Source: an optimization exercise on an open RTL-to-GDS flow (aim: small area, a short achievable clock period and few clock cycles per item). Production flows keep margins and buffers that such runs may drop. At most, simulation tests tie the RTL to the original design; equivalence was not proved. The series may have gaps, and a smaller design here may also do less where the tests do not look. Only the layout flow was run in runs 1 and 2; the RTL was not checked for function there. Power figures rest on the tool's default switching activity, not on a simulated workload.

--- flow/design.v ---
module scr_search(clk,rst,start,R_fixed,angle1,adder,error,X,Y,done);
input clk; input rst; input start; input [13:0] R_fixed; input [13:0] angle1; input [3:0] adder; input [4:0] error;
output reg [3:0] X; output reg [3:0] Y; output reg done;
wire rl_128 = R_fixed > 14'd128;
wire rl_181 = R_fixed > 14'd181;
wire rl_256 = R_fixed > 14'd256;
wire rl_286 = R_fixed > 14'd286;
wire rl_362 = R_fixed > 14'd362;
wire rl_384 = R_fixed > 14'd384;
wire rl_404 = R_fixed > 14'd404;
wire rl_461 = R_fixed > 14'd461;
wire rl_512 = R_fixed > 14'd512;
wire rl_527 = R_fixed > 14'd527;
wire rl_543 = R_fixed > 14'd543;
wire rl_572 = R_fixed > 14'd572;
wire rl_640 = R_fixed > 14'd640;
wire rl_652 = R_fixed > 14'd652;
wire rl_689 = R_fixed > 14'd689;
wire rl_724 = R_fixed > 14'd724;
wire rl_746 = R_fixed > 14'd746;
wire rl_768 = R_fixed > 14'd768;
wire rl_778 = R_fixed > 14'd778;
wire rl_809 = R_fixed > 14'd809;
wire rl_819 = R_fixed > 14'd819;
wire rl_858 = R_fixed > 14'd858;
wire rl_896 = R_fixed > 14'd896;
wire rl_905 = R_fixed > 14'd905;
wire rl_923 = R_fixed > 14'd923;
wire rl_931 = R_fixed > 14'd931;
wire rl_974 = R_fixed > 14'd974;
wire rl_999 = R_fixed > 14'd999;
wire rl_1024 = R_fixed > 14'd1024;
wire rl_1031 = R_fixed > 14'd1031;
wire rl_1055 = R_fixed > 14'd1055;
wire rl_1086 = R_fixed > 14'd1086;
wire rl_1093 = R_fixed > 14'd1093;
wire rl_1101 = R_fixed > 14'd1101;
wire rl_1144 = R_fixed > 14'd1144;
wire rl_1152 = R_fixed > 14'd1152;
wire rl_1159 = R_fixed > 14'd1159;
wire rl_1180 = R_fixed > 14'd1180;
wire rl_1207 = R_fixed > 14'd1207;
wire rl_1214 = R_fixed > 14'd1214;
wire rl_1260 = R_fixed > 14'd1260;
wire rl_1267 = R_fixed > 14'd1267;
wire rl_1280 = R_fixed > 14'd1280;
wire rl_1286 = R_fixed > 14'd1286;
wire rl_1305 = R_fixed > 14'd1305;
wire rl_1317 = R_fixed > 14'd1317;
wire rl_1336 = R_fixed > 14'd1336;
wire rl_1360 = R_fixed > 14'd1360;
wire rl_1378 = R_fixed > 14'd1378;
wire rl_1384 = R_fixed > 14'd1384;
wire rl_1408 = R_fixed > 14'd1408;
wire rl_1413 = R_fixed > 14'd1413;
wire rl_1431 = R_fixed > 14'd1431;
wire rl_1448 = R_fixed > 14'd1448;
wire rl_1459 = R_fixed > 14'd1459;
wire rl_1492 = R_fixed > 14'd1492;
wire rl_1498 = R_fixed > 14'd1498;
wire rl_1536 = R_fixed > 14'd1536;
wire rl_1541 = R_fixed > 14'd1541;
wire rl_1546 = R_fixed > 14'd1546;
wire rl_1557 = R_fixed > 14'd1557;
wire rl_1562 = R_fixed > 14'd1562;
wire rl_1583 = R_fixed > 14'd1583;
wire rl_1603 = R_fixed > 14'd1603;
wire rl_1619 = R_fixed > 14'd1619;
wire rl_1629 = R_fixed > 14'd1629;
wire rl_1639 = R_fixed > 14'd1639;
wire rl_1664 = R_fixed > 14'd1664;
wire rl_1668 = R_fixed > 14'd1668;
wire rl_1683 = R_fixed > 14'd1683;
wire rl_1707 = R_fixed > 14'd1707;
wire rl_1717 = R_fixed > 14'd1717;
wire rl_1722 = R_fixed > 14'd1722;
wire rl_1740 = R_fixed > 14'd1740;
wire rl_1778 = R_fixed > 14'd1778;
wire rl_1782 = R_fixed > 14'd1782;
wire rl_1792 = R_fixed > 14'd1792;
wire rl_1796 = R_fixed > 14'd1796;
wire rl_1810 = R_fixed > 14'd1810;
wire rl_1819 = R_fixed > 14'd1819;
wire rl_1832 = R_fixed > 14'd1832;
wire rl_1846 = R_fixed > 14'd1846;
wire rl_1863 = R_fixed > 14'd1863;
wire rl_1889 = R_fixed > 14'd1889;
wire rl_1902 = R_fixed > 14'd1902;
wire rl_1920 = R_fixed > 14'd1920;
wire rl_1924 = R_fixed > 14'd1924;
wire rl_1936 = R_fixed > 14'd1936;
wire rl_1949 = R_fixed > 14'd1949;
wire rl_1953 = R_fixed > 14'd1953;
wire rl_1958 = R_fixed > 14'd1958;
wire rl_1987 = R_fixed > 14'd1987;
wire rl_1991 = R_fixed > 14'd1991;
wire rl_1999 = R_fixed > 14'd1999;
wire rl_2003 = R_fixed > 14'd2003;
wire rl_2023 = R_fixed > 14'd2023;
wire rl_2063 = R_fixed > 14'd2063;
wire rl_2067 = R_fixed > 14'd2067;
wire rl_2083 = R_fixed > 14'd2083;
wire rl_2099 = R_fixed > 14'd2099;
wire rl_2118 = R_fixed > 14'd2118;
wire rl_2130 = R_fixed > 14'd2130;
wire rl_2172 = R_fixed > 14'd2172;
wire rl_2176 = R_fixed > 14'd2176;
wire rl_2179 = R_fixed > 14'd2179;
wire rl_2202 = R_fixed > 14'd2202;
wire rl_2239 = R_fixed > 14'd2239;
wire rl_2264 = R_fixed > 14'd2264;
wire rl_2278 = R_fixed > 14'd2278;
wire rl_2307 = R_fixed > 14'd2307;
wire rl_2353 = R_fixed > 14'd2353;
wire rl_2360 = R_fixed > 14'd2360;
wire rl_2380 = R_fixed > 14'd2380;
wire rl_2445 = R_fixed > 14'd2445;
wire rl_2458 = R_fixed > 14'd2458;
wire rl_2534 = R_fixed > 14'd2534;
wire rl_2540 = R_fixed > 14'd2540;
wire rl_2626 = R_fixed > 14'd2626;
wire rl_2715 = R_fixed > 14'd2715;
wire al_2 = adder > 4'd2;
wire al_3 = adder > 4'd3;
wire al_4 = adder > 4'd4;
wire al_5 = adder > 4'd5;
wire al_6 = adder > 4'd6;
wire al_7 = adder > 4'd7;
wire al_8 = adder > 4'd8;
wire m_1 = rl_128 & al_2;
wire m_2 = rl_256 & al_3;
wire m_3 = rl_384 & al_2;
wire m_4 = rl_512 & al_3;
wire m_5 = rl_640 & al_3;
wire m_6 = rl_768 & al_4;
wire m_7 = rl_896 & al_2;
wire m_8 = rl_1024 & al_3;
wire m_9 = rl_1152 & al_3;
wire m_10 = rl_1280 & al_4;
wire m_11 = rl_1408 & al_3;
wire m_12 = rl_1536 & al_4;
wire m_13 = rl_1664 & al_4;
wire m_14 = rl_1792 & al_5;
wire m_15 = rl_1920 & al_2;
wire m_16 = rl_128 & al_2;
wire m_17 = rl_181 & al_2;
wire m_18 = rl_286 & al_3;
wire m_19 = rl_404 & al_2;
wire m_20 = rl_527 & al_3;
wire m_21 = rl_652 & al_3;
wire m_22 = rl_778 & al_4;
wire m_23 = rl_905 & al_2;
wire m_24 = rl_1031 & al_3;
wire m_25 = rl_1159 & al_3;
wire m_26 = rl_1286 & al_4;
wire m_27 = rl_1413 & al_3;
wire m_28 = rl_1541 & al_4;
wire m_29 = rl_1668 & al_4;
wire m_30 = rl_1796 & al_5;
wire m_31 = rl_1924 & al_2;
wire m_32 = rl_256 & al_3;
wire m_33 = rl_286 & al_3;
wire m_34 = rl_362 & al_4;
wire m_35 = rl_461 & al_3;
wire m_36 = rl_572 & al_4;
wire m_37 = rl_689 & al_4;
wire m_38 = rl_809 & al_5;
wire m_39 = rl_931 & al_3;
wire m_40 = rl_1055 & al_4;
wire m_41 = rl_1180 & al_4;
wire m_42 = rl_1305 & al_5;
wire m_43 = rl_1431 & al_4;
wire m_44 = rl_1557 & al_5;
wire m_45 = rl_1683 & al_5;
wire m_46 = rl_1810 & al_6;
wire m_47 = rl_1936 & al_3;
wire m_48 = rl_384 & al_2;
wire m_49 = rl_404 & al_2;
wire m_50 = rl_461 & al_3;
wire m_51 = rl_543 & al_2;
wire m_52 = rl_640 & al_3;
wire m_53 = rl_746 & al_3;
wire m_54 = rl_858 & al_4;
wire m_55 = rl_974 & al_2;
wire m_56 = rl_1093 & al_3;
wire m_57 = rl_1214 & al_3;
wire m_58 = rl_1336 & al_4;
wire m_59 = rl_1459 & al_3;
wire m_60 = rl_1583 & al_4;
wire m_61 = rl_1707 & al_4;
wire m_62 = rl_1832 & al_5;
wire m_63 = rl_1958 & al_2;
wire m_64 = rl_512 & al_3;
wire m_65 = rl_527 & al_3;
wire m_66 = rl_572 & al_4;
wire m_67 = rl_640 & al_3;
wire m_68 = rl_724 & al_4;
wire m_69 = rl_819 & al_4;
wire m_70 = rl_923 & al_5;
wire m_71 = rl_1031 & al_3;
wire m_72 = rl_1144 & al_4;
wire m_73 = rl_1260 & al_4;
wire m_74 = rl_1378 & al_5;
wire m_75 = rl_1498 & al_4;
wire m_76 = rl_1619 & al_5;
wire m_77 = rl_1740 & al_5;
wire m_78 = rl_1863 & al_6;
wire m_79 = rl_1987 & al_3;
wire m_80 = rl_640 & al_3;
wire m_81 = rl_652 & al_3;
wire m_82 = rl_689 & al_4;
wire m_83 = rl_746 & al_3;
wire m_84 = rl_819 & al_4;
wire m_85 = rl_905 & al_4;
wire m_86 = rl_999 & al_5;
wire m_87 = rl_1101 & al_3;
wire m_88 = rl_1207 & al_4;
wire m_89 = rl_1317 & al_4;
wire m_90 = rl_1431 & al_5;
wire m_91 = rl_1546 & al_4;
wire m_92 = rl_1664 & al_5;
wire m_93 = rl_1782 & al_5;
wire m_94 = rl_1902 & al_6;
wire m_95 = rl_2023 & al_3;
wire m_96 = rl_768 & al_4;
wire m_97 = rl_778 & al_4;
wire m_98 = rl_809 & al_5;
wire m_99 = rl_858 & al_4;
wire m_100 = rl_923 & al_5;
wire m_101 = rl_999 & al_5;
wire m_102 = rl_1086 & al_6;
wire m_103 = rl_1180 & al_4;
wire m_104 = rl_1280 & al_5;
wire m_105 = rl_1384 & al_5;
wire m_106 = rl_1492 & al_6;
wire m_107 = rl_1603 & al_5;
wire m_108 = rl_1717 & al_6;
wire m_109 = rl_1832 & al_6;
wire m_110 = rl_1949 & al_7;
wire m_111 = rl_2067 & al_4;
wire m_112 = rl_896 & al_2;
wire m_113 = rl_905 & al_2;
wire m_114 = rl_931 & al_3;
wire m_115 = rl_974 & al_2;
wire m_116 = rl_1031 & al_3;
wire m_117 = rl_1101 & al_3;
wire m_118 = rl_1180 & al_4;
wire m_119 = rl_1267 & al_2;
wire m_120 = rl_1360 & al_3;
wire m_121 = rl_1459 & al_3;
wire m_122 = rl_1562 & al_4;
wire m_123 = rl_1668 & al_3;
wire m_124 = rl_1778 & al_4;
wire m_125 = rl_1889 & al_4;
wire m_126 = rl_2003 & al_5;
wire m_127 = rl_2118 & al_2;
wire m_128 = rl_1024 & al_3;
wire m_129 = rl_1031 & al_3;
wire m_130 = rl_1055 & al_4;
wire m_131 = rl_1093 & al_3;
wire m_132 = rl_1144 & al_4;
wire m_133 = rl_1207 & al_4;
wire m_134 = rl_1280 & al_5;
wire m_135 = rl_1360 & al_3;
wire m_136 = rl_1448 & al_4;
wire m_137 = rl_1541 & al_4;
wire m_138 = rl_1639 & al_5;
wire m_139 = rl_1740 & al_4;
wire m_140 = rl_1846 & al_5;
wire m_141 = rl_1953 & al_5;
wire m_142 = rl_2063 & al_6;
wire m_143 = rl_2176 & al_3;
wire m_144 = rl_1152 & al_3;
wire m_145 = rl_1159 & al_3;
wire m_146 = rl_1180 & al_4;
wire m_147 = rl_1214 & al_3;
wire m_148 = rl_1260 & al_4;
wire m_149 = rl_1317 & al_4;
wire m_150 = rl_1384 & al_5;
wire m_151 = rl_1459 & al_3;
wire m_152 = rl_1541 & al_4;
wire m_153 = rl_1629 & al_4;
wire m_154 = rl_1722 & al_5;
wire m_155 = rl_1819 & al_4;
wire m_156 = rl_1920 & al_5;
wire m_157 = rl_2023 & al_5;
wire m_158 = rl_2130 & al_6;
wire m_159 = rl_2239 & al_3;
wire m_160 = rl_1280 & al_4;
wire m_161 = rl_1286 & al_4;
wire m_162 = rl_1305 & al_5;
wire m_163 = rl_1336 & al_4;
wire m_164 = rl_1378 & al_5;
wire m_165 = rl_1431 & al_5;
wire m_166 = rl_1492 & al_6;
wire m_167 = rl_1562 & al_4;
wire m_168 = rl_1639 & al_5;
wire m_169 = rl_1722 & al_5;
wire m_170 = rl_1810 & al_6;
wire m_171 = rl_1902 & al_5;
wire m_172 = rl_1999 & al_6;
wire m_173 = rl_2099 & al_6;
wire m_174 = rl_2202 & al_7;
wire m_175 = rl_2307 & al_4;
wire m_176 = rl_1408 & al_3;
wire m_177 = rl_1413 & al_3;
wire m_178 = rl_1431 & al_4;
wire m_179 = rl_1459 & al_3;
wire m_180 = rl_1498 & al_4;
wire m_181 = rl_1546 & al_4;
wire m_182 = rl_1603 & al_5;
wire m_183 = rl_1668 & al_3;
wire m_184 = rl_1740 & al_4;
wire m_185 = rl_1819 & al_4;
wire m_186 = rl_1902 & al_5;
wire m_187 = rl_1991 & al_4;
wire m_188 = rl_2083 & al_5;
wire m_189 = rl_2179 & al_5;
wire m_190 = rl_2278 & al_6;
wire m_191 = rl_2380 & al_3;
wire m_192 = rl_1536 & al_4;
wire m_193 = rl_1541 & al_4;
wire m_194 = rl_1557 & al_5;
wire m_195 = rl_1583 & al_4;
wire m_196 = rl_1619 & al_5;
wire m_197 = rl_1664 & al_5;
wire m_198 = rl_1717 & al_6;
wire m_199 = rl_1778 & al_4;
wire m_200 = rl_1846 & al_5;
wire m_201 = rl_1920 & al_5;
wire m_202 = rl_1999 & al_6;
wire m_203 = rl_2083 & al_5;
wire m_204 = rl_2172 & al_6;
wire m_205 = rl_2264 & al_6;
wire m_206 = rl_2360 & al_7;
wire m_207 = rl_2458 & al_4;
wire m_208 = rl_1664 & al_4;
wire m_209 = rl_1668 & al_4;
wire m_210 = rl_1683 & al_5;
wire m_211 = rl_1707 & al_4;
wire m_212 = rl_1740 & al_5;
wire m_213 = rl_1782 & al_5;
wire m_214 = rl_1832 & al_6;
wire m_215 = rl_1889 & al_4;
wire m_216 = rl_1953 & al_5;
wire m_217 = rl_2023 & al_5;
wire m_218 = rl_2099 & al_6;
wire m_219 = rl_2179 & al_5;
wire m_220 = rl_2264 & al_6;
wire m_221 = rl_2353 & al_6;
wire m_222 = rl_2445 & al_7;
wire m_223 = rl_2540 & al_4;
wire m_224 = rl_1792 & al_5;
wire m_225 = rl_1796 & al_5;
wire m_226 = rl_1810 & al_6;
wire m_227 = rl_1832 & al_5;
wire m_228 = rl_1863 & al_6;
wire m_229 = rl_1902 & al_6;
wire m_230 = rl_1949 & al_7;
wire m_231 = rl_2003 & al_5;
wire m_232 = rl_2063 & al_6;
wire m_233 = rl_2130 & al_6;
wire m_234 = rl_2202 & al_7;
wire m_235 = rl_2278 & al_6;
wire m_236 = rl_2360 & al_7;
wire m_237 = rl_2445 & al_7;
wire m_238 = rl_2534 & al_8;
wire m_239 = rl_2626 & al_5;
wire m_240 = rl_1920 & al_2;
wire m_241 = rl_1924 & al_2;
wire m_242 = rl_1936 & al_3;
wire m_243 = rl_1958 & al_2;
wire m_244 = rl_1987 & al_3;
wire m_245 = rl_2023 & al_3;
wire m_246 = rl_2067 & al_4;
wire m_247 = rl_2118 & al_2;
wire m_248 = rl_2176 & al_3;
wire m_249 = rl_2239 & al_3;
wire m_250 = rl_2307 & al_4;
wire m_251 = rl_2380 & al_3;
wire m_252 = rl_2458 & al_4;
wire m_253 = rl_2540 & al_4;
wire m_254 = rl_2626 & al_5;
wire m_255 = rl_2715 & al_2;
wire v_0 = m_16 | m_32 | m_48 | m_64 | m_80 | m_96 | m_112 | m_128 | m_144 | m_160 | m_176 | m_192 | m_208 | m_224 | m_240;
wire f_16 = m_16;
wire f_32 = m_32 & ~(m_16);
wire f_48 = m_48 & ~(m_16 | m_32);
wire f_64 = m_64 & ~(m_16 | m_32 | m_48);
wire f_80 = m_80 & ~(m_16 | m_32 | m_48 | m_64);
wire f_96 = m_96 & ~(m_16 | m_32 | m_48 | m_64 | m_80);
wire f_112 = m_112 & ~(m_16 | m_32 | m_48 | m_64 | m_80 | m_96);
wire f_128 = m_128 & ~(m_16 | m_32 | m_48 | m_64 | m_80 | m_96 | m_112);
wire f_144 = m_144 & ~(m_16 | m_32 | m_48 | m_64 | m_80 | m_96 | m_112 | m_128);
wire f_160 = m_160 & ~(m_16 | m_32 | m_48 | m_64 | m_80 | m_96 | m_112 | m_128 | m_144);
wire f_176 = m_176 & ~(m_16 | m_32 | m_48 | m_64 | m_80 | m_96 | m_112 | m_128 | m_144 | m_160);
wire f_192 = m_192 & ~(m_16 | m_32 | m_48 | m_64 | m_80 | m_96 | m_112 | m_128 | m_144 | m_160 | m_176);
wire f_208 = m_208 & ~(m_16 | m_32 | m_48 | m_64 | m_80 | m_96 | m_112 | m_128 | m_144 | m_160 | m_176 | m_192);
wire f_224 = m_224 & ~(m_16 | m_32 | m_48 | m_64 | m_80 | m_96 | m_112 | m_128 | m_144 | m_160 | m_176 | m_192 | m_208);
wire f_240 = m_240 & ~(m_16 | m_32 | m_48 | m_64 | m_80 | m_96 | m_112 | m_128 | m_144 | m_160 | m_176 | m_192 | m_208 | m_224);
wire g_0 = angle1 >= 14'd0;
wire bb_0 = v_0 & g_0 & (angle1 < 14'd256);
wire aa_0 = v_0 & ~g_0;
wire v_1 = m_241;
wire g_1 = angle1 >= 14'd488;
wire bb_1 = v_1 & g_1 & (angle1 < 14'd768);
wire aa_1 = v_1 & ~g_1 & (angle1 >= 14'd256);
wire v_2 = m_225;
wire g_2 = angle1 >= 14'd522;
wire bb_2 = v_2 & g_2 & (angle1 < 14'd768);
wire aa_2 = v_2 & ~g_2 & (angle1 >= 14'd256);
wire v_3 = m_209;
wire g_3 = angle1 >= 14'd563;
wire bb_3 = v_3 & g_3 & (angle1 < 14'd1024);
wire aa_3 = v_3 & ~g_3 & (angle1 >= 14'd256);
wire v_4 = m_193;
wire g_4 = angle1 >= 14'd609;
wire bb_4 = v_4 & g_4 & (angle1 < 14'd1024);
wire aa_4 = v_4 & ~g_4 & (angle1 >= 14'd256);
wire v_5 = m_177;
wire g_5 = angle1 >= 14'd664;
wire bb_5 = v_5 & g_5 & (angle1 < 14'd1024);
wire aa_5 = v_5 & ~g_5 & (angle1 >= 14'd256);
wire v_6 = m_161;
wire g_6 = angle1 >= 14'd730;
wire bb_6 = v_6 & g_6 & (angle1 < 14'd1024);
wire aa_6 = v_6 & ~g_6 & (angle1 >= 14'd512);
wire v_7 = m_145;
wire g_7 = angle1 >= 14'd811;
wire bb_7 = v_7 & g_7 & (angle1 < 14'd1024);
wire aa_7 = v_7 & ~g_7 & (angle1 >= 14'd512);
wire v_8 = m_129;
wire g_8 = angle1 >= 14'd912;
wire bb_8 = v_8 & g_8 & (angle1 < 14'd1280);
wire aa_8 = v_8 & ~g_8 & (angle1 >= 14'd512);
wire v_9 = m_242;
wire g_9 = angle1 >= 14'd972;
wire bb_9 = v_9 & g_9 & (angle1 < 14'd1280);
wire aa_9 = v_9 & ~g_9 & (angle1 >= 14'd512);
wire v_10 = m_113 | m_226;
wire f_113 = m_113;
wire f_226 = m_226 & ~(m_113);
wire g_10 = angle1 >= 14'd1040;
wire bb_10 = v_10 & g_10 & (angle1 < 14'd1280);
wire aa_10 = v_10 & ~g_10 & (angle1 >= 14'd768);
wire v_11 = m_210;
wire g_11 = angle1 >= 14'd1119;
wire bb_11 = v_11 & g_11 & (angle1 < 14'd1536);
wire aa_11 = v_11 & ~g_11 & (angle1 >= 14'd768);
wire v_12 = m_97 | m_194;
wire f_97 = m_97;
wire f_194 = m_194 & ~(m_97);
wire g_12 = angle1 >= 14'd1211;
wire bb_12 = v_12 & g_12 & (angle1 < 14'd1536);
wire aa_12 = v_12 & ~g_12 & (angle1 >= 14'd768);
wire v_13 = m_178;
wire g_13 = angle1 >= 14'd1319;
wire bb_13 = v_13 & g_13 & (angle1 < 14'd1536);
wire aa_13 = v_13 & ~g_13 & (angle1 >= 14'd1024);
wire v_14 = m_81 | m_162 | m_243;
wire f_81 = m_81;
wire f_162 = m_162 & ~(m_81);
wire f_243 = m_243 & ~(m_81 | m_162);
wire g_14 = angle1 >= 14'd1447;
wire bb_14 = v_14 & g_14 & (angle1 < 14'd1792);
wire aa_14 = v_14 & ~g_14 & (angle1 >= 14'd1024);
wire v_15 = m_227;
wire g_15 = angle1 >= 14'd1548;
wire bb_15 = v_15 & g_15 & (angle1 < 14'd1792);
wire aa_15 = v_15 & ~g_15 & (angle1 >= 14'd1280);
wire v_16 = m_146;
wire g_16 = angle1 >= 14'd1603;
wire bb_16 = v_16 & g_16 & (angle1 < 14'd2048);
wire aa_16 = v_16 & ~g_16 & (angle1 >= 14'd1280);
wire v_17 = m_211;
wire g_17 = angle1 >= 14'd1663;
wire bb_17 = v_17 & g_17 & (angle1 < 14'd2048);
wire aa_17 = v_17 & ~g_17 & (angle1 >= 14'd1280);
wire v_18 = m_65 | m_130 | m_195;
wire f_65 = m_65;
wire f_130 = m_130 & ~(m_65);
wire f_195 = m_195 & ~(m_65 | m_130);
wire g_18 = angle1 >= 14'd1796;
wire bb_18 = v_18 & g_18 & (angle1 < 14'd2048);
wire aa_18 = v_18 & ~g_18 & (angle1 >= 14'd1536);
wire v_19 = m_244;
wire g_19 = angle1 >= 14'd1911;
wire bb_19 = v_19 & g_19 & (angle1 < 14'd2304);
wire aa_19 = v_19 & ~g_19 & (angle1 >= 14'd1536);
wire v_20 = m_179;
wire g_20 = angle1 >= 14'd1952;
wire bb_20 = v_20 & g_20 & (angle1 < 14'd2304);
wire aa_20 = v_20 & ~g_20 & (angle1 >= 14'd1536);
wire v_21 = m_114 | m_228;
wire f_114 = m_114;
wire f_228 = m_228 & ~(m_114);
wire g_21 = angle1 >= 14'd2041;
wire bb_21 = v_21 & g_21 & (angle1 < 14'd2304);
wire aa_21 = v_21 & ~g_21 & (angle1 >= 14'd1792);
wire v_22 = m_163;
wire g_22 = angle1 >= 14'd2137;
wire bb_22 = v_22 & g_22 & (angle1 < 14'd2560);
wire aa_22 = v_22 & ~g_22 & (angle1 >= 14'd1792);
wire v_23 = m_212;
wire g_23 = angle1 >= 14'd2189;
wire bb_23 = v_23 & g_23 & (angle1 < 14'd2560);
wire aa_23 = v_23 & ~g_23 & (angle1 >= 14'd1792);
wire v_24 = m_49 | m_98 | m_147 | m_196 | m_245;
wire f_49 = m_49;
wire f_98 = m_98 & ~(m_49);
wire f_147 = m_147 & ~(m_49 | m_98);
wire f_196 = m_196 & ~(m_49 | m_98 | m_147);
wire f_245 = m_245 & ~(m_49 | m_98 | m_147 | m_196);
wire g_24 = angle1 >= 14'd2359;
wire bb_24 = v_24 & g_24 & (angle1 < 14'd2816);
wire aa_24 = v_24 & ~g_24 & (angle1 >= 14'd2048);
wire v_25 = m_229;
wire g_25 = angle1 >= 14'd2515;
wire bb_25 = v_25 & g_25 & (angle1 < 14'd2816);
wire aa_25 = v_25 & ~g_25 & (angle1 >= 14'd2304);
wire v_26 = m_180;
wire g_26 = angle1 >= 14'd2557;
wire bb_26 = v_26 & g_26 & (angle1 < 14'd2816);
wire aa_26 = v_26 & ~g_26 & (angle1 >= 14'd2304);
wire v_27 = m_131;
wire g_27 = angle1 >= 14'd2631;
wire bb_27 = v_27 & g_27 & (angle1 < 14'd3072);
wire aa_27 = v_27 & ~g_27 & (angle1 >= 14'd2304);
wire v_28 = m_213;
wire g_28 = angle1 >= 14'd2692;
wire bb_28 = v_28 & g_28 & (angle1 < 14'd3072);
wire aa_28 = v_28 & ~g_28 & (angle1 >= 14'd2304);
wire v_29 = m_82 | m_164 | m_246;
wire f_82 = m_82;
wire f_164 = m_164 & ~(m_82);
wire f_246 = m_246 & ~(m_82 | m_164);
wire g_29 = angle1 >= 14'd2790;
wire bb_29 = v_29 & g_29 & (angle1 < 14'd3072);
wire aa_29 = v_29 & ~g_29 & (angle1 >= 14'd2560);
wire v_30 = m_197;
wire g_30 = angle1 >= 14'd2895;
wire bb_30 = v_30 & g_30 & (angle1 < 14'd3328);
wire aa_30 = v_30 & ~g_30 & (angle1 >= 14'd2560);
wire v_31 = m_115 | m_230;
wire f_115 = m_115;
wire f_230 = m_230 & ~(m_115);
wire g_31 = angle1 >= 14'd2969;
wire bb_31 = v_31 & g_31 & (angle1 < 14'd3328);
wire aa_31 = v_31 & ~g_31 & (angle1 >= 14'd2560);
wire v_32 = m_148;
wire g_32 = angle1 >= 14'd3067;
wire bb_32 = v_32 & g_32 & (angle1 < 14'd3328);
wire aa_32 = v_32 & ~g_32 & (angle1 >= 14'd2816);
wire v_33 = m_181;
wire g_33 = angle1 >= 14'd3128;
wire bb_33 = v_33 & g_33 & (angle1 < 14'd3584);
wire aa_33 = v_33 & ~g_33 & (angle1 >= 14'd2816);
wire v_34 = m_214;
wire g_34 = angle1 >= 14'd3171;
wire bb_34 = v_34 & g_34 & (angle1 < 14'd3584);
wire aa_34 = v_34 & ~g_34 & (angle1 >= 14'd2816);
wire v_35 = m_247;
wire g_35 = angle1 >= 14'd3202;
wire bb_35 = v_35 & g_35 & (angle1 < 14'd3584);
wire aa_35 = v_35 & ~g_35 & (angle1 >= 14'd2816);
wire v_36 = m_33 | m_66 | m_99 | m_132 | m_165 | m_198 | m_231;
wire f_33 = m_33;
wire f_66 = m_66 & ~(m_33);
wire f_99 = m_99 & ~(m_33 | m_66);
wire f_132 = m_132 & ~(m_33 | m_66 | m_99);
wire f_165 = m_165 & ~(m_33 | m_66 | m_99 | m_132);
wire f_198 = m_198 & ~(m_33 | m_66 | m_99 | m_132 | m_165);
wire f_231 = m_231 & ~(m_33 | m_66 | m_99 | m_132 | m_165 | m_198);
wire g_36 = angle1 >= 14'd3400;
wire bb_36 = v_36 & g_36 & (angle1 < 14'd3840);
wire aa_36 = v_36 & ~g_36 & (angle1 >= 14'd3072);
wire v_37 = m_248;
wire g_37 = angle1 >= 14'd3593;
wire bb_37 = v_37 & g_37 & (angle1 < 14'd3840);
wire aa_37 = v_37 & ~g_37 & (angle1 >= 14'd3328);
wire v_38 = m_215;
wire g_38 = angle1 >= 14'd3622;
wire bb_38 = v_38 & g_38 & (angle1 < 14'd3840);
wire aa_38 = v_38 & ~g_38 & (angle1 >= 14'd3328);
wire v_39 = m_182;
wire g_39 = angle1 >= 14'd3662;
wire bb_39 = v_39 & g_39 & (angle1 < 14'd4096);
wire aa_39 = v_39 & ~g_39 & (angle1 >= 14'd3328);
wire v_40 = m_149;
wire g_40 = angle1 >= 14'd3718;
wire bb_40 = v_40 & g_40 & (angle1 < 14'd4096);
wire aa_40 = v_40 & ~g_40 & (angle1 >= 14'd3328);
wire v_41 = m_116 | m_232;
wire f_116 = m_116;
wire f_232 = m_232 & ~(m_116);
wire g_41 = angle1 >= 14'd3807;
wire bb_41 = v_41 & g_41 & (angle1 < 14'd4096);
wire aa_41 = v_41 & ~g_41 & (angle1 >= 14'd3584);
wire v_42 = m_199;
wire g_42 = angle1 >= 14'd3872;
wire bb_42 = v_42 & g_42 & (angle1 < 14'd4096);
wire aa_42 = v_42 & ~g_42 & (angle1 >= 14'd3584);
wire v_43 = m_83 | m_166 | m_249;
wire f_83 = m_83;
wire f_166 = m_166 & ~(m_83);
wire f_249 = m_249 & ~(m_83 | m_166);
wire g_43 = angle1 >= 14'd3963;
wire bb_43 = v_43 & g_43 & (angle1 < 14'd4352);
wire aa_43 = v_43 & ~g_43 & (angle1 >= 14'd3584);
wire v_44 = m_216;
wire g_44 = angle1 >= 14'd4045;
wire bb_44 = v_44 & g_44 & (angle1 < 14'd4352);
wire aa_44 = v_44 & ~g_44 & (angle1 >= 14'd3584);
wire v_45 = m_133;
wire g_45 = angle1 >= 14'd4096;
wire bb_45 = v_45 & g_45 & (angle1 < 14'd4352);
wire aa_45 = v_45 & ~g_45 & (angle1 >= 14'd3840);
wire v_46 = m_183;
wire g_46 = angle1 >= 14'd4156;
wire bb_46 = v_46 & g_46 & (angle1 < 14'd4608);
wire aa_46 = v_46 & ~g_46 & (angle1 >= 14'd3840);
wire v_47 = m_233;
wire g_47 = angle1 >= 14'd4190;
wire bb_47 = v_47 & g_47 & (angle1 < 14'd4608);
wire aa_47 = v_47 & ~g_47 & (angle1 >= 14'd3840);
wire v_48 = m_50 | m_100 | m_150 | m_200 | m_250;
wire f_50 = m_50;
wire f_100 = m_100 & ~(m_50);
wire f_150 = m_150 & ~(m_50 | m_100);
wire f_200 = m_200 & ~(m_50 | m_100 | m_150);
wire f_250 = m_250 & ~(m_50 | m_100 | m_150 | m_200);
wire g_48 = angle1 >= 14'd4312;
wire bb_48 = v_48 & g_48 & (angle1 < 14'd4608);
wire aa_48 = v_48 & ~g_48 & (angle1 >= 14'd4096);
wire v_49 = m_217;
wire g_49 = angle1 >= 14'd4440;
wire bb_49 = v_49 & g_49 & (angle1 < 14'd4864);
wire aa_49 = v_49 & ~g_49 & (angle1 >= 14'd4096);
wire v_50 = m_167;
wire g_50 = angle1 >= 14'd4478;
wire bb_50 = v_50 & g_50 & (angle1 < 14'd4864);
wire aa_50 = v_50 & ~g_50 & (angle1 >= 14'd4096);
wire v_51 = m_117 | m_234;
wire f_117 = m_117;
wire f_234 = m_234 & ~(m_117);
wire g_51 = angle1 >= 14'd4548;
wire bb_51 = v_51 & g_51 & (angle1 < 14'd4864);
wire aa_51 = v_51 & ~g_51 & (angle1 >= 14'd4096);
wire v_52 = m_184;
wire g_52 = angle1 >= 14'd4611;
wire bb_52 = v_52 & g_52 & (angle1 < 14'd4864);
wire aa_52 = v_52 & ~g_52 & (angle1 >= 14'd4352);
wire v_53 = m_251;
wire g_53 = angle1 >= 14'd4640;
wire bb_53 = v_53 & g_53 & (angle1 < 14'd4864);
wire aa_53 = v_53 & ~g_53 & (angle1 >= 14'd4352);
wire v_54 = m_67 | m_134 | m_201;
wire f_67 = m_67;
wire f_134 = m_134 & ~(m_67);
wire f_201 = m_201 & ~(m_67 | m_134);
wire g_54 = angle1 >= 14'd4719;
wire bb_54 = v_54 & g_54 & (angle1 < 14'd5120);
wire aa_54 = v_54 & ~g_54 & (angle1 >= 14'd4352);
wire v_55 = m_218;
wire g_55 = angle1 >= 14'd4808;
wire bb_55 = v_55 & g_55 & (angle1 < 14'd5120);
wire aa_55 = v_55 & ~g_55 & (angle1 >= 14'd4352);
wire v_56 = m_151;
wire g_56 = angle1 >= 14'd4848;
wire bb_56 = v_56 & g_56 & (angle1 < 14'd5120);
wire aa_56 = v_56 & ~g_56 & (angle1 >= 14'd4608);
wire v_57 = m_235;
wire g_57 = angle1 >= 14'd4884;
wire bb_57 = v_57 & g_57 & (angle1 < 14'd5120);
wire aa_57 = v_57 & ~g_57 & (angle1 >= 14'd4608);
wire v_58 = m_84 | m_168 | m_252;
wire f_84 = m_84;
wire f_168 = m_168 & ~(m_84);
wire f_252 = m_252 & ~(m_84 | m_168);
wire g_58 = angle1 >= 14'd4948;
wire bb_58 = v_58 & g_58 & (angle1 < 14'd5376);
wire aa_58 = v_58 & ~g_58 & (angle1 >= 14'd4608);
wire v_59 = m_185;
wire g_59 = angle1 >= 14'd5029;
wire bb_59 = v_59 & g_59 & (angle1 < 14'd5376);
wire aa_59 = v_59 & ~g_59 & (angle1 >= 14'd4608);
wire v_60 = m_101 | m_202;
wire f_101 = m_101;
wire f_202 = m_202 & ~(m_101);
wire g_60 = angle1 >= 14'd5095;
wire bb_60 = v_60 & g_60 & (angle1 < 14'd5376);
wire aa_60 = v_60 & ~g_60 & (angle1 >= 14'd4864);
wire v_61 = m_219;
wire g_61 = angle1 >= 14'd5150;
wire bb_61 = v_61 & g_61 & (angle1 < 14'd5376);
wire aa_61 = v_61 & ~g_61 & (angle1 >= 14'd4864);
wire v_62 = m_118 | m_236;
wire f_118 = m_118;
wire f_236 = m_236 & ~(m_118);
wire g_62 = angle1 >= 14'd5196;
wire bb_62 = v_62 & g_62 & (angle1 < 14'd5632);
wire aa_62 = v_62 & ~g_62 & (angle1 >= 14'd4864);
wire v_63 = m_253;
wire g_63 = angle1 >= 14'd5237;
wire bb_63 = v_63 & g_63 & (angle1 < 14'd5632);
wire aa_63 = v_63 & ~g_63 & (angle1 >= 14'd4864);
wire v_64 = m_135;
wire g_64 = angle1 >= 14'd5271;
wire bb_64 = v_64 & g_64 & (angle1 < 14'd5632);
wire aa_64 = v_64 & ~g_64 & (angle1 >= 14'd4864);
wire v_65 = m_152;
wire g_65 = angle1 >= 14'd5329;
wire bb_65 = v_65 & g_65 & (angle1 < 14'd5632);
wire aa_65 = v_65 & ~g_65 & (angle1 >= 14'd4864);
wire v_66 = m_169;
wire g_66 = angle1 >= 14'd5374;
wire bb_66 = v_66 & g_66 & (angle1 < 14'd5632);
wire aa_66 = v_66 & ~g_66 & (angle1 >= 14'd5120);
wire v_67 = m_186;
wire g_67 = angle1 >= 14'd5411;
wire bb_67 = v_67 & g_67 & (angle1 < 14'd5632);
wire aa_67 = v_67 & ~g_67 & (angle1 >= 14'd5120);
wire v_68 = m_203;
wire g_68 = angle1 >= 14'd5441;
wire bb_68 = v_68 & g_68 & (angle1 < 14'd5888);
wire aa_68 = v_68 & ~g_68 & (angle1 >= 14'd5120);
wire v_69 = m_220;
wire g_69 = angle1 >= 14'd5466;
wire bb_69 = v_69 & g_69 & (angle1 < 14'd5888);
wire aa_69 = v_69 & ~g_69 & (angle1 >= 14'd5120);
wire v_70 = m_237;
wire g_70 = angle1 >= 14'd5488;
wire bb_70 = v_70 & g_70 & (angle1 < 14'd5888);
wire aa_70 = v_70 & ~g_70 & (angle1 >= 14'd5120);
wire v_71 = m_254;
wire g_71 = angle1 >= 14'd5507;
wire bb_71 = v_71 & g_71 & (angle1 < 14'd5888);
wire aa_71 = v_71 & ~g_71 & (angle1 >= 14'd5120);
wire v_72 = m_17 | m_34 | m_51 | m_68 | m_85 | m_102 | m_119 | m_136 | m_153 | m_170 | m_187 | m_204 | m_221 | m_238 | m_255;
wire f_17 = m_17;
wire f_34 = m_34 & ~(m_17);
wire f_51 = m_51 & ~(m_17 | m_34);
wire f_68 = m_68 & ~(m_17 | m_34 | m_51);
wire f_85 = m_85 & ~(m_17 | m_34 | m_51 | m_68);
wire f_102 = m_102 & ~(m_17 | m_34 | m_51 | m_68 | m_85);
wire f_119 = m_119 & ~(m_17 | m_34 | m_51 | m_68 | m_85 | m_102);
wire f_136 = m_136 & ~(m_17 | m_34 | m_51 | m_68 | m_85 | m_102 | m_119);
wire f_153 = m_153 & ~(m_17 | m_34 | m_51 | m_68 | m_85 | m_102 | m_119 | m_136);
wire f_170 = m_170 & ~(m_17 | m_34 | m_51 | m_68 | m_85 | m_102 | m_119 | m_136 | m_153);
wire f_187 = m_187 & ~(m_17 | m_34 | m_51 | m_68 | m_85 | m_102 | m_119 | m_136 | m_153 | m_170);
wire f_204 = m_204 & ~(m_17 | m_34 | m_51 | m_68 | m_85 | m_102 | m_119 | m_136 | m_153 | m_170 | m_187);
wire f_221 = m_221 & ~(m_17 | m_34 | m_51 | m_68 | m_85 | m_102 | m_119 | m_136 | m_153 | m_170 | m_187 | m_204);
wire f_238 = m_238 & ~(m_17 | m_34 | m_51 | m_68 | m_85 | m_102 | m_119 | m_136 | m_153 | m_170 | m_187 | m_204 | m_221);
wire f_255 = m_255 & ~(m_17 | m_34 | m_51 | m_68 | m_85 | m_102 | m_119 | m_136 | m_153 | m_170 | m_187 | m_204 | m_221 | m_238);
wire g_72 = angle1 >= 14'd5760;
wire bb_72 = v_72 & g_72 & (angle1 < 14'd6144);
wire aa_72 = v_72 & ~g_72 & (angle1 >= 14'd5376);
wire v_73 = m_239;
wire g_73 = angle1 >= 14'd6012;
wire bb_73 = v_73 & g_73 & (angle1 < 14'd6400);
wire aa_73 = v_73 & ~g_73 & (angle1 >= 14'd5632);
wire v_74 = m_222;
wire g_74 = angle1 >= 14'd6031;
wire bb_74 = v_74 & g_74 & (angle1 < 14'd6400);
wire aa_74 = v_74 & ~g_74 & (angle1 >= 14'd5632);
wire v_75 = m_205;
wire g_75 = angle1 >= 14'd6053;
wire bb_75 = v_75 & g_75 & (angle1 < 14'd6400);
wire aa_75 = v_75 & ~g_75 & (angle1 >= 14'd5632);
wire v_76 = m_188;
wire g_76 = angle1 >= 14'd6078;
wire bb_76 = v_76 & g_76 & (angle1 < 14'd6400);
wire aa_76 = v_76 & ~g_76 & (angle1 >= 14'd5632);
wire v_77 = m_171;
wire g_77 = angle1 >= 14'd6108;
wire bb_77 = v_77 & g_77 & (angle1 < 14'd6400);
wire aa_77 = v_77 & ~g_77 & (angle1 >= 14'd5888);
wire v_78 = m_154;
wire g_78 = angle1 >= 14'd6145;
wire bb_78 = v_78 & g_78 & (angle1 < 14'd6400);
wire aa_78 = v_78 & ~g_78 & (angle1 >= 14'd5888);
wire v_79 = m_137;
wire g_79 = angle1 >= 14'd6190;
wire bb_79 = v_79 & g_79 & (angle1 < 14'd6656);
wire aa_79 = v_79 & ~g_79 & (angle1 >= 14'd5888);
wire v_80 = m_120;
wire g_80 = angle1 >= 14'd6248;
wire bb_80 = v_80 & g_80 & (angle1 < 14'd6656);
wire aa_80 = v_80 & ~g_80 & (angle1 >= 14'd5888);
wire v_81 = m_223;
wire g_81 = angle1 >= 14'd6282;
wire bb_81 = v_81 & g_81 & (angle1 < 14'd6656);
wire aa_81 = v_81 & ~g_81 & (angle1 >= 14'd5888);
wire v_82 = m_103 | m_206;
wire f_103 = m_103;
wire f_206 = m_206 & ~(m_103);
wire g_82 = angle1 >= 14'd6323;
wire bb_82 = v_82 & g_82 & (angle1 < 14'd6656);
wire aa_82 = v_82 & ~g_82 & (angle1 >= 14'd5888);
wire v_83 = m_189;
wire g_83 = angle1 >= 14'd6369;
wire bb_83 = v_83 & g_83 & (angle1 < 14'd6656);
wire aa_83 = v_83 & ~g_83 & (angle1 >= 14'd6144);
wire v_84 = m_86 | m_172;
wire f_86 = m_86;
wire f_172 = m_172 & ~(m_86);
wire g_84 = angle1 >= 14'd6424;
wire bb_84 = v_84 & g_84 & (angle1 < 14'd6656);
wire aa_84 = v_84 & ~g_84 & (angle1 >= 14'd6144);
wire v_85 = m_155;
wire g_85 = angle1 >= 14'd6490;
wire bb_85 = v_85 & g_85 & (angle1 < 14'd6912);
wire aa_85 = v_85 & ~g_85 & (angle1 >= 14'd6144);
wire v_86 = m_69 | m_138 | m_207;
wire f_69 = m_69;
wire f_138 = m_138 & ~(m_69);
wire f_207 = m_207 & ~(m_69 | m_138);
wire g_86 = angle1 >= 14'd6571;
wire bb_86 = v_86 & g_86 & (angle1 < 14'd6912);
wire aa_86 = v_86 & ~g_86 & (angle1 >= 14'd6144);
wire v_87 = m_190;
wire g_87 = angle1 >= 14'd6635;
wire bb_87 = v_87 & g_87 & (angle1 < 14'd6912);
wire aa_87 = v_87 & ~g_87 & (angle1 >= 14'd6400);
wire v_88 = m_121;
wire g_88 = angle1 >= 14'd6672;
wire bb_88 = v_88 & g_88 & (angle1 < 14'd6912);
wire aa_88 = v_88 & ~g_88 & (angle1 >= 14'd6400);
wire v_89 = m_173;
wire g_89 = angle1 >= 14'd6711;
wire bb_89 = v_89 & g_89 & (angle1 < 14'd7168);
wire aa_89 = v_89 & ~g_89 & (angle1 >= 14'd6400);
wire v_90 = m_52 | m_104 | m_156;
wire f_52 = m_52;
wire f_104 = m_104 & ~(m_52);
wire f_156 = m_156 & ~(m_52 | m_104);
wire g_90 = angle1 >= 14'd6800;
wire bb_90 = v_90 & g_90 & (angle1 < 14'd7168);
wire aa_90 = v_90 & ~g_90 & (angle1 >= 14'd6400);
wire v_91 = m_191;
wire g_91 = angle1 >= 14'd6879;
wire bb_91 = v_91 & g_91 & (angle1 < 14'd7168);
wire aa_91 = v_91 & ~g_91 & (angle1 >= 14'd6656);
wire v_92 = m_139;
wire g_92 = angle1 >= 14'd6908;
wire bb_92 = v_92 & g_92 & (angle1 < 14'd7168);
wire aa_92 = v_92 & ~g_92 & (angle1 >= 14'd6656);
wire v_93 = m_87 | m_174;
wire f_87 = m_87;
wire f_174 = m_174 & ~(m_87);
wire g_93 = angle1 >= 14'd6971;
wire bb_93 = v_93 & g_93 & (angle1 < 14'd7424);
wire aa_93 = v_93 & ~g_93 & (angle1 >= 14'd6656);
wire v_94 = m_122;
wire g_94 = angle1 >= 14'd7041;
wire bb_94 = v_94 & g_94 & (angle1 < 14'd7424);
wire aa_94 = v_94 & ~g_94 & (angle1 >= 14'd6656);
wire v_95 = m_157;
wire g_95 = angle1 >= 14'd7079;
wire bb_95 = v_95 & g_95 & (angle1 < 14'd7424);
wire aa_95 = v_95 & ~g_95 & (angle1 >= 14'd6656);
wire v_96 = m_35 | m_70 | m_105 | m_140 | m_175;
wire f_35 = m_35;
wire f_70 = m_70 & ~(m_35);
wire f_105 = m_105 & ~(m_35 | m_70);
wire f_140 = m_140 & ~(m_35 | m_70 | m_105);
wire f_175 = m_175 & ~(m_35 | m_70 | m_105 | m_140);
wire g_96 = angle1 >= 14'd7207;
wire bb_96 = v_96 & g_96 & (angle1 < 14'd7424);
wire aa_96 = v_96 & ~g_96 & (angle1 >= 14'd6912);
wire v_97 = m_158;
wire g_97 = angle1 >= 14'd7329;
wire bb_97 = v_97 & g_97 & (angle1 < 14'd7680);
wire aa_97 = v_97 & ~g_97 & (angle1 >= 14'd6912);
wire v_98 = m_123;
wire g_98 = angle1 >= 14'd7363;
wire bb_98 = v_98 & g_98 & (angle1 < 14'd7680);
wire aa_98 = v_98 & ~g_98 & (angle1 >= 14'd6912);
wire v_99 = m_88;
wire g_99 = angle1 >= 14'd7423;
wire bb_99 = v_99 & g_99 & (angle1 < 14'd7680);
wire aa_99 = v_99 & ~g_99 & (angle1 >= 14'd7168);
wire v_100 = m_141;
wire g_100 = angle1 >= 14'd7474;
wire bb_100 = v_100 & g_100 & (angle1 < 14'd7936);
wire aa_100 = v_100 & ~g_100 & (angle1 >= 14'd7168);
wire v_101 = m_53 | m_106 | m_159;
wire f_53 = m_53;
wire f_106 = m_106 & ~(m_53);
wire f_159 = m_159 & ~(m_53 | m_106);
wire g_101 = angle1 >= 14'd7556;
wire bb_101 = v_101 & g_101 & (angle1 < 14'd7936);
wire aa_101 = v_101 & ~g_101 & (angle1 >= 14'd7168);
wire v_102 = m_124;
wire g_102 = angle1 >= 14'd7647;
wire bb_102 = v_102 & g_102 & (angle1 < 14'd7936);
wire aa_102 = v_102 & ~g_102 & (angle1 >= 14'd7424);
wire v_103 = m_71 | m_142;
wire f_71 = m_71;
wire f_142 = m_142 & ~(m_71);
wire g_103 = angle1 >= 14'd7712;
wire bb_103 = v_103 & g_103 & (angle1 < 14'd7936);
wire aa_103 = v_103 & ~g_103 & (angle1 >= 14'd7424);
wire v_104 = m_89;
wire g_104 = angle1 >= 14'd7801;
wire bb_104 = v_104 & g_104 & (angle1 < 14'd8192);
wire aa_104 = v_104 & ~g_104 & (angle1 >= 14'd7424);
wire v_105 = m_107;
wire g_105 = angle1 >= 14'd7857;
wire bb_105 = v_105 & g_105 & (angle1 < 14'd8192);
wire aa_105 = v_105 & ~g_105 & (angle1 >= 14'd7424);
wire v_106 = m_125;
wire g_106 = angle1 >= 14'd7897;
wire bb_106 = v_106 & g_106 & (angle1 < 14'd8192);
wire aa_106 = v_106 & ~g_106 & (angle1 >= 14'd7680);
wire v_107 = m_143;
wire g_107 = angle1 >= 14'd7926;
wire bb_107 = v_107 & g_107 & (angle1 < 14'd8192);
wire aa_107 = v_107 & ~g_107 & (angle1 >= 14'd7680);
wire v_108 = m_18 | m_36 | m_54 | m_72 | m_90 | m_108 | m_126;
wire f_18 = m_18;
wire f_36 = m_36 & ~(m_18);
wire f_54 = m_54 & ~(m_18 | m_36);
wire f_72 = m_72 & ~(m_18 | m_36 | m_54);
wire f_90 = m_90 & ~(m_18 | m_36 | m_54 | m_72);
wire f_108 = m_108 & ~(m_18 | m_36 | m_54 | m_72 | m_90);
wire f_126 = m_126 & ~(m_18 | m_36 | m_54 | m_72 | m_90 | m_108);
wire g_108 = angle1 >= 14'd8119;
wire bb_108 = v_108 & g_108 & (angle1 < 14'd8448);
wire aa_108 = v_108 & ~g_108 & (angle1 >= 14'd7680);
wire v_109 = m_127;
wire g_109 = angle1 >= 14'd8317;
wire bb_109 = v_109 & g_109 & (angle1 < 14'd8704);
wire aa_109 = v_109 & ~g_109 & (angle1 >= 14'd7936);
wire v_110 = m_109;
wire g_110 = angle1 >= 14'd8348;
wire bb_110 = v_110 & g_110 & (angle1 < 14'd8704);
wire aa_110 = v_110 & ~g_110 & (angle1 >= 14'd7936);
wire v_111 = m_91;
wire g_111 = angle1 >= 14'd8391;
wire bb_111 = v_111 & g_111 & (angle1 < 14'd8704);
wire aa_111 = v_111 & ~g_111 & (angle1 >= 14'd7936);
wire v_112 = m_73;
wire g_112 = angle1 >= 14'd8452;
wire bb_112 = v_112 & g_112 & (angle1 < 14'd8704);
wire aa_112 = v_112 & ~g_112 & (angle1 >= 14'd8192);
wire v_113 = m_55 | m_110;
wire f_55 = m_55;
wire f_110 = m_110 & ~(m_55);
wire g_113 = angle1 >= 14'd8550;
wire bb_113 = v_113 & g_113 & (angle1 < 14'd8960);
wire aa_113 = v_113 & ~g_113 & (angle1 >= 14'd8192);
wire v_114 = m_92;
wire g_114 = angle1 >= 14'd8624;
wire bb_114 = v_114 & g_114 & (angle1 < 14'd8960);
wire aa_114 = v_114 & ~g_114 & (angle1 >= 14'd8192);
wire v_115 = m_37 | m_74 | m_111;
wire f_37 = m_37;
wire f_74 = m_74 & ~(m_37);
wire f_111 = m_111 & ~(m_37 | m_74);
wire g_115 = angle1 >= 14'd8729;
wire bb_115 = v_115 & g_115 & (angle1 < 14'd8960);
wire aa_115 = v_115 & ~g_115 & (angle1 >= 14'd8448);
wire v_116 = m_93;
wire g_116 = angle1 >= 14'd8827;
wire bb_116 = v_116 & g_116 & (angle1 < 14'd9216);
wire aa_116 = v_116 & ~g_116 & (angle1 >= 14'd8448);
wire v_117 = m_56;
wire g_117 = angle1 >= 14'd8888;
wire bb_117 = v_117 & g_117 & (angle1 < 14'd9216);
wire aa_117 = v_117 & ~g_117 & (angle1 >= 14'd8448);
wire v_118 = m_75;
wire g_118 = angle1 >= 14'd8962;
wire bb_118 = v_118 & g_118 & (angle1 < 14'd9216);
wire aa_118 = v_118 & ~g_118 & (angle1 >= 14'd8704);
wire v_119 = m_94;
wire g_119 = angle1 >= 14'd9004;
wire bb_119 = v_119 & g_119 & (angle1 < 14'd9216);
wire aa_119 = v_119 & ~g_119 & (angle1 >= 14'd8704);
wire v_120 = m_19 | m_38 | m_57 | m_76 | m_95;
wire f_19 = m_19;
wire f_38 = m_38 & ~(m_19);
wire f_57 = m_57 & ~(m_19 | m_38);
wire f_76 = m_76 & ~(m_19 | m_38 | m_57);
wire f_95 = m_95 & ~(m_19 | m_38 | m_57 | m_76);
wire g_120 = angle1 >= 14'd9160;
wire bb_120 = v_120 & g_120 & (angle1 < 14'd9472);
wire aa_120 = v_120 & ~g_120 & (angle1 >= 14'd8704);
wire v_121 = m_77;
wire g_121 = angle1 >= 14'd9330;
wire bb_121 = v_121 & g_121 & (angle1 < 14'd9728);
wire aa_121 = v_121 & ~g_121 & (angle1 >= 14'd8960);
wire v_122 = m_58;
wire g_122 = angle1 >= 14'd9382;
wire bb_122 = v_122 & g_122 & (angle1 < 14'd9728);
wire aa_122 = v_122 & ~g_122 & (angle1 >= 14'd8960);
wire v_123 = m_39 | m_78;
wire f_39 = m_39;
wire f_78 = m_78 & ~(m_39);
wire g_123 = angle1 >= 14'd9478;
wire bb_123 = v_123 & g_123 & (angle1 < 14'd9728);
wire aa_123 = v_123 & ~g_123 & (angle1 >= 14'd9216);
wire v_124 = m_59;
wire g_124 = angle1 >= 14'd9567;
wire bb_124 = v_124 & g_124 & (angle1 < 14'd9984);
wire aa_124 = v_124 & ~g_124 & (angle1 >= 14'd9216);
wire v_125 = m_79;
wire g_125 = angle1 >= 14'd9608;
wire bb_125 = v_125 & g_125 & (angle1 < 14'd9984);
wire aa_125 = v_125 & ~g_125 & (angle1 >= 14'd9216);
wire v_126 = m_20 | m_40 | m_60;
wire f_20 = m_20;
wire f_40 = m_40 & ~(m_20);
wire f_60 = m_60 & ~(m_20 | m_40);
wire g_126 = angle1 >= 14'd9723;
wire bb_126 = v_126 & g_126 & (angle1 < 14'd9984);
wire aa_126 = v_126 & ~g_126 & (angle1 >= 14'd9472);
wire v_127 = m_61;
wire g_127 = angle1 >= 14'd9856;
wire bb_127 = v_127 & g_127 & (angle1 < 14'd10240);
wire aa_127 = v_127 & ~g_127 & (angle1 >= 14'd9472);
wire v_128 = m_41;
wire g_128 = angle1 >= 14'd9916;
wire bb_128 = v_128 & g_128 & (angle1 < 14'd10240);
wire aa_128 = v_128 & ~g_128 & (angle1 >= 14'd9472);
wire v_129 = m_62;
wire g_129 = angle1 >= 14'd9971;
wire bb_129 = v_129 & g_129 & (angle1 < 14'd10240);
wire aa_129 = v_129 & ~g_129 & (angle1 >= 14'd9728);
wire v_130 = m_21 | m_42 | m_63;
wire f_21 = m_21;
wire f_42 = m_42 & ~(m_21);
wire f_63 = m_63 & ~(m_21 | m_42);
wire g_130 = angle1 >= 14'd10072;
wire bb_130 = v_130 & g_130 & (angle1 < 14'd10496);
wire aa_130 = v_130 & ~g_130 & (angle1 >= 14'd9728);
wire v_131 = m_43;
wire g_131 = angle1 >= 14'd10200;
wire bb_131 = v_131 & g_131 & (angle1 < 14'd10496);
wire aa_131 = v_131 & ~g_131 & (angle1 >= 14'd9984);
wire v_132 = m_22 | m_44;
wire f_22 = m_22;
wire f_44 = m_44 & ~(m_22);
wire g_132 = angle1 >= 14'd10308;
wire bb_132 = v_132 & g_132 & (angle1 < 14'd10752);
wire aa_132 = v_132 & ~g_132 & (angle1 >= 14'd9984);
wire v_133 = m_45;
wire g_133 = angle1 >= 14'd10400;
wire bb_133 = v_133 & g_133 & (angle1 < 14'd10752);
wire aa_133 = v_133 & ~g_133 & (angle1 >= 14'd9984);
wire v_134 = m_23 | m_46;
wire f_23 = m_23;
wire f_46 = m_46 & ~(m_23);
wire g_134 = angle1 >= 14'd10479;
wire bb_134 = v_134 & g_134 & (angle1 < 14'd10752);
wire aa_134 = v_134 & ~g_134 & (angle1 >= 14'd10240);
wire v_135 = m_47;
wire g_135 = angle1 >= 14'd10547;
wire bb_135 = v_135 & g_135 & (angle1 < 14'd11008);
wire aa_135 = v_135 & ~g_135 & (angle1 >= 14'd10240);
wire v_136 = m_24;
wire g_136 = angle1 >= 14'd10608;
wire bb_136 = v_136 & g_136 & (angle1 < 14'd11008);
wire aa_136 = v_136 & ~g_136 & (angle1 >= 14'd10240);
wire v_137 = m_25;
wire g_137 = angle1 >= 14'd10708;
wire bb_137 = v_137 & g_137 & (angle1 < 14'd11008);
wire aa_137 = v_137 & ~g_137 & (angle1 >= 14'd10496);
wire v_138 = m_26;
wire g_138 = angle1 >= 14'd10789;
wire bb_138 = v_138 & g_138 & (angle1 < 14'd11008);
wire aa_138 = v_138 & ~g_138 & (angle1 >= 14'd10496);
wire v_139 = m_27;
wire g_139 = angle1 >= 14'd10855;
wire bb_139 = v_139 & g_139 & (angle1 < 14'd11264);
wire aa_139 = v_139 & ~g_139 & (angle1 >= 14'd10496);
wire v_140 = m_28;
wire g_140 = angle1 >= 14'd10910;
wire bb_140 = v_140 & g_140 & (angle1 < 14'd11264);
wire aa_140 = v_140 & ~g_140 & (angle1 >= 14'd10496);
wire v_141 = m_29;
wire g_141 = angle1 >= 14'd10956;
wire bb_141 = v_141 & g_141 & (angle1 < 14'd11264);
wire aa_141 = v_141 & ~g_141 & (angle1 >= 14'd10496);
wire v_142 = m_30;
wire g_142 = angle1 >= 14'd10997;
wire bb_142 = v_142 & g_142 & (angle1 < 14'd11264);
wire aa_142 = v_142 & ~g_142 & (angle1 >= 14'd10752);
wire v_143 = m_31;
wire g_143 = angle1 >= 14'd11031;
wire bb_143 = v_143 & g_143 & (angle1 < 14'd11264);
wire aa_143 = v_143 & ~g_143 & (angle1 >= 14'd10752);
wire v_144 = m_1 | m_2 | m_3 | m_4 | m_5 | m_6 | m_7 | m_8 | m_9 | m_10 | m_11 | m_12 | m_13 | m_14 | m_15;
wire f_1 = m_1;
wire f_2 = m_2 & ~(m_1);
wire f_3 = m_3 & ~(m_1 | m_2);
wire f_4 = m_4 & ~(m_1 | m_2 | m_3);
wire f_5 = m_5 & ~(m_1 | m_2 | m_3 | m_4);
wire f_6 = m_6 & ~(m_1 | m_2 | m_3 | m_4 | m_5);
wire f_7 = m_7 & ~(m_1 | m_2 | m_3 | m_4 | m_5 | m_6);
wire f_8 = m_8 & ~(m_1 | m_2 | m_3 | m_4 | m_5 | m_6 | m_7);
wire f_9 = m_9 & ~(m_1 | m_2 | m_3 | m_4 | m_5 | m_6 | m_7 | m_8);
wire f_10 = m_10 & ~(m_1 | m_2 | m_3 | m_4 | m_5 | m_6 | m_7 | m_8 | m_9);
wire f_11 = m_11 & ~(m_1 | m_2 | m_3 | m_4 | m_5 | m_6 | m_7 | m_8 | m_9 | m_10);
wire f_12 = m_12 & ~(m_1 | m_2 | m_3 | m_4 | m_5 | m_6 | m_7 | m_8 | m_9 | m_10 | m_11);
wire f_13 = m_13 & ~(m_1 | m_2 | m_3 | m_4 | m_5 | m_6 | m_7 | m_8 | m_9 | m_10 | m_11 | m_12);
wire f_14 = m_14 & ~(m_1 | m_2 | m_3 | m_4 | m_5 | m_6 | m_7 | m_8 | m_9 | m_10 | m_11 | m_12 | m_13);
wire f_15 = m_15 & ~(m_1 | m_2 | m_3 | m_4 | m_5 | m_6 | m_7 | m_8 | m_9 | m_10 | m_11 | m_12 | m_13 | m_14);
wire g_144 = angle1 >= 14'd11520;
wire bb_144 = v_144 & g_144 & (angle1 < 14'd11776);
wire aa_144 = v_144 & ~g_144 & (angle1 >= 14'd11264);
wire bb4_0 = (bb_0 | bb_1 | bb_2 | bb_3);
wire bb4_1 = (bb_4 | bb_5 | bb_6 | bb_7);
wire bb4_2 = (bb_8 | bb_9 | bb_10 | bb_11);
wire bb4_3 = (bb_12 | bb_13 | bb_14 | bb_15);
wire bb4_4 = (bb_16 | bb_17 | bb_18 | bb_19);
wire bb4_5 = (bb_20 | bb_21 | bb_22 | bb_23);
wire bb4_6 = (bb_24 | bb_25 | bb_26 | bb_27);
wire bb4_7 = (bb_28 | bb_29 | bb_30 | bb_31);
wire bb4_8 = (bb_32 | bb_33 | bb_34 | bb_35);
wire bb4_9 = (bb_36 | bb_37 | bb_38 | bb_39);
wire bb4_10 = (bb_40 | bb_41 | bb_42 | bb_43);
wire bb4_11 = (bb_44 | bb_45 | bb_46 | bb_47);
wire bb4_12 = (bb_48 | bb_49 | bb_50 | bb_51);
wire bb4_13 = (bb_52 | bb_53 | bb_54 | bb_55);
wire bb4_14 = (bb_56 | bb_57 | bb_58 | bb_59);
wire bb4_15 = (bb_60 | bb_61 | bb_62 | bb_63);
wire bb4_16 = (bb_64 | bb_65 | bb_66 | bb_67);
wire bb4_17 = (bb_68 | bb_69 | bb_70 | bb_71);
wire bb4_18 = (bb_72 | bb_73 | bb_74 | bb_75);
wire bb4_19 = (bb_76 | bb_77 | bb_78 | bb_79);
wire bb4_20 = (bb_80 | bb_81 | bb_82 | bb_83);
wire bb4_21 = (bb_84 | bb_85 | bb_86 | bb_87);
wire bb4_22 = (bb_88 | bb_89 | bb_90 | bb_91);
wire bb4_23 = (bb_92 | bb_93 | bb_94 | bb_95);
wire bb4_24 = (bb_96 | bb_97 | bb_98 | bb_99);
wire bb4_25 = (bb_100 | bb_101 | bb_102 | bb_103);
wire bb4_26 = (bb_104 | bb_105 | bb_106 | bb_107);
wire bb4_27 = (bb_108 | bb_109 | bb_110 | bb_111);
wire bb4_28 = (bb_112 | bb_113 | bb_114 | bb_115);
wire bb4_29 = (bb_116 | bb_117 | bb_118 | bb_119);
wire bb4_30 = (bb_120 | bb_121 | bb_122 | bb_123);
wire bb4_31 = (bb_124 | bb_125 | bb_126 | bb_127);
wire bb4_32 = (bb_128 | bb_129 | bb_130 | bb_131);
wire bb4_33 = (bb_132 | bb_133 | bb_134 | bb_135);
wire bb4_34 = (bb_136 | bb_137 | bb_138 | bb_139);
wire bb4_35 = (bb_140 | bb_141 | bb_142 | bb_143);
wire bb4_36 = (bb_144);
wire aa4_0 = (aa_0 | aa_1 | aa_2 | aa_3);
wire aa4_1 = (aa_4 | aa_5 | aa_6 | aa_7);
wire aa4_2 = (aa_8 | aa_9 | aa_10 | aa_11);
wire aa4_3 = (aa_12 | aa_13 | aa_14 | aa_15);
wire aa4_4 = (aa_16 | aa_17 | aa_18 | aa_19);
wire aa4_5 = (aa_20 | aa_21 | aa_22 | aa_23);
wire aa4_6 = (aa_24 | aa_25 | aa_26 | aa_27);
wire aa4_7 = (aa_28 | aa_29 | aa_30 | aa_31);
wire aa4_8 = (aa_32 | aa_33 | aa_34 | aa_35);
wire aa4_9 = (aa_36 | aa_37 | aa_38 | aa_39);
wire aa4_10 = (aa_40 | aa_41 | aa_42 | aa_43);
wire aa4_11 = (aa_44 | aa_45 | aa_46 | aa_47);
wire aa4_12 = (aa_48 | aa_49 | aa_50 | aa_51);
wire aa4_13 = (aa_52 | aa_53 | aa_54 | aa_55);
wire aa4_14 = (aa_56 | aa_57 | aa_58 | aa_59);
wire aa4_15 = (aa_60 | aa_61 | aa_62 | aa_63);
wire aa4_16 = (aa_64 | aa_65 | aa_66 | aa_67);
wire aa4_17 = (aa_68 | aa_69 | aa_70 | aa_71);
wire aa4_18 = (aa_72 | aa_73 | aa_74 | aa_75);
wire aa4_19 = (aa_76 | aa_77 | aa_78 | aa_79);
wire aa4_20 = (aa_80 | aa_81 | aa_82 | aa_83);
wire aa4_21 = (aa_84 | aa_85 | aa_86 | aa_87);
wire aa4_22 = (aa_88 | aa_89 | aa_90 | aa_91);
wire aa4_23 = (aa_92 | aa_93 | aa_94 | aa_95);
wire aa4_24 = (aa_96 | aa_97 | aa_98 | aa_99);
wire aa4_25 = (aa_100 | aa_101 | aa_102 | aa_103);
wire aa4_26 = (aa_104 | aa_105 | aa_106 | aa_107);
wire aa4_27 = (aa_108 | aa_109 | aa_110 | aa_111);
wire aa4_28 = (aa_112 | aa_113 | aa_114 | aa_115);
wire aa4_29 = (aa_116 | aa_117 | aa_118 | aa_119);
wire aa4_30 = (aa_120 | aa_121 | aa_122 | aa_123);
wire aa4_31 = (aa_124 | aa_125 | aa_126 | aa_127);
wire aa4_32 = (aa_128 | aa_129 | aa_130 | aa_131);
wire aa4_33 = (aa_132 | aa_133 | aa_134 | aa_135);
wire aa4_34 = (aa_136 | aa_137 | aa_138 | aa_139);
wire aa4_35 = (aa_140 | aa_141 | aa_142 | aa_143);
wire aa4_36 = (aa_144);
wire bh_0 = bb_0 & ~1'b0;
wire ah_0 = aa_0 & ~1'b0;
wire bh_1 = bb_1 & ~(bb_2 | bb_3 | bb_4 | bb_5 | bb_6);
wire ah_1 = aa_1 & ~1'b0;
wire bh_2 = bb_2 & ~(bb_3 | bb_4 | bb_5 | bb_6);
wire ah_2 = aa_2 & ~(aa_1);
wire bh_3 = bb_3 & ~(bb4_1 | bb_8 | bb_9);
wire ah_3 = aa_3 & ~(aa_1 | aa_2);
wire bh_4 = bb_4 & ~(bb_5 | bb_6 | bb_7 | bb_8 | bb_9);
wire ah_4 = aa_4 & ~(aa_1 | aa_2 | aa_3);
wire bh_5 = bb_5 & ~(bb_6 | bb_7 | bb_8 | bb_9);
wire ah_5 = aa_5 & ~(aa_1 | aa_2 | aa_3 | aa_4);
wire bh_6 = bb_6 & ~(bb_7 | bb_8 | bb_9);
wire ah_6 = aa_6 & ~(aa_2 | aa_3 | aa_4 | aa_5);
wire bh_7 = bb_7 & ~(bb_8 | bb_9);
wire ah_7 = aa_7 & ~(aa_2 | aa_3 | aa_4 | aa_5 | aa_6);
wire bh_8 = bb_8 & ~(bb_9 | bb_10 | bb_11 | bb_12);
wire ah_8 = aa_8 & ~(aa_2 | aa_3 | aa4_1);
wire bh_9 = bb_9 & ~(bb_10 | bb_11 | bb_12);
wire ah_9 = aa_9 & ~(aa_2 | aa_3 | aa4_1 | aa_8);
wire bh_10 = bb_10 & ~(bb_11 | bb_12);
wire ah_10 = aa_10 & ~(aa_7 | aa_8 | aa_9);
wire bh_11 = bb_11 & ~(bb_12 | bb_13 | bb_14);
wire ah_11 = aa_11 & ~(aa_7 | aa_8 | aa_9 | aa_10);
wire bh_12 = bb_12 & ~(bb_13 | bb_14);
wire ah_12 = aa_12 & ~(aa_7 | aa4_2);
wire bh_13 = bb_13 & ~(bb_14);
wire ah_13 = aa_13 & ~(aa_10 | aa_11 | aa_12);
wire bh_14 = bb_14 & ~(bb_15 | bb_16 | bb_17);
wire ah_14 = aa_14 & ~(aa_10 | aa_11 | aa_12 | aa_13);
wire bh_15 = bb_15 & ~(bb_16 | bb_17);
wire ah_15 = aa_15 & ~(aa_13 | aa_14);
wire bh_16 = bb_16 & ~(bb_17 | bb_18 | bb_19 | bb_20 | bb_21);
wire ah_16 = aa_16 & ~(aa_13 | aa_14 | aa_15);
wire bh_17 = bb_17 & ~(bb_18 | bb_19 | bb_20 | bb_21);
wire ah_17 = aa_17 & ~(aa_13 | aa_14 | aa_15 | aa_16);
wire bh_18 = bb_18 & ~(bb_19 | bb_20 | bb_21);
wire ah_18 = aa_18 & ~(aa_15 | aa_16 | aa_17);
wire bh_19 = bb_19 & ~(bb4_5);
wire ah_19 = aa_19 & ~(aa_15 | aa_16 | aa_17 | aa_18);
wire bh_20 = bb_20 & ~(bb_21 | bb_22 | bb_23);
wire ah_20 = aa_20 & ~(aa_15 | aa4_4);
wire bh_21 = bb_21 & ~(bb_22 | bb_23);
wire ah_21 = aa_21 & ~(aa_18 | aa_19 | aa_20);
wire bh_22 = bb_22 & ~(bb_23 | bb_24 | bb_25 | bb_26);
wire ah_22 = aa_22 & ~(aa_18 | aa_19 | aa_20 | aa_21);
wire bh_23 = bb_23 & ~(bb_24 | bb_25 | bb_26);
wire ah_23 = aa_23 & ~(aa_18 | aa_19 | aa_20 | aa_21 | aa_22);
wire bh_24 = bb_24 & ~(bb_25 | bb_26 | bb_27 | bb_28 | bb_29);
wire ah_24 = aa_24 & ~(aa_22 | aa_23);
wire bh_25 = bb_25 & ~(bb_26 | bb_27 | bb_28 | bb_29);
wire ah_25 = aa_25 & ~(aa_24);
wire bh_26 = bb_26 & ~(bb_27 | bb_28 | bb_29);
wire ah_26 = aa_26 & ~(aa_24 | aa_25);
wire bh_27 = bb_27 & ~(bb4_7 | bb_32);
wire ah_27 = aa_27 & ~(aa_24 | aa_25 | aa_26);
wire bh_28 = bb_28 & ~(bb_29 | bb_30 | bb_31 | bb_32);
wire ah_28 = aa_28 & ~(aa4_6);
wire bh_29 = bb_29 & ~(bb_30 | bb_31 | bb_32);
wire ah_29 = aa_29 & ~(aa_27 | aa_28);
wire bh_30 = bb_30 & ~(bb_31 | bb4_8);
wire ah_30 = aa_30 & ~(aa_27 | aa_28 | aa_29);
wire bh_31 = bb_31 & ~(bb4_8);
wire ah_31 = aa_31 & ~(aa_27 | aa_28 | aa_29 | aa_30);
wire bh_32 = bb_32 & ~(bb_33 | bb_34 | bb_35);
wire ah_32 = aa_32 & ~(aa_30 | aa_31);
wire bh_33 = bb_33 & ~(bb_34 | bb_35 | bb_36);
wire ah_33 = aa_33 & ~(aa_30 | aa_31 | aa_32);
wire bh_34 = bb_34 & ~(bb_35 | bb_36);
wire ah_34 = aa_34 & ~(aa_30 | aa_31 | aa_32 | aa_33);
wire bh_35 = bb_35 & ~(bb_36);
wire ah_35 = aa_35 & ~(aa_30 | aa_31 | aa_32 | aa_33 | aa_34);
wire bh_36 = bb_36 & ~(bb_37 | bb_38 | bb_39 | bb_40 | bb_41);
wire ah_36 = aa_36 & ~(aa_33 | aa_34 | aa_35);
wire bh_37 = bb_37 & ~(bb_38 | bb_39 | bb_40 | bb_41);
wire ah_37 = aa_37 & ~(aa_36);
wire bh_38 = bb_38 & ~(bb_39 | bb_40 | bb_41);
wire ah_38 = aa_38 & ~(aa_36 | aa_37);
wire bh_39 = bb_39 & ~(bb4_10 | bb_44);
wire ah_39 = aa_39 & ~(aa_36 | aa_37 | aa_38);
wire bh_40 = bb_40 & ~(bb_41 | bb_42 | bb_43 | bb_44);
wire ah_40 = aa_40 & ~(aa4_9);
wire bh_41 = bb_41 & ~(bb_42 | bb_43 | bb_44);
wire ah_41 = aa_41 & ~(aa_37 | aa_38 | aa_39 | aa_40);
wire bh_42 = bb_42 & ~(bb_43 | bb_44);
wire ah_42 = aa_42 & ~(aa_37 | aa_38 | aa_39 | aa_40 | aa_41);
wire bh_43 = bb_43 & ~(bb4_11 | bb_48);
wire ah_43 = aa_43 & ~(aa_37 | aa_38 | aa_39 | aa_40 | aa_41 | aa_42);
wire bh_44 = bb_44 & ~(bb_45 | bb_46 | bb_47 | bb_48);
wire ah_44 = aa_44 & ~(aa_37 | aa_38 | aa_39 | aa4_10);
wire bh_45 = bb_45 & ~(bb_46 | bb_47 | bb_48);
wire ah_45 = aa_45 & ~(aa_42 | aa_43 | aa_44);
wire bh_46 = bb_46 & ~(bb_47 | bb4_12);
wire ah_46 = aa_46 & ~(aa_42 | aa_43 | aa_44 | aa_45);
wire bh_47 = bb_47 & ~(bb4_12);
wire ah_47 = aa_47 & ~(aa_42 | aa_43 | aa_44 | aa_45 | aa_46);
wire bh_48 = bb_48 & ~(bb_49 | bb_50 | bb_51);
wire ah_48 = aa_48 & ~(aa_46 | aa_47);
wire bh_49 = bb_49 & ~(bb_50 | bb_51 | bb4_13 | bb_56);
wire ah_49 = aa_49 & ~(aa_46 | aa_47 | aa_48);
wire bh_50 = bb_50 & ~(bb_51 | bb4_13 | bb_56);
wire ah_50 = aa_50 & ~(aa_46 | aa_47 | aa_48 | aa_49);
wire bh_51 = bb_51 & ~(bb4_13 | bb_56);
wire ah_51 = aa_51 & ~(aa_46 | aa_47 | aa_48 | aa_49 | aa_50);
wire bh_52 = bb_52 & ~(bb_53 | bb_54 | bb_55 | bb_56);
wire ah_52 = aa_52 & ~(aa_49 | aa_50 | aa_51);
wire bh_53 = bb_53 & ~(bb_54 | bb_55 | bb_56);
wire ah_53 = aa_53 & ~(aa_49 | aa_50 | aa_51 | aa_52);
wire bh_54 = bb_54 & ~(bb_55 | bb4_14 | bb_60);
wire ah_54 = aa_54 & ~(aa_49 | aa_50 | aa_51 | aa_52 | aa_53);
wire bh_55 = bb_55 & ~(bb4_14 | bb_60);
wire ah_55 = aa_55 & ~(aa_49 | aa_50 | aa_51 | aa_52 | aa_53 | aa_54);
wire bh_56 = bb_56 & ~(bb_57 | bb_58 | bb_59 | bb_60);
wire ah_56 = aa_56 & ~(aa4_13);
wire bh_57 = bb_57 & ~(bb_58 | bb_59 | bb_60);
wire ah_57 = aa_57 & ~(aa4_13 | aa_56);
wire bh_58 = bb_58 & ~(bb_59 | bb4_15 | bb_64 | bb_65 | bb_66);
wire ah_58 = aa_58 & ~(aa4_13 | aa_56 | aa_57);
wire bh_59 = bb_59 & ~(bb4_15 | bb_64 | bb_65 | bb_66);
wire ah_59 = aa_59 & ~(aa4_13 | aa_56 | aa_57 | aa_58);
wire bh_60 = bb_60 & ~(bb_61 | bb_62 | bb_63 | bb_64 | bb_65 | bb_66);
wire ah_60 = aa_60 & ~(aa_57 | aa_58 | aa_59);
wire bh_61 = bb_61 & ~(bb_62 | bb_63 | bb_64 | bb_65 | bb_66);
wire ah_61 = aa_61 & ~(aa_57 | aa_58 | aa_59 | aa_60);
wire bh_62 = bb_62 & ~(bb_63 | bb4_16 | bb4_17);
wire ah_62 = aa_62 & ~(aa_57 | aa_58 | aa_59 | aa_60 | aa_61);
wire bh_63 = bb_63 & ~(bb4_16 | bb4_17);
wire ah_63 = aa_63 & ~(aa_57 | aa_58 | aa_59 | aa_60 | aa_61 | aa_62);
wire bh_64 = bb_64 & ~(bb_65 | bb_66 | bb_67 | bb4_17);
wire ah_64 = aa_64 & ~(aa_57 | aa_58 | aa_59 | aa4_15);
wire bh_65 = bb_65 & ~(bb_66 | bb_67 | bb4_17);
wire ah_65 = aa_65 & ~(aa_57 | aa_58 | aa_59 | aa4_15 | aa_64);
wire bh_66 = bb_66 & ~(bb_67 | bb4_17);
wire ah_66 = aa_66 & ~(aa_61 | aa_62 | aa_63 | aa_64 | aa_65);
wire bh_67 = bb_67 & ~(bb4_17);
wire ah_67 = aa_67 & ~(aa_61 | aa_62 | aa_63 | aa_64 | aa_65 | aa_66);
wire bh_68 = bb_68 & ~(bb_69 | bb_70 | bb_71 | bb_72);
wire ah_68 = aa_68 & ~(aa_61 | aa_62 | aa_63 | aa4_16);
wire bh_69 = bb_69 & ~(bb_70 | bb_71 | bb_72);
wire ah_69 = aa_69 & ~(aa_61 | aa_62 | aa_63 | aa4_16 | aa_68);
wire bh_70 = bb_70 & ~(bb_71 | bb_72);
wire ah_70 = aa_70 & ~(aa_61 | aa_62 | aa_63 | aa4_16 | aa_68 | aa_69);
wire bh_71 = bb_71 & ~(bb_72);
wire ah_71 = aa_71 & ~(aa_61 | aa_62 | aa_63 | aa4_16 | aa_68 | aa_69 | aa_70);
wire bh_72 = bb_72 & ~(bb_73 | bb_74 | bb_75 | bb_76 | bb_77);
wire ah_72 = aa_72 & ~(aa_67 | aa4_17);
wire bh_73 = bb_73 & ~(bb_74 | bb_75 | bb4_19 | bb4_20);
wire ah_73 = aa_73 & ~(aa_72);
wire bh_74 = bb_74 & ~(bb_75 | bb4_19 | bb4_20);
wire ah_74 = aa_74 & ~(aa_72 | aa_73);
wire bh_75 = bb_75 & ~(bb4_19 | bb4_20);
wire ah_75 = aa_75 & ~(aa_72 | aa_73 | aa_74);
wire bh_76 = bb_76 & ~(bb_77 | bb_78 | bb_79 | bb4_20);
wire ah_76 = aa_76 & ~(aa4_18);
wire bh_77 = bb_77 & ~(bb_78 | bb_79 | bb4_20);
wire ah_77 = aa_77 & ~(aa_73 | aa_74 | aa_75 | aa_76);
wire bh_78 = bb_78 & ~(bb_79 | bb4_20);
wire ah_78 = aa_78 & ~(aa_73 | aa_74 | aa_75 | aa_76 | aa_77);
wire bh_79 = bb_79 & ~(bb4_20 | bb4_21);
wire ah_79 = aa_79 & ~(aa_73 | aa_74 | aa_75 | aa_76 | aa_77 | aa_78);
wire bh_80 = bb_80 & ~(bb_81 | bb_82 | bb_83 | bb4_21);
wire ah_80 = aa_80 & ~(aa_73 | aa_74 | aa_75 | aa4_19);
wire bh_81 = bb_81 & ~(bb_82 | bb_83 | bb4_21);
wire ah_81 = aa_81 & ~(aa_73 | aa_74 | aa_75 | aa4_19 | aa_80);
wire bh_82 = bb_82 & ~(bb_83 | bb4_21);
wire ah_82 = aa_82 & ~(aa_73 | aa_74 | aa_75 | aa4_19 | aa_80 | aa_81);
wire bh_83 = bb_83 & ~(bb4_21);
wire ah_83 = aa_83 & ~(aa_78 | aa_79 | aa_80 | aa_81 | aa_82);
wire bh_84 = bb_84 & ~(bb_85 | bb_86 | bb_87);
wire ah_84 = aa_84 & ~(aa_78 | aa_79 | aa4_20);
wire bh_85 = bb_85 & ~(bb_86 | bb_87 | bb4_22 | bb_92);
wire ah_85 = aa_85 & ~(aa_78 | aa_79 | aa4_20 | aa_84);
wire bh_86 = bb_86 & ~(bb_87 | bb4_22 | bb_92);
wire ah_86 = aa_86 & ~(aa_78 | aa_79 | aa4_20 | aa_84 | aa_85);
wire bh_87 = bb_87 & ~(bb4_22 | bb_92);
wire ah_87 = aa_87 & ~(aa_84 | aa_85 | aa_86);
wire bh_88 = bb_88 & ~(bb_89 | bb_90 | bb_91 | bb_92);
wire ah_88 = aa_88 & ~(aa4_21);
wire bh_89 = bb_89 & ~(bb_90 | bb_91 | bb4_23);
wire ah_89 = aa_89 & ~(aa4_21 | aa_88);
wire bh_90 = bb_90 & ~(bb_91 | bb4_23);
wire ah_90 = aa_90 & ~(aa4_21 | aa_88 | aa_89);
wire bh_91 = bb_91 & ~(bb4_23);
wire ah_91 = aa_91 & ~(aa_88 | aa_89 | aa_90);
wire bh_92 = bb_92 & ~(bb_93 | bb_94 | bb_95);
wire ah_92 = aa_92 & ~(aa4_22);
wire bh_93 = bb_93 & ~(bb_94 | bb_95 | bb4_24);
wire ah_93 = aa_93 & ~(aa4_22 | aa_92);
wire bh_94 = bb_94 & ~(bb_95 | bb4_24);
wire ah_94 = aa_94 & ~(aa4_22 | aa_92 | aa_93);
wire bh_95 = bb_95 & ~(bb4_24);
wire ah_95 = aa_95 & ~(aa4_22 | aa_92 | aa_93 | aa_94);
wire bh_96 = bb_96 & ~(bb_97 | bb_98 | bb_99);
wire ah_96 = aa_96 & ~(aa_93 | aa_94 | aa_95);
wire bh_97 = bb_97 & ~(bb_98 | bb_99 | bb_100 | bb_101 | bb_102);
wire ah_97 = aa_97 & ~(aa_93 | aa_94 | aa_95 | aa_96);
wire bh_98 = bb_98 & ~(bb_99 | bb_100 | bb_101 | bb_102);
wire ah_98 = aa_98 & ~(aa_93 | aa_94 | aa_95 | aa_96 | aa_97);
wire bh_99 = bb_99 & ~(bb_100 | bb_101 | bb_102);
wire ah_99 = aa_99 & ~(aa_96 | aa_97 | aa_98);
wire bh_100 = bb_100 & ~(bb_101 | bb_102 | bb_103 | bb4_26);
wire ah_100 = aa_100 & ~(aa4_24);
wire bh_101 = bb_101 & ~(bb_102 | bb_103 | bb4_26);
wire ah_101 = aa_101 & ~(aa4_24 | aa_100);
wire bh_102 = bb_102 & ~(bb_103 | bb4_26);
wire ah_102 = aa_102 & ~(aa_100 | aa_101);
wire bh_103 = bb_103 & ~(bb4_26);
wire ah_103 = aa_103 & ~(aa_100 | aa_101 | aa_102);
wire bh_104 = bb_104 & ~(bb_105 | bb_106 | bb_107 | bb_108);
wire ah_104 = aa_104 & ~(aa4_25);
wire bh_105 = bb_105 & ~(bb_106 | bb_107 | bb_108);
wire ah_105 = aa_105 & ~(aa4_25 | aa_104);
wire bh_106 = bb_106 & ~(bb_107 | bb_108);
wire ah_106 = aa_106 & ~(aa_103 | aa_104 | aa_105);
wire bh_107 = bb_107 & ~(bb_108);
wire ah_107 = aa_107 & ~(aa_103 | aa_104 | aa_105 | aa_106);
wire bh_108 = bb_108 & ~(bb_109 | bb_110 | bb_111);
wire ah_108 = aa_108 & ~(aa_103 | aa4_26);
wire bh_109 = bb_109 & ~(bb_110 | bb_111 | bb_112 | bb_113 | bb_114);
wire ah_109 = aa_109 & ~(aa_108);
wire bh_110 = bb_110 & ~(bb_111 | bb_112 | bb_113 | bb_114);
wire ah_110 = aa_110 & ~(aa_108 | aa_109);
wire bh_111 = bb_111 & ~(bb_112 | bb_113 | bb_114);
wire ah_111 = aa_111 & ~(aa_108 | aa_109 | aa_110);
wire bh_112 = bb_112 & ~(bb_113 | bb_114);
wire ah_112 = aa_112 & ~(aa_109 | aa_110 | aa_111);
wire bh_113 = bb_113 & ~(bb_114 | bb_115 | bb_116 | bb_117);
wire ah_113 = aa_113 & ~(aa_109 | aa_110 | aa_111 | aa_112);
wire bh_114 = bb_114 & ~(bb_115 | bb_116 | bb_117);
wire ah_114 = aa_114 & ~(aa_109 | aa_110 | aa_111 | aa_112 | aa_113);
wire bh_115 = bb_115 & ~(bb_116 | bb_117);
wire ah_115 = aa_115 & ~(aa_112 | aa_113 | aa_114);
wire bh_116 = bb_116 & ~(bb_117 | bb_118 | bb_119 | bb_120);
wire ah_116 = aa_116 & ~(aa4_28);
wire bh_117 = bb_117 & ~(bb_118 | bb_119 | bb_120);
wire ah_117 = aa_117 & ~(aa4_28 | aa_116);
wire bh_118 = bb_118 & ~(bb_119 | bb_120);
wire ah_118 = aa_118 & ~(aa_115 | aa_116 | aa_117);
wire bh_119 = bb_119 & ~(bb_120);
wire ah_119 = aa_119 & ~(aa_115 | aa_116 | aa_117 | aa_118);
wire bh_120 = bb_120 & ~(bb_121 | bb_122);
wire ah_120 = aa_120 & ~(aa_115 | aa4_29);
wire bh_121 = bb_121 & ~(bb_122 | bb_123 | bb_124 | bb_125 | bb_126);
wire ah_121 = aa_121 & ~(aa_118 | aa_119 | aa_120);
wire bh_122 = bb_122 & ~(bb_123 | bb_124 | bb_125 | bb_126);
wire ah_122 = aa_122 & ~(aa_118 | aa_119 | aa_120 | aa_121);
wire bh_123 = bb_123 & ~(bb_124 | bb_125 | bb_126);
wire ah_123 = aa_123 & ~(aa_121 | aa_122);
wire bh_124 = bb_124 & ~(bb_125 | bb_126 | bb_127 | bb_128 | bb_129);
wire ah_124 = aa_124 & ~(aa_121 | aa_122 | aa_123);
wire bh_125 = bb_125 & ~(bb_126 | bb_127 | bb_128 | bb_129);
wire ah_125 = aa_125 & ~(aa_121 | aa_122 | aa_123 | aa_124);
wire bh_126 = bb_126 & ~(bb_127 | bb_128 | bb_129);
wire ah_126 = aa_126 & ~(aa_123 | aa_124 | aa_125);
wire bh_127 = bb_127 & ~(bb4_32);
wire ah_127 = aa_127 & ~(aa_123 | aa_124 | aa_125 | aa_126);
wire bh_128 = bb_128 & ~(bb_129 | bb_130 | bb_131);
wire ah_128 = aa_128 & ~(aa_123 | aa4_31);
wire bh_129 = bb_129 & ~(bb_130 | bb_131);
wire ah_129 = aa_129 & ~(aa_127 | aa_128);
wire bh_130 = bb_130 & ~(bb_131 | bb_132 | bb_133 | bb_134);
wire ah_130 = aa_130 & ~(aa_127 | aa_128 | aa_129);
wire bh_131 = bb_131 & ~(bb_132 | bb_133 | bb_134);
wire ah_131 = aa_131 & ~(aa_130);
wire bh_132 = bb_132 & ~(bb_133 | bb_134 | bb_135 | bb_136 | bb_137);
wire ah_132 = aa_132 & ~(aa_130 | aa_131);
wire bh_133 = bb_133 & ~(bb_134 | bb_135 | bb_136 | bb_137);
wire ah_133 = aa_133 & ~(aa_130 | aa_131 | aa_132);
wire bh_134 = bb_134 & ~(bb_135 | bb_136 | bb_137);
wire ah_134 = aa_134 & ~(aa_132 | aa_133);
wire bh_135 = bb_135 & ~(bb4_34 | bb_140 | bb_141 | bb_142);
wire ah_135 = aa_135 & ~(aa_132 | aa_133 | aa_134);
wire bh_136 = bb_136 & ~(bb_137 | bb_138 | bb_139 | bb_140 | bb_141 | bb_142);
wire ah_136 = aa_136 & ~(aa4_33);
wire bh_137 = bb_137 & ~(bb_138 | bb_139 | bb_140 | bb_141 | bb_142);
wire ah_137 = aa_137 & ~(aa_135 | aa_136);
wire bh_138 = bb_138 & ~(bb_139 | bb_140 | bb_141 | bb_142);
wire ah_138 = aa_138 & ~(aa_135 | aa_136 | aa_137);
wire bh_139 = bb_139 & ~(bb4_35);
wire ah_139 = aa_139 & ~(aa_135 | aa_136 | aa_137 | aa_138);
wire bh_140 = bb_140 & ~(bb_141 | bb_142 | bb_143);
wire ah_140 = aa_140 & ~(aa_135 | aa4_34);
wire bh_141 = bb_141 & ~(bb_142 | bb_143);
wire ah_141 = aa_141 & ~(aa_135 | aa4_34 | aa_140);
wire bh_142 = bb_142 & ~(bb_143);
wire ah_142 = aa_142 & ~(aa_138 | aa_139 | aa_140 | aa_141);
wire bh_143 = bb_143 & ~1'b0;
wire ah_143 = aa_143 & ~(aa_138 | aa_139 | aa_140 | aa_141 | aa_142);
wire bh_144 = bb_144 & ~1'b0;
wire ah_144 = aa_144 & ~1'b0;
wire bv = (bh_0 | bh_1 | bh_2 | bh_3 | bh_4 | bh_5 | bh_6 | bh_7 | bh_8 | bh_9 | bh_10 | bh_11 | bh_12 | bh_13 | bh_14 | bh_15 | bh_16 | bh_17 | bh_18 | bh_19 | bh_20 | bh_21 | bh_22 | bh_23 | bh_24 | bh_25 | bh_26 | bh_27 | bh_28 | bh_29 | bh_30 | bh_31 | bh_32 | bh_33 | bh_34 | bh_35 | bh_36 | bh_37 | bh_38 | bh_39 | bh_40 | bh_41 | bh_42 | bh_43 | bh_44 | bh_45 | bh_46 | bh_47 | bh_48 | bh_49 | bh_50 | bh_51 | bh_52 | bh_53 | bh_54 | bh_55 | bh_56 | bh_57 | bh_58 | bh_59 | bh_60 | bh_61 | bh_62 | bh_63 | bh_64 | bh_65 | bh_66 | bh_67 | bh_68 | bh_69 | bh_70 | bh_71 | bh_72 | bh_73 | bh_74 | bh_75 | bh_76 | bh_77 | bh_78 | bh_79 | bh_80 | bh_81 | bh_82 | bh_83 | bh_84 | bh_85 | bh_86 | bh_87 | bh_88 | bh_89 | bh_90 | bh_91 | bh_92 | bh_93 | bh_94 | bh_95 | bh_96 | bh_97 | bh_98 | bh_99 | bh_100 | bh_101 | bh_102 | bh_103 | bh_104 | bh_105 | bh_106 | bh_107 | bh_108 | bh_109 | bh_110 | bh_111 | bh_112 | bh_113 | bh_114 | bh_115 | bh_116 | bh_117 | bh_118 | bh_119 | bh_120 | bh_121 | bh_122 | bh_123 | bh_124 | bh_125 | bh_126 | bh_127 | bh_128 | bh_129 | bh_130 | bh_131 | bh_132 | bh_133 | bh_134 | bh_135 | bh_136 | bh_137 | bh_138 | bh_139 | bh_140 | bh_141 | bh_142 | bh_143 | bh_144);
wire av = (ah_0 | ah_1 | ah_2 | ah_3 | ah_4 | ah_5 | ah_6 | ah_7 | ah_8 | ah_9 | ah_10 | ah_11 | ah_12 | ah_13 | ah_14 | ah_15 | ah_16 | ah_17 | ah_18 | ah_19 | ah_20 | ah_21 | ah_22 | ah_23 | ah_24 | ah_25 | ah_26 | ah_27 | ah_28 | ah_29 | ah_30 | ah_31 | ah_32 | ah_33 | ah_34 | ah_35 | ah_36 | ah_37 | ah_38 | ah_39 | ah_40 | ah_41 | ah_42 | ah_43 | ah_44 | ah_45 | ah_46 | ah_47 | ah_48 | ah_49 | ah_50 | ah_51 | ah_52 | ah_53 | ah_54 | ah_55 | ah_56 | ah_57 | ah_58 | ah_59 | ah_60 | ah_61 | ah_62 | ah_63 | ah_64 | ah_65 | ah_66 | ah_67 | ah_68 | ah_69 | ah_70 | ah_71 | ah_72 | ah_73 | ah_74 | ah_75 | ah_76 | ah_77 | ah_78 | ah_79 | ah_80 | ah_81 | ah_82 | ah_83 | ah_84 | ah_85 | ah_86 | ah_87 | ah_88 | ah_89 | ah_90 | ah_91 | ah_92 | ah_93 | ah_94 | ah_95 | ah_96 | ah_97 | ah_98 | ah_99 | ah_100 | ah_101 | ah_102 | ah_103 | ah_104 | ah_105 | ah_106 | ah_107 | ah_108 | ah_109 | ah_110 | ah_111 | ah_112 | ah_113 | ah_114 | ah_115 | ah_116 | ah_117 | ah_118 | ah_119 | ah_120 | ah_121 | ah_122 | ah_123 | ah_124 | ah_125 | ah_126 | ah_127 | ah_128 | ah_129 | ah_130 | ah_131 | ah_132 | ah_133 | ah_134 | ah_135 | ah_136 | ah_137 | ah_138 | ah_139 | ah_140 | ah_141 | ah_142 | ah_143 | ah_144);
wire [9:0] tb;
assign tb[0] = (bh_3 | bh_4 | bh_7 | bh_11 | bh_12 | bh_13 | bh_14 | bh_16 | bh_17 | bh_19 | bh_21 | bh_22 | bh_23 | bh_24 | bh_25 | bh_26 | bh_27 | bh_30 | bh_31 | bh_32 | bh_34 | bh_37 | bh_41 | bh_43 | bh_44 | bh_52 | bh_54 | bh_59 | bh_60 | bh_63 | bh_64 | bh_65 | bh_67 | bh_68 | bh_71 | bh_74 | bh_75 | bh_78 | bh_82 | bh_83 | bh_86 | bh_87 | bh_89 | bh_91 | bh_93 | bh_94 | bh_95 | bh_96 | bh_97 | bh_98 | bh_99 | bh_102 | bh_104 | bh_105 | bh_106 | bh_108 | bh_109 | bh_111 | bh_115 | bh_116 | bh_124 | bh_126 | bh_129 | bh_134 | bh_135 | bh_138 | bh_139 | bh_142 | bh_143);
assign tb[1] = (bh_2 | bh_3 | bh_6 | bh_7 | bh_11 | bh_12 | bh_13 | bh_14 | bh_16 | bh_17 | bh_19 | bh_24 | bh_25 | bh_27 | bh_29 | bh_30 | bh_32 | bh_34 | bh_35 | bh_38 | bh_39 | bh_40 | bh_41 | bh_43 | bh_47 | bh_50 | bh_52 | bh_54 | bh_60 | bh_61 | bh_64 | bh_66 | bh_67 | bh_69 | bh_71 | bh_74 | bh_76 | bh_79 | bh_81 | bh_82 | bh_85 | bh_86 | bh_87 | bh_89 | bh_91 | bh_93 | bh_95 | bh_96 | bh_98 | bh_99 | bh_100 | bh_102 | bh_107 | bh_108 | bh_111 | bh_113 | bh_116 | bh_118 | bh_121 | bh_122 | bh_123 | bh_124 | bh_126 | bh_129 | bh_134 | bh_135 | bh_139 | bh_140 | bh_143);
assign tb[2] = (bh_9 | bh_11 | bh_13 | bh_14 | bh_15 | bh_17 | bh_18 | bh_19 | bh_23 | bh_24 | bh_26 | bh_27 | bh_28 | bh_29 | bh_30 | bh_38 | bh_39 | bh_40 | bh_41 | bh_44 | bh_46 | bh_47 | bh_50 | bh_51 | bh_54 | bh_57 | bh_58 | bh_59 | bh_60 | bh_61 | bh_62 | bh_63 | bh_64 | bh_66 | bh_73 | bh_74 | bh_75 | bh_76 | bh_77 | bh_79 | bh_89 | bh_91 | bh_92 | bh_95 | bh_96 | bh_99 | bh_101 | bh_102 | bh_107 | bh_108 | bh_109 | bh_110 | bh_111 | bh_112 | bh_113 | bh_119 | bh_122 | bh_123 | bh_124 | bh_128 | bh_132 | bh_134 | bh_137 | bh_138 | bh_139 | bh_140 | bh_141 | bh_142 | bh_143);
assign tb[3] = (bh_1 | bh_2 | bh_5 | bh_6 | bh_7 | bh_9 | bh_11 | bh_12 | bh_15 | bh_17 | bh_21 | bh_22 | bh_23 | bh_26 | bh_30 | bh_31 | bh_32 | bh_33 | bh_36 | bh_37 | bh_39 | bh_41 | bh_43 | bh_44 | bh_46 | bh_47 | bh_48 | bh_49 | bh_50 | bh_54 | bh_55 | bh_61 | bh_62 | bh_66 | bh_69 | bh_73 | bh_74 | bh_76 | bh_77 | bh_79 | bh_80 | bh_81 | bh_84 | bh_85 | bh_86 | bh_87 | bh_91 | bh_92 | bh_93 | bh_99 | bh_102 | bh_104 | bh_106 | bh_109 | bh_110 | bh_115 | bh_116 | bh_117 | bh_119 | bh_120 | bh_124 | bh_125 | bh_126 | bh_128 | bh_130 | bh_131 | bh_134 | bh_140 | bh_141);
assign tb[4] = (bh_3 | bh_5 | bh_6 | bh_8 | bh_10 | bh_11 | bh_12 | bh_17 | bh_19 | bh_21 | bh_22 | bh_24 | bh_25 | bh_26 | bh_31 | bh_32 | bh_33 | bh_41 | bh_43 | bh_46 | bh_47 | bh_48 | bh_49 | bh_50 | bh_56 | bh_57 | bh_58 | bh_61 | bh_63 | bh_64 | bh_65 | bh_66 | bh_69 | bh_70 | bh_73 | bh_76 | bh_77 | bh_82 | bh_84 | bh_85 | bh_88 | bh_89 | bh_90 | bh_91 | bh_92 | bh_93 | bh_99 | bh_100 | bh_102 | bh_104 | bh_105 | bh_106 | bh_107 | bh_108 | bh_109 | bh_110 | bh_114 | bh_115 | bh_116 | bh_117 | bh_121 | bh_124 | bh_126 | bh_128 | bh_129 | bh_130 | bh_131 | bh_135 | bh_136 | bh_137 | bh_140 | bh_142 | bh_143);
assign tb[5] = (bh_1 | bh_3 | bh_4 | bh_7 | bh_12 | bh_13 | bh_14 | bh_17 | bh_19 | bh_20 | bh_21 | bh_24 | bh_26 | bh_29 | bh_32 | bh_33 | bh_34 | bh_38 | bh_42 | bh_43 | bh_46 | bh_50 | bh_53 | bh_54 | bh_56 | bh_59 | bh_60 | bh_63 | bh_66 | bh_67 | bh_70 | bh_73 | bh_75 | bh_76 | bh_79 | bh_80 | bh_82 | bh_83 | bh_86 | bh_87 | bh_89 | bh_92 | bh_93 | bh_95 | bh_96 | bh_97 | bh_99 | bh_100 | bh_103 | bh_104 | bh_105 | bh_107 | bh_108 | bh_109 | bh_113 | bh_114 | bh_116 | bh_117 | bh_119 | bh_121 | bh_122 | bh_126 | bh_128 | bh_129 | bh_133 | bh_134 | bh_135 | bh_136 | bh_138 | bh_139 | bh_142);
assign tb[6] = (bh_1 | bh_4 | bh_6 | bh_9 | bh_11 | bh_16 | bh_17 | bh_19 | bh_21 | bh_22 | bh_25 | bh_26 | bh_27 | bh_29 | bh_30 | bh_32 | bh_34 | bh_36 | bh_39 | bh_41 | bh_43 | bh_44 | bh_47 | bh_48 | bh_49 | bh_50 | bh_51 | bh_54 | bh_55 | bh_56 | bh_58 | bh_60 | bh_62 | bh_63 | bh_65 | bh_66 | bh_68 | bh_69 | bh_70 | bh_73 | bh_77 | bh_80 | bh_83 | bh_85 | bh_87 | bh_91 | bh_92 | bh_98 | bh_99 | bh_102 | bh_104 | bh_106 | bh_107 | bh_109 | bh_111 | bh_113 | bh_116 | bh_120 | bh_121 | bh_124 | bh_126 | bh_129 | bh_130 | bh_131 | bh_132 | bh_134 | bh_136 | bh_137 | bh_139 | bh_141 | bh_142);
assign tb[7] = (bh_1 | bh_5 | bh_6 | bh_8 | bh_9 | bh_12 | bh_14 | bh_20 | bh_21 | bh_23 | bh_25 | bh_26 | bh_28 | bh_29 | bh_31 | bh_32 | bh_35 | bh_40 | bh_41 | bh_44 | bh_48 | bh_51 | bh_55 | bh_56 | bh_59 | bh_60 | bh_64 | bh_65 | bh_66 | bh_71 | bh_72 | bh_74 | bh_75 | bh_76 | bh_77 | bh_81 | bh_82 | bh_83 | bh_86 | bh_87 | bh_90 | bh_91 | bh_92 | bh_94 | bh_95 | bh_97 | bh_98 | bh_99 | bh_101 | bh_102 | bh_105 | bh_106 | bh_107 | bh_108 | bh_110 | bh_111 | bh_114 | bh_117 | bh_120 | bh_122 | bh_125 | bh_126 | bh_127 | bh_128 | bh_129 | bh_131 | bh_133 | bh_134 | bh_137 | bh_140 | bh_141 | bh_142);
assign tb[8] = (bh_1 | bh_7 | bh_8 | bh_9 | bh_13 | bh_14 | bh_18 | bh_19 | bh_20 | bh_21 | bh_24 | bh_25 | bh_26 | bh_30 | bh_31 | bh_32 | bh_36 | bh_42 | bh_43 | bh_44 | bh_49 | bh_50 | bh_51 | bh_57 | bh_58 | bh_59 | bh_60 | bh_67 | bh_68 | bh_69 | bh_70 | bh_71 | bh_73 | bh_74 | bh_75 | bh_76 | bh_77 | bh_84 | bh_85 | bh_86 | bh_87 | bh_93 | bh_94 | bh_95 | bh_100 | bh_101 | bh_102 | bh_108 | bh_112 | bh_113 | bh_114 | bh_118 | bh_119 | bh_120 | bh_123 | bh_124 | bh_125 | bh_126 | bh_130 | bh_131 | bh_135 | bh_136 | bh_137 | bh_143 | bh_144);
assign tb[9] = (bh_2 | bh_3 | bh_4 | bh_5 | bh_6 | bh_7 | bh_8 | bh_9 | bh_15 | bh_16 | bh_17 | bh_18 | bh_19 | bh_20 | bh_21 | bh_27 | bh_28 | bh_29 | bh_30 | bh_31 | bh_32 | bh_37 | bh_38 | bh_39 | bh_40 | bh_41 | bh_42 | bh_43 | bh_44 | bh_52 | bh_53 | bh_54 | bh_55 | bh_56 | bh_57 | bh_58 | bh_59 | bh_60 | bh_72 | bh_73 | bh_74 | bh_75 | bh_76 | bh_77 | bh_88 | bh_89 | bh_90 | bh_91 | bh_92 | bh_93 | bh_94 | bh_95 | bh_103 | bh_104 | bh_105 | bh_106 | bh_107 | bh_108 | bh_115 | bh_116 | bh_117 | bh_118 | bh_119 | bh_120 | bh_127 | bh_128 | bh_129 | bh_130 | bh_131 | bh_138 | bh_139 | bh_140 | bh_141 | bh_142 | bh_143);
wire [3:0] Xb;
assign Xb[0] = ((bh_0 & f_16) | (bh_0 & f_48) | (bh_0 & f_80) | (bh_0 & f_112) | (bh_0 & f_144) | (bh_0 & f_176) | (bh_0 & f_208) | (bh_0 & f_240) | bh_1 | bh_3 | bh_5 | bh_7 | bh_9 | (bh_10 & f_113) | bh_11 | bh_13 | (bh_14 & f_81) | (bh_14 & f_243) | bh_16 | bh_17 | bh_19 | bh_20 | (bh_21 & f_114) | bh_23 | (bh_24 & f_49) | (bh_24 & f_147) | (bh_24 & f_245) | bh_26 | bh_28 | (bh_29 & f_82) | (bh_29 & f_246) | (bh_31 & f_115) | bh_32 | bh_33 | bh_34 | bh_35 | bh_37 | bh_38 | bh_39 | bh_40 | (bh_41 & f_116) | (bh_43 & f_83) | (bh_43 & f_249) | bh_44 | bh_46 | (bh_48 & f_50) | (bh_48 & f_150) | (bh_48 & f_250) | bh_49 | (bh_51 & f_117) | bh_52 | bh_53 | bh_55 | bh_56 | (bh_58 & f_84) | (bh_58 & f_252) | bh_59 | bh_61 | (bh_62 & f_118) | bh_63 | bh_65 | bh_67 | bh_69 | bh_71 | (bh_72 & f_17) | (bh_72 & f_51) | (bh_72 & f_85) | (bh_72 & f_119) | (bh_72 & f_153) | (bh_72 & f_187) | (bh_72 & f_221) | (bh_72 & f_255) | bh_74 | bh_76 | bh_78 | bh_80 | bh_81 | bh_83 | (bh_84 & f_86) | bh_85 | bh_87 | bh_88 | (bh_90 & f_52) | (bh_90 & f_156) | bh_91 | (bh_93 & f_87) | bh_94 | bh_95 | bh_97 | bh_98 | bh_99 | (bh_101 & f_53) | (bh_101 & f_159) | bh_102 | bh_104 | bh_106 | (bh_108 & f_18) | (bh_108 & f_54) | (bh_108 & f_90) | (bh_108 & f_126) | bh_109 | bh_111 | (bh_113 & f_55) | bh_114 | bh_116 | bh_117 | bh_119 | (bh_120 & f_19) | (bh_120 & f_57) | (bh_120 & f_95) | bh_122 | bh_124 | (bh_126 & f_20) | (bh_126 & f_60) | bh_127 | bh_129 | (bh_130 & f_21) | (bh_130 & f_63) | (bh_132 & f_22) | (bh_134 & f_23) | bh_136 | bh_137 | bh_138 | bh_139 | bh_140 | bh_141 | bh_142 | bh_143);
assign Xb[1] = ((bh_0 & f_32) | (bh_0 & f_48) | (bh_0 & f_96) | (bh_0 & f_112) | (bh_0 & f_160) | (bh_0 & f_176) | (bh_0 & f_224) | (bh_0 & f_240) | bh_1 | bh_2 | bh_5 | bh_6 | bh_9 | (bh_10 & f_113) | (bh_10 & f_226) | (bh_12 & f_97) | bh_13 | (bh_14 & f_162) | (bh_14 & f_243) | bh_15 | bh_19 | bh_20 | (bh_21 & f_114) | (bh_21 & f_228) | bh_22 | (bh_24 & f_49) | (bh_24 & f_98) | (bh_24 & f_245) | bh_25 | bh_26 | (bh_29 & f_164) | (bh_29 & f_246) | (bh_31 & f_115) | (bh_31 & f_230) | bh_33 | bh_35 | (bh_36 & f_33) | (bh_36 & f_99) | (bh_36 & f_165) | (bh_36 & f_231) | bh_37 | bh_39 | (bh_41 & f_116) | (bh_41 & f_232) | (bh_43 & f_166) | (bh_43 & f_249) | bh_46 | bh_47 | (bh_48 & f_50) | (bh_48 & f_100) | (bh_48 & f_250) | bh_50 | (bh_51 & f_117) | (bh_51 & f_234) | bh_52 | bh_53 | bh_57 | (bh_58 & f_168) | (bh_58 & f_252) | bh_59 | (bh_60 & f_101) | (bh_62 & f_118) | (bh_62 & f_236) | bh_63 | bh_66 | bh_67 | bh_70 | bh_71 | (bh_72 & f_34) | (bh_72 & f_51) | (bh_72 & f_102) | (bh_72 & f_119) | (bh_72 & f_170) | (bh_72 & f_187) | (bh_72 & f_238) | (bh_72 & f_255) | bh_73 | bh_76 | bh_77 | bh_80 | (bh_82 & f_103) | bh_83 | (bh_84 & f_172) | bh_87 | bh_88 | bh_89 | (bh_90 & f_52) | (bh_90 & f_104) | bh_91 | (bh_93 & f_174) | bh_94 | (bh_96 & f_35) | (bh_96 & f_105) | (bh_96 & f_175) | bh_98 | (bh_101 & f_53) | (bh_101 & f_106) | bh_102 | bh_105 | bh_106 | (bh_108 & f_36) | (bh_108 & f_54) | (bh_108 & f_108) | (bh_108 & f_126) | bh_109 | bh_110 | (bh_113 & f_55) | (bh_113 & f_110) | (bh_115 & f_37) | (bh_115 & f_111) | bh_117 | (bh_120 & f_38) | (bh_120 & f_57) | bh_122 | (bh_123 & f_39) | bh_124 | (bh_126 & f_40) | (bh_126 & f_60) | bh_127 | bh_128 | bh_129 | (bh_130 & f_42) | (bh_130 & f_63) | bh_131 | (bh_132 & f_44) | bh_133 | (bh_134 & f_46) | bh_135);
assign Xb[2] = ((bh_0 & f_64) | (bh_0 & f_80) | (bh_0 & f_96) | (bh_0 & f_112) | (bh_0 & f_192) | (bh_0 & f_208) | (bh_0 & f_224) | (bh_0 & f_240) | bh_1 | bh_2 | bh_3 | bh_4 | bh_9 | (bh_10 & f_113) | (bh_10 & f_226) | bh_11 | (bh_12 & f_97) | (bh_12 & f_194) | (bh_14 & f_81) | (bh_14 & f_243) | bh_15 | bh_17 | (bh_18 & f_65) | (bh_18 & f_195) | bh_19 | (bh_21 & f_114) | (bh_21 & f_228) | bh_23 | (bh_24 & f_98) | (bh_24 & f_196) | (bh_24 & f_245) | bh_25 | bh_28 | (bh_29 & f_82) | (bh_29 & f_246) | bh_30 | (bh_31 & f_115) | (bh_31 & f_230) | bh_34 | bh_35 | (bh_36 & f_66) | (bh_36 & f_99) | (bh_36 & f_198) | (bh_36 & f_231) | bh_37 | bh_38 | (bh_41 & f_116) | (bh_41 & f_232) | bh_42 | (bh_43 & f_83) | (bh_43 & f_249) | bh_44 | bh_47 | (bh_48 & f_100) | (bh_48 & f_200) | (bh_48 & f_250) | bh_49 | (bh_51 & f_117) | (bh_51 & f_234) | bh_53 | (bh_54 & f_67) | (bh_54 & f_201) | bh_55 | bh_57 | (bh_58 & f_84) | (bh_58 & f_252) | (bh_60 & f_101) | (bh_60 & f_202) | bh_61 | (bh_62 & f_118) | (bh_62 & f_236) | bh_63 | bh_68 | bh_69 | bh_70 | bh_71 | (bh_72 & f_68) | (bh_72 & f_85) | (bh_72 & f_102) | (bh_72 & f_119) | (bh_72 & f_204) | (bh_72 & f_221) | (bh_72 & f_238) | (bh_72 & f_255) | bh_73 | bh_74 | bh_75 | bh_80 | bh_81 | (bh_82 & f_103) | (bh_82 & f_206) | (bh_84 & f_86) | (bh_86 & f_69) | (bh_86 & f_207) | bh_88 | (bh_90 & f_104) | (bh_93 & f_87) | bh_94 | (bh_96 & f_70) | (bh_96 & f_105) | bh_98 | bh_99 | (bh_101 & f_106) | bh_102 | (bh_103 & f_71) | bh_104 | bh_105 | bh_106 | (bh_108 & f_72) | (bh_108 & f_90) | (bh_108 & f_108) | (bh_108 & f_126) | bh_109 | bh_110 | bh_111 | bh_112 | (bh_113 & f_110) | bh_114 | (bh_115 & f_74) | (bh_115 & f_111) | bh_116 | bh_118 | bh_119 | (bh_120 & f_76) | (bh_120 & f_95) | bh_121 | (bh_123 & f_78) | bh_125);
assign Xb[3] = ((bh_0 & f_128) | (bh_0 & f_144) | (bh_0 & f_160) | (bh_0 & f_176) | (bh_0 & f_192) | (bh_0 & f_208) | (bh_0 & f_224) | (bh_0 & f_240) | bh_1 | bh_2 | bh_3 | bh_4 | bh_5 | bh_6 | bh_7 | bh_8 | bh_9 | (bh_10 & f_226) | bh_11 | (bh_12 & f_194) | bh_13 | (bh_14 & f_162) | (bh_14 & f_243) | bh_15 | bh_16 | bh_17 | (bh_18 & f_130) | (bh_18 & f_195) | bh_19 | bh_20 | (bh_21 & f_228) | bh_22 | bh_23 | (bh_24 & f_147) | (bh_24 & f_196) | (bh_24 & f_245) | bh_25 | bh_26 | bh_27 | bh_28 | (bh_29 & f_164) | (bh_29 & f_246) | bh_30 | (bh_31 & f_230) | bh_32 | bh_33 | bh_34 | bh_35 | (bh_36 & f_132) | (bh_36 & f_165) | (bh_36 & f_198) | (bh_36 & f_231) | bh_37 | bh_38 | bh_39 | bh_40 | (bh_41 & f_232) | bh_42 | (bh_43 & f_166) | (bh_43 & f_249) | bh_44 | bh_45 | bh_46 | bh_47 | (bh_48 & f_150) | (bh_48 & f_200) | (bh_48 & f_250) | bh_49 | bh_50 | (bh_51 & f_234) | bh_52 | bh_53 | (bh_54 & f_134) | (bh_54 & f_201) | bh_55 | bh_56 | bh_57 | (bh_58 & f_168) | (bh_58 & f_252) | bh_59 | (bh_60 & f_202) | bh_61 | (bh_62 & f_236) | bh_63 | bh_64 | bh_65 | bh_66 | bh_67 | bh_68 | bh_69 | bh_70 | bh_71 | (bh_72 & f_136) | (bh_72 & f_153) | (bh_72 & f_170) | (bh_72 & f_187) | (bh_72 & f_204) | (bh_72 & f_221) | (bh_72 & f_238) | (bh_72 & f_255) | bh_73 | bh_74 | bh_75 | bh_76 | bh_77 | bh_78 | bh_79 | bh_81 | (bh_82 & f_206) | bh_83 | (bh_84 & f_172) | bh_85 | (bh_86 & f_138) | (bh_86 & f_207) | bh_87 | bh_89 | (bh_90 & f_156) | bh_91 | bh_92 | (bh_93 & f_174) | bh_95 | (bh_96 & f_140) | (bh_96 & f_175) | bh_97 | bh_100 | (bh_101 & f_159) | (bh_103 & f_142) | bh_107);
wire [3:0] Yb;
assign Yb[0] = (bh_1 | bh_2 | bh_3 | bh_4 | bh_5 | bh_6 | bh_7 | bh_8 | (bh_10 & f_113) | (bh_12 & f_97) | (bh_14 & f_81) | (bh_14 & f_243) | bh_15 | bh_17 | (bh_18 & f_65) | (bh_18 & f_195) | bh_20 | bh_22 | (bh_24 & f_49) | (bh_24 & f_147) | (bh_24 & f_245) | bh_25 | bh_27 | bh_28 | bh_30 | (bh_31 & f_115) | bh_33 | bh_35 | (bh_36 & f_33) | (bh_36 & f_99) | (bh_36 & f_165) | (bh_36 & f_231) | bh_38 | bh_40 | bh_42 | (bh_43 & f_83) | (bh_43 & f_249) | bh_45 | bh_46 | bh_47 | bh_49 | bh_50 | (bh_51 & f_117) | bh_53 | (bh_54 & f_67) | (bh_54 & f_201) | bh_56 | bh_57 | bh_59 | (bh_60 & f_101) | bh_61 | bh_63 | bh_64 | bh_66 | bh_68 | bh_70 | (bh_72 & f_17) | (bh_72 & f_51) | (bh_72 & f_85) | (bh_72 & f_119) | (bh_72 & f_153) | (bh_72 & f_187) | (bh_72 & f_221) | (bh_72 & f_255) | bh_73 | bh_75 | bh_77 | bh_79 | bh_81 | (bh_82 & f_103) | bh_83 | bh_85 | (bh_86 & f_69) | (bh_86 & f_207) | bh_88 | bh_89 | bh_91 | bh_92 | (bh_93 & f_87) | bh_95 | (bh_96 & f_35) | (bh_96 & f_105) | (bh_96 & f_175) | bh_98 | bh_100 | (bh_101 & f_53) | (bh_101 & f_159) | (bh_103 & f_71) | bh_104 | bh_105 | bh_106 | bh_107 | bh_109 | bh_110 | bh_111 | bh_112 | (bh_113 & f_55) | (bh_115 & f_37) | (bh_115 & f_111) | bh_116 | bh_118 | (bh_120 & f_19) | (bh_120 & f_57) | (bh_120 & f_95) | bh_121 | (bh_123 & f_39) | bh_124 | bh_125 | bh_127 | bh_128 | (bh_130 & f_21) | (bh_130 & f_63) | bh_131 | bh_133 | (bh_134 & f_23) | bh_135 | bh_137 | bh_139 | bh_141 | bh_143 | (bh_144 & f_1) | (bh_144 & f_3) | (bh_144 & f_5) | (bh_144 & f_7) | (bh_144 & f_9) | (bh_144 & f_11) | (bh_144 & f_13) | (bh_144 & f_15));
assign Yb[1] = (bh_9 | (bh_10 & f_226) | bh_11 | (bh_12 & f_194) | bh_13 | (bh_14 & f_162) | (bh_14 & f_243) | bh_15 | bh_16 | bh_17 | (bh_18 & f_130) | (bh_18 & f_195) | bh_20 | (bh_21 & f_114) | bh_22 | (bh_24 & f_98) | (bh_24 & f_147) | bh_27 | (bh_29 & f_82) | (bh_29 & f_246) | (bh_31 & f_115) | (bh_31 & f_230) | bh_34 | bh_35 | (bh_36 & f_66) | (bh_36 & f_99) | (bh_36 & f_198) | (bh_36 & f_231) | bh_38 | bh_39 | bh_42 | (bh_43 & f_83) | (bh_43 & f_166) | bh_46 | (bh_48 & f_50) | (bh_48 & f_150) | (bh_48 & f_250) | bh_50 | (bh_51 & f_234) | bh_53 | (bh_54 & f_67) | (bh_54 & f_134) | bh_55 | bh_56 | bh_57 | (bh_60 & f_202) | bh_61 | (bh_62 & f_118) | bh_64 | bh_67 | bh_68 | bh_71 | (bh_72 & f_34) | (bh_72 & f_51) | (bh_72 & f_102) | (bh_72 & f_119) | (bh_72 & f_170) | (bh_72 & f_187) | (bh_72 & f_238) | (bh_72 & f_255) | bh_73 | bh_74 | bh_77 | bh_78 | bh_81 | (bh_82 & f_103) | (bh_82 & f_206) | (bh_84 & f_86) | bh_85 | (bh_86 & f_138) | (bh_86 & f_207) | bh_87 | bh_91 | bh_92 | (bh_93 & f_87) | (bh_93 & f_174) | bh_94 | (bh_96 & f_35) | (bh_96 & f_70) | (bh_96 & f_175) | bh_97 | bh_98 | (bh_101 & f_106) | (bh_101 & f_159) | (bh_103 & f_71) | (bh_103 & f_142) | bh_105 | bh_107 | (bh_108 & f_18) | (bh_108 & f_54) | (bh_108 & f_90) | (bh_108 & f_126) | bh_109 | bh_111 | (bh_113 & f_55) | (bh_113 & f_110) | (bh_115 & f_74) | (bh_115 & f_111) | bh_118 | bh_119 | (bh_120 & f_19) | (bh_120 & f_38) | (bh_120 & f_95) | bh_122 | (bh_123 & f_39) | (bh_123 & f_78) | bh_124 | bh_125 | bh_129 | (bh_130 & f_42) | (bh_130 & f_63) | bh_131 | (bh_132 & f_22) | (bh_134 & f_23) | (bh_134 & f_46) | bh_135 | bh_138 | bh_139 | bh_142 | bh_143 | (bh_144 & f_2) | (bh_144 & f_3) | (bh_144 & f_6) | (bh_144 & f_7) | (bh_144 & f_10) | (bh_144 & f_11) | (bh_144 & f_14) | (bh_144 & f_15));
assign Yb[2] = (bh_19 | (bh_21 & f_228) | bh_23 | (bh_24 & f_196) | (bh_24 & f_245) | bh_25 | bh_26 | bh_28 | (bh_29 & f_164) | (bh_29 & f_246) | bh_30 | (bh_31 & f_230) | bh_32 | bh_33 | bh_34 | bh_35 | (bh_36 & f_132) | (bh_36 & f_165) | (bh_36 & f_198) | (bh_36 & f_231) | bh_38 | bh_39 | bh_40 | (bh_41 & f_116) | bh_42 | (bh_43 & f_166) | bh_45 | bh_46 | (bh_48 & f_100) | (bh_48 & f_150) | bh_50 | (bh_51 & f_117) | (bh_54 & f_134) | bh_56 | (bh_58 & f_84) | (bh_58 & f_252) | (bh_60 & f_101) | (bh_62 & f_118) | (bh_62 & f_236) | bh_63 | bh_64 | bh_69 | bh_70 | bh_71 | (bh_72 & f_68) | (bh_72 & f_85) | (bh_72 & f_102) | (bh_72 & f_119) | (bh_72 & f_204) | (bh_72 & f_221) | (bh_72 & f_238) | (bh_72 & f_255) | bh_73 | bh_74 | bh_75 | bh_76 | bh_81 | (bh_82 & f_103) | (bh_82 & f_206) | bh_83 | (bh_84 & f_86) | (bh_84 & f_172) | (bh_86 & f_69) | (bh_86 & f_207) | bh_87 | bh_89 | (bh_90 & f_52) | (bh_90 & f_156) | bh_91 | (bh_93 & f_87) | (bh_93 & f_174) | bh_95 | (bh_96 & f_70) | (bh_96 & f_140) | (bh_96 & f_175) | bh_97 | bh_100 | (bh_101 & f_53) | (bh_101 & f_159) | bh_102 | (bh_103 & f_71) | (bh_103 & f_142) | bh_106 | bh_107 | (bh_108 & f_36) | (bh_108 & f_54) | (bh_108 & f_108) | (bh_108 & f_126) | bh_109 | bh_110 | (bh_113 & f_55) | (bh_113 & f_110) | bh_114 | (bh_115 & f_37) | (bh_115 & f_111) | bh_116 | bh_119 | (bh_120 & f_38) | (bh_120 & f_76) | (bh_120 & f_95) | bh_121 | (bh_123 & f_39) | (bh_123 & f_78) | bh_125 | (bh_126 & f_20) | (bh_126 & f_60) | bh_127 | bh_129 | (bh_130 & f_21) | (bh_130 & f_63) | (bh_132 & f_22) | (bh_132 & f_44) | bh_133 | (bh_134 & f_23) | (bh_134 & f_46) | bh_135 | bh_140 | bh_141 | bh_142 | bh_143 | (bh_144 & f_4) | (bh_144 & f_5) | (bh_144 & f_6) | (bh_144 & f_7) | (bh_144 & f_12) | (bh_144 & f_13) | (bh_144 & f_14) | (bh_144 & f_15));
assign Yb[3] = (bh_37 | (bh_41 & f_232) | (bh_43 & f_249) | bh_44 | bh_47 | (bh_48 & f_200) | (bh_48 & f_250) | bh_49 | (bh_51 & f_234) | bh_52 | bh_53 | (bh_54 & f_201) | bh_55 | bh_57 | (bh_58 & f_168) | (bh_58 & f_252) | bh_59 | (bh_60 & f_202) | bh_61 | (bh_62 & f_236) | bh_63 | bh_65 | bh_66 | bh_67 | bh_68 | bh_69 | bh_70 | bh_71 | (bh_72 & f_136) | (bh_72 & f_153) | (bh_72 & f_170) | (bh_72 & f_187) | (bh_72 & f_204) | (bh_72 & f_221) | (bh_72 & f_238) | (bh_72 & f_255) | bh_73 | bh_74 | bh_75 | bh_76 | bh_77 | bh_78 | bh_79 | bh_80 | bh_81 | (bh_82 & f_206) | bh_83 | (bh_84 & f_172) | bh_85 | (bh_86 & f_138) | (bh_86 & f_207) | bh_87 | bh_88 | bh_89 | (bh_90 & f_104) | (bh_90 & f_156) | bh_91 | bh_92 | (bh_93 & f_174) | bh_94 | bh_95 | (bh_96 & f_105) | (bh_96 & f_140) | (bh_96 & f_175) | bh_97 | bh_98 | bh_99 | bh_100 | (bh_101 & f_106) | (bh_101 & f_159) | bh_102 | (bh_103 & f_142) | bh_104 | bh_105 | bh_106 | bh_107 | (bh_108 & f_72) | (bh_108 & f_90) | (bh_108 & f_108) | (bh_108 & f_126) | bh_109 | bh_110 | bh_111 | bh_112 | (bh_113 & f_110) | bh_114 | (bh_115 & f_74) | (bh_115 & f_111) | bh_116 | bh_117 | bh_118 | bh_119 | (bh_120 & f_57) | (bh_120 & f_76) | (bh_120 & f_95) | bh_121 | bh_122 | (bh_123 & f_78) | bh_124 | bh_125 | (bh_126 & f_40) | (bh_126 & f_60) | bh_127 | bh_128 | bh_129 | (bh_130 & f_42) | (bh_130 & f_63) | bh_131 | (bh_132 & f_44) | bh_133 | (bh_134 & f_46) | bh_135 | bh_136 | bh_137 | bh_138 | bh_139 | bh_140 | bh_141 | bh_142 | bh_143 | (bh_144 & f_8) | (bh_144 & f_9) | (bh_144 & f_10) | (bh_144 & f_11) | (bh_144 & f_12) | (bh_144 & f_13) | (bh_144 & f_14) | (bh_144 & f_15));
wire [9:0] ta;
assign ta[0] = (ah_3 | ah_4 | ah_7 | ah_11 | ah_12 | ah_13 | ah_14 | ah_16 | ah_17 | ah_19 | ah_21 | ah_22 | ah_23 | ah_24 | ah_25 | ah_26 | ah_27 | ah_30 | ah_31 | ah_32 | ah_34 | ah_37 | ah_41 | ah_43 | ah_44 | ah_52 | ah_54 | ah_59 | ah_60 | ah_63 | ah_64 | ah_65 | ah_67 | ah_68 | ah_71 | ah_74 | ah_75 | ah_78 | ah_82 | ah_83 | ah_86 | ah_87 | ah_89 | ah_91 | ah_93 | ah_94 | ah_95 | ah_96 | ah_97 | ah_98 | ah_99 | ah_102 | ah_104 | ah_105 | ah_106 | ah_108 | ah_109 | ah_111 | ah_115 | ah_116 | ah_124 | ah_126 | ah_129 | ah_134 | ah_135 | ah_138 | ah_139 | ah_142 | ah_143);
assign ta[1] = (ah_2 | ah_3 | ah_6 | ah_7 | ah_11 | ah_12 | ah_13 | ah_14 | ah_16 | ah_17 | ah_19 | ah_24 | ah_25 | ah_27 | ah_29 | ah_30 | ah_32 | ah_34 | ah_35 | ah_38 | ah_39 | ah_40 | ah_41 | ah_43 | ah_47 | ah_50 | ah_52 | ah_54 | ah_60 | ah_61 | ah_64 | ah_66 | ah_67 | ah_69 | ah_71 | ah_74 | ah_76 | ah_79 | ah_81 | ah_82 | ah_85 | ah_86 | ah_87 | ah_89 | ah_91 | ah_93 | ah_95 | ah_96 | ah_98 | ah_99 | ah_100 | ah_102 | ah_107 | ah_108 | ah_111 | ah_113 | ah_116 | ah_118 | ah_121 | ah_122 | ah_123 | ah_124 | ah_126 | ah_129 | ah_134 | ah_135 | ah_139 | ah_140 | ah_143);
assign ta[2] = (ah_9 | ah_11 | ah_13 | ah_14 | ah_15 | ah_17 | ah_18 | ah_19 | ah_23 | ah_24 | ah_26 | ah_27 | ah_28 | ah_29 | ah_30 | ah_38 | ah_39 | ah_40 | ah_41 | ah_44 | ah_46 | ah_47 | ah_50 | ah_51 | ah_54 | ah_57 | ah_58 | ah_59 | ah_60 | ah_61 | ah_62 | ah_63 | ah_64 | ah_66 | ah_73 | ah_74 | ah_75 | ah_76 | ah_77 | ah_79 | ah_89 | ah_91 | ah_92 | ah_95 | ah_96 | ah_99 | ah_101 | ah_102 | ah_107 | ah_108 | ah_109 | ah_110 | ah_111 | ah_112 | ah_113 | ah_119 | ah_122 | ah_123 | ah_124 | ah_128 | ah_132 | ah_134 | ah_137 | ah_138 | ah_139 | ah_140 | ah_141 | ah_142 | ah_143);
assign ta[3] = (ah_1 | ah_2 | ah_5 | ah_6 | ah_7 | ah_9 | ah_11 | ah_12 | ah_15 | ah_17 | ah_21 | ah_22 | ah_23 | ah_26 | ah_30 | ah_31 | ah_32 | ah_33 | ah_36 | ah_37 | ah_39 | ah_41 | ah_43 | ah_44 | ah_46 | ah_47 | ah_48 | ah_49 | ah_50 | ah_54 | ah_55 | ah_61 | ah_62 | ah_66 | ah_69 | ah_73 | ah_74 | ah_76 | ah_77 | ah_79 | ah_80 | ah_81 | ah_84 | ah_85 | ah_86 | ah_87 | ah_91 | ah_92 | ah_93 | ah_99 | ah_102 | ah_104 | ah_106 | ah_109 | ah_110 | ah_115 | ah_116 | ah_117 | ah_119 | ah_120 | ah_124 | ah_125 | ah_126 | ah_128 | ah_130 | ah_131 | ah_134 | ah_140 | ah_141);
assign ta[4] = (ah_3 | ah_5 | ah_6 | ah_8 | ah_10 | ah_11 | ah_12 | ah_17 | ah_19 | ah_21 | ah_22 | ah_24 | ah_25 | ah_26 | ah_31 | ah_32 | ah_33 | ah_41 | ah_43 | ah_46 | ah_47 | ah_48 | ah_49 | ah_50 | ah_56 | ah_57 | ah_58 | ah_61 | ah_63 | ah_64 | ah_65 | ah_66 | ah_69 | ah_70 | ah_73 | ah_76 | ah_77 | ah_82 | ah_84 | ah_85 | ah_88 | ah_89 | ah_90 | ah_91 | ah_92 | ah_93 | ah_99 | ah_100 | ah_102 | ah_104 | ah_105 | ah_106 | ah_107 | ah_108 | ah_109 | ah_110 | ah_114 | ah_115 | ah_116 | ah_117 | ah_121 | ah_124 | ah_126 | ah_128 | ah_129 | ah_130 | ah_131 | ah_135 | ah_136 | ah_137 | ah_140 | ah_142 | ah_143);
assign ta[5] = (ah_1 | ah_3 | ah_4 | ah_7 | ah_12 | ah_13 | ah_14 | ah_17 | ah_19 | ah_20 | ah_21 | ah_24 | ah_26 | ah_29 | ah_32 | ah_33 | ah_34 | ah_38 | ah_42 | ah_43 | ah_46 | ah_50 | ah_53 | ah_54 | ah_56 | ah_59 | ah_60 | ah_63 | ah_66 | ah_67 | ah_70 | ah_73 | ah_75 | ah_76 | ah_79 | ah_80 | ah_82 | ah_83 | ah_86 | ah_87 | ah_89 | ah_92 | ah_93 | ah_95 | ah_96 | ah_97 | ah_99 | ah_100 | ah_103 | ah_104 | ah_105 | ah_107 | ah_108 | ah_109 | ah_113 | ah_114 | ah_116 | ah_117 | ah_119 | ah_121 | ah_122 | ah_126 | ah_128 | ah_129 | ah_133 | ah_134 | ah_135 | ah_136 | ah_138 | ah_139 | ah_142);
assign ta[6] = (ah_1 | ah_4 | ah_6 | ah_9 | ah_11 | ah_16 | ah_17 | ah_19 | ah_21 | ah_22 | ah_25 | ah_26 | ah_27 | ah_29 | ah_30 | ah_32 | ah_34 | ah_36 | ah_39 | ah_41 | ah_43 | ah_44 | ah_47 | ah_48 | ah_49 | ah_50 | ah_51 | ah_54 | ah_55 | ah_56 | ah_58 | ah_60 | ah_62 | ah_63 | ah_65 | ah_66 | ah_68 | ah_69 | ah_70 | ah_73 | ah_77 | ah_80 | ah_83 | ah_85 | ah_87 | ah_91 | ah_92 | ah_98 | ah_99 | ah_102 | ah_104 | ah_106 | ah_107 | ah_109 | ah_111 | ah_113 | ah_116 | ah_120 | ah_121 | ah_124 | ah_126 | ah_129 | ah_130 | ah_131 | ah_132 | ah_134 | ah_136 | ah_137 | ah_139 | ah_141 | ah_142);
assign ta[7] = (ah_1 | ah_5 | ah_6 | ah_8 | ah_9 | ah_12 | ah_14 | ah_20 | ah_21 | ah_23 | ah_25 | ah_26 | ah_28 | ah_29 | ah_31 | ah_32 | ah_35 | ah_40 | ah_41 | ah_44 | ah_48 | ah_51 | ah_55 | ah_56 | ah_59 | ah_60 | ah_64 | ah_65 | ah_66 | ah_71 | ah_72 | ah_74 | ah_75 | ah_76 | ah_77 | ah_81 | ah_82 | ah_83 | ah_86 | ah_87 | ah_90 | ah_91 | ah_92 | ah_94 | ah_95 | ah_97 | ah_98 | ah_99 | ah_101 | ah_102 | ah_105 | ah_106 | ah_107 | ah_108 | ah_110 | ah_111 | ah_114 | ah_117 | ah_120 | ah_122 | ah_125 | ah_126 | ah_127 | ah_128 | ah_129 | ah_131 | ah_133 | ah_134 | ah_137 | ah_140 | ah_141 | ah_142);
assign ta[8] = (ah_1 | ah_7 | ah_8 | ah_9 | ah_13 | ah_14 | ah_18 | ah_19 | ah_20 | ah_21 | ah_24 | ah_25 | ah_26 | ah_30 | ah_31 | ah_32 | ah_36 | ah_42 | ah_43 | ah_44 | ah_49 | ah_50 | ah_51 | ah_57 | ah_58 | ah_59 | ah_60 | ah_67 | ah_68 | ah_69 | ah_70 | ah_71 | ah_73 | ah_74 | ah_75 | ah_76 | ah_77 | ah_84 | ah_85 | ah_86 | ah_87 | ah_93 | ah_94 | ah_95 | ah_100 | ah_101 | ah_102 | ah_108 | ah_112 | ah_113 | ah_114 | ah_118 | ah_119 | ah_120 | ah_123 | ah_124 | ah_125 | ah_126 | ah_130 | ah_131 | ah_135 | ah_136 | ah_137 | ah_143 | ah_144);
assign ta[9] = (ah_2 | ah_3 | ah_4 | ah_5 | ah_6 | ah_7 | ah_8 | ah_9 | ah_15 | ah_16 | ah_17 | ah_18 | ah_19 | ah_20 | ah_21 | ah_27 | ah_28 | ah_29 | ah_30 | ah_31 | ah_32 | ah_37 | ah_38 | ah_39 | ah_40 | ah_41 | ah_42 | ah_43 | ah_44 | ah_52 | ah_53 | ah_54 | ah_55 | ah_56 | ah_57 | ah_58 | ah_59 | ah_60 | ah_72 | ah_73 | ah_74 | ah_75 | ah_76 | ah_77 | ah_88 | ah_89 | ah_90 | ah_91 | ah_92 | ah_93 | ah_94 | ah_95 | ah_103 | ah_104 | ah_105 | ah_106 | ah_107 | ah_108 | ah_115 | ah_116 | ah_117 | ah_118 | ah_119 | ah_120 | ah_127 | ah_128 | ah_129 | ah_130 | ah_131 | ah_138 | ah_139 | ah_140 | ah_141 | ah_142 | ah_143);
wire [3:0] Xa;
assign Xa[0] = ((ah_0 & f_16) | (ah_0 & f_48) | (ah_0 & f_80) | (ah_0 & f_112) | (ah_0 & f_144) | (ah_0 & f_176) | (ah_0 & f_208) | (ah_0 & f_240) | ah_1 | ah_3 | ah_5 | ah_7 | ah_9 | (ah_10 & f_113) | ah_11 | ah_13 | (ah_14 & f_81) | (ah_14 & f_243) | ah_16 | ah_17 | ah_19 | ah_20 | (ah_21 & f_114) | ah_23 | (ah_24 & f_49) | (ah_24 & f_147) | (ah_24 & f_245) | ah_26 | ah_28 | (ah_29 & f_82) | (ah_29 & f_246) | (ah_31 & f_115) | ah_32 | ah_33 | ah_34 | ah_35 | ah_37 | ah_38 | ah_39 | ah_40 | (ah_41 & f_116) | (ah_43 & f_83) | (ah_43 & f_249) | ah_44 | ah_46 | (ah_48 & f_50) | (ah_48 & f_150) | (ah_48 & f_250) | ah_49 | (ah_51 & f_117) | ah_52 | ah_53 | ah_55 | ah_56 | (ah_58 & f_84) | (ah_58 & f_252) | ah_59 | ah_61 | (ah_62 & f_118) | ah_63 | ah_65 | ah_67 | ah_69 | ah_71 | (ah_72 & f_17) | (ah_72 & f_51) | (ah_72 & f_85) | (ah_72 & f_119) | (ah_72 & f_153) | (ah_72 & f_187) | (ah_72 & f_221) | (ah_72 & f_255) | ah_74 | ah_76 | ah_78 | ah_80 | ah_81 | ah_83 | (ah_84 & f_86) | ah_85 | ah_87 | ah_88 | (ah_90 & f_52) | (ah_90 & f_156) | ah_91 | (ah_93 & f_87) | ah_94 | ah_95 | ah_97 | ah_98 | ah_99 | (ah_101 & f_53) | (ah_101 & f_159) | ah_102 | ah_104 | ah_106 | (ah_108 & f_18) | (ah_108 & f_54) | (ah_108 & f_90) | (ah_108 & f_126) | ah_109 | ah_111 | (ah_113 & f_55) | ah_114 | ah_116 | ah_117 | ah_119 | (ah_120 & f_19) | (ah_120 & f_57) | (ah_120 & f_95) | ah_122 | ah_124 | (ah_126 & f_20) | (ah_126 & f_60) | ah_127 | ah_129 | (ah_130 & f_21) | (ah_130 & f_63) | (ah_132 & f_22) | (ah_134 & f_23) | ah_136 | ah_137 | ah_138 | ah_139 | ah_140 | ah_141 | ah_142 | ah_143);
assign Xa[1] = ((ah_0 & f_32) | (ah_0 & f_48) | (ah_0 & f_96) | (ah_0 & f_112) | (ah_0 & f_160) | (ah_0 & f_176) | (ah_0 & f_224) | (ah_0 & f_240) | ah_1 | ah_2 | ah_5 | ah_6 | ah_9 | (ah_10 & f_113) | (ah_10 & f_226) | (ah_12 & f_97) | ah_13 | (ah_14 & f_162) | (ah_14 & f_243) | ah_15 | ah_19 | ah_20 | (ah_21 & f_114) | (ah_21 & f_228) | ah_22 | (ah_24 & f_49) | (ah_24 & f_98) | (ah_24 & f_245) | ah_25 | ah_26 | (ah_29 & f_164) | (ah_29 & f_246) | (ah_31 & f_115) | (ah_31 & f_230) | ah_33 | ah_35 | (ah_36 & f_33) | (ah_36 & f_99) | (ah_36 & f_165) | (ah_36 & f_231) | ah_37 | ah_39 | (ah_41 & f_116) | (ah_41 & f_232) | (ah_43 & f_166) | (ah_43 & f_249) | ah_46 | ah_47 | (ah_48 & f_50) | (ah_48 & f_100) | (ah_48 & f_250) | ah_50 | (ah_51 & f_117) | (ah_51 & f_234) | ah_52 | ah_53 | ah_57 | (ah_58 & f_168) | (ah_58 & f_252) | ah_59 | (ah_60 & f_101) | (ah_62 & f_118) | (ah_62 & f_236) | ah_63 | ah_66 | ah_67 | ah_70 | ah_71 | (ah_72 & f_34) | (ah_72 & f_51) | (ah_72 & f_102) | (ah_72 & f_119) | (ah_72 & f_170) | (ah_72 & f_187) | (ah_72 & f_238) | (ah_72 & f_255) | ah_73 | ah_76 | ah_77 | ah_80 | (ah_82 & f_103) | ah_83 | (ah_84 & f_172) | ah_87 | ah_88 | ah_89 | (ah_90 & f_52) | (ah_90 & f_104) | ah_91 | (ah_93 & f_174) | ah_94 | (ah_96 & f_35) | (ah_96 & f_105) | (ah_96 & f_175) | ah_98 | (ah_101 & f_53) | (ah_101 & f_106) | ah_102 | ah_105 | ah_106 | (ah_108 & f_36) | (ah_108 & f_54) | (ah_108 & f_108) | (ah_108 & f_126) | ah_109 | ah_110 | (ah_113 & f_55) | (ah_113 & f_110) | (ah_115 & f_37) | (ah_115 & f_111) | ah_117 | (ah_120 & f_38) | (ah_120 & f_57) | ah_122 | (ah_123 & f_39) | ah_124 | (ah_126 & f_40) | (ah_126 & f_60) | ah_127 | ah_128 | ah_129 | (ah_130 & f_42) | (ah_130 & f_63) | ah_131 | (ah_132 & f_44) | ah_133 | (ah_134 & f_46) | ah_135);
assign Xa[2] = ((ah_0 & f_64) | (ah_0 & f_80) | (ah_0 & f_96) | (ah_0 & f_112) | (ah_0 & f_192) | (ah_0 & f_208) | (ah_0 & f_224) | (ah_0 & f_240) | ah_1 | ah_2 | ah_3 | ah_4 | ah_9 | (ah_10 & f_113) | (ah_10 & f_226) | ah_11 | (ah_12 & f_97) | (ah_12 & f_194) | (ah_14 & f_81) | (ah_14 & f_243) | ah_15 | ah_17 | (ah_18 & f_65) | (ah_18 & f_195) | ah_19 | (ah_21 & f_114) | (ah_21 & f_228) | ah_23 | (ah_24 & f_98) | (ah_24 & f_196) | (ah_24 & f_245) | ah_25 | ah_28 | (ah_29 & f_82) | (ah_29 & f_246) | ah_30 | (ah_31 & f_115) | (ah_31 & f_230) | ah_34 | ah_35 | (ah_36 & f_66) | (ah_36 & f_99) | (ah_36 & f_198) | (ah_36 & f_231) | ah_37 | ah_38 | (ah_41 & f_116) | (ah_41 & f_232) | ah_42 | (ah_43 & f_83) | (ah_43 & f_249) | ah_44 | ah_47 | (ah_48 & f_100) | (ah_48 & f_200) | (ah_48 & f_250) | ah_49 | (ah_51 & f_117) | (ah_51 & f_234) | ah_53 | (ah_54 & f_67) | (ah_54 & f_201) | ah_55 | ah_57 | (ah_58 & f_84) | (ah_58 & f_252) | (ah_60 & f_101) | (ah_60 & f_202) | ah_61 | (ah_62 & f_118) | (ah_62 & f_236) | ah_63 | ah_68 | ah_69 | ah_70 | ah_71 | (ah_72 & f_68) | (ah_72 & f_85) | (ah_72 & f_102) | (ah_72 & f_119) | (ah_72 & f_204) | (ah_72 & f_221) | (ah_72 & f_238) | (ah_72 & f_255) | ah_73 | ah_74 | ah_75 | ah_80 | ah_81 | (ah_82 & f_103) | (ah_82 & f_206) | (ah_84 & f_86) | (ah_86 & f_69) | (ah_86 & f_207) | ah_88 | (ah_90 & f_104) | (ah_93 & f_87) | ah_94 | (ah_96 & f_70) | (ah_96 & f_105) | ah_98 | ah_99 | (ah_101 & f_106) | ah_102 | (ah_103 & f_71) | ah_104 | ah_105 | ah_106 | (ah_108 & f_72) | (ah_108 & f_90) | (ah_108 & f_108) | (ah_108 & f_126) | ah_109 | ah_110 | ah_111 | ah_112 | (ah_113 & f_110) | ah_114 | (ah_115 & f_74) | (ah_115 & f_111) | ah_116 | ah_118 | ah_119 | (ah_120 & f_76) | (ah_120 & f_95) | ah_121 | (ah_123 & f_78) | ah_125);
assign Xa[3] = ((ah_0 & f_128) | (ah_0 & f_144) | (ah_0 & f_160) | (ah_0 & f_176) | (ah_0 & f_192) | (ah_0 & f_208) | (ah_0 & f_224) | (ah_0 & f_240) | ah_1 | ah_2 | ah_3 | ah_4 | ah_5 | ah_6 | ah_7 | ah_8 | ah_9 | (ah_10 & f_226) | ah_11 | (ah_12 & f_194) | ah_13 | (ah_14 & f_162) | (ah_14 & f_243) | ah_15 | ah_16 | ah_17 | (ah_18 & f_130) | (ah_18 & f_195) | ah_19 | ah_20 | (ah_21 & f_228) | ah_22 | ah_23 | (ah_24 & f_147) | (ah_24 & f_196) | (ah_24 & f_245) | ah_25 | ah_26 | ah_27 | ah_28 | (ah_29 & f_164) | (ah_29 & f_246) | ah_30 | (ah_31 & f_230) | ah_32 | ah_33 | ah_34 | ah_35 | (ah_36 & f_132) | (ah_36 & f_165) | (ah_36 & f_198) | (ah_36 & f_231) | ah_37 | ah_38 | ah_39 | ah_40 | (ah_41 & f_232) | ah_42 | (ah_43 & f_166) | (ah_43 & f_249) | ah_44 | ah_45 | ah_46 | ah_47 | (ah_48 & f_150) | (ah_48 & f_200) | (ah_48 & f_250) | ah_49 | ah_50 | (ah_51 & f_234) | ah_52 | ah_53 | (ah_54 & f_134) | (ah_54 & f_201) | ah_55 | ah_56 | ah_57 | (ah_58 & f_168) | (ah_58 & f_252) | ah_59 | (ah_60 & f_202) | ah_61 | (ah_62 & f_236) | ah_63 | ah_64 | ah_65 | ah_66 | ah_67 | ah_68 | ah_69 | ah_70 | ah_71 | (ah_72 & f_136) | (ah_72 & f_153) | (ah_72 & f_170) | (ah_72 & f_187) | (ah_72 & f_204) | (ah_72 & f_221) | (ah_72 & f_238) | (ah_72 & f_255) | ah_73 | ah_74 | ah_75 | ah_76 | ah_77 | ah_78 | ah_79 | ah_81 | (ah_82 & f_206) | ah_83 | (ah_84 & f_172) | ah_85 | (ah_86 & f_138) | (ah_86 & f_207) | ah_87 | ah_89 | (ah_90 & f_156) | ah_91 | ah_92 | (ah_93 & f_174) | ah_95 | (ah_96 & f_140) | (ah_96 & f_175) | ah_97 | ah_100 | (ah_101 & f_159) | (ah_103 & f_142) | ah_107);
wire [3:0] Ya;
assign Ya[0] = (ah_1 | ah_2 | ah_3 | ah_4 | ah_5 | ah_6 | ah_7 | ah_8 | (ah_10 & f_113) | (ah_12 & f_97) | (ah_14 & f_81) | (ah_14 & f_243) | ah_15 | ah_17 | (ah_18 & f_65) | (ah_18 & f_195) | ah_20 | ah_22 | (ah_24 & f_49) | (ah_24 & f_147) | (ah_24 & f_245) | ah_25 | ah_27 | ah_28 | ah_30 | (ah_31 & f_115) | ah_33 | ah_35 | (ah_36 & f_33) | (ah_36 & f_99) | (ah_36 & f_165) | (ah_36 & f_231) | ah_38 | ah_40 | ah_42 | (ah_43 & f_83) | (ah_43 & f_249) | ah_45 | ah_46 | ah_47 | ah_49 | ah_50 | (ah_51 & f_117) | ah_53 | (ah_54 & f_67) | (ah_54 & f_201) | ah_56 | ah_57 | ah_59 | (ah_60 & f_101) | ah_61 | ah_63 | ah_64 | ah_66 | ah_68 | ah_70 | (ah_72 & f_17) | (ah_72 & f_51) | (ah_72 & f_85) | (ah_72 & f_119) | (ah_72 & f_153) | (ah_72 & f_187) | (ah_72 & f_221) | (ah_72 & f_255) | ah_73 | ah_75 | ah_77 | ah_79 | ah_81 | (ah_82 & f_103) | ah_83 | ah_85 | (ah_86 & f_69) | (ah_86 & f_207) | ah_88 | ah_89 | ah_91 | ah_92 | (ah_93 & f_87) | ah_95 | (ah_96 & f_35) | (ah_96 & f_105) | (ah_96 & f_175) | ah_98 | ah_100 | (ah_101 & f_53) | (ah_101 & f_159) | (ah_103 & f_71) | ah_104 | ah_105 | ah_106 | ah_107 | ah_109 | ah_110 | ah_111 | ah_112 | (ah_113 & f_55) | (ah_115 & f_37) | (ah_115 & f_111) | ah_116 | ah_118 | (ah_120 & f_19) | (ah_120 & f_57) | (ah_120 & f_95) | ah_121 | (ah_123 & f_39) | ah_124 | ah_125 | ah_127 | ah_128 | (ah_130 & f_21) | (ah_130 & f_63) | ah_131 | ah_133 | (ah_134 & f_23) | ah_135 | ah_137 | ah_139 | ah_141 | ah_143 | (ah_144 & f_1) | (ah_144 & f_3) | (ah_144 & f_5) | (ah_144 & f_7) | (ah_144 & f_9) | (ah_144 & f_11) | (ah_144 & f_13) | (ah_144 & f_15));
assign Ya[1] = (ah_9 | (ah_10 & f_226) | ah_11 | (ah_12 & f_194) | ah_13 | (ah_14 & f_162) | (ah_14 & f_243) | ah_15 | ah_16 | ah_17 | (ah_18 & f_130) | (ah_18 & f_195) | ah_20 | (ah_21 & f_114) | ah_22 | (ah_24 & f_98) | (ah_24 & f_147) | ah_27 | (ah_29 & f_82) | (ah_29 & f_246) | (ah_31 & f_115) | (ah_31 & f_230) | ah_34 | ah_35 | (ah_36 & f_66) | (ah_36 & f_99) | (ah_36 & f_198) | (ah_36 & f_231) | ah_38 | ah_39 | ah_42 | (ah_43 & f_83) | (ah_43 & f_166) | ah_46 | (ah_48 & f_50) | (ah_48 & f_150) | (ah_48 & f_250) | ah_50 | (ah_51 & f_234) | ah_53 | (ah_54 & f_67) | (ah_54 & f_134) | ah_55 | ah_56 | ah_57 | (ah_60 & f_202) | ah_61 | (ah_62 & f_118) | ah_64 | ah_67 | ah_68 | ah_71 | (ah_72 & f_34) | (ah_72 & f_51) | (ah_72 & f_102) | (ah_72 & f_119) | (ah_72 & f_170) | (ah_72 & f_187) | (ah_72 & f_238) | (ah_72 & f_255) | ah_73 | ah_74 | ah_77 | ah_78 | ah_81 | (ah_82 & f_103) | (ah_82 & f_206) | (ah_84 & f_86) | ah_85 | (ah_86 & f_138) | (ah_86 & f_207) | ah_87 | ah_91 | ah_92 | (ah_93 & f_87) | (ah_93 & f_174) | ah_94 | (ah_96 & f_35) | (ah_96 & f_70) | (ah_96 & f_175) | ah_97 | ah_98 | (ah_101 & f_106) | (ah_101 & f_159) | (ah_103 & f_71) | (ah_103 & f_142) | ah_105 | ah_107 | (ah_108 & f_18) | (ah_108 & f_54) | (ah_108 & f_90) | (ah_108 & f_126) | ah_109 | ah_111 | (ah_113 & f_55) | (ah_113 & f_110) | (ah_115 & f_74) | (ah_115 & f_111) | ah_118 | ah_119 | (ah_120 & f_19) | (ah_120 & f_38) | (ah_120 & f_95) | ah_122 | (ah_123 & f_39) | (ah_123 & f_78) | ah_124 | ah_125 | ah_129 | (ah_130 & f_42) | (ah_130 & f_63) | ah_131 | (ah_132 & f_22) | (ah_134 & f_23) | (ah_134 & f_46) | ah_135 | ah_138 | ah_139 | ah_142 | ah_143 | (ah_144 & f_2) | (ah_144 & f_3) | (ah_144 & f_6) | (ah_144 & f_7) | (ah_144 & f_10) | (ah_144 & f_11) | (ah_144 & f_14) | (ah_144 & f_15));
assign Ya[2] = (ah_19 | (ah_21 & f_228) | ah_23 | (ah_24 & f_196) | (ah_24 & f_245) | ah_25 | ah_26 | ah_28 | (ah_29 & f_164) | (ah_29 & f_246) | ah_30 | (ah_31 & f_230) | ah_32 | ah_33 | ah_34 | ah_35 | (ah_36 & f_132) | (ah_36 & f_165) | (ah_36 & f_198) | (ah_36 & f_231) | ah_38 | ah_39 | ah_40 | (ah_41 & f_116) | ah_42 | (ah_43 & f_166) | ah_45 | ah_46 | (ah_48 & f_100) | (ah_48 & f_150) | ah_50 | (ah_51 & f_117) | (ah_54 & f_134) | ah_56 | (ah_58 & f_84) | (ah_58 & f_252) | (ah_60 & f_101) | (ah_62 & f_118) | (ah_62 & f_236) | ah_63 | ah_64 | ah_69 | ah_70 | ah_71 | (ah_72 & f_68) | (ah_72 & f_85) | (ah_72 & f_102) | (ah_72 & f_119) | (ah_72 & f_204) | (ah_72 & f_221) | (ah_72 & f_238) | (ah_72 & f_255) | ah_73 | ah_74 | ah_75 | ah_76 | ah_81 | (ah_82 & f_103) | (ah_82 & f_206) | ah_83 | (ah_84 & f_86) | (ah_84 & f_172) | (ah_86 & f_69) | (ah_86 & f_207) | ah_87 | ah_89 | (ah_90 & f_52) | (ah_90 & f_156) | ah_91 | (ah_93 & f_87) | (ah_93 & f_174) | ah_95 | (ah_96 & f_70) | (ah_96 & f_140) | (ah_96 & f_175) | ah_97 | ah_100 | (ah_101 & f_53) | (ah_101 & f_159) | ah_102 | (ah_103 & f_71) | (ah_103 & f_142) | ah_106 | ah_107 | (ah_108 & f_36) | (ah_108 & f_54) | (ah_108 & f_108) | (ah_108 & f_126) | ah_109 | ah_110 | (ah_113 & f_55) | (ah_113 & f_110) | ah_114 | (ah_115 & f_37) | (ah_115 & f_111) | ah_116 | ah_119 | (ah_120 & f_38) | (ah_120 & f_76) | (ah_120 & f_95) | ah_121 | (ah_123 & f_39) | (ah_123 & f_78) | ah_125 | (ah_126 & f_20) | (ah_126 & f_60) | ah_127 | ah_129 | (ah_130 & f_21) | (ah_130 & f_63) | (ah_132 & f_22) | (ah_132 & f_44) | ah_133 | (ah_134 & f_23) | (ah_134 & f_46) | ah_135 | ah_140 | ah_141 | ah_142 | ah_143 | (ah_144 & f_4) | (ah_144 & f_5) | (ah_144 & f_6) | (ah_144 & f_7) | (ah_144 & f_12) | (ah_144 & f_13) | (ah_144 & f_14) | (ah_144 & f_15));
assign Ya[3] = (ah_37 | (ah_41 & f_232) | (ah_43 & f_249) | ah_44 | ah_47 | (ah_48 & f_200) | (ah_48 & f_250) | ah_49 | (ah_51 & f_234) | ah_52 | ah_53 | (ah_54 & f_201) | ah_55 | ah_57 | (ah_58 & f_168) | (ah_58 & f_252) | ah_59 | (ah_60 & f_202) | ah_61 | (ah_62 & f_236) | ah_63 | ah_65 | ah_66 | ah_67 | ah_68 | ah_69 | ah_70 | ah_71 | (ah_72 & f_136) | (ah_72 & f_153) | (ah_72 & f_170) | (ah_72 & f_187) | (ah_72 & f_204) | (ah_72 & f_221) | (ah_72 & f_238) | (ah_72 & f_255) | ah_73 | ah_74 | ah_75 | ah_76 | ah_77 | ah_78 | ah_79 | ah_80 | ah_81 | (ah_82 & f_206) | ah_83 | (ah_84 & f_172) | ah_85 | (ah_86 & f_138) | (ah_86 & f_207) | ah_87 | ah_88 | ah_89 | (ah_90 & f_104) | (ah_90 & f_156) | ah_91 | ah_92 | (ah_93 & f_174) | ah_94 | ah_95 | (ah_96 & f_105) | (ah_96 & f_140) | (ah_96 & f_175) | ah_97 | ah_98 | ah_99 | ah_100 | (ah_101 & f_106) | (ah_101 & f_159) | ah_102 | (ah_103 & f_142) | ah_104 | ah_105 | ah_106 | ah_107 | (ah_108 & f_72) | (ah_108 & f_90) | (ah_108 & f_108) | (ah_108 & f_126) | ah_109 | ah_110 | ah_111 | ah_112 | (ah_113 & f_110) | ah_114 | (ah_115 & f_74) | (ah_115 & f_111) | ah_116 | ah_117 | ah_118 | ah_119 | (ah_120 & f_57) | (ah_120 & f_76) | (ah_120 & f_95) | ah_121 | ah_122 | (ah_123 & f_78) | ah_124 | ah_125 | (ah_126 & f_40) | (ah_126 & f_60) | ah_127 | ah_128 | ah_129 | (ah_130 & f_42) | (ah_130 & f_63) | ah_131 | (ah_132 & f_44) | ah_133 | (ah_134 & f_46) | ah_135 | ah_136 | ah_137 | ah_138 | ah_139 | ah_140 | ah_141 | ah_142 | ah_143 | (ah_144 & f_8) | (ah_144 & f_9) | (ah_144 & f_10) | (ah_144 & f_11) | (ah_144 & f_12) | (ah_144 & f_13) | (ah_144 & f_14) | (ah_144 & f_15));
reg [7:0] emax;
always @* case(error)
  5'd0: emax = 8'd73;
  5'd1: emax = 8'd80;
  5'd2: emax = 8'd88;
  5'd3: emax = 8'd95;
  5'd4: emax = 8'd102;
  5'd5: emax = 8'd110;
  5'd6: emax = 8'd117;
  5'd7: emax = 8'd124;
  5'd8: emax = 8'd132;
  5'd9: emax = 8'd139;
  5'd10: emax = 8'd146;
  5'd11: emax = 8'd154;
  5'd12: emax = 8'd161;
  5'd13: emax = 8'd168;
  5'd14: emax = 8'd176;
  5'd15: emax = 8'd183;
  5'd16: emax = 8'd190;
  5'd17: emax = 8'd198;
  5'd18: emax = 8'd205;
  5'd19: emax = 8'd212;
  default: emax = 8'd0;
endcase
wire [9:0] ang = angle1[9:0];
wire [9:0] zb = ang - {2'd0,emax};    
wire [9:0] za = ang + {2'd0,emax};    
wire [9:0] eb = zb - tb;   
wire [9:0] ea = ta - za;   
wire okb = bv & eb[9];
wire oka = av & ea[9];
wire [9:0] sd = ta + tb - {ang[8:0],1'b0};  
wire sgt = ~sd[9] & (|sd);
wire seq = ~(|sd);
wire chb = ~av | bv & (sgt | (seq & (Xb <= Xa)));
wire ok = chb ? okb : oka;
wire [3:0] Xn = ok ? (chb ? Xb : Xa) : 4'd0;
wire [3:0] Yn = ok ? (chb ? Yb : Ya) : 4'd0;
always @(posedge clk) begin
  if (rst) done <= 1'b0;
  else if (start) begin done <= 1'b1; X <= Xn; Y <= Yn; end
end
endmodule
--- flow/run.sh ---
#!/bin/bash
# synth_recipe.tcl (not shown) runs the flow's synth.tcl, then flattens the netlist and writes it again
# the make line also repeats each setting of config.mk as NAME=value (left out here)
make -C /OpenROAD-flow-scripts/flow DESIGN_CONFIG=/design/flow/config.mk WORK_HOME=/design/flow/orfs CLKGATE_MAP_FILE= SYNTH_SCRIPT=/design/flow/synth_recipe.tcl finish
--- flow/config.mk ---
export PLATFORM = sky130hd
export DESIGN_NAME = scr_search
export DESIGN_NICKNAME = scr_search
export VERILOG_FILES = /design/flow/design.v
export SDC_FILE = /design/flow/constraint.sdc
export NUM_CORES = 4
export LEC_CHECK = 0
export CAP_MARGIN = 20
export CORE_MARGIN = 2
export CORE_UTILIZATION = 15
export PLACE_DENSITY = 0.3
export SLEW_MARGIN = 20
--- flow/constraint.sdc ---
create_clock -name core_clock -period 12.0 [get_ports {clk}]
set_input_delay 2.4000 -clock core_clock [delete_from_list [all_inputs] [get_ports {clk}]]
set_output_delay 2.4000 -clock core_clock [all_outputs]
set_load 0.01 [all_outputs]
### A small window of the routed layout, run 1

Region (171, 244) to (191, 264) um. Cells in gray, sequential cells in the stronger gray; small squares are vias.
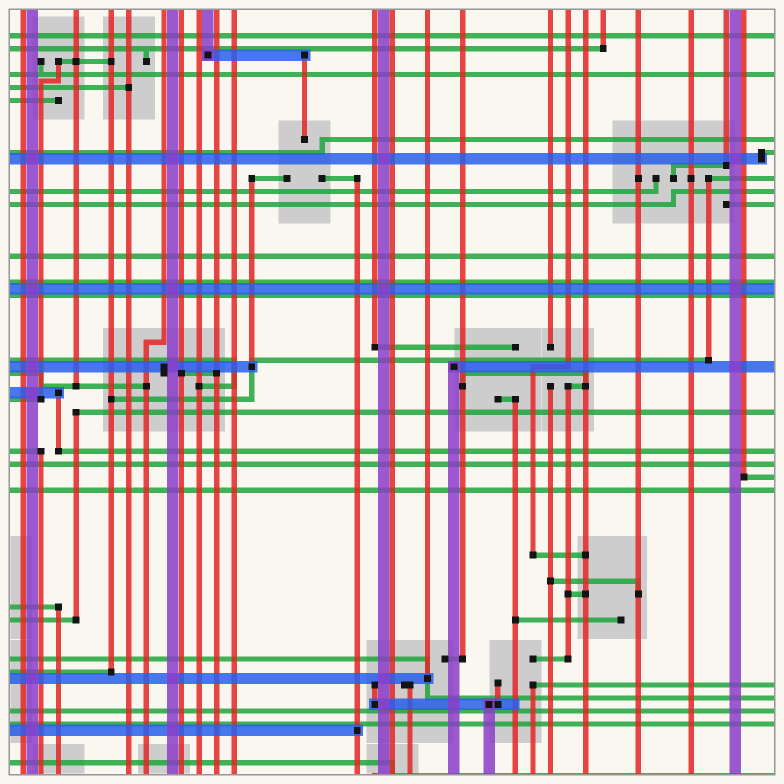
- blue: met3
- red: met2
- purple: met4
- green: met1
- most frequent: nand2_1 (4)
- cells with their middle in the window: 10
- sequential cells in the window: 0

### Local utilization, run 1

Scale: 1 px per um. The die is cut into 36 by 36 equal tiles; black is low, pale yellow is high, 0 to 100% covered.
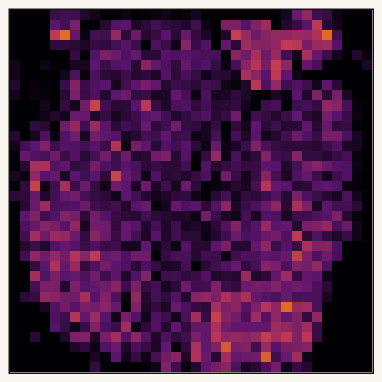
- emptiest ninth of the die: upper left
- nearly empty tiles: 20%
- mean over tiles: 17%
Core Area: 128,000 um^2
final core occ: 19.3%
initial core utilization: 15.1%

### M2 wires, run 1

Scale: 1 px per um.
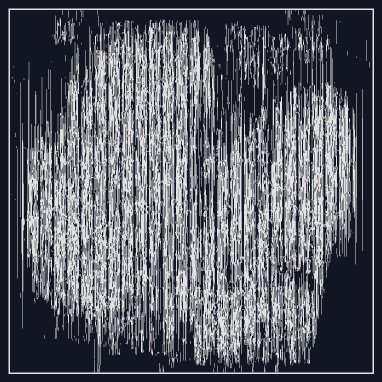
- main direction: vertical
- nets with wire on the layer: 3,059
- wire length on this layer: 105 mm
- longest straight run: 205 um
- share of all routed wire: 38%

### Metal 3, run 1

Scale: 1 px per um.
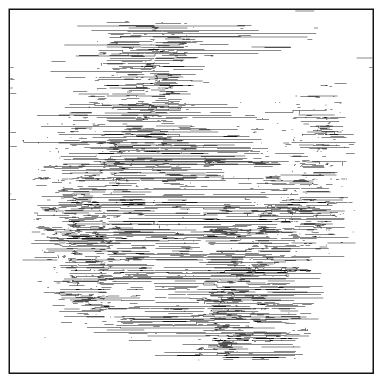
- share of all routed wire: 12%
- main direction: horizontal
- wire length on this layer: 33.3 mm
- longest straight run: 229 um
Total Routed Length: 272 mm
routed via count: 33,719
met3 global-route usage: 14.0%

==> summary.md, run 1 <==
| Metric | Value |
|---|---|
| CP Class | `input pin to register` |
| Regs by FF count | `X: 4 flops, Y: 4 flops, done: 1 flops` |
| Critical path required time | `11.93 ns` |
| Storage cell area | `between 200 and 300 um^2` |
| Relative slew slack | `about 14%` |
| Post-Route Setup TNS | `0 ns` |
| Delay-heaviest family, CP | `simple AND/OR/NAND/NOR gates` |
| Slew @ Worst Pin | `around 1.3 ns` |
| Syn Inst Count | `between 3,000 and 4,000` |
| Register fraction of the total cell area | `~1.1%` |
| Layout cell share with drive strength beyond 1 | `between 10% and 20%` |
| Yosys top cell by area | `nand2_1` |
| FFs w/ async S/R, synth | `0%` |
| Wire length on met2 | `105 mm` |
| Sink Count | `9` |
| Top cell type's share of synthesized area | `approximately 5.4%` |
| M1 wire length | `109 mm` |
| Buf+Inv Stages, Crit Path | `6` |
| Synth Warn # | `1` |
| Clk slew on worst S/H paths | `approximately 0.040 ns` |
| Mapped Area | `19,300 um^2` |
| Die H | `around 360 um` |
| Unrepaired setup endpoints after global routing | `no` |
| FF+latch count | `9` |
| Post-CTS Setup Repair Bufs | `0` |
| Clk Latency, worst-skew pair | `about 0.23 ns` |
| H-tree depth | `1` |
| Post-route ant nets | `0` |
| Leak pwr | `around 9.3 nW` |
| Vias in the first global route | `31,394` |
| Crit end category | `register` |
| Yosys cell types | `around 110` |
| Synthesized Nets | `between 3,000 and 4,000` |
| CTS tree | `done` |
| Status | `finished clean` |
| Power Density | `66.0 nW/um^2` |
| Synth area leaders | `nand2_1, nor2_1, nor3_1, nand4_1, nor4_1` |
| Max IR drop VDD | `~0.038 mV` |
| GR Layer Usage met2 | `a little over half` |
| Initial antenna violation count | `38` |
| Pwr Total | `0.00162 W` |
| Multi-input combinational area share | `between 70% and 80%` |
| Hold EP | `done$_SDFFE_PP0P_` |
| Hold Crit Depth | `2` |
| IO buf count | `48` |
| Met1 GRT Util | `between 50% and 60%` |
| Routability Congestion | `1.15` |
| CTS root buf | `clkbuf_16` |
| Post-layout nets | `between 3,000 and 4,000` |
| Top_reg_cell synth | `edfxtp_1` |
| Taps Inserted | `1,662` |
| Slowest-stage cell, CP | `clkdlybuf4s50_1` |
| Levels on crit path | `30` |
| Worst setup path endpoint | `Y[1]$_SDFFCE_PN0P_` |
| Diodes inserted | `9` |
| Cell mode on critical path | `buf_4` |
| FF-to-FF End | `done$_SDFFE_PP0P_` |
| Reg2reg path depth | `2` |
| Most frequent cells after synthesis | `nand2_1, nor2_1, nor3_1` |
| Clock Tree Buf Depth | `2` |
| F_max | `approximately 90 MHz` |
| Flops & latches, synth | `9` |
| First-pass GRT wire length | `about 340 mm` |
| Post-Syn Area per Cell | `~6.3 um^2` |
| Max Slew Vio Count | `0` |
| ClkCell Share | `less than 1%` |
| Met3 wire len | `33.3 mm` |
| Drt wl/cell | `~54 um` |
| Final Hold Vio Count | `0` |
| #MultiIn Comb | `around 2,800` |
| Tcrit/Tclk final | `94.8%` |
| HP Start | `done$_SDFFE_PP0P_` |
| Vias per std cell | `6.74` |
| Reg2reg start | `done$_SDFFE_PP0P_` |
| Crit path DAT | `approximately 11 ns` |
| Fillers | `14,869` |
| DIE WIDTH | `~360 um` |
| Die area | `around 130,000 um^2` |
| Clock buffers | `4` |
| Max Cap Violations | `0` |
| HPWL after detailed placement | `233 mm` |
| CP startpoint | `R_fixed[13]` |
| EDFF count, synth | `8` |
| Non-clk buf share | `approximately 15%` |
| Syn-to-layout area delta | `27.7%` |
| Tot GR Track Use | `around two fifths` |
| Row Count | `about 130` |
| Bufs w/o clock | `480` |
| Hold-fix buffers, CTS | `0` |
| Leading cell kind | `multi-input combinational cells` |
| Minimum clock period after layout | `between 10 and 15 ns` |
| Non-clk invs | `90` |
| Pin count of the biggest net entering global routing | `just under 70` |
| Grt ovf | `0` |
| Seq/Total Area, Yosys | `1.35%` |
| IO Pins | `49` |
| # DRC | `0` |
| # setup viols final | `0` |
| Startpoint types | `input pin` |
| DRT Pass-1 Iters | `9` |
## run 1: power by group
| part | internal, W | total [W] | leakage, nW | switching [W] |
|---|---|---|---|---|
| sequential | 0.0000451 | 0.0000479 | 0.0820 | 0.00000282 |
| combinational | 0.000404 | 0.00152 | 9.18 | 0.00111 |
| clock | 0.0000444 | 0.0000585 | 0.0382 | 0.0000141 |
| total | 0.000493 | 0.00162 | 9.30 | 0.00113 |
## run 1: logic make-up (layout without fill, tap and decap cells)
logic type | count (synthesis) | in the layout | synth area share, %
other | 0 | 9 | 0
flip-flops | 9 | 9 | 1.35
adder cells (fa/ha/maj) | 59 | 59 | 4.61
buffers and inverters | 304 | 574 | 6.66
XOR/XNOR | 11 | 11 | 0.500
AO/OA/AOI/OAI | 805 | 805 | 30.2
multiplexers | 3 | 3 | 0.156
AND/OR/NAND/NOR | 1872 | 1872 | 56.5
## run 1: through the flow
step	cell area (um^2)	hold WS [ns]	worst slack [ns]	std cells
floorplan	19300	0.503	3.32	3063
global placement	24400	0.483	0.607	4989
detailed placement	24500	0.480	0.782	4989
CTS	24500	0.492	0.978	4993
global route	24600	0.502	0.465	4995
finish	24600	0.499	0.630	5004
==> inputs of run 2 (changes only) <==
--- a/flow/config.mk
+++ b/flow/config.mk
@@ -5,8 +5,10 @@
 export SDC_FILE = /design/flow/constraint.sdc
 export NUM_CORES = 4
 export LEC_CHECK = 0
+export ABC_CLOCK_PERIOD_IN_PS = 7000
 export CAP_MARGIN = 20
 export CORE_MARGIN = 2
 export CORE_UTILIZATION = 15
 export PLACE_DENSITY = 0.3
+export SETUP_SLACK_MARGIN = 4
 export SLEW_MARGIN = 20
### A small window of the routed layout, run 2

Region (171, 244) to (191, 264) um. Cells in gray, sequential cells in the stronger gray; small squares are vias.
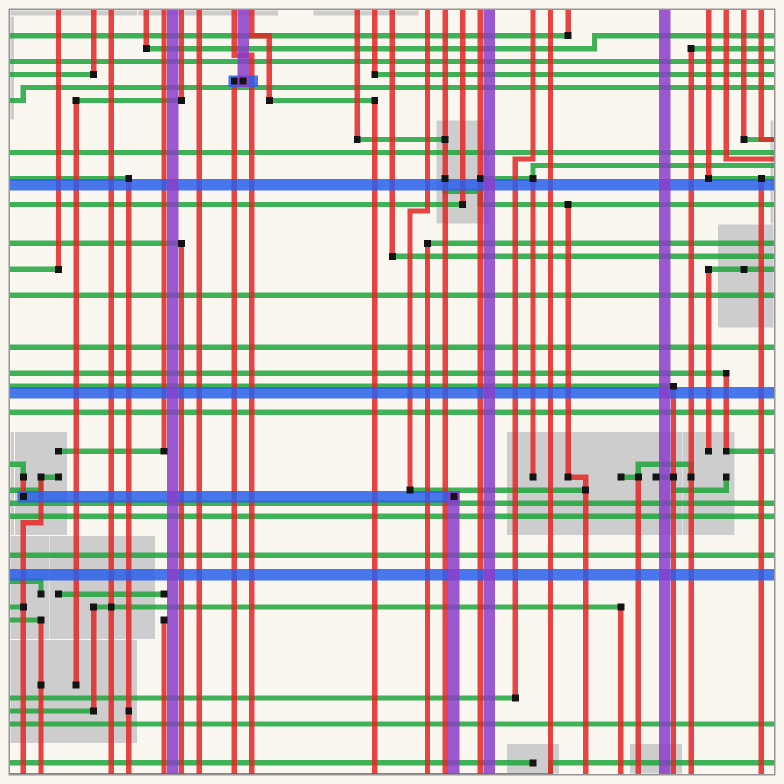
- red: met2
- blue: met3
- purple: met4
- green: met1
- sequential cells in the window: 0
- cells with their middle in the window: 7
- most frequent: nor2_1 (3)

### Metal 3, run 2

Scale: 1 px per um.
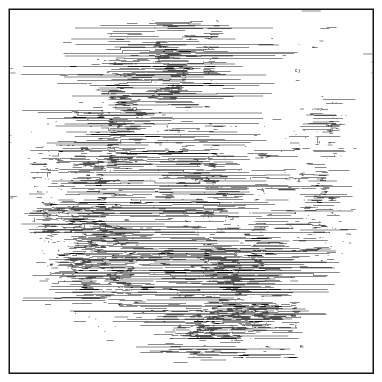
- longest straight run: 300 um
- wire length on this layer: 37.8 mm
- share of all routed wire: 14%
- main direction: horizontal
met3 global-route usage: 17.9%
Total Routed Length: 280 mm
routed via count: 35,137

### M2 wires, run 2

Scale: 1 px per um.
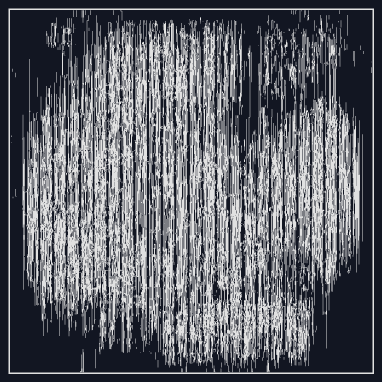
- main direction: vertical
- longest straight run: 161 um
- nets with wire on the layer: 3,300

==> summary.md, run 2 <==
| Metric | Value |
|---|---|
| Drt wl/cell | `53.7 um` |
| Startpoint types | `input pin` |
| H-tree depth | `1` |
| Crit path DAT | `9.21 ns` |
| Most common cell in the netlist | `nand2_1` |
| Top_reg_cell synth | `edfxtp_1` |
| Clock power frac | `approximately 3.0%` |
| Fillers | `14,451` |
| Post-Syn Area per Cell | `~6.3 um^2` |
| Minimum clock period after layout | `approximately 9.1 ns` |
| Synthesized Nets | `between 3,000 and 4,000` |
| Unrepaired setup endpoints after global routing | `yes` |
| Row Count | `131` |
| Hold-fix buffers, CTS | `0` |
| Layout cell share with drive strength beyond 1 | `38.5%` |
| Post-Route Setup TNS | `0 ns` |
| Worst min-delay path class | `register to register` |
| Net switching power figure | `about 0.0013 W` |
| Sink Count | `9` |
| Pwr Total | `~0.0019 W` |
| Top cell type's share of synthesized area | `between 5 and 6%` |
| FF+latch count | `9` |
| Clk Latency, worst-skew pair | `around 0.23 ns` |
| Buf+Inv Stages, Crit Path | `7` |
| Comb group | `roughly 0.0018 W` |
| Comb pwr share | `between 90 and 100%` |
| Post-CTS Setup Repair Bufs | `199` |
| ClkCell Share | `less than 1%` |
| Final instance area | `30,700 um^2` |
| Clock buffers | `4` |
| Final Hold Vio Count | `0` |
| Pin count of the biggest net entering global routing | `between 50 and 60` |
| Power Density | `61.9 nW/um^2` |
| Seq pwr share | `2.5%` |
| Hold WS | `0.472 ns` |
| FFs w/ async S/R, synth | `0%` |
| IO Pins | `between 40 and 50` |
| First-pass GRT wire length | `around 350 mm` |
| IO buf count | `between 40 and 50` |
| Critical path required time | `12.06 ns` |
| Delay-heaviest family, CP | `simple AND/OR/NAND/NOR gates` |
| Resize count post-CTS | `approximately 900` |
| Vias in the first global route | `roughly 33,000` |
| Max Slew Vio Count | `0` |
| Seq group | `0.0000470 W` |
| Regs by FF count | `X: 4 flops, Y: 4 flops, done: 1 flops` |
| Tcrit/Tclk final | `around three quarters` |
| Cell mode on critical path | `buf_4` |
| Commonest non-fill, non-tap cell in the layout | `buf_4` |
| Most frequent cells after synthesis | `nand2_1, nor2_1, nor3_1` |
| EDFF count, synth | `8` |
| Syn-to-layout area delta | `59.3%` |
| Slowest cell delay on critical path | `0.65 ns` |
| Initial antenna violation count | `28` |
| Grt ovf | `0` |
| Slew @ Worst Pin | `1.21 ns` |
| F_max | `between 100 and 150 MHz` |
| Yosys top cell by area | `nand2_1` |
| Post-layout nets | `~3,600` |
| Yosys cell types | `approximately 110` |
| GR peak layer | `met2` |
| Leading cell kind | `multi-input combinational cells` |
| Tot GR Track Use | `between 40% and 50%` |
| DRT Pass-1 Iters | `6` |
| GR Layer Usage met2 | `a little under three fifths` |
| Clk pwr | `approximately 0.000058 W` |
| Clock Tree Buf Depth | `2` |
| Max IR drop VDD | `0.0313 mV` |
| Crit end category | `register` |
| Seq/Total Area, Yosys | `between 1 and 1.5%` |
| # setup viols final | `0` |
| Multi-input logic area | `about 22,000 um^2` |
| Non-clk invs | `90` |
| Synth Warn # | `1` |
| Post-route ant nets | `0` |
| Flop2flop setup slack | `approximately 11 ns` |
| DIE WIDTH | `362 um` |
| Relative slew slack | `between 10% and 20%` |
| Routability Congestion | `approximately 1.1` |
| Setup Skew | `0 ns` |
| CTS Buf Count | `3` |
| Wire length on met2 | `between 100 and 150 mm` |
| Storage cell area | `~260 um^2` |
| Multi-input combinational area share | `between 70% and 80%` |
| Non-clk buf share | `approximately a fifth` |
| Met3 wire len | `37.8 mm` |
| Synth area leaders | `nand2_1, nor2_1, nor3_1, nand4_1, nor4_1` |
| Slowest-stage cell, CP | `or4_1` |
| Leading power group | `combinational cells` |
| Placement Cell Area | `approximately 24,000 um^2` |
| Status | `finished clean` |
| Max FO, Critical Path | `13` |
| Initial core utilization | `about 15%` |
| CTS tree | `done` |
| Core Area | `between 100,000 and 150,000 um^2` |
| CP Class | `input pin to register` |
| Die area | `between 100,000 and 150,000 um^2` |
| CTS root buf | `clkbuf_16` |
| Internal power | `0.000643 W` |
| Leak pwr | `between 10 and 15 nW` |
| Max Cap Violations | `0` |
| Initial DRC count | `about 5,500` |
| Mapped Area | `approximately 19,000 um^2` |
| Clk slew on worst S/H paths | `0.04 ns` |
| Bufs w/o clock | `~670` |
| HPWL after detailed placement | `234 mm` |
| M1 wire length | `111 mm` |
| Diodes inserted | `19` |
| # DRC | `0` |
| Taps Inserted | `roughly 1,700` |
| Flops & latches, synth | `9` |
| Commonest non-fill, non-tap cells in the layout | `buf_4, nand2_1, nor2_1` |
| Met1 GRT Util | `between 50% and 60%` |
| Register fraction of the total cell area | `less than 1%` |
| Die H | `about 360 um` |
| #MultiIn Comb | `2,753` |
| Sw Ratio | `66.2%` |
| Syn Inst Count | `just over 3,000` |
| Highest metal layer with signal wires | `met5` |
| Vias per std cell | `around 6.8` |
==> run 2: metrics by stage <==
step           setup WS [ns]  util, %  instances
2_1_floorplan           3.93        -       3063
3_3_place_gp           0.508     19.1       4950
3_5_place_dp           0.762     19.2       4951
4_1_cts                 3.18     23.7       5165
5_1_grt                 2.82     24.0       5185
6_report                2.86     24.1       5204
==> run 2: worst paths after layout <==
| check | to | start | cells after the start |
|---|---|---|---|
| setup / recovery | Y[3]$_SDFFCE_PN0P_ | angle1[4] | 28 |
| hold / removal | done$_SDFFE_PP0P_ | done$_SDFFE_PP0P_ | 2 |
| setup reg to reg | done$_SDFFE_PP0P_ | done$_SDFFE_PP0P_ | 2 |
| hold reg to reg | done$_SDFFE_PP0P_ | done$_SDFFE_PP0P_ | 2 |
==> run 2: logic make-up after synthesis <==
kind of cell | Yosys count | share of synthesized area, %
buffers and inverters | 304 | 6.66
multiplexers | 3 | 0.156
flip-flops | 9 | 1.35
adder cells (fa/ha/maj) | 59 | 4.61
AO/OA/AOI/OAI | 805 | 30.2
AND/OR/NAND/NOR | 1872 | 56.5
XOR/XNOR | 11 | 0.500
==> run 3: too many edits to list; what changed since run 2 <==
flow/design.v: 1562 -> 1475 lines; modules unchanged: 0
  scr_search: edited, 1562 -> 1475 lines
==> flow/flow/run.sh (new file) <==
#!/bin/bash
set -euo pipefail
export BUFFER_PORTS_ARGS="-buffer_cell sky130_fd_sc_hd__buf_2"
sed 's/SETUP_SLACK_MARGIN=[0-9.]*/SETUP_SLACK_MARGIN=5.5/' standard.sh > standard_m.sh
grep -q 'SETUP_SLACK_MARGIN=5.5' standard_m.sh
bash standard_m.sh > standard_flow.log 2>&1
==> flow/standard.sh (new file) <==
#!/bin/bash
# synth_recipe.tcl (not shown) runs the flow's synth.tcl, then flattens the netlist and writes it again
# the make line also repeats each setting of config.mk as NAME=value (left out here)
make -C /OpenROAD-flow-scripts/flow DESIGN_CONFIG=/design/flow/config.mk WORK_HOME=/design/flow/orfs CLKGATE_MAP_FILE= SYNTH_SCRIPT=/design/flow/synth_recipe.tcl "${@:-finish}"
--- a/flow/config.mk
+++ b/flow/config.mk
@@ -6,9 +6,8 @@
 export NUM_CORES = 4
 export LEC_CHECK = 0
-export ABC_CLOCK_PERIOD_IN_PS = 7000
 export CAP_MARGIN = 20
 export CORE_MARGIN = 2
 export CORE_UTILIZATION = 15
 export PLACE_DENSITY = 0.3
-export SETUP_SLACK_MARGIN = 4
+export SETUP_SLACK_MARGIN = 5
 export SLEW_MARGIN = 20
removed: flow/run.sh
### M2 wires, run 3

Scale: 1.5 px per um.
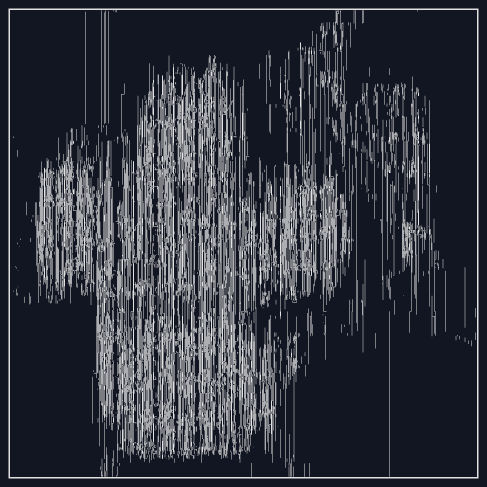
- main direction: vertical
- share of all routed wire: 45%
- nets with wire on the layer: 1,843

### Metal 3, run 3

Scale: 1.5 px per um.
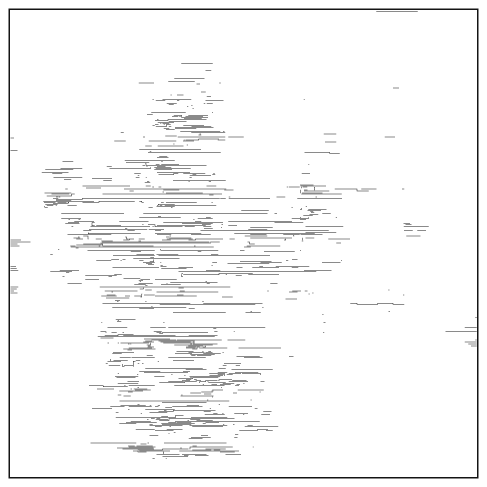
- longest straight run: 95.0 um
- nets with wire on the layer: 419
- wire length on this layer: 7,920 um
- main direction: horizontal
- share of all routed wire: 7.5%

### Local utilization, run 3

Scale: 1 px per um. The die is cut into 31 by 31 equal tiles; black is low, pale yellow is high, 0 to 100% covered.
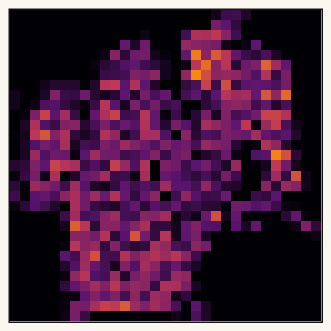
- mean over tiles: 16%
- nearly empty tiles: 41%
- emptiest ninth of the die: lower right
final core occ: 17.8%
Core Area: 93,500 um^2

==> summary.md, run 3 <==
| Metric | Value |
|---|---|
| Max IR drop VDD | `~0.075 mV` |
| Startpoint types | `input pin` |
| First-pass GRT wire length | `approximately 150 mm` |
| Hold Crit Depth | `2` |
| XOR/XNOR share of the synthesized area | `between 1 and 1.5%` |
| FF-to-FF End | `emax[1]$_DFF_P_` |
| Post-Syn Area per Cell | `around 7.1 um^2` |
| Row Count | `112` |
| Finished Layout Cells | `~3,200` |
| Hold EP | `done$_SDFFE_PP0P_` |
| Highest metal layer with signal wires | `met4` |
| Vias per std cell | `5.77` |
| GR peak layer | `met2` |
| # DRC | `0` |
| Clock Tree Buf Depth | `2` |
| Vias in the first global route | `about 18,000` |
| M1 wire length | `~43 mm` |
| HP Start | `done$_SDFFE_PP0P_` |
| Slowest cell delay on critical path | `slightly below 0.8 ns` |
| CTS Buf Count | `9` |
| Top_reg_cell synth | `edfxtp_1` |
| Tcrit/Tclk final | `54.9%` |
| Levels on crit path | `11` |
| Layout cell share with drive strength beyond 1 | `about 14%` |
| IO buf count | `between 40 and 50` |
| Max Slew Vio Count | `0` |
| Die area | `97,000 um^2` |
| Drt wl/cell | `about 33 um` |
| Setup Skew | `about 0.0032 ns` |
| Top cell type's share of synthesized area | `11.4%` |
| Regs by FF count | `ta: 10 flops, tb: 10 flops, xr: 10 flops` |
| Hold WS | `around 0.49 ns` |
| Placement Cell Area | `about 16,000 um^2` |
| Slew @ Worst Pin | `between 1 and 1.5 ns` |
| Yosys cell types | `100` |
| Synth area leaders | `edfxtp_1, nor2_1, nand2_1, nand3_1, ha_1` |
| CTS root buf | `clkbuf_16` |
| EDFF count, synth | `54` |
| Flops & latches, synth | `63` |
| Routability Congestion | `approximately 1` |
| GR Layer Usage met2 | `33.7%` |
| Post-synthesis compound-gate area fraction | `between 30% and 40%` |
| Syn-to-layout area delta | `17.3%` |
| H-tree depth | `3` |
| Post-layout nets | `around 2,100` |
| Hold-fix buffers, CTS | `0` |
| Pin count of the biggest net entering global routing | `64` |
| Seq/Total Area, Yosys | `between 10% and 20%` |
| Wire length on met2 | `~47 mm` |
| Worst setup path endpoint | `tb[7]$_DFFE_PP_` |
| Most common cell in the netlist | `nor2_1` |
| Max Cap Violations | `0` |
| Reg2reg path depth | `7` |
| Minimum clock period after layout | `6.59 ns` |
| Crit path DAT | `6.66 ns` |
| Yosys top cell by area | `edfxtp_1` |
| Critical path required time | `about 12 ns` |
| Commonest non-fill, non-tap cells in the layout | `nor2_1, nand2_1, nand3_1` |
| Final worst slack | `around 5.4 ns` |
| Syn Inst Count | `between 1,500 and 2,000` |
| Main combinational cell family by area after synthesis | `simple AND/OR/NAND/NOR gates` |
| Pwr Total | `around 0.0016 W` |
| Total Routed Length | `roughly 110 mm` |
| Max FO, Critical Path | `12` |
| Power Density | `around 96 nW/um^2` |
| Slowest-stage cell, CP | `a221oi_1` |
| Post-synthesis mux area share | `about 1.4%` |
| Flop2flop setup slack | `between 10 and 15 ns` |
| Relative slew slack | `between 10% and 20%` |
| IO Pins | `49` |
| CTS tree | `done` |
| Final instance area | `16,600 um^2` |
| Mapped Area | `between 10,000 and 15,000 um^2` |
| HPWL after detailed placement | `85.2 mm` |
| Initial core utilization | `15.2%` |
| Grt ovf | `0` |
| Synthesized Nets | `around 2,100` |
| Crit end category | `register` |
| Buf+Inv Stages, Crit Path | `2` |
| Clk slew on worst S/H paths | `about 0.060 ns` |
| Initial antenna violation count | `2` |
| Adder-cell share of the synthesized area | `around 6.6%` |
| Status | `finished clean` |
| Storage cell area | `1800 um^2` |
| Unrepaired setup endpoints after global routing | `no` |
| Met3 global-route usage | `around 3.3%` |
| DIE WIDTH | `311 um` |
| Routed via count | `between 15,000 and 20,000` |
| F_max | `roughly 150 MHz` |
| DRT Pass-1 Iters | `6` |
| Setup WS pre-CTS | `4.09 ns` |
| Worst min-delay path class | `register to register` |
| Synth Warn # | `1` |
| Leak pwr | `approximately 5.7 nW` |
| Placed Instances | `3,183` |
| Commonest non-fill, non-tap cell in the layout | `nor2_1` |
| Sink Count | `63` |
| Post-route ant nets | `0` |
| Post-Route Setup TNS | `0 ns` |
| Die H | `311 um` |
| Initial DRC count | `around 2,400` |
| Met3 wire len | `7.92 mm` |
| Reg2reg start | `err[0]$_DFFE_PP_` |
| Met1 GRT Util | `26.4%` |
| CP startpoint | `angle1[1]` |
| Most frequent cells after synthesis | `nor2_1, nand2_1, nand3_1` |
| # setup viols final | `0` |
| FFs w/ async S/R, synth | `0%` |
| Tot GR Track Use | `21.0%` |
| Multi-input logic area | `about 12,000 um^2` |
| Fillers | `10,723` |
| Delay-heaviest family, CP | `simple AND/OR/NAND/NOR gates` |
Testbench counts for the RTL of run 3, summed over its fixed seeds: cycles 384, queries 384.
==> run 3: cell types whose count changed in the layout (fill, tap and decap cells not counted), sizes merged, moves of 46 or more <==
cell	previous run	this run
nand3	169	95
nor4	144	65
nand4	141	49
edfxtp	8	54
nor3	201	84
nand2	276	140
a21oi	135	89
buf	642	100
nor2	267	162
==> run 3: cell type report <==
class | count | area share, %
well taps | 1254 | 9.43
inverters | 88 | 2.03
multi-input cells | 1692 | 71.3
clock buffers | 9 | 1.35
clock inverters | 7 | 0.730
diodes | 1 | 0.0150
repair buffers | 101 | 4.30
flip-flops and latches | 63 | 10.8
==> run 3: power breakdown <==
part | leakage (nW) | total [W] | switching (W) | internal, W
sequential | 0.601 | 0.000295 | 0.0000270 | 0.000268
clock | 0.170 | 0.000308 | 0.000104 | 0.000203
combinational | 4.91 | 0.00100 | 0.000686 | 0.000315
total | 5.68 | 0.00160 | 0.000817 | 0.000786
==> run 3: repair_timing <==
| item | CTS | global route |
|---|---|---|
| setup buffers | 9 | 5 |
| gates resized for setup | 56 | 52 |
| endpoints found under the setup margin | 46 | 28 |
| pin swaps | 3 | 5 |
| gates cloned | 1 | 0 |
==> inputs of run 4 (changes only) <==
--- a/flow/config.mk
+++ b/flow/config.mk
@@ -5,6 +5,7 @@
 export SDC_FILE = /design/flow/constraint.sdc
 export NUM_CORES = 4
 export LEC_CHECK = 0
+export ABC_AREA = 1
 export CAP_MARGIN = 20
 export CORE_MARGIN = 2
 export CORE_UTILIZATION = 15
### Where the registers sit, run 4

Scale: 1.5 px per um.
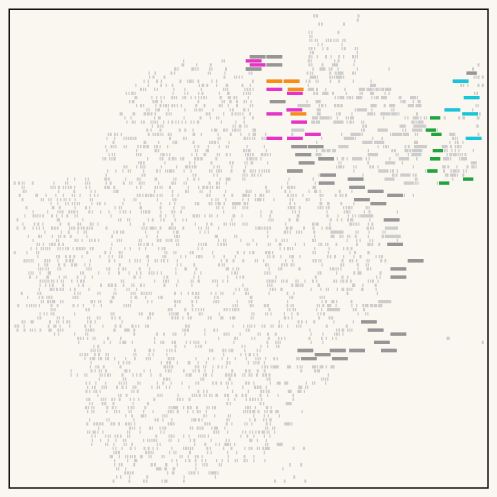
- green: `emax` (sequential cells 8)
- magenta: `ta` (sequential cells 10; where top center)
- orange: `Ya` (sequential cells 4; where top center)
- cyan: `err` (sequential cells 5; where upper right)
- not colored: 36
final core occ: 17.2%
register fraction of the total cell area: 10.7%
Seq group: 0.000316 W

### Local utilization, run 4

Scale: 1 px per um. The die is cut into 32 by 32 equal tiles; black is low, pale yellow is high, 0 to 100% covered.
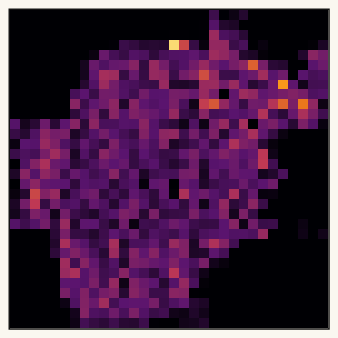
- fullest tile: 92%
- mean over tiles: 15%
- emptiest ninth of the die: lower right
- nearly empty tiles: 37%
- tiles over 75% full: 0.20%
initial core utilization: 15.1%
Core Area: 98,100 um^2

### M2 wires, run 4

Scale: 1.5 px per um.
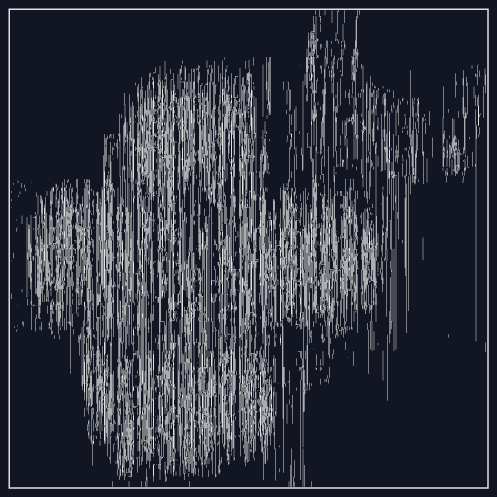
- share of all routed wire: 44%
- wire length on this layer: 48.5 mm
- longest straight run: 144 um
Total Routed Length: 109 mm
routed via count: 20,336
GR Layer Usage met2: 33.8%

==> summary.md, run 4 <==
| Metric | Value |
|---|---|
| # DRC | `0` |
| #MultiIn Comb | `around 2,400` |
| Minimum clock period after layout | `6.43 ns` |
| Routability Congestion | `1.03` |
| Clk Latency, worst-skew pair | `about 0.35 ns` |
| Regs by FF count | `ta: 10 flops, tb: 10 flops, xr: 10 flops` |
| Commonest non-fill, non-tap cell in the layout | `nand2_1` |
| Syn-to-layout area delta | `14.0%` |
| HPWL after detailed placement | `93.8 mm` |
| Cell mode on critical path | `nand2_1` |
| CTS Buf Count | `9` |
| Max FO, Critical Path | `18` |
| Post-Route Setup TNS | `0 ns` |
| Hold Crit Depth | `2` |
| Hold-fix buffers, CTS | `0` |
| Worst setup path endpoint | `tb[0]$_DFFE_PP_` |
| Status | `finished clean` |
| FFs w/ async S/R, synth | `0%` |
| DIE WIDTH | `~320 um` |
| HP Start | `done$_SDFFE_PP0P_` |
| Relative slew slack | `about an eighth` |
| EDFF count, synth | `54` |
| Power Density | `104 nW/um^2` |
| First-pass GRT wire length | `~150 mm` |
| Resize count post-CTS | `4` |
| Pwr Total | `~0.0017 W` |
| Fillers | `11,763` |
| Synth Warn # | `1` |
| Post-Syn Area per Cell | `~5 um^2` |
| FF-to-FF End | `emax[2]$_DFF_P_` |
| Worst min-delay path class | `register to register` |
| Initial DRC count | `2,137` |
| CTS root buf | `clkbuf_16` |
| Post-CTS Setup Repair Bufs | `0` |
| Initial antenna violation count | `0` |
| CP startpoint | `angle1[6]` |
| Storage cell area | `about 1800 um^2` |
| Clock buffers | `9` |
| Non-clk buf share | `roughly 1.9%` |
| F_max | `around 160 MHz` |
| Vias per std cell | `between 4 and 5` |
| Multi-input logic area | `11,200 um^2` |
| Yosys top cell by area | `nand2_1` |
| Clock Tree Buf Depth | `2` |
| CP cell instances | `buf_2 -> inv_2 -> nand2_1 -> nand2_1 -> nand2_1 -> nand2_1 -> nand3_1 -> nor2_1 -> nand2_1 -> nor2_1 -> nor2_1 -> nand3_1 -> nand2_1 -> nor2_1 -> nand3_1 -> nor3_1 -> nand3_1` |
| IO Pins | `a little under 50` |
| Top_reg_cell synth | `edfxtp_1` |
| Bufs w/o clock | `59` |
| Pin count of the biggest net entering global routing | `50` |
| Multi-input combinational area share | `66.3%` |
| Unrepaired setup endpoints after global routing | `yes` |
| Yosys cell types | `50` |
| Post-route ant nets | `0` |
| Max IR drop VDD | `0.0716 mV` |
| Tot GR Track Use | `a little over a fifth` |
| Row Count | `115` |
| Layout cell share with drive strength beyond 1 | `just over 5%` |
| Slowest-stage cell, CP | `nand2_1` |
| Flop2flop setup slack | `approximately 10 ns` |
| Slowest cell delay on critical path | `between 0.5 and 0.6 ns` |
| Flops & latches, synth | `63` |
| Leak pwr | `between 9 and 10 nW` |
| Max Slew Vio Count | `0` |
| Die H | `318 um` |
| Diodes inserted | `0` |
| DRT Pass-1 Iters | `8` |
| Max Cap Violations | `0` |
| Grt ovf | `0` |
| Top cell type's share of synthesized area | `a little under a quarter` |
| Seq/Total Area, Yosys | `between 10% and 20%` |
| ClkCell Share | `between 1.5 and 2%` |
| Die area | `101,000 um^2` |
| Most common cell in the netlist | `nand2_1` |
| Crit path DAT | `about 6.5 ns` |
| FF+latch count | `63` |
| Reg2reg path depth | `7` |
| Vias in the first global route | `about 20,000` |
| Synthesized Nets | `around 3,000` |
| Hold EP | `done$_SDFFE_PP0P_` |
| Taps Inserted | `between 1,000 and 1,500` |
| Syn Inst Count | `2,920` |
| Crit end category | `register` |
| Mapped Area | `~15,000 um^2` |
| Setup Skew | `about 0.0012 ns` |
| Drt wl/cell | `25.7 um` |
| Post-layout nets | `just over 3,000` |
| Clk slew on worst S/H paths | `around 0.060 ns` |
| Startpoint types | `input pin` |
| Non-clk invs | `437` |
| CTS tree | `done` |
| Commonest non-fill, non-tap cells in the layout | `nand2_1, nor2_1, inv_1` |
| # setup viols final | `0` |
| Final Hold Vio Count | `0` |
| Synth area leaders | `nand2_1, nor2_1, nand3_1, edfxtp_1, inv_1` |
| Reg2reg start | `err[1]$_DFFE_PP_` |
| Most frequent cells after synthesis | `nand2_1, nor2_1, inv_1` |
| Slew @ Worst Pin | `approximately 1.3 ns` |
| H-tree depth | `3` |
| Tcrit/Tclk final | `53.6%` |
| Sink Count | `63` |
| IO buf count | `48` |
| Critical path required time | `around 12 ns` |
| CP Class | `input pin to register` |
| Leading cell kind | `multi-input combinational cells` |
-- run 4: critical path, delay by kind of cell --
| kind | cells | cell delay [ns] |
|---|---|---|
| buffers and inverters | 2 | 0.61 |
| AND/OR/NAND/NOR | 15 | 3.46 |
-- run 4: per-layer routing --
layer	global-route usage (%)	vias to the layer above	share of wire, %
met1	27.8	9624	43
met5	0	-	0
met2	33.8	1041	44
met3	2.56	236	6.6
met4	9.82	0	5.4
li1	-	9435	-
-- run 4: logic make-up after synthesis --
kind of cell	share of synthesized area [%]
simple gates	58.3
fa+ha+maj	6.10
xor+xnor	1.01
flops	12.2
buf+inv	12.5
compound gates	9.86
-- run 4: per-stage QoR --
step | hold WS, ns | instance area [um^2] | std cells | worst slack, ns
after global placement | 0.462 | 16500 | 4222 | 4.75
after floorplan | 0.503 | 14800 | 2920 | 6.81
after CTS | 0.486 | 16800 | 4238 | 5.55
final | 0.474 | 16900 | 4238 | 5.57
after detailed placement | 0.472 | 16500 | 4222 | 4.75
after global routing | 0.520 | 16900 | 4238 | 5.48
-- run 4: power by group --
part           internal, W  switching (W)  leakage [nW]
combinational     0.000316       0.000838          8.66
clock             0.000163       0.000113         0.147
sequential        0.000278      0.0000376         0.601
total             0.000758       0.000989          9.41
==> inputs of run 5 (changes only) <==
--- a/flow/config.mk
+++ b/flow/config.mk
@@ -9,6 +9,7 @@
 export CAP_MARGIN = 20
 export CORE_MARGIN = 2
 export CORE_UTILIZATION = 15
+export GPL_TIMING_DRIVEN = 0
 export PLACE_DENSITY = 0.3
 export SETUP_SLACK_MARGIN = 5
 export SLEW_MARGIN = 20
### Metal 3, run 5

Scale: 1.5 px per um.
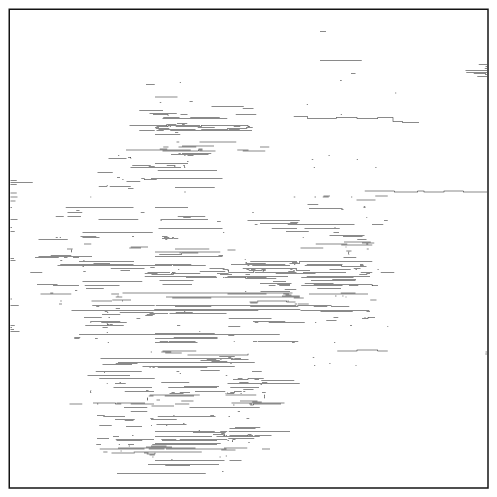
- wire length on this layer: 7,580 um
- main direction: horizontal
- share of all routed wire: 6.9%

### Where the registers sit, run 5

Scale: 1.5 px per um.
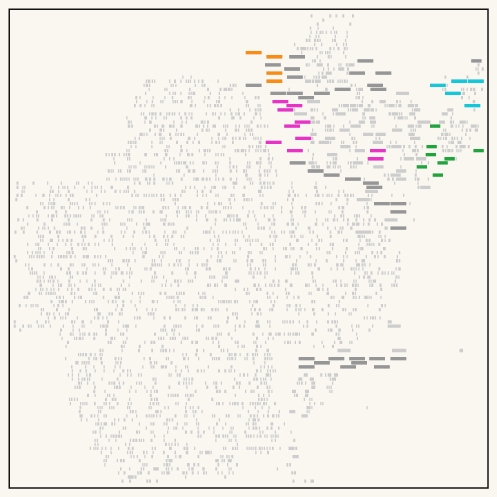
- orange: `Ya` (sequential cells 4; where top center)
- green: `emax` (sequential cells 8)
- cyan: `err` (sequential cells 5; where upper right)
- magenta: `ta` (sequential cells 10; where top center)
- not colored: 36
register fraction of the total cell area: 10.6%
final core occ: 17.3%
Storage cell area: 1800 um^2

### Placement view, run 5

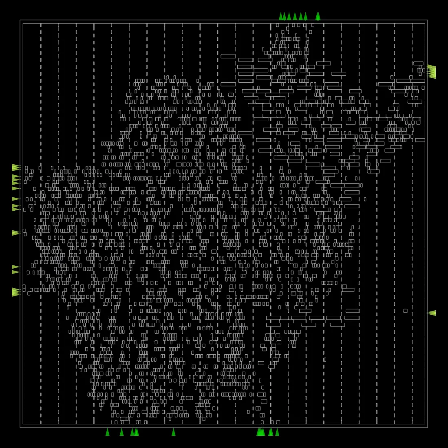
Finished Layout Cells: 4,267
Fillers: 11,942

==> summary.md, run 5 <==
| Metric | Value |
|---|---|
| Status | `finished clean` |
| Synthesized Nets | `3,019` |
| Clk slew on worst S/H paths | `around 0.06 ns` |
| Leading power group | `combinational cells` |
| Layout cell share with drive strength beyond 1 | `roughly 5.5%` |
| Leak pwr | `between 9 and 10 nW` |
| Sink Count | `63` |
| Seq group | `0.000309 W` |
| Adder-cell share of the synthesized area | `around 6.1%` |
| Pin count of the biggest net entering global routing | `53` |
| Total Routed Length | `about 110 mm` |
| Post-synthesis compound-gate area fraction | `under 10%` |
| Max Cap Violations | `0` |
| Max IR drop VDD | `0.0590 mV` |
| First-pass GRT wire length | `around 150 mm` |
| Grt ovf | `0` |
| Minimum clock period after layout | `between 6 and 7 ns` |
| F_max | `between 150 and 200 MHz` |
| CTS tree | `done` |
| Die H | `approximately 320 um` |
| Worst min-delay path class | `register to register` |
| Unrepaired setup endpoints after global routing | `no` |
| IO buf count | `43` |
| XOR/XNOR share of the synthesized area | `1.01%` |
| Syn Inst Count | `about 2,900` |
| Routability Congestion | `0.997` |
| Power Density | `between 100 and 150 nW/um^2` |
| Syn-to-layout area delta | `14.6%` |
| Post-synthesis mux area share | `0%` |
| Post-route ant nets | `0` |
| Post-Syn Area per Cell | `just over 5 um^2` |
| Placement Cell Area | `~17,000 um^2` |
| Slowest-stage cell, CP | `nor2_1` |
| Placed Instances | `4,251` |
| # DRC | `0` |
| Clock Tree Buf Depth | `2` |
| CP cell instances | `buf_2 -> buf_2 -> nand2_1 -> nand2_1 -> inv_2 -> o21ai_0 -> nand2_1 -> nand3_1 -> nand2_1 -> nand2_1 -> nor2_1 -> nor2_1 -> nand2_1 -> nand2_1 -> nor2_1 -> nand3_1 -> nor3_1 -> nand3_1` |
| Regs by FF count | `ta: 10 flops, tb: 10 flops, xr: 10 flops` |
| Slew @ Worst Pin | `between 1 and 1.5 ns` |
| Tot GR Track Use | `between 20% and 30%` |
| DRT Pass-1 Iters | `6` |
| FFs w/ async S/R, synth | `0%` |
| Routed via count | `around 20,000` |
| Crit path DAT | `approximately 6.5 ns` |
| Simple-gate portion of the synthesized area | `between 50 and 60%` |
| Mapped Area | `14,800 um^2` |
| Slowest cell delay on critical path | `approximately 0.46 ns` |
| HPWL after detailed placement | `between 90 and 100 mm` |
| Initial antenna violation count | `1` |
| Initial core utilization | `between 10% and 20%` |
| Max FO, Critical Path | `10` |
| Seq/Total Area, Yosys | `approximately 12%` |
| Yosys top cell by area | `nand2_1` |
| Buf+Inv Stages, Crit Path | `3` |
| Max Slew Vio Count | `0` |
| Critical path required time | `12.05 ns` |
| Main combinational cell family by area after synthesis | `simple AND/OR/NAND/NOR gates` |
| Commonest non-fill, non-tap cell in the layout | `nand2_1` |
| Post-Route Setup TNS | `0 ns` |
| Comb group | `roughly 0.0012 W` |
| CTS root buf | `clkbuf_16` |
| # setup viols final | `0` |
| Vias in the first global route | `around 20,000` |
| Clock power frac | `~16%` |
| Comb pwr share | `between 60 and 70%` |
| Final worst slack | `5.59 ns` |
| Post-CTS Setup Repair Bufs | `0` |
| Crit end category | `register` |
| Most frequent cells after synthesis | `nand2_1, nor2_1, inv_1` |
| IO Pins | `49` |
| Commonest non-fill, non-tap cells in the layout | `nand2_1, nor2_1, inv_1` |
| Top_reg_cell synth | `edfxtp_1` |
| Hold WS | `between 0.4 and 0.5 ns` |
| Core Area | `between 90,000 and 100,000 um^2` |
| Sw Ratio | `56.7%` |
| Setup WS pre-CTS | `5.13 ns` |
| DIE WIDTH | `318 um` |
| Clk Latency, worst-skew pair | `approximately 0.36 ns` |
| Setup Skew | `around 0.0042 ns` |
| Top cell type's share of synthesized area | `between 20% and 30%` |
| Diodes inserted | `0` |
| Drt wl/cell | `roughly 26 um` |
| Die area | `between 100,000 and 150,000 um^2` |
| CP Class | `input pin to register` |
| Row Count | `between 100 and 150` |
| Synth Warn # | `1` |
| Flops & latches, synth | `63` |
| Seq pwr share | `between 10% and 20%` |
| Internal power | `between 0.0007 and 0.0008 W` |
| Clk pwr | `0.000275 W` |
| Post-layout nets | `approximately 3,100` |
| Final Hold Vio Count | `0` |
| Delay-heaviest family, CP | `simple AND/OR/NAND/NOR gates` |
| Final instance area | `around 17,000 um^2` |
| H-tree depth | `3` |
| Most common cell in the netlist | `nand2_1` |
| Vias per std cell | `about 4.8` |
| Pwr Total | `approximately 0.0017 W` |
| Initial DRC count | `2,497` |
| Startpoint types | `input pin` |
| Synth area leaders | `nand2_1, nor2_1, nand3_1, edfxtp_1, inv_1` |
| CTS Buf Count | `9` |
| EDFF count, synth | `between 50 and 60` |
| Net switching power figure | `just under 0.001 W` |
| Relative slew slack | `between 20% and 30%` |
| Yosys cell types | `50` |
| Cell mode on critical path | `nand2_1` |
| Tcrit/Tclk final | `53.4%` |
## run 5: metal layers
metal / global-route usage (%) / part of all wire [%] / up-vias
met3: 2.48 / 6.9 / 208
li1: - / - / 9509
met1: 28.8 / 45 / 9774
met4: 10.2 / 5.5 / 2
met5: 0 / 0.010 / -
met2: 32.8 / 43 / 953
## run 5: layout make-up
class | count | area (um^2)
Sequential cell | 63 | 1800
Multi-Input combinational cell | 2376 | 11200
Timing Repair Buffer | 44 | 245
Fill cell | 11942 | 81200
Inverter | 437 | 1640
Clock buffer | 9 | 225
Buffer | 44 | 215
Tap cell | 1287 | 1610
Clock inverter | 7 | 71.3
## run 5: repair_timing
action                                  in CTS  in global routing
hold buffers                                 0                  0
endpoints found under the setup margin       0                  9
gates resized for setup                      0                  4
## run 5: worst paths after layout
kind / start / end / slack (ns) / depth (start not counted)
setup / recovery: angle1[6] / bv$_DFFE_PP_ / 5.59 / 18
hold / removal: done$_SDFFE_PP0P_ / done$_SDFFE_PP0P_ / 0.47 / 2
setup reg to reg: err[1]$_DFFE_PP_ / emax[1]$_DFF_P_ / 10.10 / 7
hold reg to reg: done$_SDFFE_PP0P_ / done$_SDFFE_PP0P_ / 0.47 / 2
==> inputs of run 6 (changes only) <==
==> flow/flow/run.sh (replaced) <==
#!/bin/bash
set -euo pipefail
export BUFFER_PORTS_ARGS="-buffer_cell sky130_fd_sc_hd__buf_2"
sed 's/SETUP_SLACK_MARGIN=[0-9.]*/SETUP_SLACK_MARGIN=5.75/' standard.sh > standard_m.sh
grep -q 'SETUP_SLACK_MARGIN=5.75' standard_m.sh
bash standard_m.sh > standard_flow.log 2>&1
--- a/flow/config.mk
+++ b/flow/config.mk
@@ -9,7 +9,6 @@
 export CAP_MARGIN = 20
 export CORE_MARGIN = 2
 export CORE_UTILIZATION = 15
-export GPL_TIMING_DRIVEN = 0
 export PLACE_DENSITY = 0.3
 export SETUP_SLACK_MARGIN = 5
 export SLEW_MARGIN = 20
### Placement view, run 6

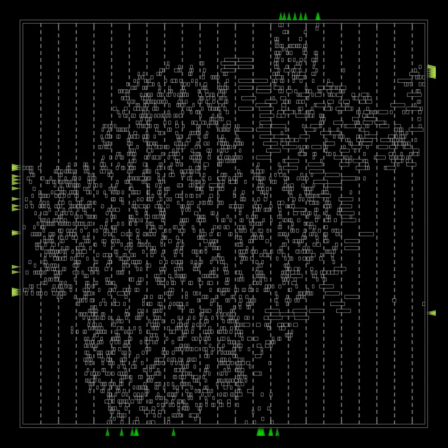
Fillers: 11,759
final core occ: 17.3%
Taps Inserted: 1,287

### M2 wires, run 6

Scale: 1.5 px per um.
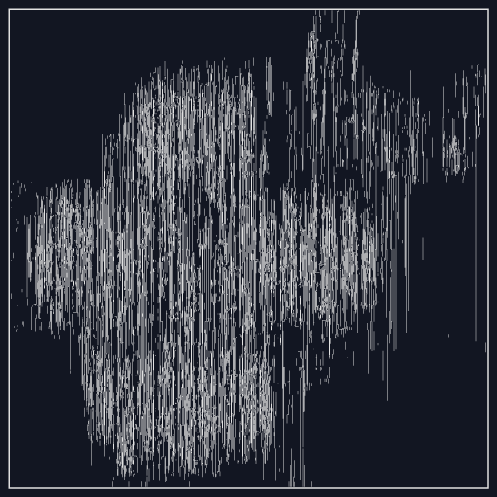
- longest straight run: 144 um
- main direction: vertical

### Where the registers sit, run 6

Scale: 1.5 px per um.
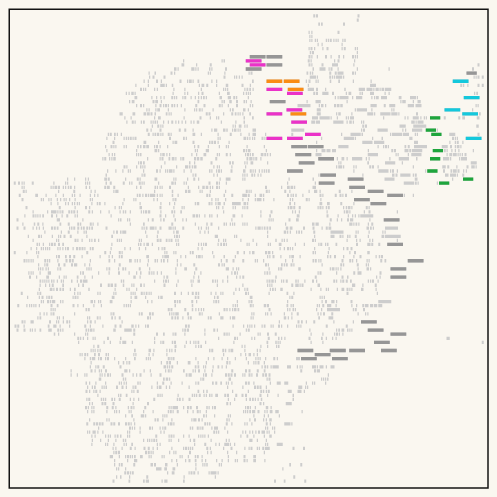
- cyan: `err` (sequential cells 5; where upper right)
- magenta: `ta` (sequential cells 10; where top center)
- orange: `Ya` (sequential cells 4; where top center)
- green: `emax` (sequential cells 8)
- not colored: 36

==> summary.md, run 6 <==
| Metric | Value |
|---|---|
| Status | `finished clean` |
| CTS root buf | `clkbuf_16` |
| Hold WS | `~0.47 ns` |
| Startpoint types | `input pin` |
| Initial core utilization | `about 15%` |
| Drt wl/cell | `25.7 um` |
| Total Routed Length | `roughly 110 mm` |
| Post-Route Setup TNS | `0 ns` |
| Non-clk invs | `between 400 and 500` |
| Cell mode on critical path | `nand2_1` |
| M1 wire length | `between 40 and 50 mm` |
| CP cell instances | `buf_2 -> clkinv_1 -> nand2_2 -> inv_1 -> nand2_1 -> nand2_1 -> nand2_1 -> nor2_1 -> nor2_2 -> nand2_1 -> nand3_1 -> nand2_1 -> nor3_1 -> nand3_1 -> nor2_1 -> nand3_1` |
| Mapped Area | `~15,000 um^2` |
| Clock Tree Buf Depth | `2` |
| Register fraction of the total cell area | `10.6%` |
| GR peak layer | `met2` |
| Slowest-stage cell, CP | `nor3_1` |
| Unrepaired setup endpoints after global routing | `no` |
| Critical path required time | `about 12 ns` |
| F_max | `161 MHz` |
| Max FO, Critical Path | `14` |
| Grt ovf | `0` |
| Non-clk buf share | `under 10%` |
| Vias per std cell | `~4.8` |
| Synth Warn # | `1` |
| Max IR drop VDD | `a little over 0.07 mV` |
| Pwr Total | `between 0.0015 and 0.002 W` |
| # setup viols final | `0` |
| EDFF count, synth | `54` |
| Flops & latches, synth | `63` |
| Post-Syn Area per Cell | `~5 um^2` |
| Vias in the first global route | `between 15,000 and 20,000` |
| Delay-heaviest family, CP | `simple AND/OR/NAND/NOR gates` |
| Met3 global-route usage | `roughly 2.6%` |
| FFs w/ async S/R, synth | `0%` |
| Syn Inst Count | `between 2,000 and 3,000` |
| Leak pwr | `about 9.4 nW` |
| CTS Buf Count | `9` |
| Crit path DAT | `about 6.3 ns` |
| Crit end category | `register` |
| Max Slew Vio Count | `0` |
| Worst min-delay path class | `register to register` |
| Seq/Total Area, Yosys | `between 10% and 20%` |
| Met1 GRT Util | `between 20 and 30%` |
| Relative slew slack | `between 20 and 25%` |
| Die H | `~320 um` |
| Synthesized Nets | `3,019` |
| Minimum clock period after layout | `6.22 ns` |
| Setup Skew | `between 0.001 and 0.0015 ns` |
| Clk slew on worst S/H paths | `roughly 0.060 ns` |
| Core Area | `just under 100,000 um^2` |
| Routability Congestion | `1.03` |
| Final Hold Vio Count | `0` |
| Storage cell area | `roughly 1800 um^2` |
| Multi-input logic area | `11,200 um^2` |
| CTS tree | `done` |
| ClkCell Share | `under 10%` |
| Most frequent cells after synthesis | `nand2_1, nor2_1, inv_1` |
| Initial antenna violation count | `0` |
| Sink Count | `63` |
| Layout cell share with drive strength beyond 1 | `under 10%` |
| Slew @ Worst Pin | `1.12 ns` |
| Diodes inserted | `0` |
| Max Cap Violations | `0` |
| Met3 wire len | `between 7 and 8 mm` |
| Power Density | `103 nW/um^2` |
| Bufs w/o clock | `60` |
| Post-route ant nets | `0` |
| Post-layout nets | `roughly 3,000` |
| DIE WIDTH | `~320 um` |
| H-tree depth | `3` |
| CP Class | `input pin to register` |
| Top cell type's share of synthesized area | `~23%` |
| Synth area leaders | `nand2_1, nor2_1, nand3_1, edfxtp_1, inv_1` |
| Final instance area | `roughly 17,000 um^2` |
| Finished Layout Cells | `4,239` |
| Tcrit/Tclk final | `roughly half` |
| Wire length on met2 | `48.3 mm` |
| HPWL after detailed placement | `about 94 mm` |
| FF+latch count | `63` |
| Commonest non-fill, non-tap cells in the layout | `nand2_1, nor2_1, inv_1` |
| Top_reg_cell synth | `edfxtp_1` |
| Yosys cell types | `50` |
| Slowest cell delay on critical path | `approximately 0.53 ns` |
| Pin count of the biggest net entering global routing | `50` |
| Tot GR Track Use | `approximately a fifth` |
| Placement Cell Area | `16,500 um^2` |
| IO Pins | `49` |
| Most common cell in the netlist | `nand2_1` |
| Commonest non-fill, non-tap cell in the layout | `nand2_1` |
| Highest metal layer with signal wires | `met4` |
| Leading cell kind | `multi-input combinational cells` |
| Placed Instances | `~4,200` |
| Initial DRC count | `about 2,200` |
| GR Layer Usage met2 | `around a third` |
| DRT Pass-1 Iters | `6` |
| Clk Latency, worst-skew pair | `approximately 0.35 ns` |
| IO buf count | `48` |
-- run 6: cell counts after synthesis --
No cell type changed its count.
-- run 6: repair_timing --
action,CTS,global route
pin swaps,0,1
setup endpoints to repair,44,39
resized for setup,9,26
buffers inserted,0,1
hold buffers,0,0
-- run 6: path summary, 6_finish.rpt --
kind | startpoint | endpoint | slack, ns | cells past startpoint
worst max-delay path | angle1[4] | bv$_DFFE_PP_ | 5.78 | 16
worst min-delay path | done$_SDFFE_PP0P_ | done$_SDFFE_PP0P_ | 0.47 | 2
worst max register to register | err[1]$_DFFE_PP_ | emax[2]$_DFF_P_ | 10.04 | 7
worst min register to register | done$_SDFFE_PP0P_ | done$_SDFFE_PP0P_ | 0.47 | 2
-- run 6: power by group --
group	total [W]	switching, W	internal [W]
clock network	0.000276	0.000112	0.000163
logic	0.00116	0.000841	0.000320
registers	0.000315	0.0000373	0.000278
total	0.00175	0.000991	0.000761
-- run 6: cell families after synthesis --
family | after synthesis | synth area share (%)
AO/OA/AOI/OAI | 273 | 9.86
XOR/XNOR | 17 | 1.01
buffers and inverters | 481 | 12.5
AND/OR/NAND/NOR | 2027 | 58.3
flip-flops | 63 | 12.2
adder cells (fa/ha/maj) | 59 | 6.10
==> inputs of run 7 (changes only) <==
==> flow/flow/run.sh (replaced) <==
#!/bin/bash
set -euo pipefail
export BUFFER_PORTS_ARGS="-buffer_cell sky130_fd_sc_hd__buf_2"
sed 's/SETUP_SLACK_MARGIN=[0-9.]*/SETUP_SLACK_MARGIN=6/' standard.sh > standard_m.sh
grep -q 'SETUP_SLACK_MARGIN=6' standard_m.sh
bash standard_m.sh > standard_flow.log 2>&1
### Where the registers sit, run 7

Scale: 1.5 px per um.
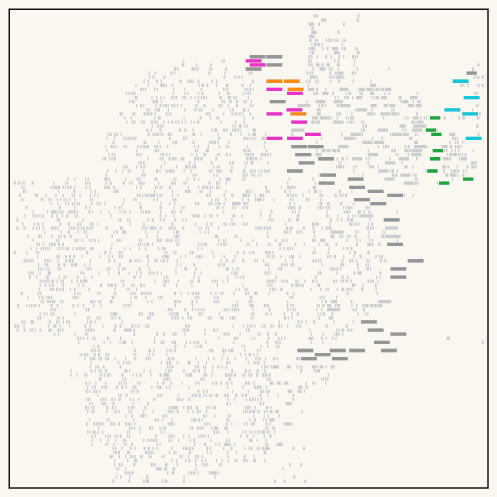
- orange: `Ya` (sequential cells 4; where top center)
- cyan: `err` (sequential cells 5; where upper right)
- green: `emax` (sequential cells 8)
- magenta: `ta` (sequential cells 10; where top center)
- not colored: 36

### Local utilization, run 7

Scale: 1 px per um. The die is cut into 32 by 32 equal tiles; black is low, pale yellow is high, 0 to 100% covered.
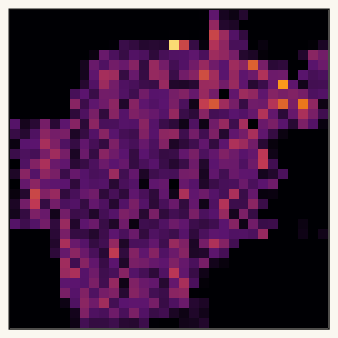
- mean over tiles: 15%
- emptiest ninth of the die: lower right
- nearly empty tiles: 36%
- tiles over 75% full: 0.20%
- fullest tile: 92%

### Placement view, run 7

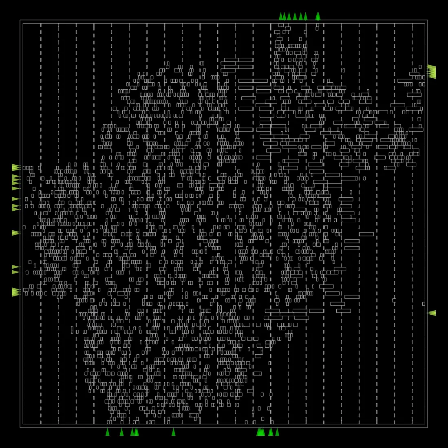
Fillers: 11,761
Row Count: 115
Finished Layout Cells: 4,248
FF+latch count: 63

==> summary.md, run 7 <==
| Metric | Value |
|---|---|
| Flop2flop setup slack | `around 10 ns` |
| Comb pwr share | `~67%` |
| CP Class | `input pin to register` |
| Regs by FF count | `ta: 10 flops, tb: 10 flops, xr: 10 flops` |
| Critical path required time | `between 10 and 15 ns` |
| Routability Congestion | `1.03` |
| H-tree depth | `3` |
| Vias per std cell | `approximately 4.8` |
| IO buf count | `48` |
| Post-Route Setup TNS | `0 ns` |
| M1 wire length | `approximately 48 mm` |
| Net switching power figure | `about 0.0010 W` |
| Yosys cell types | `50` |
| Internal power | `~0.0008 W` |
| Pwr Total | `between 0.0015 and 0.002 W` |
| Startpoint types | `input pin` |
| Post-CTS Setup Repair Bufs | `1` |
| Top cell type's share of synthesized area | `roughly 23%` |
| Slowest cell delay on critical path | `0.57 ns` |
| Commonest non-fill, non-tap cell in the layout | `nand2_1` |
| Die area | `between 100,000 and 150,000 um^2` |
| Pin count of the biggest net entering global routing | `50` |
| Setup WS pre-CTS | `4.75 ns` |
| Hold EP | `done$_SDFFE_PP0P_` |
| Worst setup path endpoint | `bv$_DFFE_PP_` |
| Wire length on met2 | `48.2 mm` |
| Final instance area | `17,200 um^2` |
| Crit end category | `register` |
| Initial core utilization | `roughly 15%` |
| Final Hold Vio Count | `0` |
| Highest metal layer with signal wires | `met4` |
| Routed via count | `approximately 20,000` |
| Seq/Total Area, Yosys | `between 10% and 20%` |
| Vias in the first global route | `about 20,000` |
| First-pass GRT wire length | `about 150 mm` |
| Max IR drop VDD | `between 0.07 and 0.08 mV` |
| Clk pwr | `0.000275 W` |
| Storage cell area | `between 1500 and 2000 um^2` |
| HP Start | `done$_SDFFE_PP0P_` |
| Final worst slack | `5.81 ns` |
| Placement Cell Area | `between 15,000 and 20,000 um^2` |
| Cell mode on critical path | `nand2_1` |
| Core Area | `98,100 um^2` |
| Crit path DAT | `about 6.3 ns` |
| CP startpoint | `angle1[4]` |
| Slew @ Worst Pin | `around 1.1 ns` |
| Drt wl/cell | `between 20 and 30 um` |
| Grt ovf | `0` |
| Minimum clock period after layout | `6.19 ns` |
| Max FO, Critical Path | `14` |
| Status | `finished clean` |
| Worst min-delay path class | `register to register` |
| Placed Instances | `~4,200` |
| Levels on crit path | `16` |
| Mapped Area | `between 10,000 and 15,000 um^2` |
| # setup viols final | `0` |
| Slowest-stage cell, CP | `nor3_1` |
| Max Cap Violations | `0` |
| Met3 global-route usage | `roughly 2.5%` |
| Initial antenna violation count | `0` |
| Yosys top cell by area | `nand2_1` |
| Max Slew Vio Count | `0` |
| Post-layout nets | `roughly 3,000` |
| Synthesized Nets | `between 3,000 and 4,000` |
| Unrepaired setup endpoints after global routing | `yes` |
| Seq group | `0.000316 W` |
| Comb group | `between 0.001 and 0.0015 W` |
| Reg2reg path depth | `7` |
| Met3 wire len | `a little over 7 mm` |
| Delay-heaviest family, CP | `simple AND/OR/NAND/NOR gates` |
| Clock power frac | `15.3%` |
| Commonest non-fill, non-tap cells in the layout | `nand2_1, nor2_1, inv_1` |
| Hold WS | `between 0.4 and 0.5 ns` |
| Most common cell in the netlist | `nand2_1` |
| GR Layer Usage met2 | `33.9%` |
| Resize count post-CTS | `24` |
| CTS Buf Count | `9` |
| Flops & latches, synth | `63` |
| Most frequent cells after synthesis | `nand2_1, nor2_1, inv_1` |
| Reg2reg start | `err[1]$_DFFE_PP_` |
| GR peak layer | `met2` |
| CP cell instances | `buf_2 -> clkinvlp_4 -> nand2_2 -> clkinvlp_4 -> nand2_1 -> nand2_1 -> nand2_1 -> nor2_1 -> nor2_2 -> nand2_1 -> nand3_1 -> nand2_1 -> nor3_1 -> nand3_1 -> nor2_1 -> nand3_1` |
| Sw Ratio | `56.4%` |
| Clock Tree Buf Depth | `2` |
| Multi-input logic area | `approximately 11,000 um^2` |
| Sink Count | `63` |
| DRT Pass-1 Iters | `5` |
| FF-to-FF End | `emax[2]$_DFF_P_` |
| Relative slew slack | `about a quarter` |
| Power Density | `roughly 100 nW/um^2` |
| Die H | `roughly 320 um` |
| DIE WIDTH | `about 320 um` |
| Post-route ant nets | `0` |
| Layout cell share with drive strength beyond 1 | `under 10%` |
| CTS root buf | `clkbuf_16` |
| Seq pwr share | `about 18%` |
| F_max | `~160 MHz` |
| Met1 GRT Util | `27.9%` |
| Clk Latency, worst-skew pair | `0.35 ns` |
| Top_reg_cell synth | `edfxtp_1` |
| Leading power group | `combinational cells` |
| Clk slew on worst S/H paths | `around 0.06 ns` |
| Setup Skew | `roughly 0.0012 ns` |
| EDFF count, synth | `54` |
| Diodes inserted | `0` |
| IO Pins | `49` |
| Leak pwr | `9.47 nW` |
| Synth area leaders | `nand2_1, nor2_1, nand3_1, edfxtp_1, inv_1` |
| Final core occ | `between 10% and 20%` |
| HPWL after detailed placement | `around 94 mm` |
| Total Routed Length | `about 110 mm` |
| Tot GR Track Use | `around a fifth` |
| Post-Syn Area per Cell | `between 5 and 6 um^2` |
| Hold-fix buffers, CTS | `0` |
| Synth Warn # | `1` |
| CTS tree | `done` |
| # DRC | `0` |
| Hold Crit Depth | `2` |
| Buf+Inv Stages, Crit Path | `3` |
| Initial DRC count | `2,239` |
| FFs w/ async S/R, synth | `0%` |
| Tcrit/Tclk final | `just over 50%` |
| Syn Inst Count | `2,920` |
| Syn-to-layout area delta | `16.0%` |
==> run 7: cell types whose count changed in the layout (fill, tap and decap cells not counted), sizes merged <==
cell / previous run / this run
clkinvlp: 2 / 5
inv: 434 / 433
buf: 59 / 67
clkinv: 7 / 5
nand2: 913 / 914
==> run 7: worst register-to-register path: stages, from the launching register on <==
cell and delay (ns):
edfxtp_1 0.35, o21ai_0 0.64, inv_1 0.21, ha_1 0.26
inv_1 0.06, nor2_1 0.05, a211oi_1 0.16, o21ai_0 0.12
==> run 7: area by class of cell <==
cell class	count	area share (%)
multi-input cells	2377	66.3
inverters	437	9.67
clock buffers	9	1.31
clock inverters	7	0.452
flip-flops and latches	63	10.5
well taps	1287	9.38
repair buffers	68	2.37
==> run 7: cells by family (layout without fill, tap and decap cells) <==
family | Yosys count | after routing | share of synthesized area (%)
AOI/OAI and AO/OA | 273 | 273 | 9.86
and+or+nand+nor | 2027 | 2028 | 58.3
buffers and inverters | 481 | 521 | 12.5
DFF | 63 | 63 | 12.2
adders and majority gates | 59 | 59 | 6.10
xor gates and xnor gates | 17 | 17 | 1.01
==> inputs of run 8 (changes only) <==
==> flow/flow/run.sh (replaced) <==
#!/bin/bash
set -euo pipefail
export BUFFER_PORTS_ARGS="-buffer_cell sky130_fd_sc_hd__buf_2"
sed 's/SETUP_SLACK_MARGIN=[0-9.]*/SETUP_SLACK_MARGIN=7/' standard.sh > standard_m.sh
grep -q 'SETUP_SLACK_MARGIN=7' standard_m.sh
bash standard_m.sh > standard_flow.log 2>&1
### Where the registers sit, run 8

Scale: 1.5 px per um.
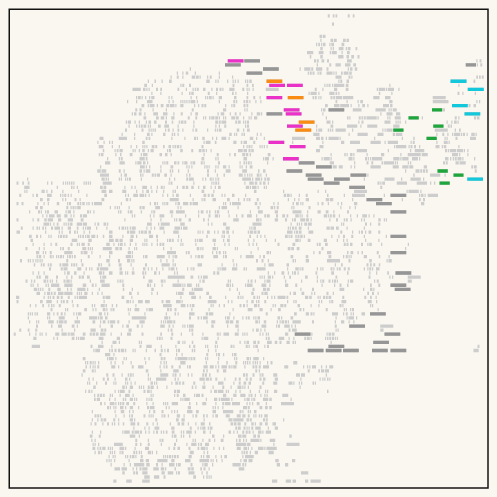
- green: `emax` (sequential cells 8; where upper right)
- cyan: `err` (sequential cells 5; where upper right)
- orange: `Ya` (sequential cells 4; where top center)
- magenta: `ta` (sequential cells 10; where top center)
- not colored: 36

### Placement view, run 8

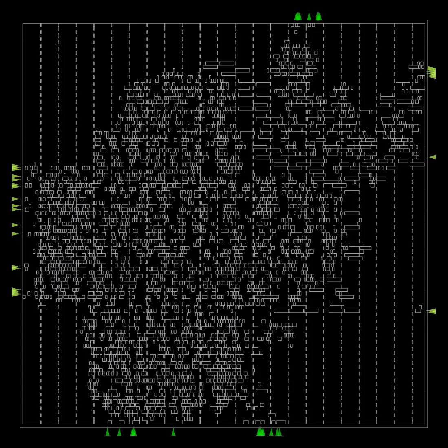
register fraction of the total cell area: 8.90%
Fillers: 11,617

### Local utilization, run 8

Scale: 1 px per um. The die is cut into 32 by 32 equal tiles; black is low, pale yellow is high, 0 to 100% covered.
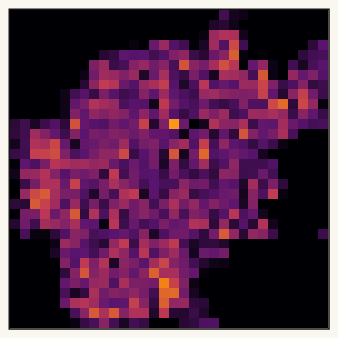
- emptiest ninth of the die: lower right
- tiles over 75% full: 0.10%
- nearly empty tiles: 36%
final core occ: 20.6%

==> summary.md, run 8 <==
| Metric | Value |
|---|---|
| Max Slew Vio Count | `0` |
| FF+latch count | `63` |
| Diodes inserted | `0` |
| Clk slew on worst S/H paths | `about 0.06 ns` |
| Post-synthesis compound-gate area fraction | `about a tenth` |
| Worst min-delay path class | `register to register` |
| Clock Tree Buf Depth | `2` |
| HPWL after detailed placement | `a little over 90 mm` |
| Leading power group | `combinational cells` |
| Leading cell kind | `multi-input combinational cells` |
| Critical path required time | `between 9 and 10 ns` |
| Vias per std cell | `a little under 5` |
| Die area | `a little over 100,000 um^2` |
| CTS tree | `done` |
| ClkCell Share | `~1.5%` |
| Final Hold Vio Count | `0` |
| Clock power frac | `between 10 and 15%` |
| Max Cap Violations | `0` |
| Startpoint types | `register` |
| Slew @ Worst Pin | `0.789 ns` |
| Layout cell share with drive strength beyond 1 | `a little under a quarter` |
| Tcrit/Tclk final | `approximately half` |
| Initial antenna violation count | `4` |
| Mapped Area | `around 15,000 um^2` |
| Unrepaired setup endpoints after global routing | `yes` |
| Comb group | `~0.0014 W` |
| Post-CTS Setup Repair Bufs | `46` |
| Multi-input logic area | `13,400 um^2` |
| Storage cell area | `approximately 1800 um^2` |
| Die H | `318 um` |
| Initial core utilization | `between 10% and 20%` |
| CP startpoint | `ta[1]$_DFFE_PP_` |
| DRT Pass-1 Iters | `6` |
| DIE WIDTH | `~320 um` |
| H-tree depth | `3` |
| Tot GR Track Use | `21.2%` |
| Most frequent cells after synthesis | `nand2_1, nor2_1, inv_1` |
| HP Start | `done$_SDFFE_PP0P_` |
| Final instance area | `around 20,000 um^2` |
| Reg2reg start | `err[1]$_DFFE_PP_` |
| Max IR drop VDD | `between 0.1 and 0.15 mV` |
| IO buf count | `between 40 and 50` |
| Max FO, Critical Path | `6` |
| Main combinational cell family by area after synthesis | `simple AND/OR/NAND/NOR gates` |
| Non-clk invs | `437` |
| Resize count post-CTS | `360` |
| Setup Skew | `0.00521 ns` |
| Minimum clock period after layout | `5.81 ns` |
| Flops & latches, synth | `63` |
| Power Density | `between 90 and 100 nW/um^2` |
| # setup viols final | `0` |
| Post-layout nets | `3,162` |
| IO Pins | `49` |
| Setup WS pre-CTS | `approximately 4.8 ns` |
| EDFF count, synth | `54` |
| Clock buffers | `10` |
| Commonest non-fill, non-tap cell in the layout | `nand2_1` |
| Multi-input combinational area share | `66.1%` |
| Synth Warn # | `1` |
| Post-Route Setup TNS | `0 ns` |
| Final worst slack | `slightly above 6 ns` |
| Drt wl/cell | `between 20 and 30 um` |
| Post-route ant nets | `0` |
| Leak pwr | `~10 nW` |
| Top cell type's share of synthesized area | `a little under a quarter` |
| Syn Inst Count | `roughly 2,900` |
| Regs by FF count | `ta: 10 flops, tb: 10 flops, xr: 10 flops` |
| Taps Inserted | `~1,300` |
| Routability Congestion | `between 1 and 1.5` |
| Placement Cell Area | `between 15,000 and 20,000 um^2` |
| XOR/XNOR share of the synthesized area | `1.01%` |
| Net switching power figure | `0.00111 W` |
| Post-synthesis mux area share | `0%` |
| Non-clk buf share | `6.99%` |
| Seq/Total Area, Yosys | `12.2%` |
| Yosys top cell by area | `nand2_1` |
| Synth area leaders | `nand2_1, nor2_1, nand3_1, edfxtp_1, inv_1` |
| Hold-fix buffers, CTS | `0` |
| Syn-to-layout area delta | `36.8%` |
| Relative slew slack | `a little under half` |
| Internal power | `approximately 0.00087 W` |
| Status | `finished clean` |
| Total Routed Length | `around 110 mm` |
| Most common cell in the netlist | `nand2_1` |
| Routed via count | `21,350` |
| Crit path DAT | `3.41 ns` |
| Sw Ratio | `approximately 56%` |
| Post-Syn Area per Cell | `approximately 5 um^2` |
| Crit end category | `output pin` |
| First-pass GRT wire length | `154 mm` |
| #MultiIn Comb | `roughly 2,400` |
| CTS Buf Count | `9` |
| Sink Count | `63` |
| Clk Latency, worst-skew pair | `around 0.37 ns` |
| CTS root buf | `clkbuf_16` |
| # DRC | `0` |
| Simple-gate portion of the synthesized area | `between 50% and 60%` |
| Top_reg_cell synth | `edfxtp_1` |
| Core Area | `around 98,000 um^2` |
| Seq pwr share | `between 10% and 20%` |
| Synthesized Nets | `about 3,000` |
| Pwr Total | `between 0.0015 and 0.002 W` |
| Hold WS | `between 0.4 and 0.5 ns` |
| Commonest non-fill, non-tap cells in the layout | `nand2_1, nor2_1, inv_1` |
| CP Class | `register to output pin` |
| Initial DRC count | `~2,200` |
| Placed Instances | `about 4,200` |
| Pin count of the biggest net entering global routing | `63` |
| Adder-cell share of the synthesized area | `6.10%` |
| Vias in the first global route | `20,404` |
| Grt ovf | `0` |
| Bufs w/o clock | `176` |
| Finished Layout Cells | `4,355` |
| FFs w/ async S/R, synth | `0%` |
| F_max | `roughly 170 MHz` |
| Clk pwr | `0.000279 W` |
| Row Count | `approximately 120` |
| Yosys cell types | `50` |
| Comb pwr share | `a little over two thirds` |
| Seq group | `around 0.00032 W` |
run 8: cell counts after synthesis:
Identical to the previous run, type by type.
run 8: layer usage:
layer,routed length (um),share of wire (%),track usage [%]
met4,7050,6.4,10.7
met3,8360,7.6,2.58
met2,48100,44,33.8
met1,46600,42,28.0
met5,32,0.029,0
run 8: worst max-delay path, stage by stage (launching register included):
cell and delay (ns):
edfxtp_1 0.46, inv_2 0.06, fa_1 0.59, inv_2 0.06, ha_4 0.14, o21bai_4 0.16, a21oi_2 0.14, nor2_1 0.06
nor2_1 0.13, nor2_1 0.07, o21ai_2 0.17, nand2_1 0.09, nand2_2 0.10, nand3_4 0.12, nand2_4 0.12, buf_12 0.14
nand2_4 0.05, nand3_2 0.08, nand2_2 0.07, nor2_2 0.10, buf_2 0.13
run 8: path summary, 6_finish.rpt:
kind              slack [ns]           endpoint  cells past startpoint
hold / removal          0.47  done$_SDFFE_PP0P_                      2
setup / recovery        6.19               Y[2]                     20
setup reg to reg       10.00    emax[2]$_DFF_P_                      7
hold reg to reg         0.47  done$_SDFFE_PP0P_                      2
==> inputs of run 9 (changes only) <==
==> flow/flow/run.sh (replaced) <==
#!/bin/bash
set -euo pipefail
export BUFFER_PORTS_ARGS="-buffer_cell sky130_fd_sc_hd__buf_2"
sed 's/SETUP_SLACK_MARGIN=[0-9.]*/SETUP_SLACK_MARGIN=6.25/' standard.sh > standard_m.sh
grep -q 'SETUP_SLACK_MARGIN=6.25' standard_m.sh
bash standard_m.sh > standard_flow.log 2>&1
--- a/flow/config.mk
+++ b/flow/config.mk
@@ -8,7 +8,7 @@
 export ABC_AREA = 1
 export CAP_MARGIN = 20
 export CORE_MARGIN = 2
-export CORE_UTILIZATION = 15
-export PLACE_DENSITY = 0.3
+export CORE_UTILIZATION = 20
+export PLACE_DENSITY = 0.4
 export SETUP_SLACK_MARGIN = 5
 export SLEW_MARGIN = 20
### Local utilization, run 9

Scale: 1.5 px per um. The die is cut into 28 by 28 equal tiles; black is low, pale yellow is high, 0 to 100% covered.
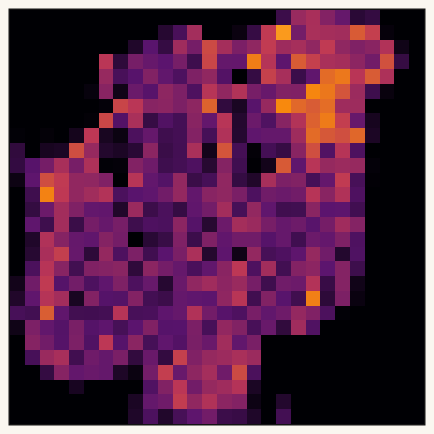
- emptiest ninth of the die: lower right
- densest ninth of the die: upper right
- tiles over 75% full: 0.10%
- nearly empty tiles: 33%
- fullest tile: 78%

### Where the registers sit, run 9

Scale: 1.5 px per um.
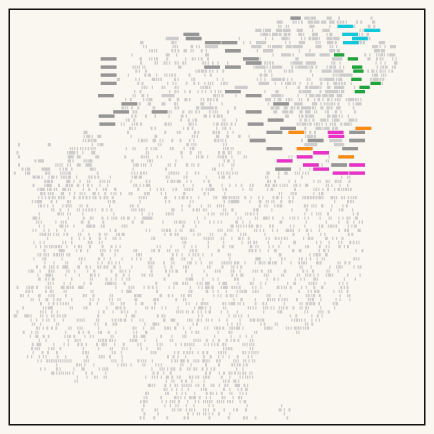
- orange: `Ya` (sequential cells 4)
- magenta: `ta` (sequential cells 10)
- green: `emax` (sequential cells 8; where upper right)
- cyan: `err` (sequential cells 5; where upper right)
- not colored: 36
final core occ: 23.3%
register fraction of the total cell area: 10.6%
Seq group: 0.000313 W

### Metal 3, run 9

Scale: 1.5 px per um.
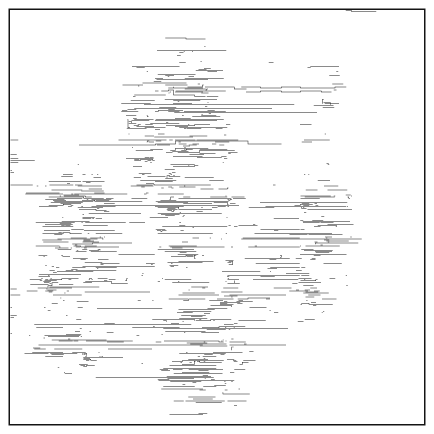
- share of all routed wire: 8.3%
- wire length on this layer: 8,500 um

==> summary.md, run 9 <==
| Metric | Value |
|---|---|
| Status | `finished clean` |
| Post-layout nets | `3,062` |
| Max Cap Violations | `0` |
| Top cell type's share of synthesized area | `22.9%` |
| Power Density | `~110 nW/um^2` |
| Commonest non-fill, non-tap cells in the layout | `nand2_1, nor2_1, inv_1` |
| HPWL after detailed placement | `86.6 mm` |
| Sw Ratio | `a little under three fifths` |
| Routability Congestion | `about 1.1` |
| Core Area | `between 70,000 and 80,000 um^2` |
| Startpoint types | `register` |
| Row Count | `99` |
| Crit path DAT | `roughly 3.4 ns` |
| CTS root buf | `clkbuf_16` |
| Post-route ant nets | `0` |
| Storage cell area | `around 1800 um^2` |
| F_max | `between 150 and 200 MHz` |
| Most frequent cells after synthesis | `nand2_1, nor2_1, inv_1` |
| ClkCell Share | `about 1.7%` |
| IO Pins | `49` |
| Regs by FF count | `ta: 10 flops, tb: 10 flops, xr: 10 flops` |
| Crit end category | `output pin` |
| Leak pwr | `9.53 nW` |
| Slew @ Worst Pin | `between 0.8 and 0.9 ns` |
| DIE WIDTH | `276 um` |
| Seq/Total Area, Yosys | `about an eighth` |
| CTS tree | `done` |
| Max Slew Vio Count | `0` |
| Leading cell kind | `multi-input combinational cells` |
| Yosys top cell by area | `nand2_1` |
| Clk Latency, worst-skew pair | `roughly 0.35 ns` |
| Placed Instances | `~4,000` |
| Comb pwr share | `between 60% and 70%` |
| Final worst slack | `between 6 and 7 ns` |
| Leading power group | `combinational cells` |
| Comb group | `0.00127 W` |
| Cell mode on critical path | `inv_1` |
| Unrepaired setup endpoints after global routing | `yes` |
| DRT Pass-1 Iters | `6` |
| First-pass GRT wire length | `143 mm` |
| Multi-input combinational area share | `between 60% and 70%` |
| Post-synthesis compound-gate area fraction | `9.86%` |
| Clk pwr | `about 0.00025 W` |
| Top_reg_cell synth | `edfxtp_1` |
| CP cell instances | `inv_1 -> fa_1 -> inv_1 -> ha_1 -> and3_1 -> nand4_1 -> nor2_1 -> nand3_1 -> nand2_1 -> inv_1 -> nand3_4 -> nand4_1 -> nand2_8 -> nand2_2 -> nor2_4 -> buf_6` |
| Slowest cell delay on critical path | `roughly 0.53 ns` |
| Syn-to-layout area delta | `15.0%` |
| Non-clk buf share | `3.05%` |
| Hold WS | `0.467 ns` |
| Layout cell share with drive strength beyond 1 | `under 10%` |
| Placement Cell Area | `approximately 16,000 um^2` |
| Die area | `approximately 76,000 um^2` |
| # setup viols final | `0` |
| Net switching power figure | `about 0.0010 W` |
| Buf+Inv Stages, Crit Path | `4` |
| Vias per std cell | `approximately 5.3` |
| Commonest non-fill, non-tap cell in the layout | `nand2_1` |
| Grt ovf | `0` |
| # DRC | `0` |
| Relative slew slack | `~43%` |
| Critical path required time | `about 9.6 ns` |
| Initial core utilization | `between 20% and 30%` |
## run 9: cell counts after synthesis
Identical to the previous run, type by type.
## run 9: kinds of logic (layout without fill, tap and decap cells)
group,count (synthesis),in the layout
xor gates and xnor gates,17,17
and+or+nand+nor,2027,2027
buffers and inverters,481,529
adders and majority gates,59,59
AOI/OAI and AO/OA,273,273
DFF,63,63
## run 9: path summary, 6_finish.rpt
kind | from | to | slack, ns | cells after the start
setup reg to reg | err[1]$_DFFE_PP_ | emax[2]$_DFF_P_ | 10.08 | 7
hold / removal | done$_SDFFE_PP0P_ | done$_SDFFE_PP0P_ | 0.47 | 2
hold reg to reg | done$_SDFFE_PP0P_ | done$_SDFFE_PP0P_ | 0.47 | 2
setup / recovery | ta[6]$_DFFE_PP_ | Y[1] | 6.20 | 16
## run 9: per-layer routing
metal	up-vias	GRT usage, %	wire length (um)
li1	9490	-	-
met1	9776	33.0	42000
met2	1318	40.8	44200
met3	345	3.89	8500
met4	2	16.1	7720
met5	-	0	13
## run 9: repair_timing
| action | 4_1_cts | 5_1_grt |
|---|---|---|
| buffers inserted | 11 | 11 |
| pin swaps | 14 | 17 |
| hold buffers | 0 | 0 |
| resized for setup | 68 | 69 |
| setup endpoints to repair | 46 | 45 |
==> inputs of run 10 (changes only) <==
--- a/flow/config.mk
+++ b/flow/config.mk
@@ -6,9 +6,9 @@
 export NUM_CORES = 4
 export LEC_CHECK = 0
 export ABC_AREA = 1
-export CAP_MARGIN = 20
+export CAP_MARGIN = 0
 export CORE_MARGIN = 2
 export CORE_UTILIZATION = 20
 export PLACE_DENSITY = 0.4
 export SETUP_SLACK_MARGIN = 5
-export SLEW_MARGIN = 20
+export SLEW_MARGIN = 0
### M2 wires, run 10

Scale: 1.5 px per um.
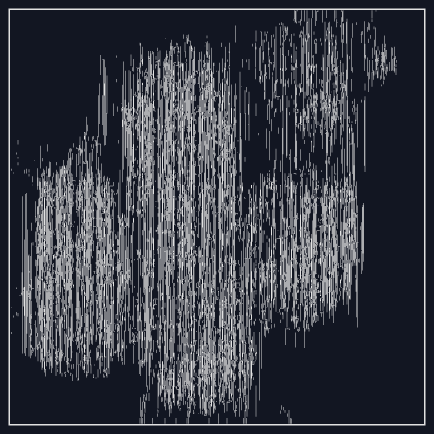
- share of all routed wire: 43%
- main direction: vertical
- wire length on this layer: 44.2 mm
- nets with wire on the layer: 2,484
GR Layer Usage met2: 40.8%
routed via count: 20,931
Total Routed Length: 102 mm

### Placement view, run 10

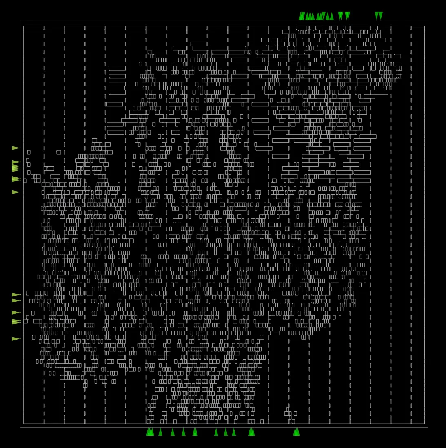
Finished Layout Cells: 3,927
Row Count: 99

==> summary.md, run 10 <==
| Metric | Value |
|---|---|
| Grt ovf | `0` |
| Post-CTS Setup Repair Bufs | `11` |
| Slew @ Worst Pin | `between 0.8 and 0.9 ns` |
| Die area | `76,200 um^2` |
| Resize count post-CTS | `a little under 70` |
| Placement Cell Area | `~16,000 um^2` |
| Hold Crit Depth | `2` |
| Max IR drop VDD | `0.0714 mV` |
| Critical path required time | `about 9.6 ns` |
| Unrepaired setup endpoints after global routing | `yes` |
| Seq group | `~0.00031 W` |
| Clk pwr | `approximately 0.00025 W` |
| Max Slew Vio Count | `0` |
| Initial DRC count | `2,866` |
| CTS root buf | `clkbuf_16` |
| HPWL after detailed placement | `86.6 mm` |
| EDFF count, synth | `54` |
| IO Pins | `49` |
| GR peak layer | `met2` |
| Syn-to-layout area delta | `15.0%` |
| DRT Pass-1 Iters | `6` |
| CP startpoint | `ta[6]$_DFFE_PP_` |
| Relative slew slack | `42.6%` |
| # setup viols final | `0` |
| Comb pwr share | `between 60 and 70%` |
| M1 wire length | `approximately 42 mm` |
| Status | `finished clean` |
| Initial antenna violation count | `2` |
| Clock Tree Buf Depth | `2` |
| Slowest-stage cell, CP | `fa_1` |
| Sink Count | `63` |
| Die H | `276 um` |
| Clock power frac | `about 14%` |
| Initial core utilization | `20.3%` |
| CP Class | `register to output pin` |
| Clk Latency, worst-skew pair | `approximately 0.35 ns` |
| Post-layout nets | `around 3,100` |
| Commonest non-fill, non-tap cell in the layout | `nand2_1` |
| Internal power | `approximately 0.0008 W` |
| Synth area leaders | `nand2_1, nor2_1, nand3_1, edfxtp_1, inv_1` |
| Final worst slack | `6.20 ns` |
| Reg2reg start | `err[1]$_DFFE_PP_` |
| Cell mode on critical path | `inv_1` |
| Syn Inst Count | `2,920` |
| Tot GR Track Use | `between 20% and 30%` |
| Seq/Total Area, Yosys | `about 12%` |
| Minimum clock period after layout | `around 5.8 ns` |
| Worst setup path endpoint | `Y[1]` |
| CP cell instances | `inv_1 -> fa_1 -> inv_1 -> ha_1 -> and3_1 -> nand4_1 -> nor2_1 -> nand3_1 -> nand2_1 -> inv_1 -> nand3_4 -> nand4_1 -> nand2_8 -> nand2_2 -> nor2_4 -> buf_6` |
| Hold-fix buffers, CTS | `0` |
| Startpoint types | `register` |
| HP Start | `done$_SDFFE_PP0P_` |
| Crit path DAT | `about 3.4 ns` |
| Vias per std cell | `~5.3` |
| Setup WS pre-CTS | `just over 5 ns` |
| Leak pwr | `9.53 nW` |
| Wire length on met2 | `roughly 44 mm` |
| Drt wl/cell | `26.1 um` |
| Yosys top cell by area | `nand2_1` |
| Setup Skew | `roughly 0.0094 ns` |
| Highest metal layer with signal wires | `met5` |
| Top cell type's share of synthesized area | `22.9%` |
| Comb group | `0.00127 W` |
| Yosys cell types | `50` |
| Post-Syn Area per Cell | `5.07 um^2` |
| # DRC | `0` |
| Met1 GRT Util | `roughly 33%` |
| Reg2reg path depth | `7` |
| H-tree depth | `3` |
| Layout cell share with drive strength beyond 1 | `under 10%` |
| Final Hold Vio Count | `0` |
| Pin count of the biggest net entering global routing | `63` |
| Pwr Total | `around 0.0018 W` |
| Most common cell in the netlist | `nand2_1` |
| IO buf count | `48` |
| Synthesized Nets | `about 3,000` |
| Vias in the first global route | `around 20,000` |
| Net switching power figure | `0.00103 W` |
| Power Density | `around 110 nW/um^2` |
| Tcrit/Tclk final | `48.3%` |
| Crit end category | `output pin` |
| Met3 global-route usage | `3.89%` |
| Flops & latches, synth | `63` |
| Mapped Area | `around 15,000 um^2` |
| Top_reg_cell synth | `edfxtp_1` |
| Commonest non-fill, non-tap cells in the layout | `nand2_1, nor2_1, inv_1` |
| Max FO, Critical Path | `8` |
| CTS tree | `done` |
| Routability Congestion | `1.06` |
| Post-Route Setup TNS | `0 ns` |
| Sw Ratio | `between 50% and 60%` |
| Leading power group | `combinational cells` |
| Flop2flop setup slack | `10.08 ns` |
| Final instance area | `around 17,000 um^2` |
| Core Area | `73,100 um^2` |
| Seq pwr share | `around 17%` |
| F_max | `about 170 MHz` |
| FFs w/ async S/R, synth | `0%` |
| CTS Buf Count | `9` |
| FF-to-FF End | `emax[2]$_DFF_P_` |
| Most frequent cells after synthesis | `nand2_1, nor2_1, inv_1` |
| Max Cap Violations | `0` |
| Diodes inserted | `0` |
| Regs by FF count | `ta: 10 flops, tb: 10 flops, xr: 10 flops` |
| First-pass GRT wire length | `approximately 140 mm` |
| Clk slew on worst S/H paths | `approximately 0.060 ns` |
| Worst min-delay path class | `register to register` |
| Post-route ant nets | `0` |
| Slowest cell delay on critical path | `approximately 0.53 ns` |
| Met3 wire len | `about 8.5 mm` |
| DIE WIDTH | `276 um` |
==> run 10: cell counts after synthesis <==
No cell type changed its count.
==> run 10: critical path, delay by kind of cell, from the launching register on <==
kind | cells | cell delay (ns)
adder cells (fa/ha/maj) | 2 | 0.79
buffers and inverters | 4 | 0.34
AND/OR/NAND/NOR | 10 | 1.40
flip-flops | 1 | 0.50
==> run 10: layout make-up <==
type	instances	area, um^2
Clock buffer	9	225
Clock inverter	7	56.3
Fill cell	8831	56100
Inverter	437	1670
Multi-Input combinational cell	2376	11600
Sequential cell	63	1800
Tap cell	959	1200
Timing Repair Buffer	76	519
==> run 10: through the flow <==
stage	util, %	hold slack [ns]	instances
2_1_floorplan	-	0.503	2920
3_3_place_gp	22.0	0.447	3889
3_5_place_dp	22.0	0.455	3889
4_1_cts	22.8	0.470	3916
5_1_grt	23.3	0.529	3927
6_report	23.3	0.467	3927
==> run 10: cell families (layout without fill, tap and decap cells) <==
family	Yosys count	count (layout)	synth area share [%]
and+or+nand+nor	2027	2027	58.3
buffers and inverters	481	529	12.5
adders and majority gates	59	59	6.10
DFF	63	63	12.2
AOI/OAI and AO/OA	273	273	9.86
xor gates and xnor gates	17	17	1.01
==> inputs of run 11 (changes only) <==
--- a/flow/config.mk
+++ b/flow/config.mk
@@ -6,9 +6,9 @@
 export NUM_CORES = 4
 export LEC_CHECK = 0
 export ABC_AREA = 1
-export CAP_MARGIN = 0
+export CAP_MARGIN = 20
 export CORE_MARGIN = 2
-export CORE_UTILIZATION = 20
-export PLACE_DENSITY = 0.4
+export CORE_UTILIZATION = 25
+export PLACE_DENSITY = 0.5
 export SETUP_SLACK_MARGIN = 5
-export SLEW_MARGIN = 0
+export SLEW_MARGIN = 20
### Placement view, run 11

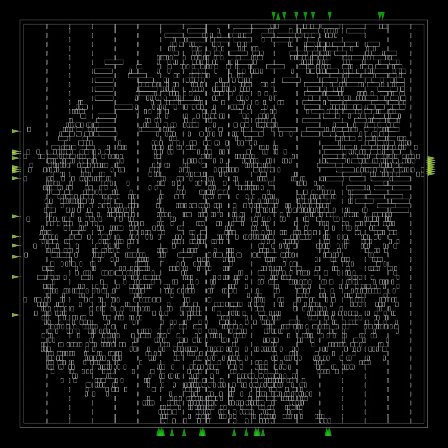
Fillers: 7,025
final core occ: 28.1%
Taps Inserted: 773

### Where the registers sit, run 11

Scale: 2 px per um.
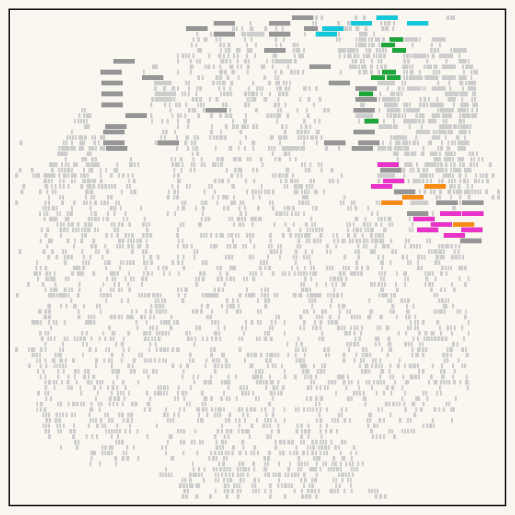
- magenta: `ta` (sequential cells 10; where middle right)
- cyan: `err` (sequential cells 5)
- orange: `Ya` (sequential cells 4; where middle right)
- green: `emax` (sequential cells 8; where upper right)
register fraction of the total cell area: 10.9%
Seq group: 0.000321 W

### M2 wires, run 11

Scale: 2 px per um.
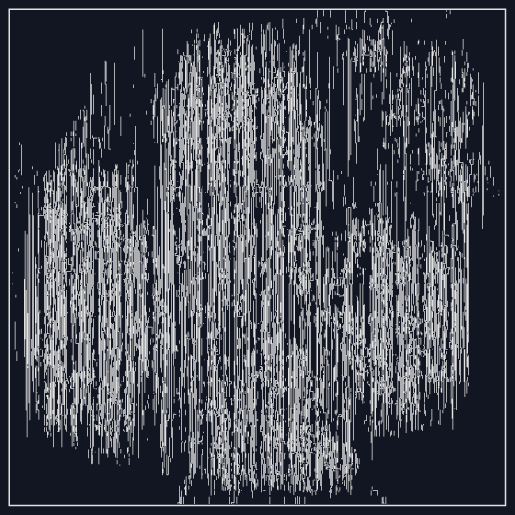
- nets with wire on the layer: 2,484
- longest straight run: 118 um
- share of all routed wire: 42%
Total Routed Length: 104 mm
routed via count: 21,305

==> summary.md, run 11 <==
| Metric | Value |
|---|---|
| Setup Skew | `between 0.006 and 0.007 ns` |
| FF+latch count | `63` |
| Placed Instances | `between 3,000 and 4,000` |
| Leading cell kind | `multi-input combinational cells` |
| Net switching power figure | `roughly 0.00099 W` |
| Tot GR Track Use | `between 30 and 40%` |
| Vias per std cell | `approximately 5.7` |
| Syn Inst Count | `just under 3,000` |
| Max IR drop VDD | `approximately 0.064 mV` |
| CTS tree | `done` |
| Commonest non-fill, non-tap cells in the layout | `nand2_1, nor2_1, inv_1` |
| CTS Buf Count | `9` |
| Flops & latches, synth | `63` |
| Non-clk invs | `437` |
| Seq pwr share | `a little under a fifth` |
| Drt wl/cell | `between 20 and 30 um` |
| Synth area leaders | `nand2_1, nor2_1, nand3_1, edfxtp_1, inv_1` |
| IO buf count | `48` |
| Unrepaired setup endpoints after global routing | `yes` |
| Tcrit/Tclk final | `about half` |
| Finished Layout Cells | `between 3,000 and 4,000` |
| Multi-input combinational area share | `between 60 and 70%` |
| EDFF count, synth | `54` |
| Power Density | `107 nW/um^2` |
| Vias in the first global route | `about 20,000` |
| Leading power group | `combinational cells` |
| Worst setup path endpoint | `ta[8]$_DFFE_PP_` |
| IO Pins | `49` |
| Core Area | `58,800 um^2` |
| Mapped Area | `roughly 15,000 um^2` |
| Crit path DAT | `~6 ns` |
| Clk Latency, worst-skew pair | `about 0.35 ns` |
| Clock Tree Buf Depth | `2` |
| Clock buffers | `9` |
| Most frequent cells after synthesis | `nand2_1, nor2_1, inv_1` |
| Clock power frac | `15.1%` |
| Die H | `approximately 250 um` |
| Non-clk buf share | `between 2 and 3%` |
| Clk slew on worst S/H paths | `about 0.06 ns` |
| Post-Route Setup TNS | `0 ns` |
| Comb group | `0.00118 W` |
| Flop2flop setup slack | `a little under 10 ns` |
| Reg2reg path depth | `7` |
| Final Hold Vio Count | `0` |
| Row Count | `89` |
| Regs by FF count | `ta: 10 flops, tb: 10 flops, xr: 10 flops` |
| Sw Ratio | `~56%` |
| Hold WS | `0.470 ns` |
| Max Slew Vio Count | `0` |
| Die area | `between 60,000 and 70,000 um^2` |
| H-tree depth | `3` |
| Synth Warn # | `1` |
| F_max | `around 170 MHz` |
| Top_reg_cell synth | `edfxtp_1` |
| DRT Pass-1 Iters | `7` |
| Internal power | `slightly below 0.0008 W` |
| Bufs w/o clock | `just under 70` |
| Final instance area | `16,500 um^2` |
| First-pass GRT wire length | `roughly 150 mm` |
| Sink Count | `63` |
| Yosys cell types | `50` |
| Synthesized Nets | `a little over 3,000` |
| Status | `finished clean` |
| Post-route ant nets | `0` |
| FF-to-FF End | `emax[1]$_DFF_P_` |
| Setup WS pre-CTS | `approximately 4.9 ns` |
| Post-CTS Setup Repair Bufs | `5` |
| Syn-to-layout area delta | `11.8%` |
| Initial antenna violation count | `0` |
| # DRC | `0` |
| Worst min-delay path class | `register to register` |
| Yosys top cell by area | `nand2_1` |
| CTS root buf | `clkbuf_16` |
| ClkCell Share | `1.80%` |
| Top cell type's share of synthesized area | `a little under a quarter` |
| Clk pwr | `0.000266 W` |
| Grt ovf | `0` |
| Max Cap Violations | `0` |
| Max FO, Critical Path | `23` |
| Hold Crit Depth | `2` |
| Initial DRC count | `approximately 3,200` |
| Pwr Total | `0.00177 W` |
| Diodes inserted | `0` |
| CP Class | `input pin to register` |
| Multi-input logic area | `~11,000 um^2` |
| Post-Syn Area per Cell | `just over 5 um^2` |
| Seq/Total Area, Yosys | `about an eighth` |
| Routability Congestion | `approximately 1.1` |
| Initial core utilization | `25.2%` |
| Storage cell area | `between 1500 and 2000 um^2` |
| Startpoint types | `input pin` |
| Slew @ Worst Pin | `approximately 1.1 ns` |
| Resize count post-CTS | `27` |
| CP startpoint | `angle1[13]` |
| Final worst slack | `between 6 and 7 ns` |
| Leak pwr | `roughly 9.5 nW` |
| Critical path required time | `between 10 and 15 ns` |
| FFs w/ async S/R, synth | `0%` |
| Hold EP | `done$_SDFFE_PP0P_` |
| Relative slew slack | `27.2%` |
| Placement Cell Area | `15,900 um^2` |
| Pin count of the biggest net entering global routing | `between 60 and 70` |
| Crit end category | `register` |
| Post-layout nets | `approximately 3,100` |
| Comb pwr share | `66.8%` |
| Hold-fix buffers, CTS | `0` |
| Layout cell share with drive strength beyond 1 | `between 7 and 8%` |
| #MultiIn Comb | `about 2,400` |
| Most common cell in the netlist | `nand2_1` |
| DIE WIDTH | `between 200 and 250 um` |
| # setup viols final | `0` |
| HP Start | `done$_SDFFE_PP0P_` |
| Commonest non-fill, non-tap cell in the layout | `nand2_1` |
| Reg2reg start | `err[1]$_DFFE_PP_` |
| HPWL after detailed placement | `approximately 88 mm` |
| Minimum clock period after layout | `approximately 5.8 ns` |
run 11: kinds of logic (layout without fill, tap and decap cells):
group / after synthesis / in the layout / share of synthesized area (%)
xor+xnor: 17 / 17 / 1.01
compound gates: 273 / 273 / 9.86
simple gates: 2027 / 2028 / 58.3
buf+inv: 481 / 522 / 12.5
fa+ha+maj: 59 / 59 / 6.10
flops: 63 / 63 / 12.2
run 11: routing by layer:
| metal | global-route usage (%) | vias up | part of all wire [%] |
|---|---|---|---|
| li1 | - | 9471 | - |
| met1 | 42.9 | 9883 | 40 |
| met2 | 51.5 | 1532 | 42 |
| met3 | 6.31 | 419 | 9.8 |
| met4 | 20.5 | 0 | 8.3 |
| met5 | 0 | - | 0 |
run 11: critical path, stage by stage:
cell,delay (ns)
buf_4,0.22
inv_4,0.25
nand2_2,0.23
a21oi_2,0.59
nor3b_2,0.55
nor2_1,0.09
nand2_1,0.17
nand2_1,0.17
nor2_1,0.62
nor2_1,0.21
nand4_1,0.15
nor2_1,0.07
nand2_1,0.07
nor2_1,0.06
==> inputs of run 12 (changes only) <==
--- a/flow/config.mk
+++ b/flow/config.mk
@@ -5,7 +5,6 @@
 export SDC_FILE = /design/flow/constraint.sdc
 export NUM_CORES = 4
 export LEC_CHECK = 0
-export ABC_AREA = 1
 export CAP_MARGIN = 20
 export CORE_MARGIN = 2
 export CORE_UTILIZATION = 25
### Local utilization, run 12

Scale: 1.5 px per um. The die is cut into 24 by 24 equal tiles; black is low, pale yellow is high, 0 to 100% covered.
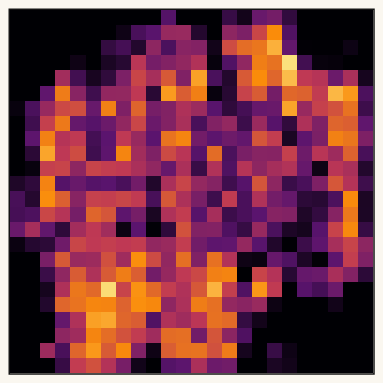
- emptiest ninth of the die: lower right
- mean over tiles: 31%
- tiles over 75% full: 3.3%
- fullest tile: 93%
- densest ninth of the die: bottom center
- nearly empty tiles: 21%
initial core utilization: 25.2%
final core occ: 34.2%

### M2 wires, run 12

Scale: 2 px per um.
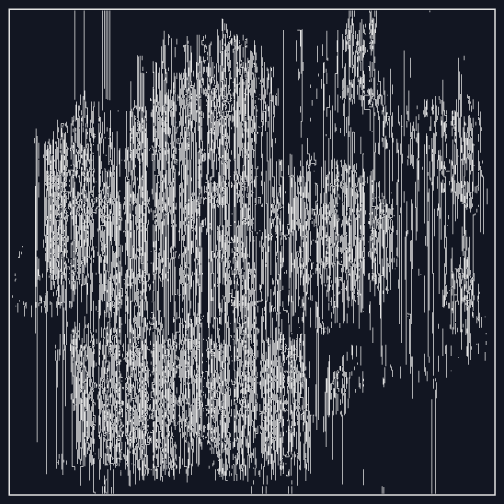
- nets with wire on the layer: 1,990
- longest straight run: 125 um
- wire length on this layer: 40.7 mm
Total Routed Length: 99.9 mm
GR Layer Usage met2: 48.1%

### Placement view, run 12

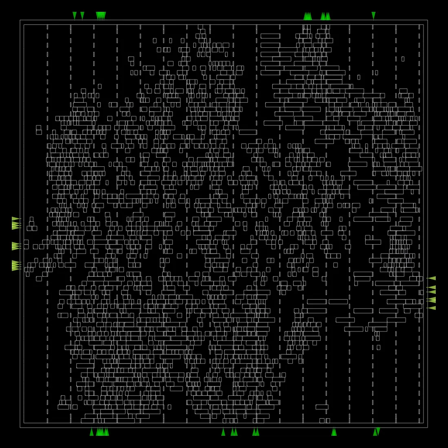
Finished Layout Cells: 2,869
register fraction of the total cell area: 9.38%
Row Count: 87
Core Area: 56,200 um^2

==> summary.md, run 12 <==
| Metric | Value |
|---|---|
| Grt ovf | `0` |
| Post-route ant nets | `0` |
| # DRC | `0` |
| Synth Warn # | `1` |
| Max IR drop VDD | `approximately 0.060 mV` |
| Post-Syn Area per Cell | `7.14 um^2` |
| Hold WS | `0.470 ns` |
| Placement Cell Area | `15,100 um^2` |
| Flops & latches, synth | `63` |
| Crit end category | `output pin` |
| Pin count of the biggest net entering global routing | `64` |
| Internal power | `0.000869 W` |
| Routability Congestion | `between 1 and 1.5` |
| CTS root buf | `clkbuf_16` |
| Mapped Area | `approximately 14,000 um^2` |
| Top_reg_cell synth | `edfxtp_1` |
| Comb pwr share | `67.0%` |
| Sink Count | `between 60 and 70` |
| Clk pwr | `around 0.00028 W` |
| HPWL after detailed placement | `around 75 mm` |
| Vias in the first global route | `18,550` |
| Setup WS pre-CTS | `around 4.4 ns` |
| Power Density | `90.2 nW/um^2` |
| Seq/Total Area, Yosys | `between 10% and 20%` |
| Layout cell share with drive strength beyond 1 | `29.7%` |
| Seq group | `0.000294 W` |
| Die area | `around 60,000 um^2` |
| Met1 GRT Util | `39.8%` |
| Startpoint types | `register` |
| Final instance area | `approximately 19,000 um^2` |
| CTS Buf Count | `9` |
| First-pass GRT wire length | `137 mm` |
| Critical path required time | `~9.6 ns` |
| F_max | `approximately 160 MHz` |
| Flop2flop setup slack | `slightly above 10 ns` |
| Yosys top cell by area | `edfxtp_1` |
| Placed Instances | `around 2,700` |
| Commonest non-fill, non-tap cells in the layout | `buf_4, nor2_1, nand2_1` |
| Worst min-delay path class | `register to register` |
| Regs by FF count | `ta: 10 flops, tb: 10 flops, xr: 10 flops` |
| Hold EP | `done$_SDFFE_PP0P_` |
| M1 wire length | `37.5 mm` |
| DIE WIDTH | `242 um` |
| Simple-gate portion of the synthesized area | `38.6%` |
| Most common cell in the netlist | `nor2_1` |
| Routed via count | `around 20,000` |
| Leading power group | `combinational cells` |
| Cell mode on critical path | `maj3_2` |
| Met3 global-route usage | `slightly below 8%` |
| XOR/XNOR share of the synthesized area | `roughly 1.2%` |
| DRT Pass-1 Iters | `10` |
| Synthesized Nets | `approximately 2,100` |
| Crit path DAT | `3.70 ns` |
| Syn-to-layout area delta | `35.5%` |
| Synth area leaders | `edfxtp_1, nor2_1, nand2_1, nand3_1, ha_1` |
| Tcrit/Tclk final | `between 50% and 60%` |
| Comb group | `approximately 0.0012 W` |
| Reg2reg path depth | `7` |
| Relative slew slack | `between 20 and 30%` |
| FF-to-FF End | `emax[1]$_DFF_P_` |
| Hold-fix buffers, CTS | `0` |
| Status | `finished clean` |
| Tot GR Track Use | `a little under a third` |
| FFs w/ async S/R, synth | `0%` |
| Post-CTS Setup Repair Bufs | `75` |
| Die H | `approximately 240 um` |
| HP Start | `done$_SDFFE_PP0P_` |
| Highest metal layer with signal wires | `met4` |
| Hold Crit Depth | `2` |
| Seq pwr share | `roughly 17%` |
| Slowest-stage cell, CP | `edfxtp_1` |
| Max Slew Vio Count | `0` |
| Main combinational cell family by area after synthesis | `simple AND/OR/NAND/NOR gates` |
| CP Class | `register to output pin` |
| Max Cap Violations | `0` |
| Buf+Inv Stages, Crit Path | `3` |
| IO buf count | `48` |
| CP cell instances | `inv_2 -> fa_1 -> a21o_1 -> a221oi_2 -> a2111oi_1 -> or4_1 -> maj3_2 -> maj3_2 -> xnor2_2 -> a22oi_2 -> buf_6 -> a211oi_4 -> buf_2` |
| Final worst slack | `about 5.9 ns` |
| Slew @ Worst Pin | `~1.1 ns` |
| Post-synthesis compound-gate area fraction | `32.3%` |
| Delay-heaviest family, CP | `adder cells` |
| EDFF count, synth | `54` |
| Slowest cell delay on critical path | `approximately 0.46 ns` |
| H-tree depth | `3` |
| Drt wl/cell | `roughly 35 um` |
| Most frequent cells after synthesis | `nor2_1, nand2_1, nand3_1` |
| GR peak layer | `met2` |
| Sw Ratio | `about half` |
| Net switching power figure | `between 0.0008 and 0.0009 W` |
| Setup Skew | `0.00378 ns` |
| Max FO, Critical Path | `8` |
| Clk Latency, worst-skew pair | `roughly 0.33 ns` |
| Initial DRC count | `3,236` |
| Commonest non-fill, non-tap cell in the layout | `buf_4` |
| Top cell type's share of synthesized area | `a little under an eighth` |
| IO Pins | `49` |
| Yosys cell types | `100` |
| Adder-cell share of the synthesized area | `6.58%` |
| Post-synthesis mux area share | `~1.4%` |
| Unrepaired setup endpoints after global routing | `yes` |
| Initial antenna violation count | `1` |
| Vias per std cell | `between 6 and 7` |
| # setup viols final | `0` |
| Minimum clock period after layout | `about 6.1 ns` |
| Leak pwr | `slightly below 7 nW` |
| Final Hold Vio Count | `0` |
| Clock power frac | `16.1%` |
| Met3 wire len | `11.9 mm` |
| Reg2reg start | `err[0]$_DFFE_PP_` |
| Syn Inst Count | `about 2,000` |
| CTS tree | `done` |
| Post-layout nets | `around 2,200` |
| Post-Route Setup TNS | `0 ns` |
| Wire length on met2 | `between 40 and 50 mm` |
| Resize count post-CTS | `around 290` |
| Clk slew on worst S/H paths | `about 0.06 ns` |
| Pwr Total | `between 0.0015 and 0.002 W` |
| Clock Tree Buf Depth | `2` |
[run 12: changes by cell type after synthesis, sizes merged, moves of 31 or more]
cell,previous run,this run
nor4,1,65
inv,432,88
nor2,535,162
nand2,913,140
nor2b,1,45
o211ai,7,46
o21a,1,32
clkbuf,7,59
a211oi,2,54
nand4,96,49
nand3,371,95
and3,3,34
buf,37,85
o21ai,132,100
[run 12: final cells by class]
type | count | area (um^2)
fill | 6038 | 37000
multi-input combinational | 1692 | 13500
tap | 756 | 946
sequential | 63 | 1800
clock buffer | 10 | 229
antenna | 1 | 2.50
inverter | 88 | 349
clock inverter | 6 | 85.1
timing repair buffer | 253 | 2320
[run 12: worst max-delay path by stage]
| stage | slack (ns) | to | depth (start not counted) | from |
|---|---|---|---|---|
| after floorplan | 6.23 | tb[0]$_DFFE_PP_ | 16 | angle1[9] |
| after CTS | 5.91 | Y[0] | 13 | tb[2]$_DFFE_PP_ |
| after global routing | 5.72 | Y[2] | 13 | tb[2]$_DFFE_PP_ |
| after detailed placement | 4.40 | tb[1]$_DFFE_PP_ | 13 | angle1[13] |
| after global placement | 4.30 | tb[4]$_DFFE_PP_ | 13 | angle1[13] |
| final | 5.90 | Y[2] | 13 | tb[2]$_DFFE_PP_ |
==> inputs of run 13 (changes only) <==
--- a/flow/config.mk
+++ b/flow/config.mk
@@ -5,9 +5,10 @@
 export SDC_FILE = /design/flow/constraint.sdc
 export NUM_CORES = 4
 export LEC_CHECK = 0
+export ABC_AREA = 1
 export CAP_MARGIN = 20
 export CORE_MARGIN = 2
-export CORE_UTILIZATION = 25
-export PLACE_DENSITY = 0.5
+export CORE_UTILIZATION = 30
+export PLACE_DENSITY = 0.6
 export SETUP_SLACK_MARGIN = 5
 export SLEW_MARGIN = 20
### Metal 3, run 13

Scale: 2 px per um.
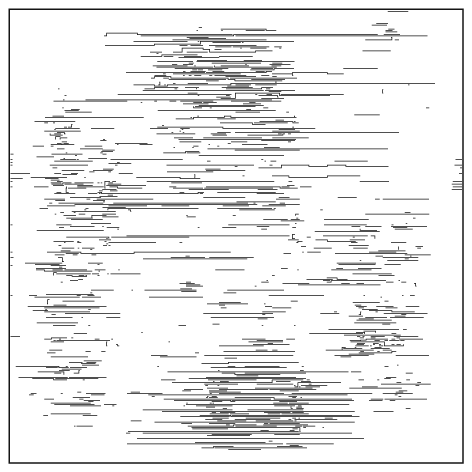
- main direction: horizontal
- wire length on this layer: 11,100 um

### Placement view, run 13

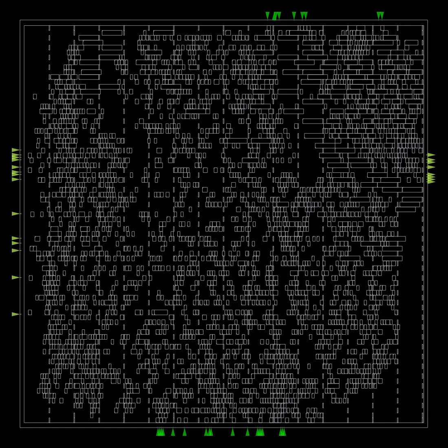
Core Area: 48,800 um^2
register fraction of the total cell area: 11.0%
final core occ: 33.6%

### Where the registers sit, run 13

Scale: 2 px per um.
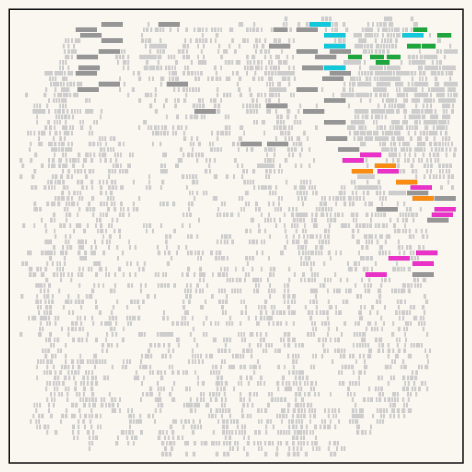
- cyan: `err` (sequential cells 5; where upper right)
- magenta: `ta` (sequential cells 10; where middle right)
- green: `emax` (sequential cells 8; where upper right)
- orange: `Ya` (sequential cells 4)

==> summary.md, run 13 <==
| Metric | Value |
|---|---|
| Comb pwr share | `between 60% and 70%` |
| DRT Pass-1 Iters | `9` |
| Pin count of the biggest net entering global routing | `63` |
| Comb group | `0.00117 W` |
| Final Hold Vio Count | `0` |
| CP cell instances | `buf_2 -> inv_2 -> nor2_4 -> nand2_1 -> nand2_2 -> inv_2 -> buf_12 -> nand2_1 -> inv_2 -> nand3_1 -> inv_1 -> nand3_2 -> nand2_1 -> nand3b_1 -> nor2_1 -> nand3_1 -> nor2_1` |
| Yosys top cell by area | `nand2_1` |
| Top_reg_cell synth | `edfxtp_1` |
| Reg2reg start | `err[1]$_DFFE_PP_` |
| HPWL after detailed placement | `between 80 and 90 mm` |
| Post-route ant nets | `0` |
| Worst setup path endpoint | `tb[9]$_DFFE_PP_` |
| Most frequent cells after synthesis | `nand2_1, nor2_1, inv_1` |
| Clk slew on worst S/H paths | `~0.06 ns` |
| Commonest non-fill, non-tap cells in the layout | `nand2_1, nor2_1, inv_1` |
| Synth area leaders | `nand2_1, nor2_1, nand3_1, edfxtp_1, inv_1` |
| Critical path required time | `between 10 and 15 ns` |
| Die area | `51,100 um^2` |
| Post-Syn Area per Cell | `between 5 and 6 um^2` |
| Total Routed Length | `about 100 mm` |
| Initial core utilization | `between 30% and 40%` |
| First-pass GRT wire length | `~140 mm` |
| Regs by FF count | `ta: 10 flops, tb: 10 flops, xr: 10 flops` |
| Post-synthesis compound-gate area fraction | `9.86%` |
| Startpoint types | `input pin` |
| Final worst slack | `6.11 ns` |
| Grt ovf | `0` |
| Post-synthesis mux area share | `0%` |
| Delay-heaviest family, CP | `simple AND/OR/NAND/NOR gates` |
| Worst min-delay path class | `register to register` |
| Internal power | `roughly 0.00079 W` |
| Synth Warn # | `1` |
| Routed via count | `about 21,000` |
| Leak pwr | `around 9.5 nW` |
| Unrepaired setup endpoints after global routing | `yes` |
| # setup viols final | `0` |
| FFs w/ async S/R, synth | `0%` |
| Hold-fix buffers, CTS | `0` |
| Main combinational cell family by area after synthesis | `simple AND/OR/NAND/NOR gates` |
| Setup WS pre-CTS | `roughly 5 ns` |
| Setup Skew | `0.00363 ns` |
| DIE WIDTH | `roughly 230 um` |
| Fillers | `5,869` |
| Layout cell share with drive strength beyond 1 | `7.06%` |
| Drt wl/cell | `approximately 28 um` |
| # DRC | `0` |
| IO Pins | `49` |
| Synthesized Nets | `a little over 3,000` |
| Seq/Total Area, Yosys | `12.2%` |
| Power Density | `roughly 110 nW/um^2` |
| Seq group | `~0.00032 W` |
| Leading power group | `combinational cells` |
| Net switching power figure | `roughly 0.001 W` |
| Commonest non-fill, non-tap cell in the layout | `nand2_1` |
| Mapped Area | `around 15,000 um^2` |
| CP Class | `input pin to register` |
| Max IR drop VDD | `just over 0.07 mV` |
| CTS tree | `done` |
| CTS Buf Count | `9` |
| Simple-gate portion of the synthesized area | `between 50% and 60%` |
| Pwr Total | `0.00179 W` |
| F_max | `between 150 and 200 MHz` |
| FF-to-FF End | `emax[2]$_DFF_P_` |
| Row Count | `slightly above 80` |
| Crit path DAT | `~6 ns` |
| HP Start | `done$_SDFFE_PP0P_` |
| Minimum clock period after layout | `around 5.9 ns` |
| Sw Ratio | `around 56%` |
| Clock power frac | `between 15 and 20%` |
| Status | `finished clean` |
| Clock Tree Buf Depth | `2` |
| Top cell type's share of synthesized area | `22.9%` |
| Relative slew slack | `around 31%` |
| Post-Route Setup TNS | `0 ns` |
| IO buf count | `48` |
| Max Slew Vio Count | `0` |
| Levels on crit path | `17` |
| Hold Crit Depth | `2` |
| Buf+Inv Stages, Crit Path | `6` |
| Initial DRC count | `approximately 3,200` |
| CP startpoint | `angle1[10]` |
-- run 13: per-stage QoR --
stage / utilization [%] / instances / hold slack, ns / area, um^2
floorplan: - / 2920 / 0.503 / 14800
global placement: 32.2 / 3597 / 0.451 / 15700
detailed placement: 32.2 / 3597 / 0.460 / 15700
CTS: 33.2 / 3620 / 0.473 / 16200
global route: 33.6 / 3623 / 0.495 / 16400
finish: 33.6 / 3623 / 0.470 / 16400
-- run 13: layer usage --
metal  global-route usage (%)  vias up  share of wire, %
met5                        0        -                 0
met1                     47.9     9659                38
li1                         -     9468                 -
met4                     26.5        0               8.4
met2                     62.1     1516                43
met3                     10.8      405                11
-- run 13: repair_timing --
action / CTS / global route
pin swaps: 4 / 9
endpoints found under the setup margin: 46 / 47
buffers inserted: 7 / 3
gates resized for setup: 25 / 59
-- run 13: cell type report --
type / instances / area [um^2] / share of cell area (%)
sequential: 63 / 1800 / 11.0
timing repair buffer: 67 / 410 / 2.50
clock buffer: 9 / 225 / 1.37
clock inverter: 7 / 97.6 / 0.594
inverter: 437 / 1650 / 10.1
multi-input combinational: 2376 / 11400 / 69.4
tap: 664 / 831 / 5.06

==> layout pictures side by side <==
Metal 3.
panel A
Scale: 2 px per um.
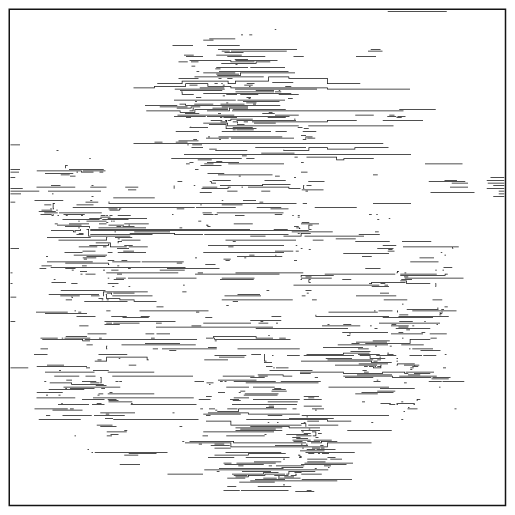
panel B
Scale: 1.5 px per um.
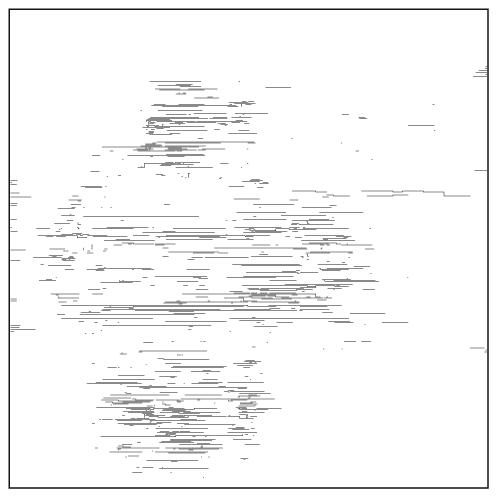
The one with the largest die is panel B.
run 11: panel A
run 8: panel B

Key to panel B:
- nets with wire on the layer: 463
- wire length on this layer: 8,360 um
- share of all routed wire: 7.6%
- main direction: horizontal
- longest straight run: 124 um


==> layout pictures side by side <==
Placement view.
shot_01.png
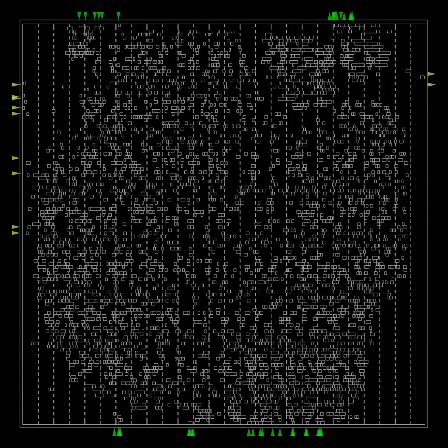
shot_02.png
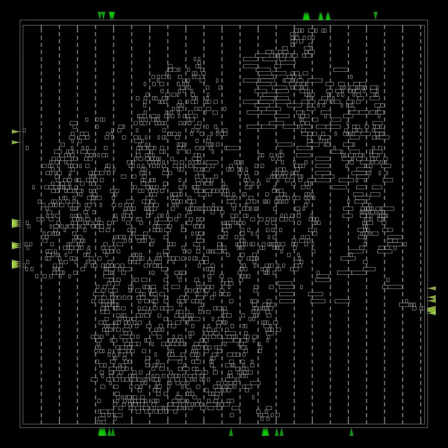
shot_03.png
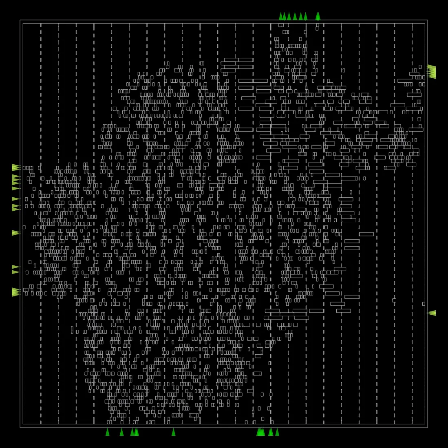
shot_03.png is run 4.
shot_01.png is run 1.
shot_02.png is run 3.
- most cells: shot_01.png
- fewest sequential cells: shot_01.png

separate check: timing with driven ports:
Ports are ideal in the flow. The routed layouts listed here were re-timed in OpenROAD.
Step 1 (the two cells are an assumption about what drives the block):
set clk [get_ports {clk}]
set_driving_cell -lib_cell sky130_fd_sc_hd__clkbuf_16 $clk
set_driving_cell -lib_cell sky130_fd_sc_hd__buf_2 [delete_from_list [all_inputs] $clk]
Step 2 times the ports against the registers' clock, not the clock port: input delays grow and output delays shrink by t, the midpoint of the rising clock arrivals with the driver on.
Slacks: ideal ports / drivers / drivers and shift; pairs: ideal ports / drivers.
run	shift t [ns]	slack for setup (ns)	worst hold slack (ns)	worst register clock-pin slew, ns
run 1	0.258	0.630 / 0.630 / 0.372	0.499 / 0.499 / 0.499	0.04 / 0.04
run 2	0.259	2.857 / 2.837 / 2.578	0.472 / 0.472 / 0.472	0.04 / 0.04
run 3	0.389	5.411 / 5.432 / 5.044	0.489 / 0.489 / 0.489	0.06 / 0.06
run 4	0.402	5.571 / 5.594 / 5.192	0.474 / 0.474 / 0.474	0.06 / 0.06
run 5	0.402	5.588 / 5.606 / 5.204	0.475 / 0.475 / 0.475	0.06 / 0.06
run 6	0.401	5.785 / 5.801 / 5.401	0.474 / 0.474 / 0.474	0.06 / 0.06
run 7	0.401	5.812 / 5.828 / 5.427	0.474 / 0.474 / 0.474	0.06 / 0.06
run 8	0.415	6.193 / 6.142 / 6.557	0.468 / 0.468 / 0.468	0.07 / 0.07
run 9	0.396	6.203 / 6.156 / 5.877	0.467 / 0.467 / 0.467	0.06 / 0.06
run 10	0.396	6.203 / 6.156 / 5.877	0.467 / 0.467 / 0.467	0.06 / 0.06
run 11	0.397	6.190 / 6.212 / 5.816	0.470 / 0.470 / 0.470	0.06 / 0.06
run 12	0.370	5.904 / 5.865 / 5.636	0.470 / 0.470 / 0.470	0.06 / 0.06
run 13	0.400	6.110 / 6.134 / 5.735	0.470 / 0.470 / 0.470	0.06 / 0.06
After both steps setup and hold are still met in every run listed. For run 7, which loses most, drivers alone change the setup slack by +0.016 ns; drivers and shift together by -0.385 ns.
